What follows belongs to an exercise in optimizing a design on an open flow for small area; a production flow would make more cautious choices.
Function was checked by simulation only, so behaviour that the tests miss may differ from the original.
Some runs may be left out. An edit can pass the tests and still lose a function that they never use.
Power figures rest on the tool's default switching activity, not on a simulated workload.

## flow/flow/run.sh

```bash
#!/bin/bash
# Layout flow: the standard flow (standard.sh) with these changes:
#  - synthesis: the logic is mapped with ABC's area-oriented mapper
#    (flow/abc_map.script) in place of ORFS's abc_area.script, and Yosys's
#    extract_fa (full/half adder extraction) is skipped; registers are made
#    exactly as in the standard synthesis;
#  - the port buffers are the smallest buffer;
#  - the clock tree is built from small clock buffers without dummy loads.
set -euo pipefail
HERE=$(pwd)
{
  cat <<EOT
proc abc {args} {
  set i [lsearch -exact \$args -script]
  if {\$i >= 0} { lset args [expr {\$i + 1}] $HERE/flow/abc_map.script }
  yosys abc {*}\$args
}
proc extract_fa {args} { puts "extract_fa skipped" }
EOT
  cat synth_recipe.tcl
} > my_synth.tcl
bash standard.sh SYNTH_SCRIPT=$HERE/my_synth.tcl synth > synth.log 2>&1
bash standard.sh "BUFFER_PORTS_ARGS=-buffer_cell sky130_fd_sc_hd__buf_1" \
  "CTS_ARGS=-sink_clustering_enable -repair_clock_nets -buf_list sky130_fd_sc_hd__clkbuf_8 -root_buf sky130_fd_sc_hd__clkbuf_8 -dont_use_dummy_load" \
  finish > layout.log 2>&1
```

## flow/standard.sh

```bash
#!/bin/bash
# synth_recipe.tcl (not shown) runs the flow's synth.tcl, then flattens the netlist and writes it again
# the make line also repeats each setting of config.mk as NAME=value (left out here)
make -C /OpenROAD-flow-scripts/flow DESIGN_CONFIG=/design/flow/config.mk WORK_HOME=/design/flow/orfs CLKGATE_MAP_FILE= SYNTH_SCRIPT=/design/flow/synth_recipe.tcl "${@:-finish}"
```

## flow/config.mk

```make
export PLATFORM = sky130hd
export DESIGN_NAME = Main
export DESIGN_NICKNAME = Main
export VERILOG_FILES = /design/flow/design.v
export SDC_FILE = /design/flow/constraint.sdc
export NUM_CORES = 4
export LEC_CHECK = 0
export ABC_AREA = 1
export CAP_MARGIN = 0
export CORE_MARGIN = 2
export CORE_UTILIZATION = 40
export PLACE_DENSITY = 0.6
export SLEW_MARGIN = 0
```

## flow/flow/abc_map.script

```
strash
dc2
dch
amap
topo
```

## flow/constraint.sdc

```tcl
create_clock -name core_clock -period 10.0 [get_ports {clk}]
set_input_delay 2.0000 -clock core_clock [delete_from_list [all_inputs] [get_ports {clk}]]
set_output_delay 2.0000 -clock core_clock [all_outputs]
set_load 0.01 [all_outputs]
```

## flow/design.v

```verilog
module Main(clk, vga_h_sync, vga_v_sync, vga_R, vga_G, vga_B, right, left, reset, start);
  input clk;
  wire clk;
  output vga_h_sync;
  wire vga_h_sync;
  output vga_v_sync;
  wire vga_v_sync;
  output vga_R;
  reg vga_R;
  output vga_G;
  reg vga_G;
  output vga_B;
  reg vga_B;
  input right;
  wire right;
  input left;
  wire left;
  input reset;
  wire reset;
  input start;
  wire start;
  wire _0000_;
  wire _0001_;
  wire _0002_;
  wire _0003_;
  wire _0004_;
  wire _0005_;
  wire _0006_;
  wire _0007_;
  wire _0008_;
  wire _0009_;
  wire _0010_;
  wire _0011_;
  wire _0012_;
  wire _0013_;
  wire _0014_;
  wire _0015_;
  wire _0016_;
  wire _0017_;
  wire _0018_;
  wire _0019_;
  wire _0020_;
  wire _0021_;
  wire _0022_;
  wire _0023_;
  wire _0024_;
  wire _0025_;
  wire _0026_;
  wire _0027_;
  wire _0028_;
  wire _0029_;
  wire _0030_;
  wire _0031_;
  wire _0032_;
  wire _0033_;
  wire _0034_;
  wire _0035_;
  wire _0036_;
  wire _0037_;
  wire _0038_;
  wire _0039_;
  wire _0040_;
  wire _0041_;
  wire _0042_;
  wire _0043_;
  wire _0044_;
  wire _0045_;
  wire _0046_;
  wire _0047_;
  wire _0048_;
  wire _0049_;
  wire _0050_;
  wire _0051_;
  wire _0052_;
  wire _0053_;
  wire _0054_;
  wire _0055_;
  wire _0056_;
  wire _0057_;
  wire _0058_;
  wire _0059_;
  wire _0060_;
  wire _0061_;
  wire _0062_;
  wire _0063_;
  wire _0064_;
  wire _0065_;
  wire _0066_;
  wire _0067_;
  wire _0068_;
  wire _0069_;
  wire _0070_;
  wire _0071_;
  wire _0072_;
  wire _0073_;
  wire _0074_;
  wire _0075_;
  wire _0076_;
  wire _0077_;
  wire _0078_;
  wire _0079_;
  wire _0080_;
  wire _0081_;
  wire _0082_;
  wire _0083_;
  wire _0084_;
  wire _0085_;
  wire _0086_;
  wire _0087_;
  wire _0088_;
  wire _0089_;
  wire _0090_;
  wire _0091_;
  wire _0092_;
  wire _0093_;
  wire _0094_;
  wire _0095_;
  wire _0096_;
  wire _0097_;
  wire _0098_;
  wire _0099_;
  wire _0100_;
  wire _0101_;
  wire _0102_;
  wire _0103_;
  wire _0104_;
  wire _0105_;
  wire _0106_;
  wire _0107_;
  wire _0108_;
  wire _0109_;
  wire _0110_;
  wire _0111_;
  wire _0112_;
  wire _0113_;
  wire _0114_;
  wire _0115_;
  wire _0116_;
  wire _0117_;
  wire _0118_;
  wire _0119_;
  wire _0120_;
  wire _0121_;
  wire _0122_;
  wire _0123_;
  wire _0124_;
  wire _0125_;
  wire _0126_;
  wire _0127_;
  wire _0128_;
  wire _0129_;
  wire _0130_;
  wire _0131_;
  wire _0132_;
  wire _0133_;
  wire _0134_;
  wire _0135_;
  wire _0136_;
  wire _0137_;
  wire _0138_;
  wire _0139_;
  wire _0140_;
  wire _0141_;
  wire _0142_;
  wire _0143_;
  wire _0144_;
  wire _0145_;
  wire _0146_;
  wire _0147_;
  wire _0148_;
  wire _0149_;
  wire _0150_;
  wire _0151_;
  wire _0152_;
  wire _0153_;
  wire _0154_;
  wire _0155_;
  wire _0156_;
  wire _0157_;
  wire _0158_;
  wire _0159_;
  wire _0160_;
  wire _0161_;
  wire _0162_;
  wire _0163_;
  wire _0164_;
  wire _0165_;
  wire _0166_;
  wire _0167_;
  wire _0168_;
  wire _0169_;
  wire _0170_;
  wire _0171_;
  wire _0172_;
  wire _0173_;
  wire _0174_;
  wire _0175_;
  wire _0176_;
  wire _0177_;
  wire _0178_;
  wire _0179_;
  wire _0180_;
  wire _0181_;
  wire _0182_;
  wire _0183_;
  wire _0184_;
  wire _0185_;
  wire _0186_;
  wire _0187_;
  wire _0188_;
  wire _0189_;
  wire _0190_;
  wire _0191_;
  wire _0192_;
  wire _0193_;
  wire _0194_;
  wire _0195_;
  wire _0196_;
  wire _0197_;
  wire _0198_;
  wire _0199_;
  wire _0200_;
  wire _0201_;
  wire _0202_;
  wire _0203_;
  wire _0204_;
  wire _0205_;
  wire _0206_;
  wire _0207_;
  wire _0208_;
  wire _0209_;
  wire _0210_;
  wire _0211_;
  wire _0212_;
  wire _0213_;
  wire _0214_;
  wire _0215_;
  wire _0216_;
  wire _0217_;
  wire _0218_;
  wire _0219_;
  wire _0220_;
  wire _0221_;
  wire _0222_;
  wire _0223_;
  wire _0224_;
  wire _0225_;
  wire _0226_;
  wire _0227_;
  wire _0228_;
  wire _0229_;
  wire _0230_;
  wire _0231_;
  wire _0232_;
  wire _0233_;
  wire _0234_;
  wire _0235_;
  wire _0236_;
  wire _0237_;
  wire _0238_;
  wire _0239_;
  wire _0240_;
  wire _0241_;
  wire _0242_;
  wire _0243_;
  wire _0244_;
  wire _0245_;
  wire _0246_;
  wire _0247_;
  wire _0248_;
  wire _0249_;
  wire _0250_;
  wire _0251_;
  wire _0252_;
  wire _0253_;
  wire _0254_;
  wire _0255_;
  wire _0256_;
  wire _0257_;
  wire _0258_;
  wire _0259_;
  wire _0260_;
  wire _0261_;
  wire _0262_;
  wire _0263_;
  wire _0264_;
  wire _0265_;
  wire _0266_;
  wire _0267_;
  wire _0268_;
  wire _0269_;
  wire _0270_;
  wire _0271_;
  wire _0272_;
  wire _0273_;
  wire _0274_;
  wire _0275_;
  wire _0276_;
  wire _0277_;
  wire _0278_;
  wire _0279_;
  wire _0280_;
  wire _0281_;
  wire _0282_;
  wire _0283_;
  wire _0284_;
  wire _0285_;
  wire _0286_;
  wire _0287_;
  wire _0288_;
  wire _0289_;
  wire _0290_;
  wire _0291_;
  wire _0292_;
  wire _0293_;
  wire _0294_;
  wire _0295_;
  wire _0296_;
  wire _0297_;
  wire _0298_;
  wire _0299_;
  wire _0300_;
  wire _0301_;
  wire _0302_;
  wire _0303_;
  wire _0304_;
  wire _0305_;
  wire _0306_;
  wire _0307_;
  wire _0308_;
  wire _0309_;
  wire _0310_;
  wire _0311_;
  wire _0312_;
  wire _0313_;
  wire _0314_;
  wire _0315_;
  wire _0316_;
  wire _0317_;
  wire _0318_;
  wire _0319_;
  wire _0320_;
  wire _0321_;
  wire _0322_;
  wire _0323_;
  wire _0324_;
  wire _0325_;
  wire _0326_;
  wire _0327_;
  wire _0328_;
  wire _0329_;
  wire _0330_;
  wire _0331_;
  wire _0332_;
  wire _0333_;
  wire _0334_;
  wire _0335_;
  wire _0336_;
  wire _0337_;
  wire _0338_;
  wire _0339_;
  wire _0340_;
  wire _0341_;
  wire _0342_;
  wire _0343_;
  wire _0344_;
  wire _0345_;
  wire _0346_;
  wire _0347_;
  wire _0348_;
  wire _0349_;
  wire _0350_;
  wire _0351_;
  wire _0352_;
  wire _0353_;
  wire _0354_;
  wire _0355_;
  wire _0356_;
  wire _0357_;
  wire _0358_;
  wire _0359_;
  wire _0360_;
  wire _0361_;
  wire _0362_;
  wire _0363_;
  wire _0364_;
  wire _0365_;
  wire _0366_;
  wire _0367_;
  wire _0368_;
  wire _0369_;
  wire _0370_;
  wire _0371_;
  wire _0372_;
  wire _0373_;
  wire _0374_;
  wire _0375_;
  wire _0376_;
  wire _0377_;
  wire _0378_;
  wire _0379_;
  wire _0380_;
  wire _0381_;
  wire _0382_;
  wire _0383_;
  wire _0384_;
  wire _0385_;
  wire _0386_;
  wire _0387_;
  wire _0388_;
  wire _0389_;
  wire _0390_;
  wire _0391_;
  wire _0392_;
  wire _0393_;
  wire _0394_;
  wire _0395_;
  wire _0396_;
  wire _0397_;
  wire _0398_;
  wire _0399_;
  wire _0400_;
  wire _0401_;
  wire _0402_;
  wire _0403_;
  wire _0404_;
  wire _0405_;
  wire _0406_;
  wire _0407_;
  wire _0408_;
  wire _0409_;
  wire _0410_;
  wire _0411_;
  wire _0412_;
  wire _0413_;
  wire _0414_;
  wire _0415_;
  wire _0416_;
  wire _0417_;
  wire _0418_;
  wire _0419_;
  wire _0420_;
  wire _0421_;
  wire _0422_;
  wire _0423_;
  wire _0424_;
  wire _0425_;
  wire _0426_;
  wire _0427_;
  wire _0428_;
  wire _0429_;
  wire _0430_;
  wire _0431_;
  wire _0432_;
  wire _0433_;
  wire _0434_;
  wire _0435_;
  wire _0436_;
  wire _0437_;
  wire _0438_;
  wire _0439_;
  wire _0440_;
  wire _0441_;
  wire _0442_;
  wire _0443_;
  wire _0444_;
  wire _0445_;
  wire _0446_;
  wire _0447_;
  wire _0448_;
  wire _0449_;
  wire _0450_;
  wire _0451_;
  wire _0452_;
  wire _0453_;
  wire _0454_;
  wire _0455_;
  wire _0456_;
  wire _0457_;
  wire _0458_;
  wire _0459_;
  wire _0460_;
  wire _0461_;
  wire _0462_;
  wire _0463_;
  wire _0464_;
  wire _0465_;
  wire _0466_;
  wire _0467_;
  wire _0468_;
  wire _0469_;
  wire _0470_;
  wire _0471_;
  wire _0472_;
  wire _0473_;
  wire _0474_;
  wire _0475_;
  wire _0476_;
  wire _0477_;
  wire _0478_;
  wire _0479_;
  wire _0480_;
  wire _0481_;
  wire _0482_;
  wire _0483_;
  wire _0484_;
  wire _0485_;
  wire _0486_;
  wire _0487_;
  wire _0488_;
  wire _0489_;
  wire _0490_;
  wire _0491_;
  wire _0492_;
  wire _0493_;
  wire _0494_;
  wire _0495_;
  wire _0496_;
  wire _0497_;
  wire _0498_;
  wire _0499_;
  wire _0500_;
  wire _0501_;
  wire _0502_;
  wire _0503_;
  wire _0504_;
  wire _0505_;
  wire _0506_;
  wire _0507_;
  wire _0508_;
  wire _0509_;
  wire _0510_;
  wire _0511_;
  wire _0512_;
  wire _0513_;
  wire _0514_;
  wire _0515_;
  wire _0516_;
  wire _0517_;
  wire _0518_;
  wire _0519_;
  wire _0520_;
  wire _0521_;
  wire _0522_;
  wire _0523_;
  wire _0524_;
  wire _0525_;
  wire _0526_;
  wire _0527_;
  wire _0528_;
  wire _0529_;
  wire _0530_;
  wire _0531_;
  wire _0532_;
  wire _0533_;
  wire _0534_;
  wire _0535_;
  wire _0536_;
  wire _0537_;
  wire _0538_;
  wire _0539_;
  wire _0540_;
  wire _0541_;
  wire _0542_;
  wire _0543_;
  wire _0544_;
  wire _0545_;
  wire _0546_;
  wire _0547_;
  wire _0548_;
  wire _0549_;
  wire _0550_;
  wire _0551_;
  wire _0552_;
  wire _0553_;
  wire _0554_;
  wire _0555_;
  wire _0556_;
  wire _0557_;
  wire _0558_;
  wire _0559_;
  wire _0560_;
  wire _0561_;
  wire _0562_;
  wire _0563_;
  wire _0564_;
  wire _0565_;
  wire _0566_;
  wire _0567_;
  wire _0568_;
  wire _0569_;
  wire _0570_;
  wire _0571_;
  wire _0572_;
  wire _0573_;
  wire _0574_;
  wire _0575_;
  wire _0576_;
  wire _0577_;
  wire _0578_;
  wire _0579_;
  wire _0580_;
  wire _0581_;
  wire _0582_;
  wire _0583_;
  wire _0584_;
  wire _0585_;
  wire _0586_;
  wire _0587_;
  wire _0588_;
  wire _0589_;
  wire _0590_;
  wire _0591_;
  wire _0592_;
  wire _0593_;
  wire _0594_;
  wire _0595_;
  wire _0596_;
  wire _0597_;
  wire _0598_;
  wire _0599_;
  wire _0600_;
  wire _0601_;
  wire _0602_;
  wire _0603_;
  wire _0604_;
  wire _0605_;
  wire _0606_;
  wire _0607_;
  wire _0608_;
  wire _0609_;
  wire _0610_;
  wire _0611_;
  wire _0612_;
  wire _0613_;
  wire _0614_;
  wire _0615_;
  wire _0616_;
  wire _0617_;
  wire _0618_;
  wire _0619_;
  wire _0620_;
  wire _0621_;
  wire _0622_;
  wire _0623_;
  wire _0624_;
  wire _0625_;
  wire _0626_;
  wire _0627_;
  wire _0628_;
  wire _0629_;
  wire _0630_;
  wire _0631_;
  wire _0632_;
  wire _0633_;
  wire _0634_;
  wire _0635_;
  wire _0636_;
  wire _0637_;
  wire _0638_;
  wire _0639_;
  wire _0640_;
  wire _0641_;
  wire _0642_;
  wire _0643_;
  wire _0644_;
  wire _0645_;
  wire _0646_;
  wire _0647_;
  wire _0648_;
  wire _0649_;
  wire _0650_;
  wire _0651_;
  wire _0652_;
  wire _0653_;
  wire _0654_;
  wire _0655_;
  wire _0656_;
  wire _0657_;
  wire _0658_;
  wire _0659_;
  wire _0660_;
  wire _0661_;
  wire _0662_;
  wire _0663_;
  wire _0664_;
  wire _0665_;
  wire _0666_;
  wire _0667_;
  wire _0668_;
  wire _0669_;
  wire _0670_;
  wire _0671_;
  wire _0672_;
  wire _0673_;
  wire _0674_;
  wire _0675_;
  wire _0676_;
  wire _0677_;
  wire _0678_;
  wire _0679_;
  wire _0680_;
  wire _0681_;
  wire _0682_;
  wire _0683_;
  wire _0684_;
  wire _0685_;
  wire _0686_;
  wire _0687_;
  wire _0688_;
  wire _0689_;
  wire _0690_;
  wire _0691_;
  wire _0692_;
  wire _0693_;
  wire _0694_;
  wire _0695_;
  wire _0696_;
  wire _0697_;
  wire _0698_;
  wire _0699_;
  wire _0700_;
  wire _0701_;
  wire _0702_;
  wire _0703_;
  wire _0704_;
  wire _0705_;
  wire _0706_;
  wire _0707_;
  wire _0708_;
  wire _0709_;
  wire _0710_;
  wire _0711_;
  wire _0712_;
  wire _0713_;
  wire _0714_;
  wire _0715_;
  wire _0716_;
  wire _0717_;
  wire _0718_;
  wire _0719_;
  wire _0720_;
  wire _0721_;
  wire _0722_;
  wire _0723_;
  wire _0724_;
  wire _0725_;
  wire _0726_;
  wire _0727_;
  wire _0728_;
  wire _0729_;
  wire _0730_;
  wire _0731_;
  wire _0732_;
  wire _0733_;
  wire _0734_;
  wire _0735_;
  wire _0736_;
  wire _0737_;
  wire _0738_;
  wire _0739_;
  wire _0740_;
  wire _0741_;
  wire _0742_;
  wire _0743_;
  wire _0744_;
  wire _0745_;
  wire _0746_;
  wire _0747_;
  wire _0748_;
  wire _0749_;
  wire _0750_;
  wire _0751_;
  wire _0752_;
  wire _0753_;
  wire _0754_;
  wire _0755_;
  wire _0756_;
  wire _0757_;
  wire _0758_;
  wire _0759_;
  wire _0760_;
  wire _0761_;
  wire _0762_;
  wire _0763_;
  wire _0764_;
  wire _0765_;
  wire _0766_;
  wire _0767_;
  wire _0768_;
  wire _0769_;
  wire _0770_;
  wire _0771_;
  wire _0772_;
  wire _0773_;
  wire _0774_;
  wire _0775_;
  wire _0776_;
  wire _0777_;
  wire _0778_;
  wire _0779_;
  wire _0780_;
  wire _0781_;
  wire _0782_;
  wire _0783_;
  wire _0784_;
  wire _0785_;
  wire _0786_;
  wire _0787_;
  wire _0788_;
  wire _0789_;
  wire _0790_;
  wire _0791_;
  wire _0792_;
  wire _0793_;
  wire _0794_;
  wire _0795_;
  wire _0796_;
  wire _0797_;
  wire _0798_;
  wire _0799_;
  wire _0800_;
  wire _0801_;
  wire _0802_;
  wire _0803_;
  wire _0804_;
  wire _0805_;
  wire _0806_;
  wire _0807_;
  wire _0808_;
  wire _0809_;
  wire _0810_;
  wire _0811_;
  wire _0812_;
  wire _0813_;
  wire _0814_;
  wire _0815_;
  wire _0816_;
  wire _0817_;
  wire _0818_;
  wire _0819_;
  wire _0820_;
  wire _0821_;
  wire _0822_;
  wire _0823_;
  wire _0824_;
  wire _0825_;
  wire _0826_;
  wire _0827_;
  wire _0828_;
  wire _0829_;
  wire _0830_;
  wire _0831_;
  wire _0832_;
  wire _0833_;
  wire _0834_;
  wire _0835_;
  wire _0836_;
  wire _0837_;
  wire _0838_;
  wire _0839_;
  wire _0840_;
  wire _0841_;
  wire _0842_;
  wire _0843_;
  wire _0844_;
  wire _0845_;
  wire _0846_;
  wire _0847_;
  wire _0848_;
  wire _0849_;
  wire _0850_;
  wire _0851_;
  wire _0852_;
  wire _0853_;
  wire _0854_;
  wire _0855_;
  wire _0856_;
  wire _0857_;
  wire _0858_;
  wire _0859_;
  wire _0860_;
  wire _0861_;
  wire _0862_;
  wire _0863_;
  wire _0864_;
  wire _0865_;
  wire _0866_;
  wire _0867_;
  wire _0868_;
  wire _0869_;
  wire _0870_;
  wire _0871_;
  wire _0872_;
  wire _0873_;
  wire _0874_;
  wire _0875_;
  wire _0876_;
  wire _0877_;
  wire _0878_;
  wire _0879_;
  wire _0880_;
  wire _0881_;
  wire _0882_;
  wire _0883_;
  wire _0884_;
  wire _0885_;
  wire _0886_;
  wire _0887_;
  wire _0888_;
  wire _0889_;
  wire _0890_;
  wire _0891_;
  wire _0892_;
  wire _0893_;
  wire _0894_;
  wire _0895_;
  wire _0896_;
  wire _0897_;
  wire _0898_;
  wire _0899_;
  wire _0900_;
  wire _0901_;
  wire _0902_;
  wire _0903_;
  wire _0904_;
  wire _0905_;
  wire _0906_;
  wire _0907_;
  wire _0908_;
  wire _0909_;
  wire _0910_;
  wire _0911_;
  wire _0912_;
  wire _0913_;
  wire _0914_;
  wire _0915_;
  wire _0916_;
  wire _0917_;
  wire _0918_;
  wire _0919_;
  wire _0920_;
  wire _0921_;
  wire _0922_;
  wire _0923_;
  wire _0924_;
  wire _0925_;
  wire _0926_;
  wire _0927_;
  wire _0928_;
  wire _0929_;
  wire _0930_;
  wire _0931_;
  wire _0932_;
  wire _0933_;
  wire _0934_;
  wire _0935_;
  wire _0936_;
  wire _0937_;
  wire _0938_;
  wire _0939_;
  wire _0940_;
  wire _0941_;
  wire _0942_;
  wire _0943_;
  wire _0944_;
  wire _0945_;
  wire _0946_;
  wire _0947_;
  wire _0948_;
  wire _0949_;
  wire _0950_;
  wire _0951_;
  wire _0952_;
  wire _0953_;
  wire _0954_;
  wire _0955_;
  wire _0956_;
  wire _0957_;
  wire _0958_;
  wire _0959_;
  wire _0960_;
  wire _0961_;
  wire _0962_;
  wire _0963_;
  wire _0964_;
  wire _0965_;
  wire _0966_;
  wire _0967_;
  wire _0968_;
  wire _0969_;
  wire _0970_;
  wire _0971_;
  wire _0972_;
  wire _0973_;
  wire _0974_;
  wire _0975_;
  wire _0976_;
  wire _0977_;
  wire _0978_;
  wire _0979_;
  wire _0980_;
  wire _0981_;
  wire _0982_;
  wire _0983_;
  wire _0984_;
  wire _0985_;
  wire _0986_;
  wire _0987_;
  wire _0988_;
  wire _0989_;
  wire _0990_;
  wire _0991_;
  wire _0992_;
  wire _0993_;
  wire _0994_;
  wire _0995_;
  wire _0996_;
  wire _0997_;
  wire _0998_;
  wire _0999_;
  wire _1000_;
  wire _1001_;
  wire _1002_;
  wire _1003_;
  wire _1004_;
  wire _1005_;
  wire _1006_;
  wire _1007_;
  wire _1008_;
  wire _1009_;
  wire _1010_;
  wire _1011_;
  wire _1012_;
  wire _1013_;
  wire _1014_;
  wire _1015_;
  wire _1016_;
  wire _1017_;
  wire _1018_;
  wire _1019_;
  wire _1020_;
  wire _1021_;
  wire _1022_;
  wire _1023_;
  wire _1024_;
  wire _1025_;
  wire _1026_;
  wire _1027_;
  wire _1028_;
  wire _1029_;
  wire _1030_;
  wire _1031_;
  wire _1032_;
  wire _1033_;
  wire _1034_;
  wire _1035_;
  wire _1036_;
  wire _1037_;
  wire _1038_;
  wire _1039_;
  wire _1040_;
  wire _1041_;
  wire _1042_;
  wire _1043_;
  wire _1044_;
  wire _1045_;
  wire _1046_;
  wire _1047_;
  wire _1048_;
  wire _1049_;
  wire _1050_;
  wire _1051_;
  wire _1052_;
  wire _1053_;
  wire _1054_;
  wire _1055_;
  wire _1056_;
  wire _1057_;
  wire _1058_;
  wire _1059_;
  wire _1060_;
  wire _1061_;
  wire _1062_;
  wire _1063_;
  wire _1064_;
  wire _1065_;
  wire _1066_;
  wire _1067_;
  wire _1068_;
  wire _1069_;
  wire _1070_;
  wire _1071_;
  wire _1072_;
  wire _1073_;
  wire _1074_;
  wire _1075_;
  wire _1076_;
  wire _1077_;
  wire _1078_;
  wire _1079_;
  wire _1080_;
  wire _1081_;
  wire _1082_;
  wire _1083_;
  wire _1084_;
  wire _1085_;
  wire _1086_;
  wire _1087_;
  wire _1088_;
  wire _1089_;
  wire _1090_;
  wire _1091_;
  wire _1092_;
  wire _1093_;
  wire _1094_;
  wire _1095_;
  wire _1096_;
  wire _1097_;
  wire _1098_;
  wire _1099_;
  wire _1100_;
  wire _1101_;
  wire _1102_;
  wire _1103_;
  wire _1104_;
  wire _1105_;
  wire _1106_;
  wire _1107_;
  wire _1108_;
  wire _1109_;
  wire _1110_;
  wire _1111_;
  wire _1112_;
  wire _1113_;
  wire _1114_;
  wire _1115_;
  wire _1116_;
  wire _1117_;
  wire _1118_;
  wire _1119_;
  wire _1120_;
  wire _1121_;
  wire _1122_;
  wire _1123_;
  wire _1124_;
  wire _1125_;
  wire _1126_;
  wire _1127_;
  wire _1128_;
  wire _1129_;
  wire _1130_;
  wire _1131_;
  wire _1132_;
  wire _1133_;
  wire _1134_;
  wire _1135_;
  wire _1136_;
  wire _1137_;
  wire _1138_;
  wire _1139_;
  wire _1140_;
  wire _1141_;
  wire _1142_;
  wire _1143_;
  wire _1144_;
  wire _1145_;
  wire _1146_;
  wire _1147_;
  wire _1148_;
  wire _1149_;
  wire _1150_;
  wire _1151_;
  wire _1152_;
  wire _1153_;
  wire _1154_;
  wire _1155_;
  wire _1156_;
  wire _1157_;
  wire _1158_;
  wire _1159_;
  wire _1160_;
  wire _1161_;
  wire _1162_;
  wire _1163_;
  wire _1164_;
  wire _1165_;
  wire _1166_;
  wire _1167_;
  wire _1168_;
  wire _1169_;
  wire _1170_;
  wire _1171_;
  wire _1172_;
  wire _1173_;
  wire _1174_;
  wire _1175_;
  wire _1176_;
  wire _1177_;
  wire _1178_;
  wire _1179_;
  wire _1180_;
  wire _1181_;
  wire _1182_;
  wire _1183_;
  wire _1184_;
  wire _1185_;
  wire _1186_;
  wire _1187_;
  wire _1188_;
  wire _1189_;
  wire _1190_;
  wire _1191_;
  wire _1192_;
  wire _1193_;
  wire _1194_;
  wire _1195_;
  wire _1196_;
  wire _1197_;
  wire _1198_;
  wire _1199_;
  wire _1200_;
  wire _1201_;
  wire _1202_;
  wire _1203_;
  wire _1204_;
  wire _1205_;
  wire _1206_;
  wire _1207_;
  wire _1208_;
  wire _1209_;
  wire _1210_;
  wire _1211_;
  wire _1212_;
  wire _1213_;
  wire _1214_;
  wire _1215_;
  reg B;
  reg G;
  reg HS;
  reg [8:0] P;
  reg R;
  reg [3:0] Ten;
  reg [3:0] Unit;
  reg VS;
  reg [9:0] X;
  reg [8:0] Y;
  reg cpy;
  reg [3:0] data;
  reg dead;
  reg [1:0] lane;
  reg p_y;
  reg [7:0] q;
  reg [10:0] sc;
  reg start_d;
  reg status;
  assign vga_v_sync = ~VS;
  assign vga_h_sync = ~HS;
  assign _0384_ = ~X[4];
  assign _0385_ = X[1] & X[0];
  assign _0386_ = X[3] & X[2];
  assign _0387_ = _0386_ & _0385_;
  assign _0388_ = _0384_ & ~(_0387_);
  assign _0389_ = ~X[2];
  assign _0390_ = _0385_ & ~(_0389_);
  assign _0391_ = X[3] & X[4];
  assign _0392_ = _0391_ & _0390_;
  assign _0393_ = reset & ~(_0392_);
  assign _0000_ = _0393_ & ~(_0388_);
  assign _0394_ = ~X[3];
  assign _0395_ = _0394_ & ~(_0390_);
  assign _0396_ = reset & ~(_0387_);
  assign _0001_ = _0396_ & ~(_0395_);
  assign _0397_ = _0389_ & ~(_0385_);
  assign _0398_ = reset & ~(_0390_);
  assign _0002_ = _0398_ & ~(_0397_);
  assign _0399_ = ~Y[8];
  assign _0400_ = Y[7] & ~(Y[6]);
  assign _0401_ = X[7] | ~(X[8]);
  assign _0402_ = X[6] & ~(_0401_);
  assign _0403_ = ~(X[3] | X[2]);
  assign _0404_ = _0403_ & ~(_0385_);
  assign _0405_ = X[5] & X[4];
  assign _0406_ = _0404_ | ~(_0405_);
  assign _0407_ = _0406_ | ~(_0402_);
  assign _0408_ = ~X[8];
  assign _0409_ = X[7] & ~(X[6]);
  assign _0410_ = _0409_ & ~(_0408_);
  assign _0411_ = ~(X[5] | X[4]);
  assign _0412_ = ~(_0411_ & _0410_);
  assign _0413_ = _0395_ & ~(_0412_);
  assign _0414_ = _0407_ & ~(_0413_);
  assign _0415_ = ~(X[1] | X[0]);
  assign _0416_ = ~(_0415_ & _0403_);
  assign _0417_ = X[2] & ~(_0415_);
  assign _0418_ = _0394_ & ~(_0417_);
  assign _0419_ = _0384_ ? _0416_ : _0418_;
  assign _0420_ = X[5] & ~(X[6]);
  assign _0421_ = X[7] & ~(X[8]);
  assign _0422_ = ~(_0421_ & _0420_);
  assign _0423_ = _0419_ & ~(_0422_);
  assign _0424_ = ~X[5];
  assign _0425_ = _0415_ & ~(X[2]);
  assign _0426_ = X[3] & ~(_0425_);
  assign _0427_ = _0384_ & ~(_0426_);
  assign _0428_ = _0424_ ? _0392_ : _0427_;
  assign _0429_ = ~(_0421_ & X[6]);
  assign _0430_ = _0429_ | ~(_0395_);
  assign _0431_ = _0428_ & ~(_0430_);
  assign _0432_ = _0431_ | _0423_;
  assign _0433_ = X[6] & ~(X[5]);
  assign _0434_ = ~(_0433_ & _0421_);
  assign _0435_ = X[4] & ~(_0434_);
  assign _0436_ = _0435_ & ~(_0404_);
  assign _0437_ = _0436_ | _0432_;
  assign _0438_ = ~X[7];
  assign _0439_ = ~(_0433_ & _0438_);
  assign _0440_ = _0439_ | _0408_;
  assign _0441_ = _0419_ & ~(_0440_);
  assign _0442_ = _0441_ | _0437_;
  assign _0443_ = ~_0387_;
  assign _0444_ = _0384_ ? _0443_ : _0426_;
  assign _0445_ = ~X[6];
  assign _0446_ = _0445_ & ~(_0401_);
  assign _0447_ = _0446_ & _0406_;
  assign _0448_ = _0386_ & ~(_0415_);
  assign _0449_ = ~(_0448_ & X[5]);
  assign _0450_ = ~(_0449_ & _0447_);
  assign _0451_ = _0444_ & ~(_0450_);
  assign _0452_ = ~(_0416_ & X[4]);
  assign _0453_ = _0452_ | ~(_0410_);
  assign _0454_ = _0410_ & ~(_0424_);
  assign _0455_ = _0454_ & _0418_;
  assign _0456_ = _0453_ & ~(_0455_);
  assign _0457_ = ~(_0456_ | _0405_);
  assign _0458_ = ~(_0452_ | _0429_);
  assign _0459_ = X[3] & ~(_0397_);
  assign _0460_ = _0459_ & _0458_;
  assign _0461_ = _0460_ | _0457_;
  assign _0462_ = _0461_ | _0451_;
  assign _0463_ = _0462_ | _0442_;
  assign _0464_ = ~(Y[5] | Y[4]);
  assign _0465_ = ~(Y[1] | Y[0]);
  assign _0466_ = Y[3] & Y[2];
  assign _0467_ = _0466_ & ~(_0465_);
  assign _0468_ = _0464_ & ~(_0467_);
  assign _0469_ = _0463_ | ~(_0468_);
  assign _0470_ = _0418_ & _0411_;
  assign _0471_ = X[5] & ~(_0404_);
  assign _0472_ = _0471_ | _0405_;
  assign _0473_ = _0472_ | _0470_;
  assign _0474_ = ~(_0452_ | _0395_);
  assign _0475_ = _0474_ | ~(_0446_);
  assign _0476_ = _0475_ & ~(_0458_);
  assign _0477_ = _0473_ & ~(_0476_);
  assign _0478_ = _0477_ | _0457_;
  assign _0479_ = ~(_0478_ | _0442_);
  assign _0480_ = ~Y[3];
  assign _0481_ = Y[2] & ~(_0465_);
  assign _0482_ = _0480_ & ~(_0481_);
  assign _0483_ = Y[4] & ~(_0482_);
  assign _0484_ = _0483_ & ~(X[8]);
  assign _0485_ = _0484_ | _0479_;
  assign _0486_ = ~Y[5];
  assign _0487_ = X[6] & X[7];
  assign _0488_ = _0487_ & ~(_0408_);
  assign _0489_ = ~_0488_;
  assign _0490_ = _0411_ & ~(_0448_);
  assign _0491_ = _0490_ & ~(_0489_);
  assign _0492_ = _0453_ & ~(_0491_);
  assign _0493_ = _0454_ | ~(_0492_);
  assign _0494_ = ~(_0493_ | _0477_);
  assign _0495_ = ~_0420_;
  assign _0496_ = _0384_ & ~(_0459_);
  assign _0497_ = _0496_ | _0495_;
  assign _0498_ = _0417_ & _0391_;
  assign _0499_ = _0433_ & ~(_0498_);
  assign _0500_ = _0497_ & ~(_0499_);
  assign _0501_ = _0421_ & ~(_0500_);
  assign _0502_ = _0404_ & ~(X[4]);
  assign _0503_ = ~(_0488_ & _0424_);
  assign _0504_ = ~(_0503_ | _0502_);
  assign _0505_ = _0504_ & ~(_0474_);
  assign _0506_ = _0505_ | _0501_;
  assign _0507_ = _0494_ & ~(_0506_);
  assign _0508_ = _0483_ & ~(_0507_);
  assign _0509_ = _0508_ | _0486_;
  assign _0510_ = _0485_ & ~(_0509_);
  assign _0511_ = _0469_ & ~(_0510_);
  assign _0512_ = _0414_ & ~(_0511_);
  assign _0513_ = _0411_ & ~(_0416_);
  assign _0514_ = _0402_ & ~(_0513_);
  assign _0515_ = _0414_ & ~(_0514_);
  assign _0516_ = ~(_0515_ | _0428_);
  assign _0517_ = ~(Y[4] | Y[2]);
  assign _0518_ = _0517_ | Y[5];
  assign _0519_ = _0518_ | _0468_;
  assign _0520_ = _0519_ | _0423_;
  assign _0521_ = _0520_ | _0516_;
  assign _0522_ = ~(_0521_ | _0478_);
  assign _0523_ = Y[1] & Y[0];
  assign _0524_ = ~(_0523_ & _0466_);
  assign _0525_ = Y[4] & ~(_0524_);
  assign _0526_ = Y[3] | Y[2];
  assign _0527_ = _0486_ & ~(_0526_);
  assign _0528_ = _0523_ | Y[4];
  assign _0529_ = _0527_ & ~(_0528_);
  assign _0530_ = _0529_ | _0525_;
  assign _0531_ = _0530_ | _0522_;
  assign _0532_ = _0531_ | _0512_;
  assign _0533_ = _0515_ & _0494_;
  assign _0534_ = ~(_0434_ | _0427_);
  assign _0535_ = _0534_ | _0432_;
  assign _0536_ = _0535_ | ~(_0533_);
  assign _0537_ = ~Y[4];
  assign _0538_ = _0465_ & ~(_0526_);
  assign _0539_ = ~(_0538_ & _0537_);
  assign _0540_ = ~Y[2];
  assign _0541_ = _0523_ & ~(_0540_);
  assign _0542_ = _0480_ & ~(_0541_);
  assign _0543_ = _0486_ & ~(_0542_);
  assign _0544_ = _0539_ & ~(_0543_);
  assign _0545_ = _0544_ | _0464_;
  assign _0546_ = _0536_ & ~(_0545_);
  assign _0547_ = _0546_ | ~(_0532_);
  assign _0548_ = ~(_0547_ & _0400_);
  assign _0549_ = _0446_ & ~(_0473_);
  assign _0550_ = _0549_ | _0506_;
  assign _0551_ = _0424_ ? _0496_ : _0498_;
  assign _0552_ = _0551_ & ~(_0515_);
  assign _0553_ = _0552_ | _0493_;
  assign _0554_ = _0553_ | _0550_;
  assign _0555_ = Y[4] & Y[3];
  assign _0556_ = ~(Y[4] | Y[3]);
  assign _0557_ = ~(_0556_ | _0555_);
  assign _0558_ = Y[7] & Y[6];
  assign _0559_ = ~(Y[6] & Y[5]);
  assign _0560_ = Y[4] & ~(_0559_);
  assign _0561_ = _0560_ & ~(_0542_);
  assign _0562_ = ~Y[7];
  assign _0563_ = _0529_ & ~(_0562_);
  assign _0564_ = ~(_0563_ | _0561_);
  assign _0565_ = _0564_ | _0558_;
  assign _0566_ = _0565_ | _0557_;
  assign _0567_ = _0554_ & ~(_0566_);
  assign _0568_ = ~_0557_;
  assign _0569_ = _0540_ & ~(_0523_);
  assign _0570_ = Y[4] & ~(_0569_);
  assign _0571_ = ~(_0570_ | _0568_);
  assign _0572_ = _0571_ | _0505_;
  assign _0573_ = _0572_ | ~(_0479_);
  assign _0574_ = _0501_ | ~(_0571_);
  assign _0575_ = _0533_ & ~(_0574_);
  assign _0576_ = _0556_ & ~(_0541_);
  assign _0577_ = Y[5] & ~(_0576_);
  assign _0578_ = _0556_ & ~(Y[5]);
  assign _0579_ = _0578_ | ~(_0558_);
  assign _0580_ = _0579_ | _0577_;
  assign _0581_ = _0580_ | _0575_;
  assign _0582_ = _0573_ & ~(_0581_);
  assign _0583_ = _0582_ | _0567_;
  assign _0584_ = _0548_ & ~(_0583_);
  assign _0585_ = _0399_ & ~(_0584_);
  assign _0586_ = _0388_ & ~(_0404_);
  assign _0587_ = _0493_ & ~(_0586_);
  assign _0588_ = _0479_ & ~(_0587_);
  assign _0589_ = _0560_ & ~(_0588_);
  assign _0590_ = _0427_ | _0424_;
  assign _0591_ = _0433_ & ~(_0387_);
  assign _0592_ = Y[6] | ~(Y[5]);
  assign _0593_ = Y[4] | Y[8];
  assign _0594_ = _0593_ | _0401_;
  assign _0595_ = _0594_ | _0592_;
  assign _0596_ = _0595_ | _0538_;
  assign _0597_ = _0596_ | _0591_;
  assign _0598_ = _0590_ & ~(_0597_);
  assign _0599_ = _0598_ | _0589_;
  assign _0600_ = Y[3] & ~(_0569_);
  assign _0601_ = _0600_ | _0562_;
  assign _0602_ = _0599_ & ~(_0601_);
  assign _0603_ = X[3] ? _0389_ : _0417_;
  assign _0604_ = X[6] | ~(X[1]);
  assign _0605_ = _0604_ & ~(_0385_);
  assign _0606_ = _0605_ ^ _0389_;
  assign _0607_ = ~(_0606_ | _0603_);
  assign _0608_ = X[5] ? Ten[1] : Unit[1];
  assign _0609_ = X[5] ? Ten[2] : Unit[2];
  assign _0610_ = _0609_ | _0608_;
  assign _0611_ = X[5] ? Ten[3] : Unit[3];
  assign _0612_ = ~(_0611_ | _0610_);
  assign _0613_ = ~Unit[0];
  assign _0614_ = ~Ten[0];
  assign _0615_ = _0424_ ? _0613_ : _0614_;
  assign _0616_ = _0612_ & ~(_0615_);
  assign _0617_ = ~(_0616_ | _0607_);
  assign _0618_ = X[4] & ~(_0386_);
  assign _0619_ = X[3] & ~(X[4]);
  assign _0620_ = ~(Y[3] ^ p_y);
  assign _0621_ = _0517_ & ~(_0620_);
  assign _0622_ = ~(_0556_ | p_y);
  assign _0623_ = _0622_ ^ _0486_;
  assign _0624_ = ~(_0623_ | _0621_);
  assign _0625_ = _0415_ & ~(_0445_);
  assign _0626_ = _0625_ | _0624_;
  assign _0627_ = _0385_ & ~(X[6]);
  assign _0628_ = _0627_ | X[2];
  assign _0629_ = _0626_ & ~(_0628_);
  assign _0630_ = _0619_ & ~(_0629_);
  assign _0631_ = _0630_ | _0618_;
  assign _0632_ = _0627_ & _0391_;
  assign _0633_ = _0631_ & ~(_0632_);
  assign _0634_ = ~(_0633_ | _0617_);
  assign _0635_ = ~Y[6];
  assign _0636_ = Y[7] | Y[8];
  assign _0637_ = _0635_ & ~(_0636_);
  assign _0638_ = _0637_ & ~(_0527_);
  assign _0639_ = _0486_ ? _0537_ : _0525_;
  assign _0640_ = _0638_ & ~(_0639_);
  assign _0641_ = p_y & ~(_0640_);
  assign _0642_ = _0577_ | Y[6];
  assign _0643_ = Y[7] & Y[8];
  assign _0644_ = ~(Y[5] & Y[8]);
  assign _0645_ = _0466_ & ~(_0644_);
  assign _0646_ = ~(_0645_ | _0643_);
  assign _0647_ = _0646_ | _0560_;
  assign _0648_ = _0642_ & ~(_0647_);
  assign _0649_ = Ten[3] ^ Ten[1];
  assign _0650_ = Ten[2] | Ten[0];
  assign _0651_ = ~(_0650_ | _0649_);
  assign _0652_ = _0651_ | _0495_;
  assign _0653_ = _0652_ & ~(_0433_);
  assign _0654_ = _0646_ & ~(p_y);
  assign _0655_ = _0611_ & _0610_;
  assign _0656_ = _0655_ | _0401_;
  assign _0657_ = _0656_ | _0654_;
  assign _0658_ = _0657_ | _0653_;
  assign _0659_ = _0658_ | _0648_;
  assign _0660_ = _0659_ | _0641_;
  assign _0661_ = ~(_0660_ | _0634_);
  assign _0662_ = _0608_ & ~(_0615_);
  assign _0663_ = _0620_ ? _0568_ : _0570_;
  assign _0664_ = _0608_ | ~(_0615_);
  assign _0665_ = _0663_ & ~(_0664_);
  assign _0666_ = ~(_0665_ | _0662_);
  assign _0667_ = ~(_0624_ & _0609_);
  assign _0668_ = ~(_0667_ | _0666_);
  assign _0669_ = _0607_ | X[4];
  assign _0670_ = _0668_ & ~(_0669_);
  assign _0671_ = _0661_ & ~(_0670_);
  assign _0672_ = _0444_ & ~(_0492_);
  assign _0673_ = _0672_ | _0463_;
  assign _0674_ = ~(_0600_ & Y[7]);
  assign _0675_ = _0674_ | ~(_0560_);
  assign _0676_ = _0464_ & ~(Y[6]);
  assign _0677_ = Y[8] & ~(Y[7]);
  assign _0678_ = ~(_0677_ & _0676_);
  assign _0679_ = _0482_ & ~(_0678_);
  assign _0680_ = _0675_ & ~(_0679_);
  assign _0681_ = _0673_ & ~(_0680_);
  assign _0682_ = _0448_ & _0405_;
  assign _0683_ = _0514_ & ~(_0682_);
  assign _0684_ = ~(_0683_ | _0437_);
  assign _0685_ = ~(_0684_ & _0494_);
  assign _0686_ = Y[4] & ~(_0538_);
  assign _0687_ = _0558_ & ~(_0686_);
  assign _0688_ = ~(_0687_ & _0577_);
  assign _0689_ = _0685_ & ~(_0688_);
  assign _0690_ = _0457_ | ~(_0515_);
  assign _0691_ = _0690_ | _0550_;
  assign _0692_ = _0524_ & ~(_0482_);
  assign _0693_ = _0678_ | ~(_0692_);
  assign _0694_ = _0691_ & ~(_0693_);
  assign _0695_ = _0694_ | status;
  assign _0696_ = _0695_ | _0689_;
  assign _0697_ = _0696_ | _0681_;
  assign _0698_ = _0697_ | _0671_;
  assign _0699_ = _0698_ | _0602_;
  assign _0700_ = ~(_0699_ | _0585_);
  assign _0701_ = ~(_0405_ & _0387_);
  assign _0702_ = X[6] & ~(_0701_);
  assign _0703_ = _0702_ | X[7];
  assign _0704_ = _0408_ & ~(_0703_);
  assign _0705_ = X[9] & ~(_0704_);
  assign _0706_ = _0644_ | ~(_0558_);
  assign _0707_ = _0539_ & ~(_0706_);
  assign _0708_ = ~reset;
  assign _0709_ = ~(Y[5] | Y[3]);
  assign _0710_ = _0517_ & _0465_;
  assign _0711_ = ~(_0710_ & _0709_);
  assign _0712_ = _0637_ & ~(_0711_);
  assign _0713_ = _0712_ | _0708_;
  assign _0714_ = _0713_ | _0707_;
  assign _0715_ = _0714_ | _0705_;
  assign _0716_ = ~(_0715_ | _0700_);
  assign _0717_ = ~status;
  assign _0718_ = ~(_0556_ & Y[7]);
  assign _0719_ = _0718_ & ~(_0560_);
  assign _0720_ = ~(Y[2] | Y[1]);
  assign _0721_ = _0720_ | _0719_;
  assign _0722_ = q[1] & ~(X[2]);
  assign _0723_ = X[2] & ~(q[1]);
  assign _0724_ = ~(_0723_ | _0722_);
  assign _0725_ = q[0] | ~(X[1]);
  assign _0726_ = ~(_0725_ & _0724_);
  assign _0727_ = ~q[0];
  assign _0728_ = ~X[1];
  assign _0729_ = ~_0415_;
  assign _0730_ = _0727_ ? _0728_ : _0729_;
  assign _0731_ = ~(_0724_ & X[0]);
  assign _0732_ = _0731_ & ~(_0730_);
  assign _0733_ = _0726_ & ~(_0732_);
  assign _0734_ = ~_0733_;
  assign _0735_ = X[5] | ~(q[4]);
  assign _0736_ = q[4] | ~(X[5]);
  assign _0737_ = _0736_ & _0735_;
  assign _0738_ = q[0] & ~(X[1]);
  assign _0739_ = _0738_ & _0722_;
  assign _0740_ = q[2] | ~(X[3]);
  assign _0741_ = _0738_ | ~(_0723_);
  assign _0742_ = _0741_ & ~(_0739_);
  assign _0743_ = q[2] & ~(X[3]);
  assign _0744_ = _0740_ & ~(_0743_);
  assign _0745_ = _0744_ & ~(_0742_);
  assign _0746_ = _0740_ & ~(_0745_);
  assign _0747_ = ~(_0746_ | _0739_);
  assign _0748_ = q[3] | ~(X[4]);
  assign _0749_ = X[4] | ~(q[3]);
  assign _0750_ = ~(X[1] | X[2]);
  assign _0751_ = _0750_ & ~(X[3]);
  assign _0752_ = ~(q[2] & q[1]);
  assign _0753_ = _0752_ | _0727_;
  assign _0754_ = _0751_ & ~(_0753_);
  assign _0755_ = _0749_ & ~(_0754_);
  assign _0756_ = _0748_ & ~(_0755_);
  assign _0757_ = ~_0756_;
  assign _0758_ = _0747_ ? _0748_ : _0757_;
  assign _0759_ = ~(_0758_ ^ _0737_);
  assign _0760_ = ~(_0754_ | _0747_);
  assign _0761_ = _0749_ & _0748_;
  assign _0762_ = ~(_0761_ ^ _0760_);
  assign _0763_ = _0762_ & ~(_0759_);
  assign _0764_ = ~(_0738_ | _0722_);
  assign _0765_ = _0764_ | _0723_;
  assign _0766_ = _0765_ | ~(_0744_);
  assign _0767_ = _0726_ | X[0];
  assign _0768_ = _0744_ | ~(_0765_);
  assign _0769_ = _0767_ & ~(_0768_);
  assign _0770_ = _0766_ & ~(_0769_);
  assign _0771_ = _0770_ | ~(_0763_);
  assign _0772_ = ~(_0771_ | _0734_);
  assign _0773_ = _0740_ & ~(_0742_);
  assign _0774_ = _0741_ & ~(_0743_);
  assign _0775_ = _0774_ ^ _0773_;
  assign _0776_ = _0775_ | ~(_0763_);
  assign _0777_ = q[5] & ~(X[6]);
  assign _0778_ = X[6] & ~(q[5]);
  assign _0779_ = ~(_0778_ | _0777_);
  assign _0780_ = _0756_ ? _0735_ : _0736_;
  assign _0781_ = ~(_0780_ ^ _0779_);
  assign _0782_ = _0781_ ^ _0776_;
  assign _0783_ = ~(_0782_ | _0772_);
  assign _0784_ = ~_0569_;
  assign _0785_ = _0763_ & _0734_;
  assign _0786_ = _0784_ & ~(_0785_);
  assign _0787_ = _0556_ & ~(_0786_);
  assign _0788_ = _0787_ | _0559_;
  assign _0789_ = _0744_ ^ _0742_;
  assign _0790_ = _0789_ | _0762_;
  assign _0791_ = _0733_ & ~(X[0]);
  assign _0792_ = ~(_0791_ | _0759_);
  assign _0793_ = _0790_ ? _0759_ : _0792_;
  assign _0794_ = ~(_0770_ | _0762_);
  assign _0795_ = ~(_0464_ & Y[7]);
  assign _0796_ = _0795_ | _0481_;
  assign _0797_ = ~(_0796_ | _0794_);
  assign _0798_ = _0797_ & ~(_0793_);
  assign _0799_ = _0788_ & ~(_0798_);
  assign _0800_ = _0783_ & ~(_0799_);
  assign _0801_ = _0721_ & ~(_0800_);
  assign _0802_ = _0782_ & _0770_;
  assign _0803_ = _0802_ | _0801_;
  assign _0804_ = Y[2] & Y[1];
  assign _0805_ = _0555_ & _0804_;
  assign _0806_ = _0486_ & ~(_0805_);
  assign _0807_ = Y[7] | ~(Y[6]);
  assign _0808_ = _0807_ | _0806_;
  assign _0809_ = _0793_ & ~(_0808_);
  assign _0810_ = _0400_ | ~(_0564_);
  assign _0811_ = _0810_ | _0809_;
  assign _0812_ = _0803_ & ~(_0811_);
  assign _0813_ = ~(_0791_ & _0770_);
  assign _0814_ = _0813_ | _0759_;
  assign _0815_ = _0781_ | _0763_;
  assign _0816_ = _0814_ & ~(_0815_);
  assign _0817_ = q[4] & ~(_0405_);
  assign _0818_ = _0817_ | _0411_;
  assign _0819_ = _0818_ ? _0777_ : _0778_;
  assign _0820_ = ~(X[7] ^ q[6]);
  assign _0821_ = _0820_ & ~(_0819_);
  assign _0822_ = _0819_ & ~(_0820_);
  assign _0823_ = _0822_ | _0399_;
  assign _0824_ = _0823_ | _0821_;
  assign _0825_ = ~(X[9] | X[8]);
  assign _0826_ = ~_0825_;
  assign _0827_ = ~(X[6] | X[7]);
  assign _0828_ = q[6] & ~(_0487_);
  assign _0829_ = ~(_0828_ | _0827_);
  assign _0830_ = q[7] & ~(_0829_);
  assign _0831_ = _0826_ & ~(_0830_);
  assign _0832_ = ~X[9];
  assign _0833_ = _0829_ & ~(q[7]);
  assign _0834_ = _0832_ & ~(_0833_);
  assign _0835_ = _0834_ ^ _0831_;
  assign _0836_ = _0835_ | _0824_;
  assign _0837_ = _0836_ | _0816_;
  assign _0838_ = _0837_ | _0812_;
  assign _0839_ = _0716_ & ~(_0838_);
  assign _0840_ = _0839_ & ~(_0717_);
  assign _0841_ = _0716_ & ~(_0840_);
  assign _0842_ = ~(Y[4] & Y[2]);
  assign _0843_ = _0842_ & ~(_0517_);
  assign _0844_ = Y[2] & ~(Y[0]);
  assign _0845_ = Y[1] & ~(_0844_);
  assign _0846_ = X[6] & ~(_0845_);
  assign _0847_ = ~(_0846_ | _0465_);
  assign _0848_ = ~(_0847_ | _0481_);
  assign _0849_ = _0848_ | _0480_;
  assign _0850_ = _0804_ & ~(X[6]);
  assign _0851_ = _0850_ | _0523_;
  assign _0852_ = _0849_ & ~(_0851_);
  assign _0853_ = _0843_ & ~(_0852_);
  assign _0854_ = _0842_ & ~(_0853_);
  assign _0855_ = _0854_ | _0486_;
  assign _0856_ = Y[3] & ~(_0855_);
  assign _0857_ = _0557_ & _0528_;
  assign _0858_ = _0857_ & _0692_;
  assign _0859_ = X[6] | ~(Y[1]);
  assign _0860_ = ~(_0517_ & Y[3]);
  assign _0861_ = _0859_ & ~(_0860_);
  assign _0862_ = _0861_ | _0709_;
  assign _0863_ = _0854_ & ~(_0862_);
  assign _0864_ = _0863_ | _0858_;
  assign _0865_ = ~(_0864_ | _0856_);
  assign _0866_ = _0865_ & ~(Y[6]);
  assign _0867_ = _0866_ & ~(Y[7]);
  assign _0868_ = _0867_ | _0399_;
  assign _0869_ = _0865_ ^ _0635_;
  assign _0870_ = ~(_0852_ ^ _0843_);
  assign _0871_ = _0870_ & ~(_0869_);
  assign _0872_ = _0851_ | _0848_;
  assign _0873_ = _0854_ ^ _0486_;
  assign _0874_ = ~(_0873_ | _0872_);
  assign _0875_ = _0873_ & _0872_;
  assign _0876_ = _0480_ ? _0874_ : _0875_;
  assign _0877_ = Y[7] & ~(_0866_);
  assign _0878_ = ~(_0877_ | _0867_);
  assign _0879_ = _0878_ & _0876_;
  assign _0880_ = _0871_ & ~(_0879_);
  assign _0881_ = _0869_ & ~(_0870_);
  assign _0882_ = ~(_0881_ | _0871_);
  assign _0883_ = _0875_ | _0874_;
  assign _0884_ = _0883_ & ~(_0876_);
  assign _0885_ = _0877_ & ~(_0876_);
  assign _0886_ = _0885_ | _0884_;
  assign _0887_ = _0886_ ^ _0882_;
  assign _0888_ = ~(_0887_ | _0880_);
  assign _0889_ = ~(Y[2] ^ Y[0]);
  assign _0890_ = _0889_ ? _0846_ : _0847_;
  assign _0891_ = _0890_ | ~(_0888_);
  assign _0892_ = _0878_ ? _0876_ : _0884_;
  assign _0893_ = _0882_ & ~(_0892_);
  assign _0894_ = _0884_ & ~(_0878_);
  assign _0895_ = _0894_ & _0871_;
  assign _0896_ = _0879_ & _0881_;
  assign _0897_ = _0896_ | _0895_;
  assign _0898_ = _0897_ | _0893_;
  assign _0899_ = _0891_ & ~(_0898_);
  assign _0900_ = _0868_ & ~(_0899_);
  assign _0901_ = ~(_0898_ & _0890_);
  assign _0902_ = _0888_ | _0868_;
  assign _0903_ = _0901_ & ~(_0902_);
  assign _0904_ = ~(_0903_ | _0900_);
  assign _0905_ = _0866_ & ~(_0636_);
  assign _0906_ = _0905_ | _0438_;
  assign _0907_ = ~(_0906_ | _0904_);
  assign _0908_ = _0388_ | _0832_;
  assign _0909_ = _0908_ & ~(_0392_);
  assign _0910_ = _0401_ & ~(_0452_);
  assign _0911_ = _0910_ | _0495_;
  assign _0912_ = _0911_ | _0909_;
  assign _0913_ = ~(X[8] | X[4]);
  assign _0914_ = _0751_ & ~(_0913_);
  assign _0915_ = X[4] & ~(_0825_);
  assign _0916_ = _0915_ | _0439_;
  assign _0917_ = _0914_ & ~(_0916_);
  assign _0918_ = _0912_ & ~(_0917_);
  assign _0919_ = _0825_ & _0827_;
  assign _0920_ = _0603_ | _0438_;
  assign _0921_ = _0445_ & ~(_0405_);
  assign _0922_ = _0832_ & ~(_0410_);
  assign _0923_ = _0922_ | _0921_;
  assign _0924_ = _0913_ & _0433_;
  assign _0925_ = _0923_ & ~(_0924_);
  assign _0926_ = _0920_ & ~(_0925_);
  assign _0927_ = _0926_ | _0919_;
  assign _0928_ = _0918_ & ~(_0927_);
  assign _0929_ = _0928_ | _0717_;
  assign _0930_ = ~(_0929_ | _0907_);
  assign _0931_ = _0841_ & ~(_0930_);
  assign _0932_ = ~(_0794_ & _0733_);
  assign _0933_ = ~(_0932_ & _0793_);
  assign _0934_ = _0730_ | X[0];
  assign _0935_ = _0934_ & ~(_0733_);
  assign _0936_ = _0770_ & ~(_0935_);
  assign _0937_ = _0762_ & ~(_0936_);
  assign _0938_ = Y[2] & ~(Y[7]);
  assign _0939_ = ~(_0938_ & _0556_);
  assign _0940_ = _0939_ | _0937_;
  assign _0941_ = _0940_ | _0933_;
  assign _0942_ = _0839_ & ~(_0941_);
  assign _0003_ = _0942_ | _0931_;
  assign _0943_ = ~Unit[1];
  assign _0944_ = _0702_ & ~(X[7]);
  assign _0945_ = ~(p_y & cpy);
  assign _0946_ = _0945_ | ~(_0944_);
  assign _0947_ = Unit[0] & ~(_0946_);
  assign _0948_ = _0947_ & ~(_0943_);
  assign _0949_ = _0948_ & Unit[2];
  assign _0950_ = _0949_ | Unit[3];
  assign _0951_ = _0948_ ^ Unit[2];
  assign _0952_ = ~(_0947_ & Unit[3]);
  assign _0953_ = ~(_0952_ | _0951_);
  assign _0954_ = reset & ~(_0953_);
  assign _0004_ = _0954_ & _0950_;
  assign _0955_ = _0385_ | _0708_;
  assign _0005_ = _0729_ & ~(_0955_);
  assign _0006_ = reset & ~(X[0]);
  assign _0956_ = _0487_ & ~(_0701_);
  assign _0957_ = _0956_ & ~(_0832_);
  assign _0958_ = ~(_0957_ & _0525_);
  assign _0959_ = _0958_ | _0559_;
  assign _0960_ = _0959_ & ~(Y[7]);
  assign _0961_ = reset & ~(_0960_);
  assign _0962_ = Y[7] & ~(_0959_);
  assign _0007_ = _0961_ & ~(_0962_);
  assign _0963_ = Y[5] & Y[4];
  assign _0964_ = _0524_ | ~(_0957_);
  assign _0965_ = _0963_ & ~(_0964_);
  assign _0966_ = _0965_ | Y[6];
  assign _0967_ = ~(_0959_ & reset);
  assign _0008_ = _0966_ & ~(_0967_);
  assign _0968_ = ~(_0958_ & _0486_);
  assign _0969_ = _0965_ | _0708_;
  assign _0009_ = _0968_ & ~(_0969_);
  assign _0970_ = ~(_0964_ & _0537_);
  assign _0971_ = ~(_0958_ & reset);
  assign _0010_ = _0970_ & ~(_0971_);
  assign _0972_ = _0957_ & ~(_0708_);
  assign _0973_ = _0972_ & _0541_;
  assign _0974_ = reset & ~(_0973_);
  assign _0011_ = _0480_ ? _0973_ : _0974_;
  assign _0975_ = ~(reset & X[9]);
  assign _0976_ = _0975_ | ~(_0956_);
  assign _0977_ = _0523_ & ~(_0976_);
  assign _0012_ = Y[2] ? _0974_ : _0977_;
  assign _0978_ = reset & ~(_0957_);
  assign _0979_ = _0978_ & Y[1];
  assign _0980_ = _0523_ | _0465_;
  assign _0981_ = _0972_ & ~(_0980_);
  assign _0013_ = _0981_ | _0979_;
  assign _0982_ = _0526_ & ~(_0466_);
  assign _0983_ = _0982_ | _0785_;
  assign _0984_ = _0783_ & ~(_0983_);
  assign _0985_ = ~(_0935_ | _0771_);
  assign _0986_ = _0782_ & ~(_0985_);
  assign _0987_ = _0963_ | ~(_0711_);
  assign _0988_ = _0987_ & ~(_0986_);
  assign _0989_ = Y[3] & ~(_0793_);
  assign _0990_ = _0989_ & ~(_0985_);
  assign _0991_ = _0467_ | Y[7];
  assign _0992_ = ~(_0991_ | _0990_);
  assign _0993_ = _0933_ | ~(_0992_);
  assign _0994_ = _0988_ ? _0992_ : _0993_;
  assign _0995_ = _0994_ | _0984_;
  assign _0996_ = _0763_ & ~(_0791_);
  assign _0997_ = _0523_ & ~(_0842_);
  assign _0998_ = ~(_0997_ & _0793_);
  assign _0999_ = _0710_ | ~(_0557_);
  assign _1000_ = _0998_ & ~(_0999_);
  assign _1001_ = _1000_ ? Y[7] : _0674_;
  assign _1002_ = _1001_ | _0996_;
  assign _1003_ = ~(_0985_ | _0592_);
  assign _1004_ = ~(_0720_ & _0578_);
  assign _1005_ = Y[6] & ~(_1004_);
  assign _1006_ = _1005_ | _1003_;
  assign _1007_ = _1002_ & ~(_1006_);
  assign _1008_ = _0783_ & ~(_1007_);
  assign _1009_ = _0804_ | Y[3];
  assign _1010_ = _0676_ & ~(_1009_);
  assign _1011_ = _1004_ & ~(_1010_);
  assign _1012_ = _1011_ | _0783_;
  assign _1013_ = ~(_0592_ | _0482_);
  assign _1014_ = _1012_ & ~(_1013_);
  assign _1015_ = _0985_ & ~(_1014_);
  assign _1016_ = _1015_ | _1008_;
  assign _1017_ = _0995_ & ~(_1016_);
  assign _1018_ = _0840_ & ~(_1017_);
  assign _1019_ = X[1] & ~(X[9]);
  assign _1020_ = _1019_ & ~(Y[0]);
  assign _1021_ = X[2] & ~(Y[1]);
  assign _1022_ = _1021_ & _1020_;
  assign _1023_ = Y[0] & ~(_1019_);
  assign _1024_ = X[9] & ~(X[1]);
  assign _1025_ = Y[1] & ~(X[2]);
  assign _1026_ = _1025_ | _1024_;
  assign _1027_ = _1026_ | _1023_;
  assign _1028_ = _1027_ | _1022_;
  assign _1029_ = ~(X[3] ^ Y[2]);
  assign _1030_ = _1019_ | ~(_1021_);
  assign _1031_ = ~(_1030_ & _1029_);
  assign _1032_ = _1028_ & ~(_1031_);
  assign _1033_ = ~(_1024_ & Y[0]);
  assign _1034_ = _1033_ | _1021_;
  assign _1035_ = _1025_ & ~(_1020_);
  assign _1036_ = _1035_ | _1029_;
  assign _1037_ = _1034_ & ~(_1036_);
  assign _1038_ = _1037_ | X[7];
  assign _1039_ = _1038_ | _1032_;
  assign _1040_ = _1039_ | ~(_0918_);
  assign _1041_ = ~(_1040_ & _0930_);
  assign _1042_ = X[1] & X[2];
  assign _1043_ = _0394_ & ~(_1042_);
  assign _1044_ = _0420_ & ~(_0384_);
  assign _1045_ = _1044_ & ~(_1043_);
  assign _1046_ = _0827_ | _0487_;
  assign _1047_ = _1046_ | _0826_;
  assign _1048_ = _1047_ | _1045_;
  assign _1049_ = ~(_1048_ | _0499_);
  assign _1050_ = X[3] & ~(_0750_);
  assign _1051_ = _1050_ | X[5];
  assign _1052_ = _0429_ | _0411_;
  assign _1053_ = _1051_ & ~(_1052_);
  assign _1054_ = ~(_1053_ | _0447_);
  assign _1055_ = _1054_ & ~(_1049_);
  assign _1056_ = _1055_ | X[4];
  assign _1057_ = ~(_1055_ & X[4]);
  assign _1058_ = _1057_ & _1056_;
  assign _1059_ = ~_1042_;
  assign _1060_ = _0402_ & ~(_0490_);
  assign _1061_ = _1043_ | _0424_;
  assign _1062_ = _0405_ | ~(_0409_);
  assign _1063_ = _1061_ & ~(_1062_);
  assign _1064_ = _1063_ | _1060_;
  assign _1065_ = ~(_1064_ | _1049_);
  assign _1066_ = _1065_ & ~(_0397_);
  assign _1067_ = _1059_ & ~(_1066_);
  assign _1068_ = X[3] & ~(_1067_);
  assign _1069_ = ~(_1065_ | _0417_);
  assign _1070_ = _1069_ & ~(X[3]);
  assign _1071_ = _1070_ | _0751_;
  assign _1072_ = _1071_ | _1068_;
  assign _1073_ = ~(_1072_ | _1058_);
  assign _1074_ = _1050_ & ~(_1069_);
  assign _1075_ = _1057_ & ~(_1074_);
  assign _1076_ = _1056_ & ~(_1075_);
  assign _1077_ = _1076_ ^ _0424_;
  assign _1078_ = ~_1077_;
  assign _1079_ = ~_1058_;
  assign _1080_ = _0415_ & ~(_1065_);
  assign _1081_ = X[3] & ~(_1080_);
  assign _1082_ = _1065_ & ~(_1059_);
  assign _1083_ = _1082_ | _0386_;
  assign _1084_ = ~(_1083_ | _1081_);
  assign _1085_ = ~(_1084_ & _1079_);
  assign _1086_ = _1084_ | _1079_;
  assign _1087_ = _0424_ & ~(_1086_);
  assign _1088_ = _1085_ & ~(_1087_);
  assign _1089_ = _1088_ ^ _0445_;
  assign _1090_ = _1078_ & ~(_1089_);
  assign _1091_ = _1073_ | ~(_1090_);
  assign _1092_ = X[0] & ~(X[1]);
  assign _1093_ = _1092_ & _1069_;
  assign _1094_ = _1082_ & ~(X[0]);
  assign _1095_ = ~(_1094_ | _1093_);
  assign _1096_ = ~(Y[2] ^ P[2]);
  assign _1097_ = P[1] & ~(Y[1]);
  assign _1098_ = P[0] & ~(Y[0]);
  assign _1099_ = ~(_1098_ | _1097_);
  assign _1100_ = Y[0] & ~(P[0]);
  assign _1101_ = Y[1] & ~(P[1]);
  assign _1102_ = ~(_1101_ | _1100_);
  assign _1103_ = ~(_1102_ & _1099_);
  assign _1104_ = _1096_ & ~(_1103_);
  assign _1105_ = ~_1104_;
  assign _1106_ = ~(_1105_ & _1095_);
  assign _1107_ = _1090_ & ~(_1106_);
  assign _1108_ = P[6] & ~(Y[6]);
  assign _1109_ = P[6] | ~(Y[6]);
  assign _1110_ = _1109_ & ~(_1108_);
  assign _1111_ = Y[5] | ~(P[5]);
  assign _1112_ = ~(Y[5] ^ P[5]);
  assign _1113_ = Y[4] | ~(P[4]);
  assign _1114_ = ~(Y[4] ^ P[4]);
  assign _1115_ = Y[3] | ~(P[3]);
  assign _1116_ = ~(Y[3] ^ P[3]);
  assign _1117_ = Y[2] | ~(P[2]);
  assign _1118_ = ~(_1101_ | _1099_);
  assign _1119_ = _1118_ & _1096_;
  assign _1120_ = _1117_ & ~(_1119_);
  assign _1121_ = _1116_ & ~(_1120_);
  assign _1122_ = _1115_ & ~(_1121_);
  assign _1123_ = _1114_ & ~(_1122_);
  assign _1124_ = _1113_ & ~(_1123_);
  assign _1125_ = _1112_ & ~(_1124_);
  assign _1126_ = _1111_ & ~(_1125_);
  assign _1127_ = ~(_1126_ ^ _1110_);
  assign _1128_ = ~(_1120_ ^ _1116_);
  assign _1129_ = _1118_ ^ _1096_;
  assign _1130_ = ~_1129_;
  assign _1131_ = _1130_ & ~(_1128_);
  assign _1132_ = _1043_ & ~(_1066_);
  assign _1133_ = ~(_1132_ | _1074_);
  assign _1134_ = _1131_ & ~(_1133_);
  assign _1135_ = _1134_ | _1073_;
  assign _1136_ = ~(_1124_ ^ _1112_);
  assign _1137_ = ~_1136_;
  assign _1138_ = _1135_ & ~(_1137_);
  assign _1139_ = ~(_1133_ & _0445_);
  assign _1140_ = ~(_1082_ | _0751_);
  assign _1141_ = _1065_ & ~(X[3]);
  assign _1142_ = _1141_ | _1140_;
  assign _1143_ = _1095_ & ~(_1142_);
  assign _1144_ = _1058_ ? _1142_ : _1143_;
  assign _1145_ = _1139_ & ~(_1144_);
  assign _1146_ = _1130_ ^ _1128_;
  assign _1147_ = _1145_ & ~(_1146_);
  assign _1148_ = _1147_ | _1138_;
  assign _1149_ = ~(_1122_ ^ _1114_);
  assign _1150_ = ~(_1149_ & _1077_);
  assign _1151_ = _1148_ & ~(_1150_);
  assign _1152_ = _1127_ & ~(_1151_);
  assign _1153_ = _1152_ | _1107_;
  assign _1154_ = _1074_ | _1086_;
  assign _1155_ = _0445_ ? X[3] : _0403_;
  assign _1156_ = _1155_ & _1080_;
  assign _1157_ = ~(_0750_ | _0403_);
  assign _1158_ = _1157_ & ~(_0390_);
  assign _1159_ = _0750_ | _0386_;
  assign _1160_ = _1065_ ? _1158_ : _1159_;
  assign _1161_ = _0445_ & ~(_1160_);
  assign _1162_ = ~(_1161_ | _1156_);
  assign _1163_ = ~_1162_;
  assign _1164_ = _1154_ ? _1078_ : _1163_;
  assign _1165_ = _1164_ | _1106_;
  assign _1166_ = ~_1149_;
  assign _1167_ = _1058_ & ~(_1072_);
  assign _1168_ = ~(_1167_ & _1166_);
  assign _1169_ = _1165_ & ~(_1168_);
  assign _1170_ = _1169_ | _1137_;
  assign _1171_ = _1103_ & ~(_1129_);
  assign _1172_ = ~(_1167_ | _1077_);
  assign _1173_ = _1172_ | _1171_;
  assign _1174_ = _1133_ & ~(_1130_);
  assign _1175_ = _1174_ | _1077_;
  assign _1176_ = _1145_ & ~(_1175_);
  assign _1177_ = _1173_ & ~(_1176_);
  assign _1178_ = _1128_ | _1090_;
  assign _1179_ = _1178_ | _1177_;
  assign _1180_ = ~(_1074_ & X[6]);
  assign _1181_ = _1142_ & ~(_1180_);
  assign _1182_ = _1181_ | _1163_;
  assign _1183_ = ~(_1182_ | _1073_);
  assign _1184_ = _1183_ | _1077_;
  assign _1185_ = _1105_ & ~(_1128_);
  assign _1186_ = _1184_ & ~(_1185_);
  assign _1187_ = _1186_ ^ _1166_;
  assign _1188_ = _1179_ & ~(_1187_);
  assign _1189_ = _1170_ & ~(_1188_);
  assign _1190_ = _1153_ & ~(_1189_);
  assign _1191_ = _1091_ & ~(_1190_);
  assign _1192_ = _1136_ & _1128_;
  assign _1193_ = ~_1171_;
  assign _1194_ = _1193_ | _1167_;
  assign _1195_ = _1194_ & _1192_;
  assign _1196_ = _1195_ & ~(_1164_);
  assign _1197_ = _1164_ | _1130_;
  assign _1198_ = _1174_ | _1136_;
  assign _1199_ = _1197_ & ~(_1198_);
  assign _1200_ = _1199_ | _1196_;
  assign _1201_ = _1193_ & ~(_1182_);
  assign _1202_ = _1185_ & ~(_1201_);
  assign _1203_ = _1202_ | _1149_;
  assign _1204_ = _1200_ & ~(_1203_);
  assign _1205_ = _1204_ | _1191_;
  assign _1206_ = ~(_1193_ & _1149_);
  assign _1207_ = _1206_ | ~(_1192_);
  assign _1208_ = _1207_ & ~(_1127_);
  assign _1209_ = lane[0] & ~(lane[1]);
  assign _1210_ = _1209_ & ~(_1049_);
  assign _1211_ = _1210_ | _1055_;
  assign _1212_ = lane[1] & ~(lane[0]);
  assign _1213_ = _1064_ & ~(_1212_);
  assign _1214_ = ~(lane[1] & lane[0]);
  assign _1215_ = _0411_ & ~(_1050_);
  assign _0074_ = _1215_ | _0489_;
  assign _0075_ = _0921_ & ~(_0832_);
  assign _0076_ = _0075_ & ~(_0471_);
  assign _0077_ = _0074_ & ~(_0076_);
  assign _0078_ = _1214_ & ~(_0077_);
  assign _0079_ = _0078_ | _1213_;
  assign _0080_ = _1211_ & ~(_0079_);
  assign _0081_ = lane[1] | lane[0];
  assign _0082_ = _1049_ & ~(_0081_);
  assign _0083_ = _0082_ | _0717_;
  assign _0084_ = P[8] | ~(Y[8]);
  assign _0085_ = Y[7] & ~(P[7]);
  assign _0086_ = _0084_ & ~(_0085_);
  assign _0087_ = ~(Y[8] ^ P[8]);
  assign _0088_ = Y[7] | ~(P[7]);
  assign _0089_ = _0088_ & ~(_0085_);
  assign _0090_ = ~(_0089_ & _0087_);
  assign _0091_ = _1109_ & ~(_1111_);
  assign _0092_ = _0091_ | _1108_;
  assign _0093_ = _0088_ & ~(_0087_);
  assign _0094_ = _0092_ & ~(_0093_);
  assign _0095_ = _0094_ ? _0086_ : _0090_;
  assign _0096_ = _0095_ | _0083_;
  assign _0097_ = _0096_ | _0080_;
  assign _0098_ = _0097_ | _1208_;
  assign _0099_ = _1205_ & ~(_0098_);
  assign _0100_ = _0609_ | ~(_0517_);
  assign _0101_ = _0609_ & ~(_0608_);
  assign _0102_ = _0101_ | ~(_0615_);
  assign _0103_ = _0100_ & ~(_0102_);
  assign _0104_ = _0103_ | X[4];
  assign _0105_ = _0104_ & ~(_0607_);
  assign _0106_ = _0620_ | _0570_;
  assign _0107_ = _0106_ | _0537_;
  assign _0108_ = ~(_0620_ & _0557_);
  assign _0109_ = _0541_ & ~(_0108_);
  assign _0110_ = _0107_ & ~(_0109_);
  assign _0111_ = ~(_0608_ | _0607_);
  assign _0112_ = _0621_ & ~(_0111_);
  assign _0113_ = _0110_ & ~(_0112_);
  assign _0114_ = _0113_ | _0612_;
  assign _0115_ = _0114_ & ~(_0668_);
  assign _0116_ = _0115_ | _0105_;
  assign _0117_ = _0615_ & ~(_0110_);
  assign _0118_ = _0117_ | _0609_;
  assign _0119_ = _0662_ | ~(_0664_);
  assign _0120_ = _0609_ & ~(_0621_);
  assign _0121_ = _0120_ | _0384_;
  assign _0122_ = _0121_ | _0119_;
  assign _0123_ = _0118_ & ~(_0122_);
  assign _0124_ = _0612_ & ~(_0663_);
  assign _0125_ = _0857_ | Y[5];
  assign _0126_ = _0480_ & ~(_0528_);
  assign _0127_ = _0125_ & ~(_0126_);
  assign _0128_ = _0101_ & ~(_0127_);
  assign _0129_ = _0128_ | _0124_;
  assign _0130_ = ~(_0615_ & _0607_);
  assign _0131_ = _0129_ & ~(_0130_);
  assign _0132_ = p_y & ~(_0555_);
  assign _0133_ = _0132_ ^ _0486_;
  assign _0134_ = _0784_ & ~(_0133_);
  assign _0135_ = _0619_ | ~(_0606_);
  assign _0136_ = _0444_ & ~(_0135_);
  assign _0137_ = _0136_ | _0134_;
  assign _0138_ = _0137_ | _0131_;
  assign _0139_ = _0138_ | _0123_;
  assign _0140_ = _0116_ & ~(_0139_);
  assign _0141_ = _0626_ | ~(_0620_);
  assign _0142_ = _0141_ & ~(_0627_);
  assign _0143_ = X[2] & ~(_0142_);
  assign _0144_ = _0533_ | ~(_0143_);
  assign _0145_ = _0143_ | X[3];
  assign _0146_ = ~(_0145_ & _0616_);
  assign _0147_ = _0146_ | ~(_0144_);
  assign _0148_ = ~(_0147_ & _0661_);
  assign _0149_ = _0140_ & ~(_0148_);
  assign _0150_ = ~(_0149_ | _0099_);
  assign _0151_ = ~(_0150_ & _0841_);
  assign _0152_ = _1041_ & ~(_0151_);
  assign _0014_ = _0152_ | _1018_;
  assign _0015_ = Y[0] ? _0978_ : _0972_;
  assign _0153_ = ~(_0385_ & reset);
  assign _0154_ = _0153_ | sc[8];
  assign _0155_ = ~(_0955_ | sc[9]);
  assign _0016_ = _0154_ & ~(_0155_);
  assign _0156_ = ~(sc[4] | sc[3]);
  assign _0157_ = ~(sc[6] & sc[5]);
  assign _0158_ = _0156_ & ~(_0157_);
  assign _0159_ = ~(sc[2] & sc[0]);
  assign _0160_ = _0158_ & ~(_0159_);
  assign _0161_ = sc[8] | ~(sc[7]);
  assign _0162_ = _0161_ | sc[9];
  assign _0163_ = sc[10] | ~(sc[1]);
  assign _0164_ = _0163_ | _0162_;
  assign _0165_ = _0160_ & ~(_0164_);
  assign _0166_ = _0165_ | _0153_;
  assign _0167_ = sc[7] & ~(_0166_);
  assign _0168_ = _0385_ & ~(_0165_);
  assign _0169_ = _0168_ | _0708_;
  assign _0170_ = sc[8] & ~(_0169_);
  assign _0017_ = _0170_ | _0167_;
  assign _0018_ = R & reset;
  assign _0171_ = _0168_ & sc[6];
  assign _0172_ = sc[7] & ~(_0385_);
  assign _0173_ = _0172_ | _0708_;
  assign _0019_ = _0173_ | _0171_;
  assign _0174_ = _0168_ & sc[5];
  assign _0175_ = sc[6] & ~(_0385_);
  assign _0176_ = _0175_ | _0708_;
  assign _0020_ = _0176_ | _0174_;
  assign _0177_ = sc[4] & ~(_0153_);
  assign _0178_ = sc[5] & ~(_0955_);
  assign _0021_ = _0178_ | _0177_;
  assign _0179_ = ~(_0953_ & _0943_);
  assign _0180_ = _0946_ | ~(_0651_);
  assign _0181_ = _0179_ & ~(_0180_);
  assign _0182_ = reset & ~(_0181_);
  assign _0183_ = Ten[0] & ~(_0179_);
  assign _0184_ = _0183_ & Ten[1];
  assign _0185_ = _0184_ & Ten[2];
  assign _0186_ = ~(_0185_ ^ Ten[3]);
  assign _0022_ = _0182_ & ~(_0186_);
  assign _0023_ = B & reset;
  assign _0187_ = dead | cpy;
  assign _0188_ = _0944_ & ~(_0187_);
  assign _0189_ = p_y & ~(_0188_);
  assign _0024_ = _0189_ | _0708_;
  assign _0190_ = sc[3] & ~(_0153_);
  assign _0191_ = sc[4] & ~(_0955_);
  assign _0025_ = _0191_ | _0190_;
  assign _0026_ = G & reset;
  assign _0192_ = _0962_ ^ _0399_;
  assign _0027_ = reset & ~(_0192_);
  assign _0193_ = _0166_ | sc[2];
  assign _0194_ = ~(_0169_ | sc[3]);
  assign _0028_ = _0193_ & ~(_0194_);
  assign _0195_ = sc[2] & ~(_0955_);
  assign _0196_ = sc[1] & ~(_0166_);
  assign _0029_ = _0196_ | _0195_;
  assign _0197_ = _0168_ & sc[0];
  assign _0198_ = sc[1] & ~(_0385_);
  assign _0199_ = _0198_ | _0708_;
  assign _0030_ = _0199_ | _0197_;
  assign _0200_ = _0169_ | sc[0];
  assign _0201_ = sc[8] ^ sc[10];
  assign _0202_ = ~(_0201_ | _0166_);
  assign _0031_ = _0200_ & ~(_0202_);
  assign _0203_ = ~q[6];
  assign _0204_ = ~q[5];
  assign _0205_ = q[4] | q[3];
  assign _0206_ = _0204_ & ~(_0205_);
  assign _0207_ = ~_0206_;
  assign _0208_ = ~q[3];
  assign _0209_ = q[5] & q[4];
  assign _0210_ = _0209_ & ~(_0208_);
  assign _0211_ = ~_0210_;
  assign _0212_ = _0203_ ? _0207_ : _0211_;
  assign _0213_ = q[2] | q[1];
  assign _0214_ = _0213_ & _0752_;
  assign _0215_ = ~q[2];
  assign _0216_ = ~(_0206_ & _0215_);
  assign _0217_ = ~(q[7] & q[6]);
  assign _0218_ = _0216_ & ~(_0217_);
  assign _0219_ = ~(_0218_ | right);
  assign _0220_ = _0206_ & ~(q[6]);
  assign _0221_ = q[7] | q[0];
  assign _0222_ = _0221_ | _0213_;
  assign _0223_ = _0220_ & ~(_0222_);
  assign _0224_ = _0223_ | left;
  assign _0225_ = _0224_ & ~(_0219_);
  assign _0226_ = _0944_ & ~(_0225_);
  assign _0227_ = ~(_0219_ & q[0]);
  assign _0228_ = _0219_ | q[0];
  assign _0229_ = _0724_ ? _0227_ : _0228_;
  assign _0230_ = _0226_ & ~(_0229_);
  assign _0231_ = _0230_ & ~(_0214_);
  assign _0232_ = q[3] ^ q[2];
  assign _0233_ = _0231_ & ~(_0232_);
  assign _0234_ = _0233_ & ~(_0212_);
  assign _0235_ = _0234_ & ~(q[7]);
  assign _0236_ = q[7] & ~(_0234_);
  assign _0237_ = _0236_ | _0708_;
  assign _0032_ = _0237_ | _0235_;
  assign _0033_ = _0435_ & ~(_0975_);
  assign _0238_ = dead | ~(reset);
  assign _0239_ = P[7] & P[6];
  assign _0240_ = ~P[5];
  assign _0241_ = P[4] & P[3];
  assign _0242_ = _0240_ & ~(_0241_);
  assign _0243_ = _0239_ & ~(_0242_);
  assign _0244_ = q[3] | ~(q[2]);
  assign _0245_ = q[6] & q[1];
  assign _0246_ = _0244_ & ~(_0245_);
  assign _0247_ = _0209_ & ~(_0246_);
  assign _0248_ = q[7] | ~(P[8]);
  assign _0249_ = _0248_ | _0708_;
  assign _0250_ = _0249_ | _0247_;
  assign _0251_ = _0250_ | _0243_;
  assign _0252_ = _0203_ & ~(_0210_);
  assign _0253_ = _0252_ ^ _0081_;
  assign _0254_ = _0253_ | _0251_;
  assign _0255_ = ~P[4];
  assign _0256_ = P[1] & P[0];
  assign _0257_ = ~(P[3] & P[2]);
  assign _0258_ = _0256_ & ~(_0257_);
  assign _0259_ = _0255_ & ~(_0258_);
  assign _0260_ = _0259_ | _0240_;
  assign _0261_ = P[7] | P[6];
  assign _0262_ = _0260_ & ~(_0261_);
  assign _0263_ = _0206_ & _0081_;
  assign _0264_ = _0211_ & ~(_0263_);
  assign _0265_ = _0753_ & ~(_0264_);
  assign _0266_ = _0265_ | _0262_;
  assign _0267_ = _0266_ | _0254_;
  assign _0268_ = _0944_ & ~(_0267_);
  assign _0034_ = _0238_ & ~(_0268_);
  assign _0269_ = reset & data[0];
  assign _0270_ = ~_0269_;
  assign _0271_ = sc[10] | ~(sc[0]);
  assign _0272_ = ~(sc[2] & sc[1]);
  assign _0273_ = ~(_0272_ | _0271_);
  assign _0274_ = ~(_0273_ & _0158_);
  assign _0275_ = _0274_ | _0162_;
  assign _0276_ = _1092_ & ~(_0275_);
  assign _0277_ = _0276_ & data[3];
  assign _0278_ = data[0] | ~(reset);
  assign _0035_ = _0277_ ? _0270_ : _0278_;
  assign _0279_ = _0944_ & ~(P[0]);
  assign _0280_ = _0279_ & ~(P[1]);
  assign _0281_ = _0944_ & ~(_0280_);
  assign _0282_ = _0281_ & P[2];
  assign _0283_ = ~(_0282_ & _0241_);
  assign _0284_ = P[5] & ~(_0283_);
  assign _0285_ = _0284_ & P[6];
  assign _0286_ = _0285_ | P[7];
  assign _0287_ = P[4] | P[3];
  assign _0288_ = _0287_ | _0240_;
  assign _0289_ = P[8] & ~(P[2]);
  assign _0290_ = ~(_0289_ & _0239_);
  assign _0291_ = _0290_ | _0288_;
  assign _0292_ = _0280_ & ~(_0291_);
  assign _0293_ = reset & ~(_0292_);
  assign _0294_ = _0293_ & _0286_;
  assign _0295_ = _0284_ & _0239_;
  assign _0036_ = _0294_ & ~(_0295_);
  assign _0296_ = ~(_0284_ ^ P[6]);
  assign _0037_ = _0293_ & ~(_0296_);
  assign _0297_ = _0283_ & ~(P[5]);
  assign _0298_ = _0293_ & ~(_0297_);
  assign _0038_ = _0298_ & ~(_0284_);
  assign _0299_ = ~P[3];
  assign _0300_ = _0282_ & ~(_0299_);
  assign _0301_ = _0300_ | P[4];
  assign _0302_ = ~(_0301_ & _0283_);
  assign _0039_ = _0293_ & ~(_0302_);
  assign _0303_ = _0513_ & _0409_;
  assign _0304_ = _0303_ & cpy;
  assign _0305_ = _0304_ | _0708_;
  assign _0306_ = _0305_ | lane[1];
  assign _0307_ = data[1] | ~(reset);
  assign _0308_ = _0304_ & ~(_0307_);
  assign _0040_ = _0306_ & ~(_0308_);
  assign _0309_ = _0282_ ^ _0299_;
  assign _0041_ = _0293_ & ~(_0309_);
  assign _0310_ = _0153_ | sc[9];
  assign _0311_ = ~(_0955_ | sc[10]);
  assign _0042_ = _0310_ & ~(_0311_);
  assign _0312_ = _0281_ | P[2];
  assign _0313_ = _0282_ | _0708_;
  assign _0043_ = _0312_ & ~(_0313_);
  assign _0314_ = ~(_0279_ ^ P[1]);
  assign _0044_ = _0293_ & ~(_0314_);
  assign _0315_ = ~(_0944_ ^ P[0]);
  assign _0045_ = _0293_ & ~(_0315_);
  assign _0316_ = _0304_ & ~(_0270_);
  assign _0317_ = lane[0] & ~(_0305_);
  assign _0046_ = _0317_ | _0316_;
  assign _0318_ = reset & ~(_0842_);
  assign _0319_ = ~(_0318_ & _0482_);
  assign _0047_ = _0714_ & ~(_0319_);
  assign _0320_ = _0233_ & ~(_0763_);
  assign _0321_ = _0320_ & _0781_;
  assign _0322_ = ~(_0321_ & q[6]);
  assign _0323_ = _0203_ & ~(_0321_);
  assign _0324_ = _0323_ | _0708_;
  assign _0048_ = _0322_ & ~(_0324_);
  assign _0325_ = _0320_ ^ _0204_;
  assign _0049_ = reset & ~(_0325_);
  assign _0326_ = ~(_0233_ ^ q[4]);
  assign _0050_ = reset & ~(_0326_);
  assign _0327_ = _0231_ ^ _0208_;
  assign _0051_ = reset & ~(_0327_);
  assign _0328_ = _0230_ ^ _0215_;
  assign _0052_ = reset & ~(_0328_);
  assign _0329_ = _0228_ & _0227_;
  assign _0330_ = _0226_ & ~(_0329_);
  assign _0331_ = ~(_0330_ & q[1]);
  assign _0332_ = ~(_0330_ | q[1]);
  assign _0333_ = _0332_ | _0708_;
  assign _0053_ = _0331_ & ~(_0333_);
  assign _0334_ = _0226_ ^ _0727_;
  assign _0054_ = reset & ~(_0334_);
  assign _0335_ = _0276_ ? data[1] : data[2];
  assign _0055_ = _0335_ | _0708_;
  assign _0336_ = _0184_ | Ten[2];
  assign _0337_ = _0185_ | _0708_;
  assign _0056_ = _0336_ & ~(_0337_);
  assign _0338_ = _0183_ | Ten[1];
  assign _0339_ = _0184_ | ~(_0182_);
  assign _0057_ = _0338_ & ~(_0339_);
  assign _0340_ = ~(_0179_ & _0614_);
  assign _0341_ = _0183_ | _0708_;
  assign _0058_ = _0340_ & ~(_0341_);
  assign _0342_ = _0956_ & ~(_0825_);
  assign _0343_ = _0832_ & ~(_0342_);
  assign _0059_ = _0978_ & ~(_0343_);
  assign _0060_ = _0276_ ? _0278_ : _0307_;
  assign _0061_ = _0951_ & ~(_0708_);
  assign _0344_ = _0947_ ^ _0943_;
  assign _0062_ = _0954_ & ~(_0344_);
  assign _0345_ = ~(_0946_ & _0613_);
  assign _0346_ = _0947_ | _0708_;
  assign _0063_ = _0345_ & ~(_0346_);
  assign _0347_ = dead | ~(p_y);
  assign _0348_ = _0303_ & ~(_0347_);
  assign _0349_ = _0348_ | start_d;
  assign _0350_ = _0349_ & ~(start);
  assign _0351_ = status & ~(_0348_);
  assign _0352_ = _0351_ | _0708_;
  assign _0064_ = _0352_ | _0350_;
  assign _0353_ = _0931_ & ~(_0099_);
  assign _0354_ = _0783_ | _0525_;
  assign _0355_ = _0555_ & ~(_0720_);
  assign _0356_ = _0785_ & ~(_0355_);
  assign _0357_ = _0356_ | _0482_;
  assign _0358_ = _0354_ & ~(_0357_);
  assign _0359_ = _0556_ | Y[6];
  assign _0360_ = _0359_ | _0518_;
  assign _0361_ = _0360_ | _0986_;
  assign _0362_ = _0361_ | _0358_;
  assign _0363_ = ~(_0933_ | _0565_);
  assign _0364_ = _0363_ & ~(_0992_);
  assign _0365_ = ~(_0985_ | _0542_);
  assign _0366_ = ~(_0996_ | _0720_);
  assign _0367_ = _0366_ | _0365_;
  assign _0368_ = ~(_0783_ & _0676_);
  assign _0369_ = _0367_ & ~(_0368_);
  assign _0370_ = _0369_ | _0364_;
  assign _0371_ = _0362_ & ~(_0370_);
  assign _0372_ = _0839_ & ~(_0371_);
  assign _0065_ = _0372_ | _0353_;
  assign _0373_ = _0956_ | X[8];
  assign _0374_ = _0342_ | _0708_;
  assign _0066_ = _0373_ & ~(_0374_);
  assign _0375_ = ~(_0295_ ^ P[8]);
  assign _0067_ = _0293_ & ~(_0375_);
  assign _0376_ = _0956_ | _0708_;
  assign _0068_ = _0703_ & ~(_0376_);
  assign _0377_ = cpy & ~(_0944_);
  assign _0378_ = ~(_0377_ | _0292_);
  assign _0069_ = reset & ~(_0378_);
  assign _0070_ = start | ~(reset);
  assign _0379_ = _0276_ ? data[2] : data[3];
  assign _0071_ = _0379_ | _0708_;
  assign _0380_ = ~(_0701_ & _0445_);
  assign _0381_ = _0702_ | _0708_;
  assign _0072_ = _0380_ & ~(_0381_);
  assign _0382_ = _0392_ | X[5];
  assign _0383_ = ~(_0701_ & reset);
  assign _0073_ = _0382_ & ~(_0383_);
  always @(posedge clk)
    G <= _0014_;
  always @(posedge clk)
    R <= _0003_;
  always @(posedge clk)
    sc[0] <= _0031_;
  always @(posedge clk)
    sc[1] <= _0030_;
  always @(posedge clk)
    sc[2] <= _0029_;
  always @(posedge clk)
    sc[3] <= _0028_;
  always @(posedge clk)
    sc[4] <= _0025_;
  always @(posedge clk)
    sc[5] <= _0021_;
  always @(posedge clk)
    sc[6] <= _0020_;
  always @(posedge clk)
    sc[7] <= _0019_;
  always @(posedge clk)
    sc[8] <= _0017_;
  always @(posedge clk)
    sc[9] <= _0016_;
  always @(posedge clk)
    sc[10] <= _0042_;
  always @(posedge clk)
    HS <= _0033_;
  always @(posedge clk)
    VS <= _0047_;
  always @(posedge clk)
    Y[0] <= _0015_;
  always @(posedge clk)
    Y[1] <= _0013_;
  always @(posedge clk)
    Y[2] <= _0012_;
  always @(posedge clk)
    Y[3] <= _0011_;
  always @(posedge clk)
    Y[4] <= _0010_;
  always @(posedge clk)
    Y[5] <= _0009_;
  always @(posedge clk)
    Y[6] <= _0008_;
  always @(posedge clk)
    Y[7] <= _0007_;
  always @(posedge clk)
    Y[8] <= _0027_;
  always @(posedge clk)
    B <= _0065_;
  always @(posedge clk)
    X[0] <= _0006_;
  always @(posedge clk)
    X[1] <= _0005_;
  always @(posedge clk)
    X[2] <= _0002_;
  always @(posedge clk)
    X[3] <= _0001_;
  always @(posedge clk)
    X[4] <= _0000_;
  always @(posedge clk)
    X[5] <= _0073_;
  always @(posedge clk)
    X[6] <= _0072_;
  always @(posedge clk)
    X[7] <= _0068_;
  always @(posedge clk)
    X[8] <= _0066_;
  always @(posedge clk)
    X[9] <= _0059_;
  always @(posedge clk)
    vga_B <= _0023_;
  always @(posedge clk)
    vga_G <= _0026_;
  always @(posedge clk)
    vga_R <= _0018_;
  always @(posedge clk)
    status <= _0064_;
  always @(posedge clk)
    start_d <= _0070_;
  always @(posedge clk)
    Unit[0] <= _0063_;
  always @(posedge clk)
    Unit[1] <= _0062_;
  always @(posedge clk)
    Unit[2] <= _0061_;
  always @(posedge clk)
    Unit[3] <= _0004_;
  always @(posedge clk)
    Ten[0] <= _0058_;
  always @(posedge clk)
    Ten[1] <= _0057_;
  always @(posedge clk)
    Ten[2] <= _0056_;
  always @(posedge clk)
    Ten[3] <= _0022_;
  always @(posedge clk)
    p_y <= _0024_;
  always @(posedge clk)
    q[0] <= _0054_;
  always @(posedge clk)
    q[1] <= _0053_;
  always @(posedge clk)
    q[2] <= _0052_;
  always @(posedge clk)
    q[3] <= _0051_;
  always @(posedge clk)
    q[4] <= _0050_;
  always @(posedge clk)
    q[5] <= _0049_;
  always @(posedge clk)
    q[6] <= _0048_;
  always @(posedge clk)
    q[7] <= _0032_;
  always @(posedge clk)
    dead <= _0034_;
  always @(posedge clk)
    lane[0] <= _0046_;
  always @(posedge clk)
    lane[1] <= _0040_;
  always @(posedge clk)
    P[0] <= _0045_;
  always @(posedge clk)
    P[1] <= _0044_;
  always @(posedge clk)
    P[2] <= _0043_;
  always @(posedge clk)
    P[3] <= _0041_;
  always @(posedge clk)
    P[4] <= _0039_;
  always @(posedge clk)
    P[5] <= _0038_;
  always @(posedge clk)
    P[6] <= _0037_;
  always @(posedge clk)
    P[7] <= _0036_;
  always @(posedge clk)
    P[8] <= _0067_;
  always @(posedge clk)
    cpy <= _0069_;
  always @(posedge clk)
    data[0] <= _0035_;
  always @(posedge clk)
    data[1] <= _0060_;
  always @(posedge clk)
    data[2] <= _0055_;
  always @(posedge clk)
    data[3] <= _0071_;
endmodule
```

==> flow_metrics.py, run 1 <==
metrics = {
    "outcome": {
        "status": "timing/DRC/antenna clean",
    },
    "sta": {
        "tightest_slew_ns": 0.805,
        "setup_ws_ns": 4.24,
        "setup_violations": 0,
        "rsz0062_at_grt": "no",
        "finalHoldViolCount": 0,
        "fin_crit_sh_pct": 57.6,
        "fin_crit_ns": 5.76,
        "slew_headroom_pct": 44.9,
        "drv_slew": 0,
        "fin_tns_setup_ns": 0,
        "fmax_mhz": 174,
    },
    "hold_path": {
        "hold_class": "reg -> reg",
        "holdPathStages": 2,
    },
    "setup_path": {
        "timing.critical_path.mode_cell": "nor2_1",
        "cpMaxStageDelayCell": "dfxtp_1",
        "cp-start-kind": "flip-flop",
        "cp.arrival_ns": 6.04,
        "critPathMaxFanout": 16,
        "reg2regPathDepth": 25,
        "critPathKind": "reg -> reg",
        "end_kind": "flip-flop",
        "rrSetupSlack_ns": 4.24,
    },
    "global_routing": {
        "grt_max_degree": 33,
        "grt_pass1_wl_mm": 34.9,
        "antenna_found_initial": 0,
        "grt_usage_pct": 29.8,
    },
    "clocking": {
        "clockBufferDepth": 2,
        "clock_latency_ns": 0.38,
        "h-tree-depth": 3,
        "postCtsSetupRepairBufs": 0,
        "cts-root-buf": "clkbuf_8",
        "ctsResizeCount": 0,
        "clkSinkCount": 74,
        "cts_hold_buf": 0,
        "cts_tree": "done",
        "path_clk_slew_ns": 0.09,
        "numCtsBuffers": 9,
    },
    "logic_synthesis": {
        "synth-edff-count": 0,
        "synth.distinct_cells": 54,
        "synth_top_area_cell": "dfxtp_1",
        "synth.net_count": 938,
        "synth_flop_cell": "dfxtp_1",
        "avgSynthCellArea_um2": 6.19,
        "yosysWarnings": 1,
        "synth_cells": 933,
        "syn_area_um2": 5780,
        "async_flop_share_pct": 0,
        "synth-seq-cells": 74,
        "synth_common_cells": "nor2_1 (223), clkinv_1 (119), nand2_1 (94)",
        "ys_top_cells_by_area": "dfxtp_1 (26%), nor2_1 (14%), clkinv_1 (7.7%), o21ai_0 (7.3%), nand2_1 (6.1%)",
    },
    "floorplanning": {
        "die_w_um": 124,
        "io_pins": 10,
        "coreArea_um2": 14000,
        "die_h_um": 124,
    },
    "cells_and_area": {
        "antenna_cells": 0,
        "fin_cells": 1137,
        "fillers": 1508,
        "syn2layout_area_growth_pct": 7.41,
        "drive_gt1_share_pct": 1.57,
    },
    "placed_design": {
        "post-dp-hpwl_mm": 16.7,
        "dp.cells": 1128,
        "port_buffers": 9,
        "dpl_worst_slack_ns": 4.53,
    },
    "route": {
        "ant_nets": 0,
        "drc": 0,
        "routed_via_density": 6.37,
        "routed_wl_mm": 22.2,
        "dr.pass1.iters": 6,
        "drt_iter0_markers": 1032,
        "via_count": 7240,
        "avgRoutedWirePerCell_um": 19.5,
    },
    "power_and_ir_drop": {
        "irDropWorstVdd_mv": 0.0566,
        "totalPowerFinal_w": 0.000540,
        "p_per_area_nw_per_um2": 87.0,
    },
    "job": {
        "maxCapViolCount": 0,
    },
}
==> run 1: cells in the final DEF (no fill, tap or decap), types with 11 or more instances in the layout <==
cell type / netlist / final
nor2_1: 223 / 223
clkinv_1: 119 / 119
o21ai_0: 84 / 84
a21oi_1: 52 / 52
nor4_1: 12 / 12
o21a_1: 11 / 11
a211oi_1: 20 / 20
a31oi_1: 17 / 17
o22ai_1: 32 / 32
nor2b_1: 11 / 11
nand2_1: 94 / 94
nand3_1: 22 / 22
nor3_1: 45 / 45
dfxtp_1: 74 / 74
==> run 1: state kept, by name, indices dropped and copies added (netlist names), 2 cells and up <==
name,flops
P,9
Ten,4
Unit,4
X,10
Y,9
data,4
lane,2
q,8
sc,11
==> run 1: worst max-delay path: cells and delay by family, from the launching register on <==
family	cells	cell delay, ns
AO/OA/AOI/OAI	13	2.18
buffers and inverters	3	0.90
flip-flops	1	0.74
AND/OR/NAND/NOR	9	1.82
==> run 1: routing by layer <==
metal  part of all wire (%)  up-vias  track usage [%]
li1                       -     3449                -
met1                     42     3268             40.1
met2                     42      422             43.2
met3                     11      101             8.06
met4                    4.9        0             15.7
met5                      0        -                0
==> run 1: logic make-up after synthesis <==
logic type      share of synthesized area, %
flops                                   25.6
compound gates                          34.3
simple gates                            32.3
buf+inv                                 7.73
==> run 1: stage by stage <==
stage | util (%) | cell area (um^2)
global route | 44.4 | 6210
detailed placement | 43.5 | 6080
global placement | 43.5 | 6080
finish | 44.4 | 6210
CTS | 44.4 | 6210
floorplan | - | 5780
==> run 1: final timing paths <==
kind            from  endpoint
min          data[3]   data[0]
max reg2reg     X[6]         G
max             X[6]         G
min reg2reg  data[3]   data[0]
==> run 1: area by class of cell <==
cell class	instances	area [um^2]	area share (%)
inverter	119	447	7.20
timing repair buffer	15	78.8	1.27
multi-input combinational	740	3850	62.0
clock buffer	9	124	2.00
tap	180	225	3.63
sequential	74	1480	23.9
==> run 1: report_power, final <==
group / leakage [nW] / internal [W] / switching [W]
sequential: 0.598 / 0.000297 / 0.00000387
clock: 0.0647 / 0.0000805 / 0.000112
combinational: 1.32 / 0.0000124 / 0.0000341
total: 1.98 / 0.000390 / 0.000150
### Logic cells by family, run 1

Drawn at 4 px/um.
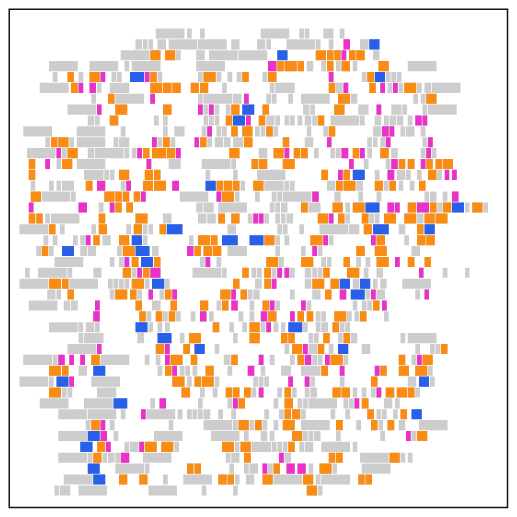
- aoi and oai cells: orange (cells 267; most used o21ai_0; where widely spread)
- non-inverting ao/oa cells: blue (cells 37; most used o21a_1; where widely spread)
- nand cells: magenta (cells 124; most used nand2_1; where widely spread)

### Drive-strength map, run 1

Drawn at 4 px/um.
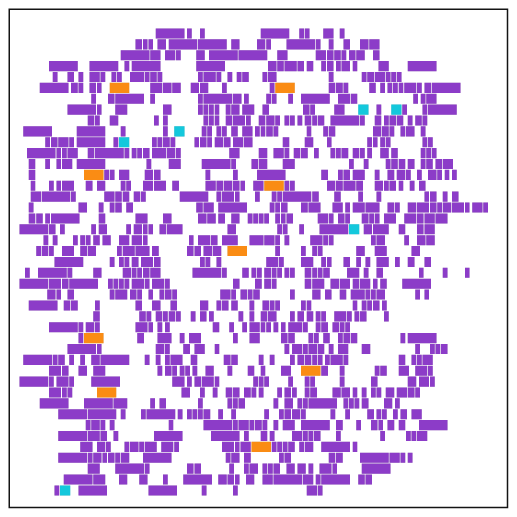
- x6 and larger: orange (cells 9)
- x3 and x4: cyan (cells 6)
- x1 and smaller: purple (cells 942)

### Supply network, run 1

Drawn at 4 px/um. Pins as bars on the die edge. Tap cells in gray.
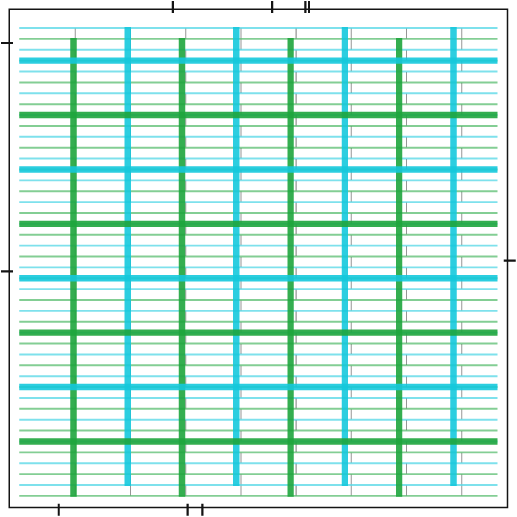
- VSS: green
- VDD: cyan
- met1 rails: 44
- met4 straps: 8
- met5 straps: 8
- tap cells: 180
- signal pins: 10

==> run 2, diff against run 1 <==
--- a/flow/config.mk
+++ b/flow/config.mk
@@ -10,4 +10,4 @@
 export CORE_MARGIN = 2
-export CORE_UTILIZATION = 40
-export PLACE_DENSITY = 0.6
+export CORE_UTILIZATION = 65
+export PLACE_DENSITY = 0.75
 export SLEW_MARGIN = 0
==> run 2 against run 1 <==
  * Final cell count is 6.5% lower
  * Core utilization increased by 26 points
  * Synthesized cell count stayed put
  * Critical path depth is the same
  * Combinational power rose by 7.7%
==> flow_metrics.py, run 2 <==
metrics = {
    "outcome": {
        "status": "timing/DRC/antenna clean",
    },
    "route": {
        "routed_wl_mm": 22.6,
        "drc": 0,
        "dr.pass1.iters": 9,
        "via_count": 7761,
    },
    "logic_synthesis": {
        "syn_area_um2": 5780,
        "synth_cells": 933,
        "synth.distinct_cells": 54,
        "avgSynthCellArea_um2": 6.19,
        "synth_common_cells": "nor2_1 (223), clkinv_1 (119), nand2_1 (94)",
        "synth-seq-cells": 74,
    },
    "power_and_ir_drop": {
        "p_per_area_nw_per_um2": 89.2,
        "irDropWorstVdd_mv": 0.0862,
    },
    "sta": {
        "fin_tns_setup_ns": 0,
        "fin_crit_sh_pct": 61.2,
        "setup_violations": 0,
        "fin_crit_ns": 6.12,
        "finalHoldViolCount": 0,
    },
    "setup_path": {
        "r2r_start": "X[6]",
        "worst-path-stages": 25,
        "timing.critical_path.mode_cell": "nor2_1",
        "timing.rr.end": "G",
        "reg2regPathDepth": 25,
    },
    "clocking": {
        "ctsResizeCount": 0,
        "cts_tree": "done",
        "cts_hold_buf": 0,
        "path_clk_slew_ns": 0.09,
        "cts-root-buf": "clkbuf_8",
        "clkSinkCount": 74,
        "numCtsBuffers": 9,
    },
    "global_routing": {
        "grt_busiest_layer": "met2",
        "grt_use_met2_pct": 68.8,
        "met1_usage_pct": 57.3,
    },
    "cells_and_area": {
        "antenna_cells": 0,
        "drive_gt1_share_pct": 1.36,
        "finalCoreUtilization_pct": 70.3,
    },
    "floorplanning": {
        "die_h_um": 98.3,
        "die_w_um": 98.3,
        "coreArea_um2": 8680,
    },
    "placed_design": {
        "port_buffers": 9,
    },
    "hold_path": {
        "hold_class": "reg -> reg",
    },
}
-- run 2: layout make-up --
type                       instances  area, um^2
sequential                        74        1480
tap                              108         135
fill                             742        2580
inverter                         119         447
timing repair buffer              13        63.8
clock buffer                       9         124
multi-input combinational        740        3850
-- run 2: metrics by stage --
step	power (W)	instances
2_1_floorplan	0.000336	933
3_3_place_gp	0.000353	1054
3_5_place_dp	0.000354	1054
4_1_cts	0.000532	1063
5_1_grt	0.000553	1063
6_report	0.000544	1063
-- run 2: worst reg2reg max path, delay by kind of cell (launching register included) --
kind,cells,cell delay (ns)
compound gates,13,2.37
simple gates,9,2.00
buf+inv,3,0.94
flops,1,0.73
-- run 2: per-layer routing --
| metal | up-vias | wire length (um) | part of all wire, % |
|---|---|---|---|
| met5 | - | 0 | 0 |
| met2 | 762 | 9230 | 41 |
| met1 | 3332 | 7870 | 35 |
| li1 | 3429 | - | - |
| met4 | 0 | 1950 | 8.6 |
| met3 | 238 | 3500 | 16 |
-- run 2: where the power goes --
group          switching, W  internal [W]
sequential       0.00000386      0.000297
clock              0.000112     0.0000806
combinational     0.0000372     0.0000130
total              0.000153      0.000391
-- run 2: cells by family (layout without fill, tap and decap cells) --
| kind of cell | after synthesis | count (layout) | synth area share [%] |
|---|---|---|---|
| flops | 74 | 74 | 25.6 |
| compound gates | 304 | 304 | 34.3 |
| buf+inv | 119 | 141 | 7.73 |
| simple gates | 436 | 436 | 32.3 |
-- run 2: worst min-delay path by stage --
stage	from	to	slack, ns	depth (start not counted)
after floorplan	B	vga_B	0.41	1
after global placement	data[3]	data[0]	0.45	2
after detailed placement	B	vga_B	0.45	1
after CTS	R	vga_R	0.46	1
after global routing	R	vga_R	0.48	1
final	R	vga_R	0.45	1
### Logic cells by family, run 2

Drawn at 6 px/um.
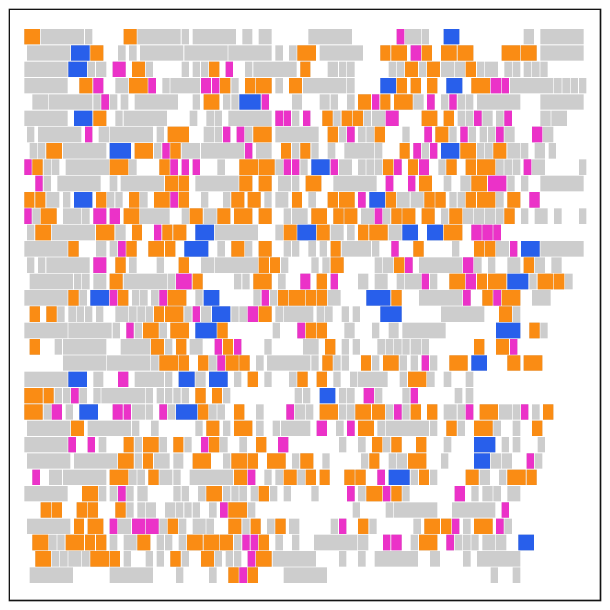
commonest non-fill, non-tap cell in the layout: nor2_1
multi-input gate share of total cell area: 63.1%
Finished Layout Cells: 1063

### Drive-strength map, run 2

Drawn at 4 px/um.
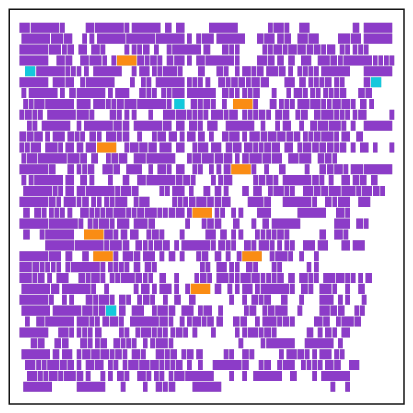
post-route cell area: 6100 um^2
Area growth, synth to finish: 5.59%
crit path setup slack, layout: 3.88 ns
Plain + repair buffers: 13

==> run 3, diff against run 2 <==
--- a/flow/config.mk
+++ b/flow/config.mk
@@ -8,6 +8,6 @@
 export ABC_AREA = 1
-export CAP_MARGIN = 0
+export CAP_MARGIN = 20
 export CORE_MARGIN = 2
-export CORE_UTILIZATION = 65
-export PLACE_DENSITY = 0.75
-export SLEW_MARGIN = 0
+export CORE_UTILIZATION = 55
+export PLACE_DENSITY = 0.7
+export SLEW_MARGIN = 20
==> run 3 against run 2 <==
  * Highest routed layer unchanged
  * Maximum frequency down 0.16%
  * Combinational power grew 2%
  * Count of clock-buffer cells in the layout stayed put
  * Setup slack got worse by 0.010 ns
  * Largest power group unchanged
  * Critical path depth did not move
  * Largest cell class unchanged
  * Worst hold slack improved by 0.0096 ns
  * Routed wire length rose by 5.3%
  * Register-to-register slack about the same
  * Still clean
  * Sequential share of layout area shrank 0.20 points
  * Final cell count is 2.8% higher
==> flow_metrics.py, run 3 <==
metrics = {
    "outcome": {
        "status": "timing/DRC/antenna clean",
    },
    "logic_synthesis": {
        "synth-seq-cells": 74,
        "avgSynthCellArea_um2": 6.19,
        "synth.distinct_cells": 54,
        "synth_common_cells": "nor2_1 (223), clkinv_1 (119), nand2_1 (94)",
        "synth_cells": 933,
        "syn_area_um2": 5780,
        "synth.net_count": 938,
    },
    "cells_and_area": {
        "drive_gt1_share_pct": 1.57,
        "antenna_cells": 0,
        "syn2layout_area_growth_pct": 6.45,
        "layout_commonest_cell": "nor2_1",
    },
    "clocking": {
        "path_clk_slew_ns": 0.08,
        "ctsResizeCount": 0,
        "cts-root-buf": "clkbuf_8",
        "clkSinkCount": 74,
        "cts_tree": "done",
        "numCtsBuffers": 9,
        "clockBufferDepth": 2,
        "cts_hold_buf": 0,
    },
    "setup_path": {
        "cp-start-kind": "flip-flop",
        "timing.critical_path.mode_cell": "nor2_1",
    },
    "route": {
        "via_count": 7709,
        "routed_wl_mm": 23.8,
        "drc": 0,
        "dr.pass1.iters": 8,
    },
    "sta": {
        "setup_ws_ns": 3.87,
        "slew_headroom_pct": 36.5,
        "fin_crit_sh_pct": 61.3,
        "finalHoldViolCount": 0,
        "fin_crit_ns": 6.13,
        "setup_violations": 0,
        "fin_tns_setup_ns": 0,
    },
    "power_and_ir_drop": {
        "p_per_area_nw_per_um2": 88.7,
        "p_sw_w": 0.000155,
        "intPower_w": 0.000391,
        "seqPwrFrac_pct": 55.2,
        "pwr-share-clk_pct": 35.4,
        "combPwrFrac_pct": 9.3,
        "switching_share_pct": 28.4,
    },
    "placed_design": {
        "port_buffers": 9,
    },
    "floorplanning": {
        "coreArea_um2": 10300,
    },
    "hold_path": {
        "hold_class": "reg -> reg",
    },
    "global_routing": {
        "grt_max_degree": 33,
    },
}
==> run 3: kinds of logic (layout without fill, tap and decap cells) <==
| kind of cell | count (synthesis) | after routing | share of synthesized area (%) |
|---|---|---|---|
| DFF | 74 | 74 | 25.6 |
| AOI/OAI and AO/OA | 304 | 304 | 34.3 |
| and+or+nand+nor | 436 | 436 | 32.3 |
| buffers and inverters | 119 | 143 | 7.73 |
==> run 3: power groups by stage <==
stage / combinational [W] / sequential (W) / clock, W
detailed placement: 0.0000474 / 0.000308 / 0
global placement: 0.0000462 / 0.000308 / 0
CTS: 0.0000476 / 0.000301 / 0.000190
finish: 0.0000510 / 0.000302 / 0.000193
global route: 0.0000540 / 0.000302 / 0.000202
floorplan: 0.0000297 / 0.000307 / 0
==> run 3: area by class of cell <==
type | count | area (um^2)
multi-input combinational | 740 | 3850
sequential | 74 | 1480
timing repair buffer | 15 | 78.8
inverter | 119 | 447
tap | 136 | 170
fill | 997 | 4130
clock buffer | 9 | 124
==> run 3: metrics by stage <==
step                      instance area (um^2)  total power (W)  utilization (%)  cells  hold WS, ns
after floorplan                           5780         0.000336                -    933        0.414
after global placement                    6030         0.000354             58.6   1084        0.442
after detailed placement                  6030         0.000356             58.6   1084        0.453
after CTS                                 6150         0.000539             59.8   1093        0.463
after global routing                      6150         0.000557             59.8   1093        0.469
final                                     6150         0.000546             59.8   1093        0.459
==> run 3: final timing paths <==
kind | cells past startpoint | slack [ns] | start | to
min | 2 | 0.46 | data[3] | data[0]
max | 25 | 3.87 | X[6] | G
min reg2reg | 2 | 0.46 | data[3] | data[0]
max reg2reg | 25 | 3.87 | X[6] | G
==> run 3: worst min-delay path, stage by stage, from the launching register on <==
cell and delay, ns:
dfxtp_1 0.31, nand3_1 0.06, nand2_1 0.04
==> run 3: metal layers <==
layer	vias up	GRT usage, %	share of wire [%]
li1	3433	-	-
met2	673	66.6	42
met3	176	11.2	13
met1	3427	53.6	38
met5	-	0	0
met4	0	21.2	6.6
### Supply network, run 3

Drawn at 4 px/um. Pins as bars on the die edge. Tap cells in gray.
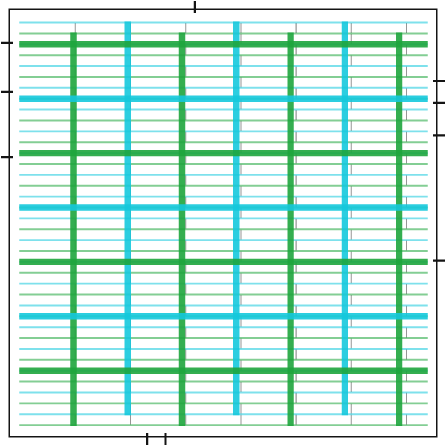
die width: 106 um
peak supply drop: 0.0856 mV

### Final layout, run 3

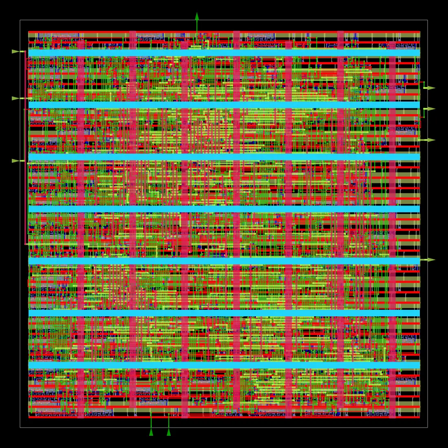
Core Util, Final: 59.8%
number of cell rows: 37

==> run 4, diff against run 3 <==
--- a/flow/config.mk
+++ b/flow/config.mk
@@ -10,4 +10,4 @@
 export CORE_MARGIN = 2
-export CORE_UTILIZATION = 55
-export PLACE_DENSITY = 0.7
+export CORE_UTILIZATION = 40
+export PLACE_DENSITY = 0.6
 export SLEW_MARGIN = 20
==> run 4 against run 3 <==
  * Via count shrank 6.1%
  * Synthesized cell count did not move
  * Synthesized area stayed put
  * Global-route usage shrank 13 points
  * Cell area rose by 0.89%
  * Die area rose by 36%
  * Core utilization shrank 15 points
  * Non-clock buffer count unchanged
==> flow_metrics.py, run 4 <==
metrics = {
    "logic_synthesis": {
        "synth.distinct_cells": 54,
        "synth-seq-cells": 74,
        "ys_seq_area_share_pct": 25.6,
        "yosysMostFrequentCell": "nor2_1",
        "synth.net_count": 938,
        "async_flop_share_pct": 0,
        "synth_flop_cell": "dfxtp_1",
        "synth_cells": 933,
        "synth-edff-count": 0,
        "avgSynthCellArea_um2": 6.19,
        "syn_area_um2": 5780,
        "synth_common_cells": "nor2_1 (223), clkinv_1 (119), nand2_1 (94)",
        "yosysWarnings": 1,
        "synth_top_area_share_pct": 25.6,
    },
    "sta": {
        "finalHoldViolCount": 0,
        "fin_tns_setup_ns": 0,
        "setup_violations": 0,
        "slew_headroom_pct": 44.9,
        "fin_crit_ns": 5.76,
        "fin_skew_ns": 0.0211,
        "fin_crit_sh_pct": 57.6,
        "tightest_slew_ns": 0.805,
    },
    "power_and_ir_drop": {
        "seqPwrFrac_pct": 55.8,
        "p_leak_nw": 1.98,
        "intPower_w": 0.000390,
        "p_sw_w": 0.000150,
        "p_per_area_nw_per_um2": 87.0,
        "irDropWorstVdd_mv": 0.0566,
        "pwr-share-clk_pct": 35.6,
        "combPwrFrac_pct": 8.6,
        "switching_share_pct": 27.7,
    },
    "clocking": {
        "path_clk_slew_ns": 0.09,
        "numCtsBuffers": 9,
        "ctsResizeCount": 0,
        "cts-root-buf": "clkbuf_8",
        "clockBufferDepth": 2,
        "clkSinkCount": 74,
        "cts_hold_buf": 0,
        "cts_tree": "done",
        "clock_latency_ns": 0.38,
    },
    "setup_path": {
        "crit_required_ns": 10.27,
        "cp-start-kind": "flip-flop",
        "critPathMaxFanout": 16,
        "end_kind": "flip-flop",
        "critPathKind": "reg -> reg",
        "cp.arrival_ns": 6.04,
    },
    "route": {
        "via_count": 7240,
        "routed_wl_mm": 22.2,
        "avgRoutedWirePerCell_um": 19.5,
        "dr.pass1.iters": 6,
        "drc": 0,
        "drt_iter0_markers": 1032,
        "ant_nets": 0,
    },
    "floorplanning": {
        "start_util_pct": 41.3,
        "die_w_um": 124,
        "coreArea_um2": 14000,
        "io_pins": 10,
    },
    "cells_and_area": {
        "syn2layout_area_growth_pct": 7.41,
        "drive_gt1_share_pct": 1.57,
        "layout_commonest_cell": "nor2_1",
        "antenna_cells": 0,
        "final_cell_mix": "nor2_1 (223), clkinv_1 (119), nand2_1 (94)",
        "fillers": 1508,
        "reg_top3": "sc: 11 flops, X: 10 flops",
        "top_register": "sc",
        "nNetsFinal": 964,
    },
    "placed_design": {
        "port_buffers": 9,
        "post-dp-hpwl_mm": 16.7,
        "dp.cells": 1128,
    },
    "global_routing": {
        "grt_pass1_vias": 6410,
        "grt_max_degree": 33,
        "antenna_found_initial": 0,
    },
    "hold_path": {
        "hold_class": "reg -> reg",
    },
    "outcome": {
        "status": "timing/DRC/antenna clean",
    },
}
run 4: critical path, stage by stage (launching register included):
cell      delay, ns
dfxtp_1        0.74
clkinv_1       0.63
nor2_1         0.46
clkinv_1       0.16
a21oi_1        0.19
a31oi_1        0.06
nand3_1        0.18
o211ai_1       0.25
o21ai_0        0.19
o21ai_0        0.17
nor2_1         0.20
clkinv_1       0.11
nor2_1         0.10
a21oi_1        0.06
o21ai_0        0.50
nor2_1         0.11
o32ai_1        0.13
nand2_1        0.09
o221ai_1       0.15
o21a_1         0.15
o22a_1         0.13
a31oi_1        0.05
nor4_1         0.46
nor3_1         0.07
nor3b_1        0.15
a21o_1         0.15
run 4: metal layers:
layer  track usage, %  part of all wire [%]
met5                0                     0
met4             15.7                   4.9
met3             8.06                    11
met2             43.2                    42
met1             40.1                    42
run 4: logic make-up (layout without fill, tap and decap cells):
logic type / count (synthesis) / in the layout / synth area share (%)
AND/OR/NAND/NOR: 436 / 436 / 32.3
flip-flops: 74 / 74 / 25.6
AO/OA/AOI/OAI: 304 / 304 / 34.3
buffers and inverters: 119 / 143 / 7.73
run 4: final cells by class:
| cell class | instances | area, um^2 | share of cell area, % |
|---|---|---|---|
| multi-input cells | 740 | 3850 | 62.0 |
| flip-flops and latches | 74 | 1480 | 23.9 |
| inverters | 119 | 447 | 7.20 |
| well taps | 180 | 225 | 3.63 |
| clock buffers | 9 | 124 | 2.00 |
| repair buffers | 15 | 78.8 | 1.27 |
run 4: power by group through the flow:
stage	Combinational (W)	Sequential [W]	Clock, W
final	0.0000465	0.000301	0.000192
after global routing	0.0000508	0.000302	0.000206
after global placement	0.0000450	0.000308	0
after floorplan	0.0000297	0.000307	0
after CTS	0.0000449	0.000301	0.000196
after detailed placement	0.0000447	0.000308	0
run 4: path summary, 6_finish.rpt:
check,startpoint,to,slack (ns),cells after the start
worst max-delay path,X[6],G,4.24,25
worst min-delay path,data[3],data[0],0.45,2
worst min register to register,data[3],data[0],0.45,2
worst max register to register,X[6],G,4.24,25
run 4: stage by stage:
step	hold slack [ns]	utilization [%]	setup slack, ns	area (um^2)	total power (W)
4_1_cts	0.456	44.4	4.47	6210	0.000542
2_1_floorplan	0.414	-	5.68	5780	0.000336
6_report	0.454	44.4	4.24	6210	0.000540
5_1_grt	0.474	44.4	3.74	6210	0.000559
3_3_place_gp	0.442	43.5	4.73	6080	0.000353
3_5_place_dp	0.445	43.5	4.53	6080	0.000353
### Met3 routing, run 4

Drawn at 4 px/um.
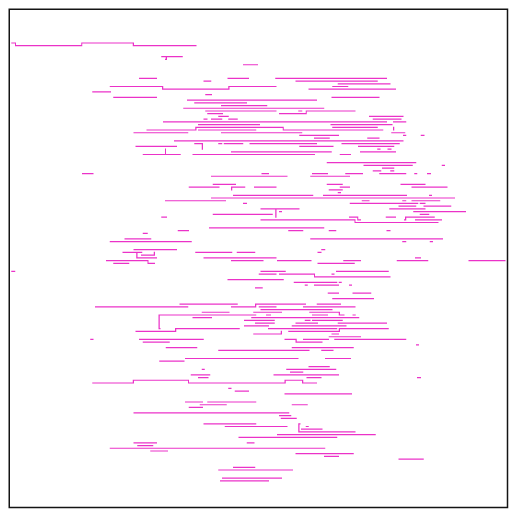
- nets with wire on the layer: 147
- longest straight run: 60.7 um
- share of all routed wire: 11%
- main direction: horizontal

### Final layout, run 4

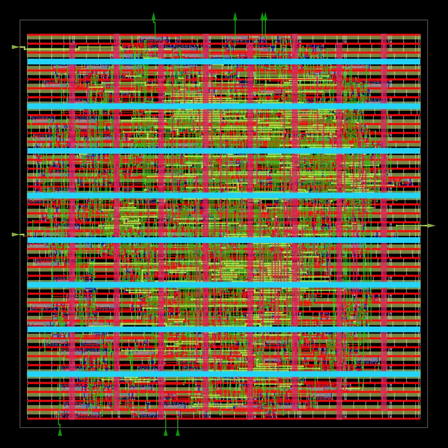
post-route cell area: 6210 um^2
die area: 15400 um^2
Finished Layout Cells: 1137
number of cell rows: 43
Die Ht: 124 um

==> run 5, diff against run 4 <==
--- a/flow/flow/run.sh
+++ b/flow/flow/run.sh
@@ -23,3 +23,3 @@
 bash standard.sh "BUFFER_PORTS_ARGS=-buffer_cell sky130_fd_sc_hd__buf_1" \
-  "CTS_ARGS=-sink_clustering_enable -repair_clock_nets -buf_list sky130_fd_sc_hd__clkbuf_8 -root_buf sky130_fd_sc_hd__clkbuf_8 -dont_use_dummy_load" \
+  "CTS_ARGS=-repair_clock_nets -buf_list sky130_fd_sc_hd__clkbuf_8 -root_buf sky130_fd_sc_hd__clkbuf_8 -dont_use_dummy_load" \
   finish > layout.log 2>&1
==> run 5 against run 4 <==
  * Still clean
  * Cell area unchanged
  * Sequential share of layout area unchanged
  * Routed wire length unchanged
  * Clock power about the same
  * Global-route usage unchanged
  * Critical endpoint unchanged
  * Largest cell class unchanged
==> flow_metrics.py, run 5 <==
metrics = {
    "setup_path": {
        "reg2regPathDepth": 25,
        "critPathMaxFanout": 16,
        "cp.arrival_ns": 6.04,
        "crit_required_ns": 10.27,
        "end_kind": "flip-flop",
        "cp-start-kind": "flip-flop",
        "critPathKind": "reg -> reg",
    },
    "logic_synthesis": {
        "ys_seq_area_share_pct": 25.6,
        "syn_area_um2": 5780,
        "synth_flop_cell": "dfxtp_1",
        "synth_mux_area_share_pct": 0,
        "synth-simple-area-share_pct": 32.3,
        "yosysWarnings": 1,
        "synthXorXnorAreaFrac_pct": 0,
        "synthAdderAreaFrac_pct": 0,
        "synth_top_area_cell": "dfxtp_1",
        "synth-edff-count": 0,
        "avgSynthCellArea_um2": 6.19,
        "synth_top_area_share_pct": 25.6,
        "synth_common_cells": "nor2_1 (223), clkinv_1 (119), nand2_1 (94)",
        "synth.distinct_cells": 54,
        "synth_cells": 933,
        "yosysMostFrequentCell": "nor2_1",
        "synth_compound_area_share_pct": 34.3,
        "synth_top_family_by_area": "compound AO/OA/AOI/OAI gates",
        "synth.net_count": 938,
        "async_flop_share_pct": 0,
        "synth-seq-cells": 74,
        "ys_top_cells_by_area": "dfxtp_1 (26%), nor2_1 (14%), clkinv_1 (7.7%), o21ai_0 (7.3%), nand2_1 (6.1%)",
    },
    "floorplanning": {
        "dieArea_um2": 15400,
        "rows": 43,
        "start_util_pct": 41.3,
        "die_w_um": 124,
        "io_pins": 10,
        "coreArea_um2": 14000,
        "die_h_um": 124,
    },
    "global_routing": {
        "grt_overflow": 0,
        "grt_pass1_vias": 6410,
        "grt_pass1_wl_mm": 34.9,
        "grt_usage_pct": 29.8,
        "grt_max_degree": 33,
        "antenna_found_initial": 0,
    },
    "hold_path": {
        "hold_class": "reg -> reg",
        "holdPathStages": 2,
    },
    "job": {
        "maxCapViolCount": 0,
    },
    "clocking": {
        "clkSinkCount": 74,
        "postCtsSetupRepairBufs": 0,
        "clockBufferDepth": 2,
        "path_clk_slew_ns": 0.09,
        "h-tree-depth": 3,
        "cts_tree": "done",
        "ctsResizeCount": 0,
        "cts_hold_buf": 0,
        "clock_latency_ns": 0.38,
        "numCtsBuffers": 9,
        "cts-root-buf": "clkbuf_8",
    },
    "sta": {
        "fin_crit_sh_pct": 57.6,
        "finalHoldViolCount": 0,
        "slew_headroom_pct": 44.9,
        "rsz0062_at_grt": "no",
        "fin_skew_ns": 0.0211,
        "fin_crit_ns": 5.76,
        "setup_violations": 0,
        "tightest_slew_ns": 0.805,
        "drv_slew": 0,
        "fmax_mhz": 174,
        "fin_tns_setup_ns": 0,
    },
    "route": {
        "drt_iter0_markers": 1032,
        "via_count": 7240,
        "routed_wl_mm": 22.2,
        "dr.pass1.iters": 6,
        "drc": 0,
        "routed_via_density": 6.37,
        "avgRoutedWirePerCell_um": 19.5,
        "ant_nets": 0,
    },
    "power_and_ir_drop": {
        "totalPowerFinal_w": 0.000540,
        "p_per_area_nw_per_um2": 87.0,
        "irDropWorstVdd_mv": 0.0566,
        "p_leak_nw": 1.98,
    },
    "placed_design": {
        "placed_area_um2": 6080,
        "gp_congestion": 1.04,
        "dp.cells": 1128,
        "post-dp-hpwl_mm": 16.7,
        "port_buffers": 9,
    },
    "cells_and_area": {
        "final_cell_mix": "nor2_1 (223), clkinv_1 (119), nand2_1 (94)",
        "antenna_cells": 0,
        "drive_gt1_share_pct": 1.57,
        "top_register": "sc",
        "largest_register_ffs": 11,
        "syn2layout_area_growth_pct": 7.41,
        "finalCoreUtilization_pct": 44.4,
        "stdcell_area_um2": 6210,
        "fin_cells": 1137,
        "reg_top3": "sc: 11 flops, X: 10 flops",
        "nNetsFinal": 964,
        "layout_commonest_cell": "nor2_1",
    },
    "outcome": {
        "status": "timing/DRC/antenna clean",
    },
}
-- run 5: cell counts after synthesis --
No cell type changed its count.
-- run 5: cell families after synthesis --
logic type             Yosys count
AND/OR/NAND/NOR                436
AO/OA/AOI/OAI                  304
buffers and inverters          119
flip-flops                      74
-- run 5: power breakdown --
part	switching [W]	internal [W]	total (W)
registers	0.00000387	0.000297	0.000301
clock network	0.000112	0.0000805	0.000192
logic	0.0000341	0.0000124	0.0000465
total	0.000150	0.000390	0.000540
-- run 5: per-stage QoR --
step,hold WS [ns],setup slack [ns]
finish,0.454,4.24
global placement,0.442,4.73
global route,0.474,3.74
CTS,0.456,4.47
floorplan,0.414,5.68
detailed placement,0.445,4.53
-- run 5: path summary, 6_finish.rpt --
kind	slack (ns)	startpoint	end
worst max register to register	4.24	X[6]	G
worst max-delay path	4.24	X[6]	G
worst min register to register	0.45	data[3]	data[0]
worst min-delay path	0.45	data[3]	data[0]
-- run 5: final cells by class --
cell class | count | area [um^2]
clock buffer | 9 | 124
tap | 180 | 225
fill | 1508 | 7780
multi-input combinational | 740 | 3850
sequential | 74 | 1480
timing repair buffer | 15 | 78.8
inverter | 119 | 447
-- run 5: worst max-delay path, cell delays in order, from the launching register on --
cell and delay [ns]:
dfxtp_1 0.74, clkinv_1 0.63, nor2_1 0.46, clkinv_1 0.16, a21oi_1 0.19, a31oi_1 0.06, nand3_1 0.18, o211ai_1 0.25
o21ai_0 0.19, o21ai_0 0.17, nor2_1 0.20, clkinv_1 0.11, nor2_1 0.10, a21oi_1 0.06, o21ai_0 0.50, nor2_1 0.11
o32ai_1 0.13, nand2_1 0.09, o221ai_1 0.15, o21a_1 0.15, o22a_1 0.13, a31oi_1 0.05, nor4_1 0.46, nor3_1 0.07
nor3b_1 0.15, a21o_1 0.15
-- run 5: routing by layer --
metal  up-vias  wire length, um  share of wire (%)  GRT usage [%]
met3       101             2450                 11           8.06
met2       422             9330                 42           43.2
met5         -                0                  0              0
li1       3449                -                  -              -
met1      3268             9290                 42           40.1
met4         0             1090                4.9           15.7
==> run 6, diff against run 5 <==
--- a/flow/flow/run.sh
+++ b/flow/flow/run.sh
@@ -23,3 +23,3 @@
 bash standard.sh "BUFFER_PORTS_ARGS=-buffer_cell sky130_fd_sc_hd__buf_1" \
-  "CTS_ARGS=-repair_clock_nets -buf_list sky130_fd_sc_hd__clkbuf_8 -root_buf sky130_fd_sc_hd__clkbuf_8 -dont_use_dummy_load" \
+  "CTS_ARGS=-sink_clustering_enable -repair_clock_nets -buf_list sky130_fd_sc_hd__clkbuf_4 -root_buf sky130_fd_sc_hd__clkbuf_8 -dont_use_dummy_load -sink_clustering_size 10 -sink_clustering_max_diameter 50 -balance_levels" \
   finish > layout.log 2>&1
==> run 6 against run 5 <==
  * Register-to-register slack hardly changed
  * Global-route usage stayed put
  * Total power stayed put
  * Critical path depth stayed put
  * Worst hold slack stayed put
  * Critical path type unchanged
  * Largest power group unchanged
==> flow_metrics.py, run 6 <==
metrics = {
    "floorplanning": {
        "rows": 43,
        "start_util_pct": 41.3,
        "coreArea_um2": 14000,
        "die_w_um": 124,
        "io_pins": 10,
    },
    "cells_and_area": {
        "antenna_cells": 0,
        "fillers": 1508,
        "nNetsFinal": 964,
    },
    "logic_synthesis": {
        "ys_seq_area_share_pct": 25.6,
        "synthXorXnorAreaFrac_pct": 0,
        "synth-simple-area-share_pct": 32.3,
        "async_flop_share_pct": 0,
        "synth_mux_area_share_pct": 0,
        "synth.distinct_cells": 54,
        "synth.net_count": 938,
        "synthAdderAreaFrac_pct": 0,
        "yosysMostFrequentCell": "nor2_1",
        "synth_top_area_share_pct": 25.6,
        "synth-seq-cells": 74,
        "avgSynthCellArea_um2": 6.19,
    },
    "clocking": {
        "cts_hold_buf": 0,
        "ctsResizeCount": 0,
        "h-tree-depth": 3,
        "postCtsSetupRepairBufs": 0,
    },
    "global_routing": {
        "grt_usage_pct": 29.8,
        "grt_pass1_wl_mm": 34.9,
        "grt_max_degree": 33,
        "antenna_found_initial": 0,
    },
    "route": {
        "routed_via_density": 6.37,
        "drt_iter0_markers": 1032,
        "dr.pass1.iters": 6,
    },
    "sta": {
        "setup_violations": 0,
        "drv_slew": 0,
        "finalHoldViolCount": 0,
        "slew_headroom_pct": 44.9,
        "fin_crit_ns": 5.76,
        "fin_crit_sh_pct": 57.6,
        "fin_skew_ns": 0.0211,
        "rsz0062_at_grt": "no",
        "tightest_slew_ns": 0.805,
    },
    "setup_path": {
        "end_kind": "flip-flop",
        "timing.rr.end": "G",
    },
    "placed_design": {
        "port_buffers": 9,
    },
    "power_and_ir_drop": {
        "irDropWorstVdd_mv": 0.0566,
        "p_leak_nw": 1.98,
    },
    "hold_path": {
        "worst_hold_startpoint": "data[3]",
        "worstHoldEndpoint": "data[0]",
    },
    "outcome": {
        "status": "timing/DRC/antenna clean",
    },
    "job": {
        "maxCapViolCount": 0,
    },
}
## run 6: cell counts after synthesis
No cell type changed its count.
## run 6: power by group
group          leakage [nW]  switching (W)   total, W  internal [W]
registers             0.598     0.00000387   0.000301      0.000297
logic                  1.32      0.0000341  0.0000465     0.0000124
clock network        0.0647       0.000112   0.000192     0.0000805
## run 6: layer usage
layer	routed length, um	up-vias	GRT usage [%]	share of wire (%)
met1	9290	3268	40.1	42
met5	0	-	0	0
met3	2450	101	8.06	11
li1	-	3449	-	-
met4	1090	0	15.7	4.9
met2	9330	422	43.2	42
## run 6: how the worst max path moves through the flow
stage	start	end	slack, ns
after floorplan	X[6]	G	5.68
after global placement	X[6]	G	4.73
after detailed placement	X[6]	G	4.53
after CTS	X[6]	G	4.47
after global routing	X[6]	G	3.74
final	X[6]	G	4.24
## run 6: kinds of logic after synthesis
family | count (synthesis)
simple gates | 436
buf+inv | 119
flops | 74
compound gates | 304
## run 6: area by class of cell
cell class,count,area (um^2),area share [%]
Timing Repair Buffer,15,78.8,1.27
Tap cell,180,225,3.63
Multi-Input combinational cell,740,3850,62.0
Sequential cell,74,1480,23.9
Clock buffer,9,124,2.00
Inverter,119,447,7.20
## run 6: critical path, stage by stage (launching register included)
cell	delay, ns
dfxtp_1	0.74
clkinv_1	0.63
nor2_1	0.46
clkinv_1	0.16
a21oi_1	0.19
a31oi_1	0.06
nand3_1	0.18
o211ai_1	0.25
o21ai_0	0.19
o21ai_0	0.17
nor2_1	0.20
clkinv_1	0.11
nor2_1	0.10
a21oi_1	0.06
o21ai_0	0.50
nor2_1	0.11
o32ai_1	0.13
nand2_1	0.09
o221ai_1	0.15
o21a_1	0.15
o22a_1	0.13
a31oi_1	0.05
nor4_1	0.46
nor3_1	0.07
nor3b_1	0.15
a21o_1	0.15
## run 6: through the flow
| stage | area, um^2 | worst slack (ns) | instances | util, % | hold slack [ns] |
|---|---|---|---|---|---|
| 5_1_grt | 6210 | 3.74 | 1137 | 44.4 | 0.474 |
| 3_3_place_gp | 6080 | 4.73 | 1128 | 43.5 | 0.442 |
| 6_report | 6210 | 4.24 | 1137 | 44.4 | 0.454 |
| 2_1_floorplan | 5780 | 5.68 | 933 | - | 0.414 |
| 4_1_cts | 6210 | 4.47 | 1137 | 44.4 | 0.456 |
| 3_5_place_dp | 6080 | 4.53 | 1128 | 43.5 | 0.445 |
==> run 7: too many edits to list; what changed since run 6 <==
flow/design.v: 2623 -> 2583 lines; modules unchanged: 0
  Main: edited, 2623 -> 2583 lines
--- a/flow/flow/run.sh
+++ b/flow/flow/run.sh
@@ -21,5 +21,5 @@
 } > my_synth.tcl
 bash standard.sh SYNTH_SCRIPT=$HERE/my_synth.tcl synth > synth.log 2>&1
-bash standard.sh "BUFFER_PORTS_ARGS=-buffer_cell sky130_fd_sc_hd__buf_1" \
-  "CTS_ARGS=-sink_clustering_enable -repair_clock_nets -buf_list sky130_fd_sc_hd__clkbuf_4 -root_buf sky130_fd_sc_hd__clkbuf_8 -dont_use_dummy_load -sink_clustering_size 10 -sink_clustering_max_diameter 50 -balance_levels" \
+bash standard.sh MATCH_CELL_FOOTPRINT=0 "BUFFER_PORTS_ARGS=-buffer_cell sky130_fd_sc_hd__buf_1" \
+  "CTS_ARGS=-sink_clustering_enable -repair_clock_nets -buf_list sky130_fd_sc_hd__clkbuf_8 -root_buf sky130_fd_sc_hd__clkbuf_8 -dont_use_dummy_load" \
   finish > layout.log 2>&1
==> run 7 against run 6 <==
  * Non-clock buffer count is 2 lower
  * Combinational power is 5.6% higher
  * Sequential cell count stayed put
  * Total power is 0.37% lower
  * Highest routed layer unchanged
  * Via count is 2.6% lower
  * Sequential power hardly changed
  * Critical endpoint is now B
  * Global-route usage is 2.6 points higher
  * Synthesized cell count is 2.9% lower
==> flow_metrics.py, run 7 <==
metrics = {
    "sta": {
        "fin_crit_sh_pct": 57.6,
        "setup_violations": 0,
        "drv_slew": 0,
        "slew_headroom_pct": 36.8,
        "tightest_slew_ns": 0.940,
        "fin_crit_ns": 5.76,
        "fin_tns_setup_ns": 0,
        "setup_ws_ns": 4.24,
        "rsz0062_at_grt": "no",
        "fin_skew_ns": 0.0220,
        "finalHoldViolCount": 0,
    },
    "clocking": {
        "clockBufferDepth": 2,
        "postCtsSetupRepairBufs": 0,
        "h-tree-depth": 3,
        "ctsResizeCount": 0,
        "cts_hold_buf": 0,
    },
    "setup_path": {
        "critPathTopFamily": "compound AO/OA/AOI/OAI gates",
        "timing.critical_path.buf_inv": 2,
        "timing.critical_path.mode_cell": "nor2_1",
        "slowest_delay_ns": 0.75,
        "crit_chain": "clkinv_1, nor2_1, nor2_1, clkinv_1, nor2_1, nor3_1, a21oi_1, a31oi_1, a31oi_1, a211oi_1, o2111a_1, or2_0, a2111oi_0, a2111oi_0, o31ai_1, or4_1, nor2_1, or3_1, o22ai_1",
        "end_kind": "flip-flop",
        "cpMaxStageDelayCell": "dfxtp_1",
    },
    "global_routing": {
        "grt_pass1_wl_mm": 36.8,
        "grt_max_degree": 33,
        "antenna_found_initial": 0,
        "grt_usage_pct": 32.4,
    },
    "floorplanning": {
        "coreArea_um2": 13900,
        "rows": 43,
        "start_util_pct": 41.0,
    },
    "logic_synthesis": {
        "avgSynthCellArea_um2": 6.28,
        "synth.distinct_cells": 50,
        "yosysMostFrequentCell": "nor2_1",
        "ys_seq_area_share_pct": 26.1,
        "synth_top_area_share_pct": 26.1,
        "async_flop_share_pct": 0,
        "synth-seq-cells": 74,
    },
    "placed_design": {
        "placed_area_um2": 5980,
        "port_buffers": 9,
    },
    "route": {
        "via_count": 7051,
        "routed_via_density": 6.36,
        "drt_iter0_markers": 830,
        "dr.pass1.iters": 6,
    },
    "power_and_ir_drop": {
        "seqPwrFrac_pct": 55.8,
        "pwr-share-clk_pct": 35.1,
        "switching_share_pct": 27.4,
        "combPwrFrac_pct": 9.1,
        "p_sw_w": 0.000147,
        "p_leak_nw": 1.91,
        "irDropWorstVdd_mv": 0.0520,
        "p_per_area_nw_per_um2": 88.2,
    },
    "cells_and_area": {
        "nNetsFinal": 935,
        "antenna_cells": 0,
    },
    "outcome": {
        "status": "timing/DRC/antenna clean",
    },
    "job": {
        "maxCapViolCount": 0,
    },
}
## run 7: cell types whose count changed after synthesis, moves of 7 or more
cell     before  now
nor3_1       45   59
nor2_1      223  204
nand2_1      94   74
nand3_1      22   11
o21a_1       11   18
a31oi_1      17   24
## run 7: routing by layer
layer / track usage [%] / wire length [um] / vias up
li1: - / - / 3363
met1: 41.7 / 10100 / 3239
met2: 49.7 / 10300 / 357
met3: 6.96 / 2000 / 92
met4: 19.1 / 1510 / 0
met5: 0 / 0 / -
## run 7: layout make-up
class / instances / area, um^2
Timing Repair Buffer: 13 / 63.8
Sequential cell: 74 / 1480
Fill cell: 1548 / 7780
Inverter: 124 / 465
Tap cell: 180 / 225
Multi-Input combinational cell: 708 / 3740
Clock buffer: 9 / 124
## run 7: cells by family (layout without fill, tap and decap cells)
kind of cell / after synthesis / in the layout / share of synthesized area [%]
buffers and inverters: 124 / 146 / 8.18
AOI/OAI and AO/OA: 310 / 310 / 35.6
DFF: 74 / 74 / 26.1
and+or+nand+nor: 397 / 397 / 30.0
xor gates and xnor gates: 1 / 1 / 0.154
## run 7: power groups by stage
stage | Clock (W) | Sequential (W) | Combinational [W]
after global routing | 0.000203 | 0.000301 | 0.0000542
after detailed placement | 0 | 0.000307 | 0.0000479
after CTS | 0.000195 | 0.000300 | 0.0000481
final | 0.000189 | 0.000300 | 0.0000491
after global placement | 0 | 0.000307 | 0.0000490
after floorplan | 0 | 0.000306 | 0.0000311
## run 7: path summary, 6_finish.rpt
check,slack (ns),cells after the start,start,end
worst max-delay path,4.24,19,X[6],B
worst min-delay path,0.45,1,R,vga_R
worst max register to register,4.24,19,X[6],B
worst min register to register,0.45,1,R,vga_R
## run 7: through the flow
| stage | util, % | hold WS [ns] | std cells |
|---|---|---|---|
| 4_1_cts | 43.9 | 0.459 | 1108 |
| 6_report | 43.9 | 0.449 | 1108 |
| 3_3_place_gp | 43.1 | 0.441 | 1099 |
| 2_1_floorplan | - | 0.414 | 906 |
| 5_1_grt | 43.9 | 0.466 | 1108 |
| 3_5_place_dp | 43.1 | 0.441 | 1099 |
## run 7: worst reg2reg max path: cells and delay by family (launching register included)
family,cells,cell delay (ns)
buf+inv,2,0.67
simple gates,8,1.91
compound gates,9,2.25
flops,1,0.75
### Logic cells by family, run 7

Drawn at 4 px/um.
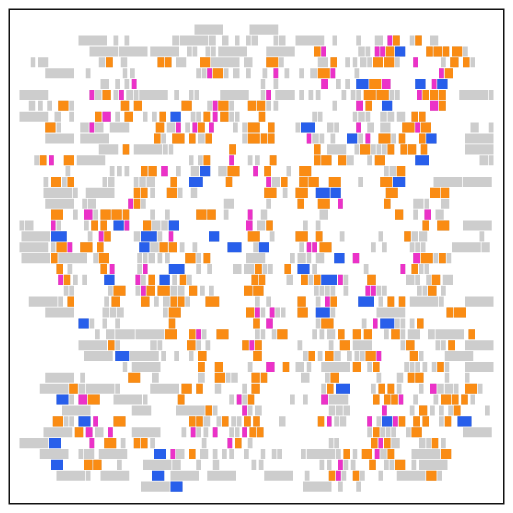
multi-input gate share of total cell area: 61.3%
Finished Layout Cells: 1108

### Final layout, run 7

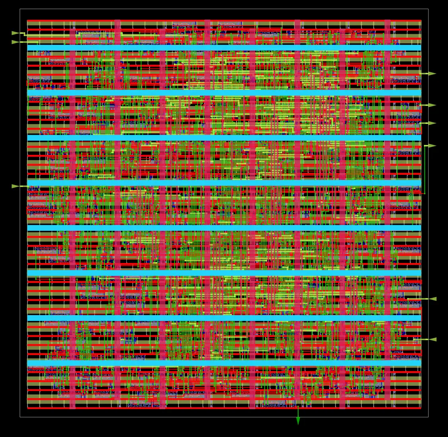
post-route cell area: 6100 um^2
die width: 123 um
Boundary Pins: 10
Die Ht: 123 um

==> run 8, diff against run 7 <==
--- a/flow/flow/run.sh
+++ b/flow/flow/run.sh
@@ -22,3 +22,3 @@
 bash standard.sh SYNTH_SCRIPT=$HERE/my_synth.tcl synth > synth.log 2>&1
-bash standard.sh MATCH_CELL_FOOTPRINT=0 "BUFFER_PORTS_ARGS=-buffer_cell sky130_fd_sc_hd__buf_1" \
+bash standard.sh "BUFFER_PORTS_ARGS=-buffer_cell sky130_fd_sc_hd__buf_1" \
   "CTS_ARGS=-sink_clustering_enable -repair_clock_nets -buf_list sky130_fd_sc_hd__clkbuf_8 -root_buf sky130_fd_sc_hd__clkbuf_8 -dont_use_dummy_load" \
==> run 8 against run 7 <==
  * First-iteration DRC count unchanged
  * Synthesized cell count unchanged
  * Register-to-register slack about the same
  * Synthesized area unchanged
  * Sequential power about the same
  * Sequential cell count unchanged
  * Critical path type unchanged
  * Critical endpoint unchanged
  * Largest cell class unchanged
  * Largest power group unchanged
==> flow_metrics.py, run 8 <==
metrics = {
    "outcome": {
        "status": "timing/DRC/antenna clean",
    },
    "logic_synthesis": {
        "synth_mux_area_share_pct": 0,
        "synthXorXnorAreaFrac_pct": 0.154,
        "synth_compound_area_share_pct": 35.6,
        "async_flop_share_pct": 0,
        "avgSynthCellArea_um2": 6.28,
        "synth_top_area_share_pct": 26.1,
        "yosysWarnings": 1,
        "ys_seq_area_share_pct": 26.1,
        "synth.net_count": 911,
        "synth.distinct_cells": 50,
        "synthAdderAreaFrac_pct": 0,
        "yosysMostFrequentCell": "nor2_1",
        "synth_top_family_by_area": "compound AO/OA/AOI/OAI gates",
        "synth-simple-area-share_pct": 30.0,
        "synth-seq-cells": 74,
    },
    "route": {
        "drt_iter0_markers": 830,
        "dr.pass1.iters": 6,
        "via_count": 7051,
        "routed_via_density": 6.36,
    },
    "sta": {
        "fin_crit_ns": 5.76,
        "slew_headroom_pct": 36.8,
        "setup_violations": 0,
        "tightest_slew_ns": 0.940,
        "rsz0062_at_grt": "no",
        "drv_slew": 0,
        "fin_skew_ns": 0.0220,
        "hold_ws_ns": 0.449,
        "fin_crit_sh_pct": 57.6,
        "finalHoldViolCount": 0,
        "fin_tns_setup_ns": 0,
    },
    "cells_and_area": {
        "largest_register_ffs": 11,
        "antenna_cells": 0,
        "nNetsFinal": 935,
        "final_cell_mix": "nor2_1 (204), clkinv_1 (124), o21ai_0 (78)",
        "fin_cells": 1108,
        "drive_gt1_share_pct": 1.40,
    },
    "floorplanning": {
        "io_pins": 10,
        "die_w_um": 123,
        "coreArea_um2": 13900,
        "rows": 43,
        "die_h_um": 123,
        "start_util_pct": 41.0,
    },
    "setup_path": {
        "timing.critical_path.mode_cell": "nor2_1",
        "slowest_delay_ns": 0.75,
        "crit_chain": "clkinv_1, nor2_1, nor2_1, clkinv_1, nor2_1, nor3_1, a21oi_1, a31oi_1, a31oi_1, a211oi_1, o2111a_1, or2_0, a2111oi_0, a2111oi_0, o31ai_1, or4_1, nor2_1, or3_1, o22ai_1",
        "worst-path-stages": 19,
        "cpMaxStageDelayCell": "dfxtp_1",
        "reg2regPathDepth": 19,
        "critPathTopFamily": "compound AO/OA/AOI/OAI gates",
        "timing.critical_path.buf_inv": 2,
        "end_kind": "flip-flop",
    },
    "global_routing": {
        "grt_pass1_wl_mm": 36.8,
        "antenna_found_initial": 0,
        "grt_max_degree": 33,
        "grt_usage_pct": 32.4,
    },
    "clocking": {
        "cts_hold_buf": 0,
        "postCtsSetupRepairBufs": 0,
        "ctsResizeCount": 0,
        "clockBufferDepth": 2,
        "h-tree-depth": 3,
    },
    "power_and_ir_drop": {
        "combPwrFrac_pct": 9.1,
        "p_sw_w": 0.000147,
        "irDropWorstVdd_mv": 0.0520,
        "seqPwrFrac_pct": 55.8,
        "p_per_area_nw_per_um2": 88.2,
        "switching_share_pct": 27.4,
        "pwr-share-clk_pct": 35.1,
        "p_leak_nw": 1.91,
    },
    "placed_design": {
        "dp.cells": 1099,
        "port_buffers": 9,
        "gp_congestion": 1.08,
    },
    "hold_path": {
        "holdPathStages": 1,
        "hold_class": "reg -> reg",
    },
    "job": {
        "maxCapViolCount": 0,
    },
}
-- run 8: cell counts in the layout (fill, tap and decap cells not counted) --
Identical to the previous run, type by type.
-- run 8: path summary, 6_finish.rpt --
path / startpoint / to / slack, ns
worst min register to register: R / vga_R / 0.45
worst max register to register: X[6] / B / 4.24
worst min-delay path: R / vga_R / 0.45
worst max-delay path: X[6] / B / 4.24
-- run 8: layout make-up --
class	count	area (um^2)
clock buffers	9	124
fillers	1548	7780
inverters	124	465
multi-input cells	708	3740
flip-flops and latches	74	1480
well taps	180	225
repair buffers	13	63.8
-- run 8: layer usage --
layer | vias up | share of wire [%] | GRT usage, %
met1 | 3239 | 42 | 41.7
met2 | 357 | 43 | 49.7
li1 | 3363 | - | -
met5 | - | 0 | 0
met3 | 92 | 8.4 | 6.96
met4 | 0 | 6.3 | 19.1
-- run 8: power by group through the flow --
stage                     combinational [W]  clock, W  sequential (W)
after floorplan                   0.0000311         0        0.000306
after global placement            0.0000490         0        0.000307
after detailed placement          0.0000479         0        0.000307
after CTS                         0.0000481  0.000195        0.000300
after global routing              0.0000542  0.000203        0.000301
final                             0.0000491  0.000189        0.000300
-- run 8: per-stage QoR --
stage	instance area, um^2	worst slack [ns]	total power [W]	util [%]
detailed placement	5980	4.52	0.000355	43.1
CTS	6100	4.49	0.000543	43.9
finish	6100	4.24	0.000538	43.9
global route	6100	3.92	0.000558	43.9
global placement	5980	4.58	0.000356	43.1
floorplan	5690	5.45	0.000337	-
-- run 8: cell families (layout without fill, tap and decap cells) --
logic type,Yosys count,in the layout
AOI/OAI and AO/OA,310,310
xor gates and xnor gates,1,1
buffers and inverters,124,146
DFF,74,74
and+or+nand+nor,397,397
### Met3 routing, run 8

Drawn at 4 px/um.
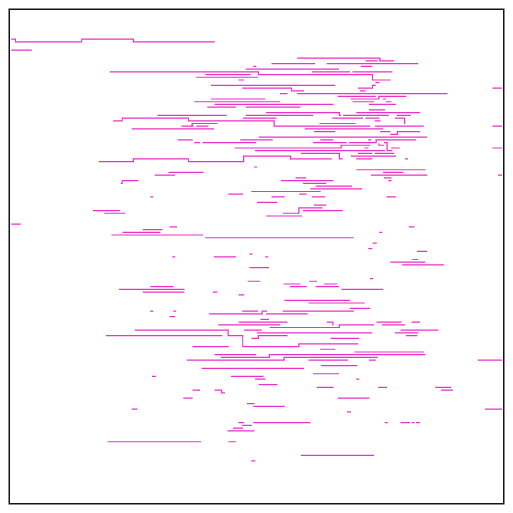
- main direction: horizontal
- share of all routed wire: 8.4%

### Supply network, run 8

Drawn at 4 px/um. Pins as bars on the die edge. Tap cells in gray.
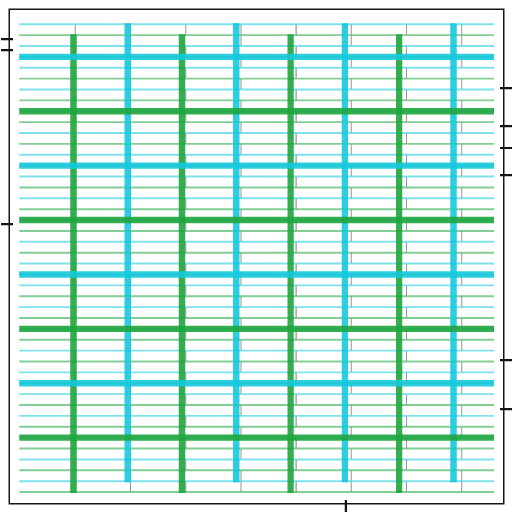
- VDD: cyan
- VSS: green
- rows: 43
- met5 straps: 8
- tap cells: 180
- signal pins: 10
- met1 rails: 44

==> run 9: too many edits to list; what changed since run 8 <==
flow/design.v: 2583 -> 2543 lines; modules unchanged: 0
  Main: edited, 2583 -> 2543 lines
==> run 9 against run 8 <==
  * Still clean on timing, DRC and antenna
  * Maximum frequency shrank 5.3%
  * Count of clock-buffer cells in the layout unchanged
  * Non-clock buffer count is the same
  * Sequential power hardly changed
  * Sequential cell count unchanged
  * Combinational power decreased by 6.5%
  * Die area decreased by 0.47%
  * Critical path depth up 1
  * Cell area down 0.45%
  * Sequential share of layout area grew 0.11 points
  * Clock power barely moved
  * Critical path type unchanged
  * Largest power group unchanged
==> flow_metrics.py, run 9 <==
metrics = {
    "outcome": {
        "status": "timing/DRC/antenna clean",
    },
    "route": {
        "via_count": 6837,
        "ant_nets": 0,
        "avgRoutedWirePerCell_um": 19.0,
        "dr.pass1.iters": 6,
        "drc": 0,
        "routed_via_density": 6.14,
        "drt_iter0_markers": 833,
    },
    "logic_synthesis": {
        "yosysWarnings": 1,
        "ys_top_cells_by_area": "dfxtp_1 (26%), nor2_1 (15%), clkinv_1 (8.8%), o21ai_0 (6.5%), nand2_1 (4.8%)",
        "async_flop_share_pct": 0,
        "avgSynthCellArea_um2": 6.21,
        "synth.net_count": 917,
        "synth_top_area_cell": "dfxtp_1",
        "ys_seq_area_share_pct": 26.2,
        "synth-seq-cells": 74,
        "synth_top_area_share_pct": 26.2,
        "yosysMostFrequentCell": "nor2_1",
        "syn_area_um2": 5660,
        "synth.distinct_cells": 45,
        "synth-edff-count": 0,
        "synth_flop_cell": "dfxtp_1",
        "synth_common_cells": "nor2_1 (233), clkinv_1 (133), dfxtp_1 (74), o21ai_0 (74), nand2_1 (72)",
        "synth_cells": 912,
    },
    "setup_path": {
        "crit_chain": "clkinv_1, nor2_1, clkinv_1, nor2_1, nor2_1, o221a_1, a211oi_1, nor2_1, and2_0, o21ai_0, nand3_1, nor2_1, a2111oi_0, o311a_1, or4b_1, nor3_1, o21ai_0, nor2_1, or3_1, o22ai_1",
        "slowest_delay_ns": 0.63,
        "critPathTopFamily": "simple AND/OR/NAND/NOR gates",
        "critPathKind": "reg -> reg",
        "reg2regPathDepth": 20,
        "cp-start-kind": "flip-flop",
        "critPathMaxFanout": 11,
        "end_kind": "flip-flop",
        "crit_required_ns": 10.23,
        "timing.critical_path.buf_inv": 2,
        "r2r_start": "X[0]",
        "timing.rr.end": "B",
        "cpMaxStageDelayCell": "a211oi_1",
        "cp.arrival_ns": 6.31,
        "rrSetupSlack_ns": 3.92,
        "timing.critical_path.mode_cell": "nor2_1",
    },
    "floorplanning": {
        "io_pins": 10,
        "rows": 43,
        "die_w_um": 123,
        "coreArea_um2": 13800,
        "die_h_um": 123,
        "start_util_pct": 40.9,
    },
    "clocking": {
        "ctsResizeCount": 0,
        "clock_latency_ns": 0.38,
        "clockBufferDepth": 2,
        "clkSinkCount": 74,
        "cts-root-buf": "clkbuf_8",
        "path_clk_slew_ns": 0.08,
        "cts_tree": "done",
        "postCtsSetupRepairBufs": 0,
        "cts_hold_buf": 0,
        "h-tree-depth": 3,
        "numCtsBuffers": 9,
    },
    "cells_and_area": {
        "layout_commonest_cell": "nor2_1",
        "fin_cells": 1114,
        "largest_register_ffs": 11,
        "fillers": 1500,
        "final_cell_mix": "nor2_1 (233), clkinv_1 (133), dfxtp_1 (74), o21ai_0 (74), nand2_1 (72)",
        "antenna_cells": 0,
        "syn2layout_area_growth_pct": 7.30,
        "drive_gt1_share_pct": 1.39,
        "nNetsFinal": 941,
        "top_register": "sc",
        "reg_top3": "sc: 11 flops, X: 10 flops",
    },
    "sta": {
        "setup_violations": 0,
        "drv_slew": 0,
        "slew_headroom_pct": 46.0,
        "tightest_slew_ns": 0.809,
        "rsz0062_at_grt": "no",
        "fmax_mhz": 165,
        "fin_tns_setup_ns": 0,
        "fin_crit_ns": 6.08,
        "fin_skew_ns": 0.0193,
        "finalHoldViolCount": 0,
        "setup_ws_ns": 3.92,
        "fin_crit_sh_pct": 60.8,
    },
    "hold_path": {
        "worstHoldEndpoint": "vga_B",
        "worst_hold_startpoint": "B",
        "hold_class": "reg -> reg",
        "holdPathStages": 1,
    },
    "job": {
        "maxCapViolCount": 0,
    },
    "placed_design": {
        "dpl_worst_slack_ns": 4.22,
        "placed_area_um2": 5950,
        "port_buffers": 9,
        "dp.cells": 1105,
        "post-dp-hpwl_mm": 16.3,
        "gp_congestion": 1.02,
    },
    "global_routing": {
        "antenna_found_initial": 0,
        "grt_pass1_vias": 6141,
        "grt_overflow": 0,
        "grt_pass1_wl_mm": 33.1,
        "grt_max_degree": 46,
        "grt_usage_pct": 28.8,
    },
    "power_and_ir_drop": {
        "p_leak_nw": 1.90,
        "p_per_area_nw_per_um2": 88.7,
        "irDropWorstVdd_mv": 0.0673,
        "totalPowerFinal_w": 0.000539,
    },
}
[run 9: cell types whose count changed after synthesis, moves of 4 or more]
cell      change
or2_0         -7
a31oi_1       -9
clkinv_1      +9
o22a_1        +5
o21a_1        -4
nor2_1       +29
o22ai_1       -4
nor3_1        -5
a21oi_1       -7
a211oi_1     +11
o21ai_0       -4
[run 9: cells by family (layout without fill, tap and decap cells)]
group	Yosys count	after routing	share of synthesized area (%)
buf+inv	133	155	8.82
compound gates	294	294	34.3
flops	74	74	26.2
simple gates	410	410	30.6
xor+xnor	1	1	0.155
[run 9: worst reg2reg max path: stages (launching register included)]
cell       delay (ns)
dfxtp_1          0.61
clkinv_1         0.24
nor2_1           0.47
clkinv_1         0.30
nor2_1           0.34
nor2_1           0.17
o221a_1          0.36
a211oi_1         0.63
nor2_1           0.13
and2_0           0.22
o21ai_0          0.49
nand3_1          0.16
nor2_1           0.10
a2111oi_0        0.06
o311a_1          0.39
or4b_1           0.54
nor3_1           0.15
o21ai_0          0.20
nor2_1           0.16
or3_1            0.15
o22ai_1          0.08
[run 9: worst max path at each step]
stage               start  slack [ns]  to  cells after the start
finish               X[0]        3.92   B                     20
global route         X[0]        3.46   B                     21
global placement     X[6]        4.24   B                     24
CTS                  X[0]        4.12   B                     21
floorplan            X[6]        5.40   B                     21
detailed placement   X[0]        4.22   B                     21
[run 9: layout make-up]
type | instances | area [um^2] | area share, %
multi-input cells | 705 | 3680 | 60.6
flip-flops and latches | 74 | 1480 | 24.4
inverters | 133 | 499 | 8.22
well taps | 180 | 225 | 3.71
clock buffers | 9 | 124 | 2.04
repair buffers | 13 | 63.8 | 1.05
[run 9: layer usage]
metal / GRT usage [%] / wire [um] / up-vias
met1: 39.7 / 9260 / 3069
met3: 4.80 / 1860 / 72
li1: - / - / 3329
met2: 43.5 / 9210 / 367
met5: 0 / 0 / -
met4: 14.2 / 864 / 0
[run 9: stage by stage]
step,hold slack [ns],utilization (%)
after global placement,0.416,43.0
after global routing,0.453,43.9
after CTS,0.438,43.9
final,0.436,43.9
after detailed placement,0.423,43.0
after floorplan,0.414,-
[run 9: power breakdown]
group / switching, W / internal, W / leakage [nW]
logic: 0.0000331 / 0.0000129 / 1.24
clock network: 0.000111 / 0.0000805 / 0.0647
registers: 0.00000328 / 0.000297 / 0.598
total: 0.000148 / 0.000391 / 1.90
### Logic cells by family, run 9

Drawn at 4 px/um.
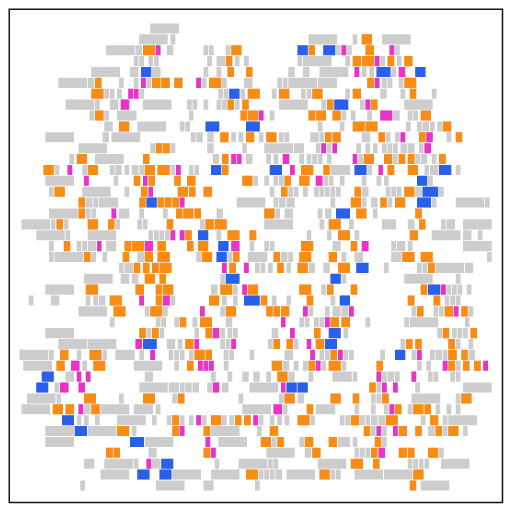
- aoi and oai cells: orange (cells 253; most used o21ai_0; where widely spread)
- non-inverting ao/oa cells: blue (cells 41; most used o21a_1)
- nand cells: magenta (cells 91; most used nand2_1)

### Final layout, run 9

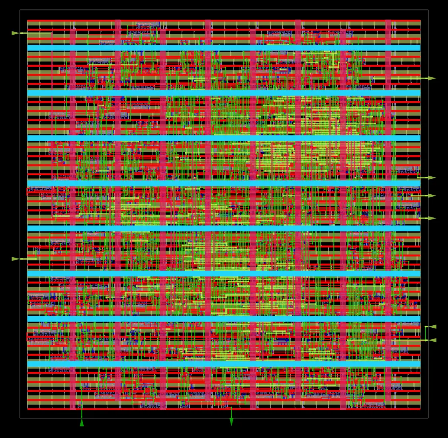
final wirelength: 21.2 mm
die area: 15100 um^2
post-route cell area: 6070 um^2

## Run 10: large edit since run 9, in outline
flow/design.v: 2543 -> 2587 lines; modules unchanged: 0
  Main: edited, 2543 -> 2587 lines
==> run 10 against run 9 <==
  * Register-to-register slack better by 0.11 ns
  * Routed wire length up 6.1%
  * Total power is 0.12% lower
  * Final cell count is 1.3% lower
  * Combinational power decreased by 7.8%
  * Sequential cell count did not move
  * Maximum frequency up 1.9%
  * Sequential share of layout area rose by 0.13 points
  * Core utilization is 0.23 points lower
  * Clock skew up 0.0056 ns
  * Sequential power hardly changed
  * Synthesized area fell by 0.42%
  * Critical endpoint unchanged
  * Largest cell class unchanged
  * Highest routed layer unchanged
==> flow_metrics.py, run 10 <==
metrics = {
    "clocking": {
        "numCtsBuffers": 9,
        "postCtsSetupRepairBufs": 0,
        "ctsResizeCount": 0,
        "path_clk_slew_ns": 0.09,
        "clockBufferDepth": 2,
        "h-tree-depth": 3,
        "cts_tree": "done",
    },
    "power_and_ir_drop": {
        "pwr-share-clk_pct": 36.1,
        "switching_share_pct": 27.7,
        "totalPowerFinal_w": 0.000538,
        "irDropWorstVdd_mv": 0.0622,
        "combPwrFrac_pct": 7.9,
    },
    "global_routing": {
        "antenna_found_initial": 0,
        "grt_max_degree": 41,
        "grt_usage_pct": 30.4,
    },
    "outcome": {
        "status": "timing/DRC/antenna clean",
    },
    "sta": {
        "tightest_slew_ns": 0.752,
        "setup_violations": 0,
        "slew_headroom_pct": 48.5,
        "fin_crit_ns": 5.97,
        "finalHoldViolCount": 0,
    },
    "cells_and_area": {
        "fillers": 1497,
        "largest_register_ffs": 11,
        "syn2layout_area_growth_pct": 7.19,
        "layout_commonest_cell": "nor2_1",
        "drive_gt1_share_pct": 1.30,
        "nNetsFinal": 927,
    },
    "job": {
        "maxCapViolCount": 0,
    },
    "setup_path": {
        "end_kind": "flip-flop",
        "crit_chain": "clkinv_1, o22ai_1, nor2_1, a21oi_1, o21ai_0, nor2_1, a31oi_1, o21ai_0, clkinv_1, nor2_1, nand2_1, o21ai_0, o21ai_0, o31ai_1, o311ai_0, a21oi_1, nor2_1, a21oi_1, nand3_1, nor2_1, or3_1, o22ai_1",
        "crit_required_ns": 10.24,
        "crit_start": "X[3]",
        "critPathMaxFanout": 18,
        "timing.critical_path.buf_inv": 2,
        "cpMaxStageDelayCell": "dfxtp_1",
    },
    "logic_synthesis": {
        "avgSynthCellArea_um2": 6.27,
        "synth.distinct_cells": 49,
        "synth_top_family_by_area": "compound AO/OA/AOI/OAI gates",
        "ys_top_cells_by_area": "dfxtp_1 (26%), nor2_1 (15%), clkinv_1 (7.9%), o21ai_0 (6.3%), a21oi_1 (5.8%)",
        "yosysWarnings": 1,
        "synth-edff-count": 0,
        "synth_top_area_cell": "dfxtp_1",
        "ys_seq_area_share_pct": 26.3,
        "async_flop_share_pct": 0,
    },
    "floorplanning": {
        "io_pins": 10,
        "dieArea_um2": 15100,
        "start_util_pct": 40.8,
        "die_h_um": 123,
        "die_w_um": 123,
    },
    "placed_design": {
        "post-dp-hpwl_mm": 17.1,
        "gp_congestion": 0.998,
        "port_buffers": 9,
    },
    "hold_path": {
        "holdPathStages": 1,
        "worstHoldEndpoint": "vga_G",
    },
    "route": {
        "avgRoutedWirePerCell_um": 20.4,
        "drt_iter0_markers": 1038,
        "ant_nets": 0,
        "routed_via_density": 6.24,
    },
}
[run 10: changes by cell type in the layout (fill, tap and decap cells not counted), sizes merged, moves of 4 or more]
cell,previous run,this run
clkinv,133,118
a21oi,51,65
nor3,54,43
o22ai,26,37
nand2,72,62
nand3,12,18
o221ai,8,3
a31oi,15,19
nor2,233,229
o22a,12,8
[run 10: cell families after synthesis]
group | Yosys count
buffers and inverters | 118
and+or+nand+nor | 390
DFF | 74
AOI/OAI and AO/OA | 317
[run 10: area by class of cell]
class	count	area, um^2	share of cell area (%)
Timing Repair Buffer	12	56.3	0.932
Sequential cell	74	1480	24.5
Multi-Input combinational cell	707	3710	61.4
Clock buffer	9	124	2.05
Tap cell	180	225	3.73
Inverter	118	443	7.33
[run 10: worst max path at each step]
stage | end | slack, ns | depth (start not counted)
3_5_place_dp | B | 4.21 | 20
5_1_grt | B | 3.25 | 20
4_1_cts | B | 4.15 | 20
2_1_floorplan | B | 5.47 | 20
6_report | B | 4.03 | 22
3_3_place_gp | B | 4.22 | 20
[run 10: power by group through the flow]
stage	Sequential, W	Combinational, W	Clock, W
3_3_place_gp	0.000308	0.0000415	0
2_1_floorplan	0.000307	0.0000266	0
4_1_cts	0.000301	0.0000407	0.000199
6_report	0.000302	0.0000423	0.000194
5_1_grt	0.000302	0.0000454	0.000210
3_5_place_dp	0.000308	0.0000405	0
[run 10: through the flow]
step	util [%]	hold slack, ns	std cells	worst slack, ns	instance area, um^2
2_1_floorplan	-	0.414	899	5.47	5640
3_5_place_dp	42.8	0.464	1091	4.21	5920
6_report	43.7	0.474	1100	4.03	6040
4_1_cts	43.7	0.476	1100	4.15	6040
3_3_place_gp	42.8	0.470	1091	4.22	5920
5_1_grt	43.7	0.489	1100	3.25	6040
[run 10: metal layers]
layer	GRT usage (%)	vias to the layer above	share of wire (%)
met2	45.1	357	43
met3	5.39	85	8.5
met1	41.5	3098	44
met5	0	-	0
met4	16.8	0	4.8
li1	-	3324	-
### Met3 routing, run 10

Drawn at 4 px/um.
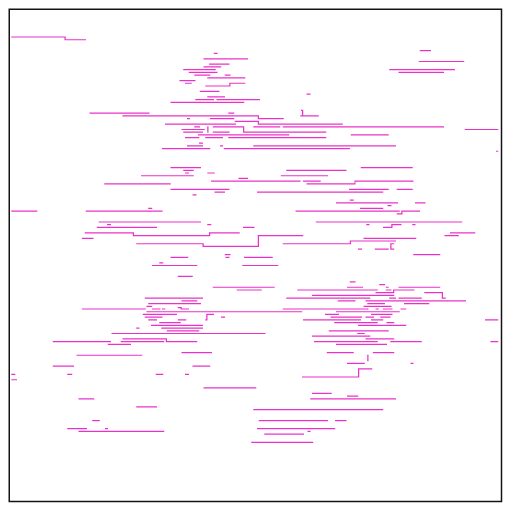
via count: 6864
final wirelength: 22.5 mm

### Logic cells by family, run 10

Drawn at 4 px/um.
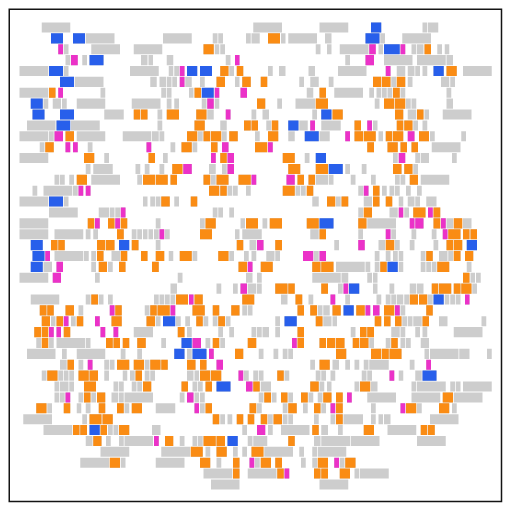
- aoi and oai cells: orange (cells 276; most used o21ai_0; where widely spread)
- nand cells: magenta (cells 89; most used nand2_1; where widely spread)
- non-inverting ao/oa cells: blue (cells 41; most used o21a_1; where widely spread)

## Run 11: large edit since run 10, in outline
flow/design.v: 2587 -> 2585 lines; modules unchanged: 0
  Main: edited, 2587 -> 2585 lines
==> run 11 against run 10 <==
  * Worst hold slack got worse by 0.036 ns
  * Combinational power rose by 21%
  * Via count rose by 1.4%
  * Highest routed layer unchanged
  * Clock skew fell by 0.0057 ns
  * Core utilization rose by 0.26 points
  * Total power rose by 1.4%
  * Clock power barely moved
  * Sequential cell count did not move
  * Critical endpoint unchanged
  * Setup slack got worse by 0.099 ns
  * Sequential share of layout area fell by 0.051 points
  * Non-clock buffer count rose by 5
  * Final cell count rose by 0.18%
==> flow_metrics.py, run 11 <==
metrics = {
    "setup_path": {
        "crit_required_ns": 10.22,
        "timing.critical_path.buf_inv": 4,
        "critPathMaxFanout": 17,
        "cpMaxStageDelayCell": "dfxtp_1",
        "crit_chain": "clkinv_1, nor2_1, nor2_1, o32ai_1, nand2_1, o22ai_1, clkinv_1, nor2_1, o21ai_0, o21ai_0, nor2_1, nor2_1, clkinv_1, o32ai_1, a21boi_0, o211ai_1, a31oi_1, clkinv_1, o2111a_1, nor3b_1, o311ai_0, o21ai_0, o32ai_1",
        "end_kind": "flip-flop",
    },
    "placed_design": {
        "placed_area_um2": 5920,
        "gp_congestion": 0.997,
        "port_buffers": 9,
        "dpl_worst_slack_ns": 4.23,
        "post-dp-hpwl_mm": 17.3,
    },
    "power_and_ir_drop": {
        "combPwrFrac_pct": 9.4,
        "irDropWorstVdd_mv": 0.0668,
        "totalPowerFinal_w": 0.000546,
        "pwr-share-clk_pct": 35.5,
    },
    "logic_synthesis": {
        "async_flop_share_pct": 0,
        "ys_top_cells_by_area": "dfxtp_1 (26%), nor2_1 (15%), clkinv_1 (7.9%), o21ai_0 (6.4%), nand2_1 (5.1%)",
        "synth-edff-count": 0,
        "ys_seq_area_share_pct": 26.4,
        "avgSynthCellArea_um2": 6.26,
    },
    "route": {
        "routed_via_density": 6.32,
        "via_count": 6961,
        "ant_nets": 0,
        "drt_iter0_markers": 811,
    },
    "global_routing": {
        "grt_usage_pct": 30.8,
        "antenna_found_initial": 0,
    },
    "clocking": {
        "postCtsSetupRepairBufs": 0,
        "clockBufferDepth": 2,
        "h-tree-depth": 3,
        "ctsResizeCount": 0,
    },
    "floorplanning": {
        "die_w_um": 122,
        "die_h_um": 122,
        "dieArea_um2": 15000,
        "io_pins": 10,
    },
    "cells_and_area": {
        "finalCoreUtilization_pct": 43.9,
        "multi_input_area_um2": 3690,
        "syn2layout_area_growth_pct": 7.85,
        "fillers": 1510,
        "fin_cells": 1102,
        "regArea_um2": 1480,
        "layout_commonest_cell": "nor2_1",
        "stdcell_area_um2": 6050,
        "drive_gt1_share_pct": 1.84,
    },
    "hold_path": {
        "worstHoldEndpoint": "vga_G",
        "holdPathStages": 1,
    },
    "sta": {
        "finalHoldViolCount": 0,
        "hold_ws_ns": 0.438,
        "tightest_slew_ns": 0.709,
        "slew_headroom_pct": 52.1,
        "fin_crit_ns": 6.06,
    },
    "outcome": {
        "status": "timing/DRC/antenna clean",
    },
    "job": {
        "maxCapViolCount": 0,
    },
}
## run 11: cell count changes in the layout (fill, tap and decap cells not counted), moves of 5 or more
| cell | change |
|---|---|
| a211oi_1 | -11 |
| a32oi_1 | +6 |
| o221ai_1 | +8 |
| nand2_1 | +14 |
| nor3_1 | +10 |
| nor4_1 | +5 |
| o22ai_1 | -14 |
| a21oi_1 | -15 |
## run 11: final cells by class
class / count / share of cell area (%)
Inverter: 118 / 7.32
Clock buffer: 9 / 2.05
Timing Repair Buffer: 17 / 1.51
Multi-Input combinational cell: 704 / 60.9
Tap cell: 180 / 3.72
Sequential cell: 74 / 24.5
## run 11: per-layer routing
metal	track usage, %	part of all wire [%]	vias to the layer above
li1	-	-	3306
met1	42.0	44	3212
met2	47.6	44	363
met3	6.64	8.7	80
met4	11.5	3.4	0
met5	0	0	-
## run 11: worst max path at each step
stage,start,end,slack (ns),cells after the start
floorplan,X[6],B,5.41,23
global placement,X[8],B,4.36,25
detailed placement,X[6],B,4.23,23
CTS,X[6],B,4.18,23
global route,X[8],B,3.46,25
finish,X[6],B,3.94,23
## run 11: power groups by stage
stage	Clock, W	Sequential (W)	Combinational [W]
2_1_floorplan	0	0.000306	0.0000336
3_3_place_gp	0	0.000308	0.0000509
3_5_place_dp	0	0.000308	0.0000495
4_1_cts	0.000198	0.000301	0.0000498
5_1_grt	0.000208	0.000301	0.0000570
6_report	0.000194	0.000301	0.0000512
## run 11: cell families after synthesis
| kind of cell | synth area share, % |
|---|---|
| xor+xnor | 0.312 |
| compound gates | 34.2 |
| flops | 26.4 |
| buf+inv | 7.89 |
| simple gates | 31.2 |
## run 11: worst reg2reg max path, stage by stage (launching register included)
cell and delay [ns]:
dfxtp_1 0.74, clkinv_1 0.57, nor2_1 0.40, nor2_1 0.13, o32ai_1 0.39, nand2_1 0.09, o22ai_1 0.27, clkinv_1 0.22
nor2_1 0.16, o21ai_0 0.10, o21ai_0 0.16, nor2_1 0.12, nor2_1 0.29, clkinv_1 0.14, o32ai_1 0.31, a21boi_0 0.22
o211ai_1 0.10, a31oi_1 0.18, clkinv_1 0.08, o2111a_1 0.12, nor3b_1 0.28, o311ai_0 0.31, o21ai_0 0.38, o32ai_1 0.15
### Logic cells by family, run 11

Drawn at 4 px/um.
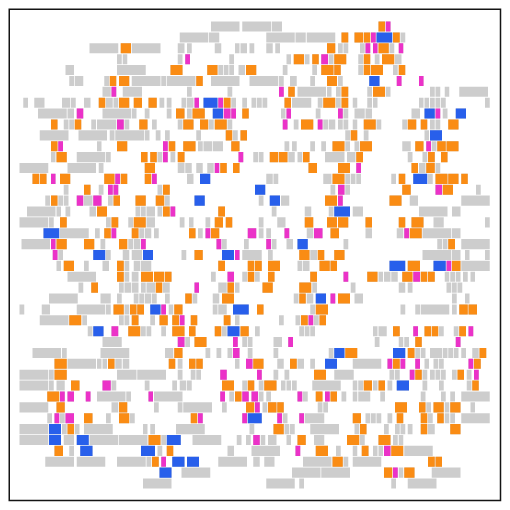
- nand cells: magenta (cells 100; most used nand2_1; where widely spread)
- non-inverting ao/oa cells: blue (cells 39; most used o21a_1; where widely spread)
- aoi and oai cells: orange (cells 250; most used o21ai_0; where widely spread)

### Met3 routing, run 11

Drawn at 4 px/um.
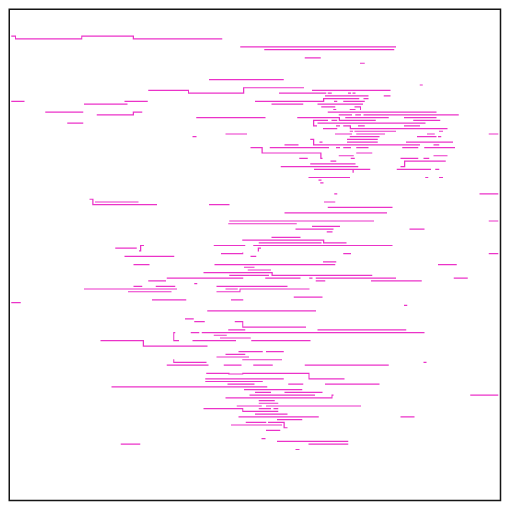
- nets with wire on the layer: 139
- share of all routed wire: 8.7%
- longest straight run: 55.4 um


==> notes/layouts.md <==
Pictures saved along the way, in no particular order.

Drive-strength map.
Drawn at 4 px/um.
Plate I
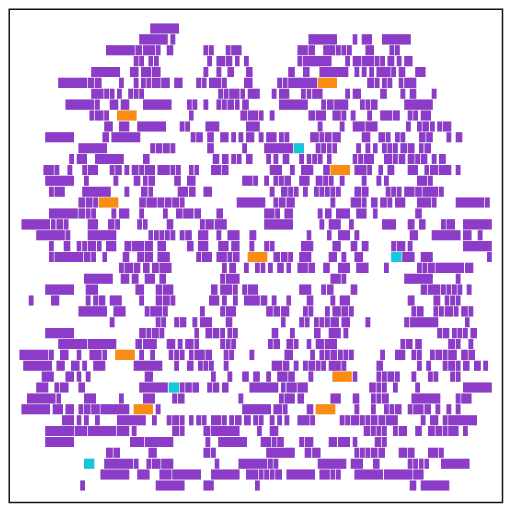
Plate II
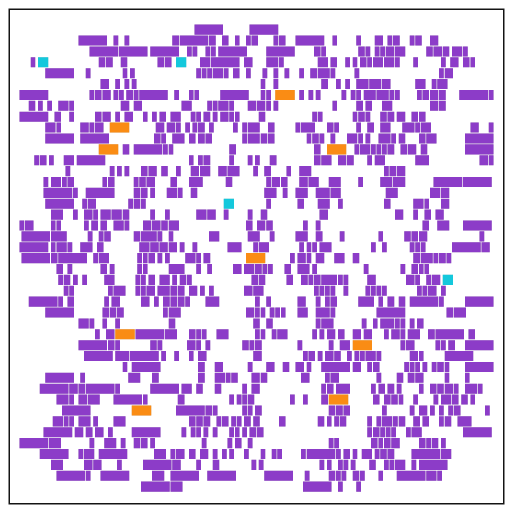
Plate III
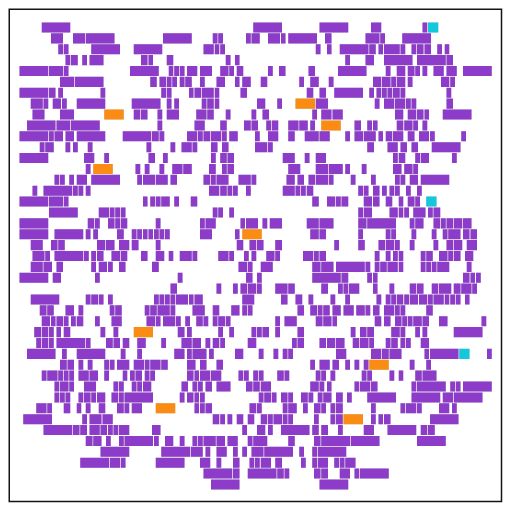
Plate IV
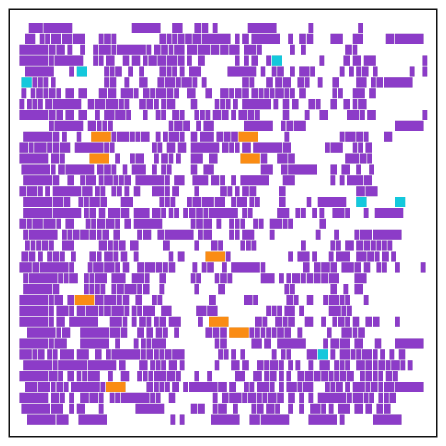
Of these, smallest die: Plate IV
- run 10 = Plate III
- run 9 = Plate I
- run 3 = Plate IV
- run 7 = Plate II


## Gallery

Final layout.
picture 1
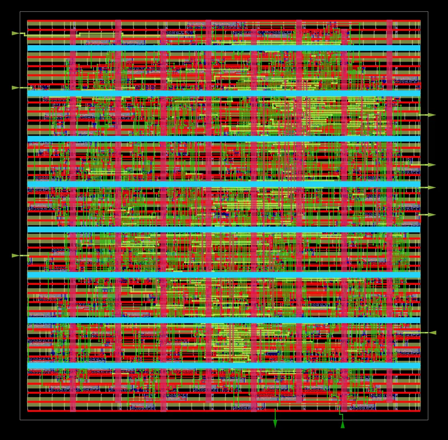
picture 2
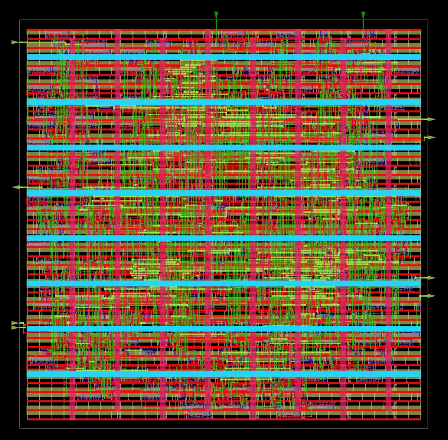
picture 3
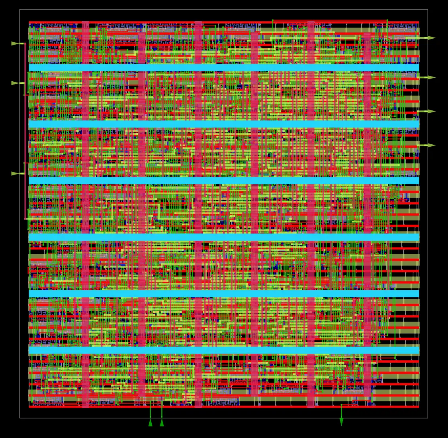
| picture | from |
|---|---|
| picture 3 | run 2 |
| picture 1 | run 11 |
| picture 2 | run 10 |
Of these, smallest die: picture 3
Of these, highest utilization: picture 3

-- separate check: timing with driven ports --
The results above use ideal ports. As a check the final layouts listed here were re-extracted and re-timed, cells and wires unchanged.
Step 1 sets driving cells, clkbuf_16 on the clock port and buf_2 on the other inputs (assumed; they add their load-dependent delay and slew).
Step 2 times the ports against the registers' clock, not the clock port: input delays grow and output delays shrink by t, the midpoint of the rising clock arrivals with the driver on.
Three values: ideal, step 1, step 2; two values: the first two.
run	t (ns)	slack for setup (ns)	latest minus earliest clock arrival (ns)	worst slew at a driven data input, ns	cell pins on the clock port's net
run 1	0.411	4.238 / 4.238 / 4.238	0.021 / 0.021	0.03	1
run 2	0.398	3.884 / 3.884 / 3.884	0.031 / 0.031	0.03	1
run 3	0.392	3.874 / 3.874 / 3.874	0.029 / 0.029	0.03	1
run 4	0.411	4.238 / 4.238 / 4.238	0.021 / 0.021	0.03	1
run 5	0.411	4.238 / 4.238 / 4.238	0.021 / 0.021	0.03	1
run 6	0.411	4.238 / 4.238 / 4.238	0.021 / 0.021	0.03	1
run 7	0.407	4.244 / 4.244 / 4.244	0.023 / 0.023	0.03	1
run 8	0.407	4.244 / 4.244 / 4.244	0.023 / 0.023	0.03	1
run 9	0.412	3.924 / 3.924 / 3.924	0.020 / 0.019	0.03	1
run 10	0.405	4.034 / 4.034 / 4.034	0.025 / 0.025	0.03	1
run 11	0.410	3.936 / 3.936 / 3.936	0.020 / 0.020	0.03	1
After both steps setup and hold are still met in every run listed.
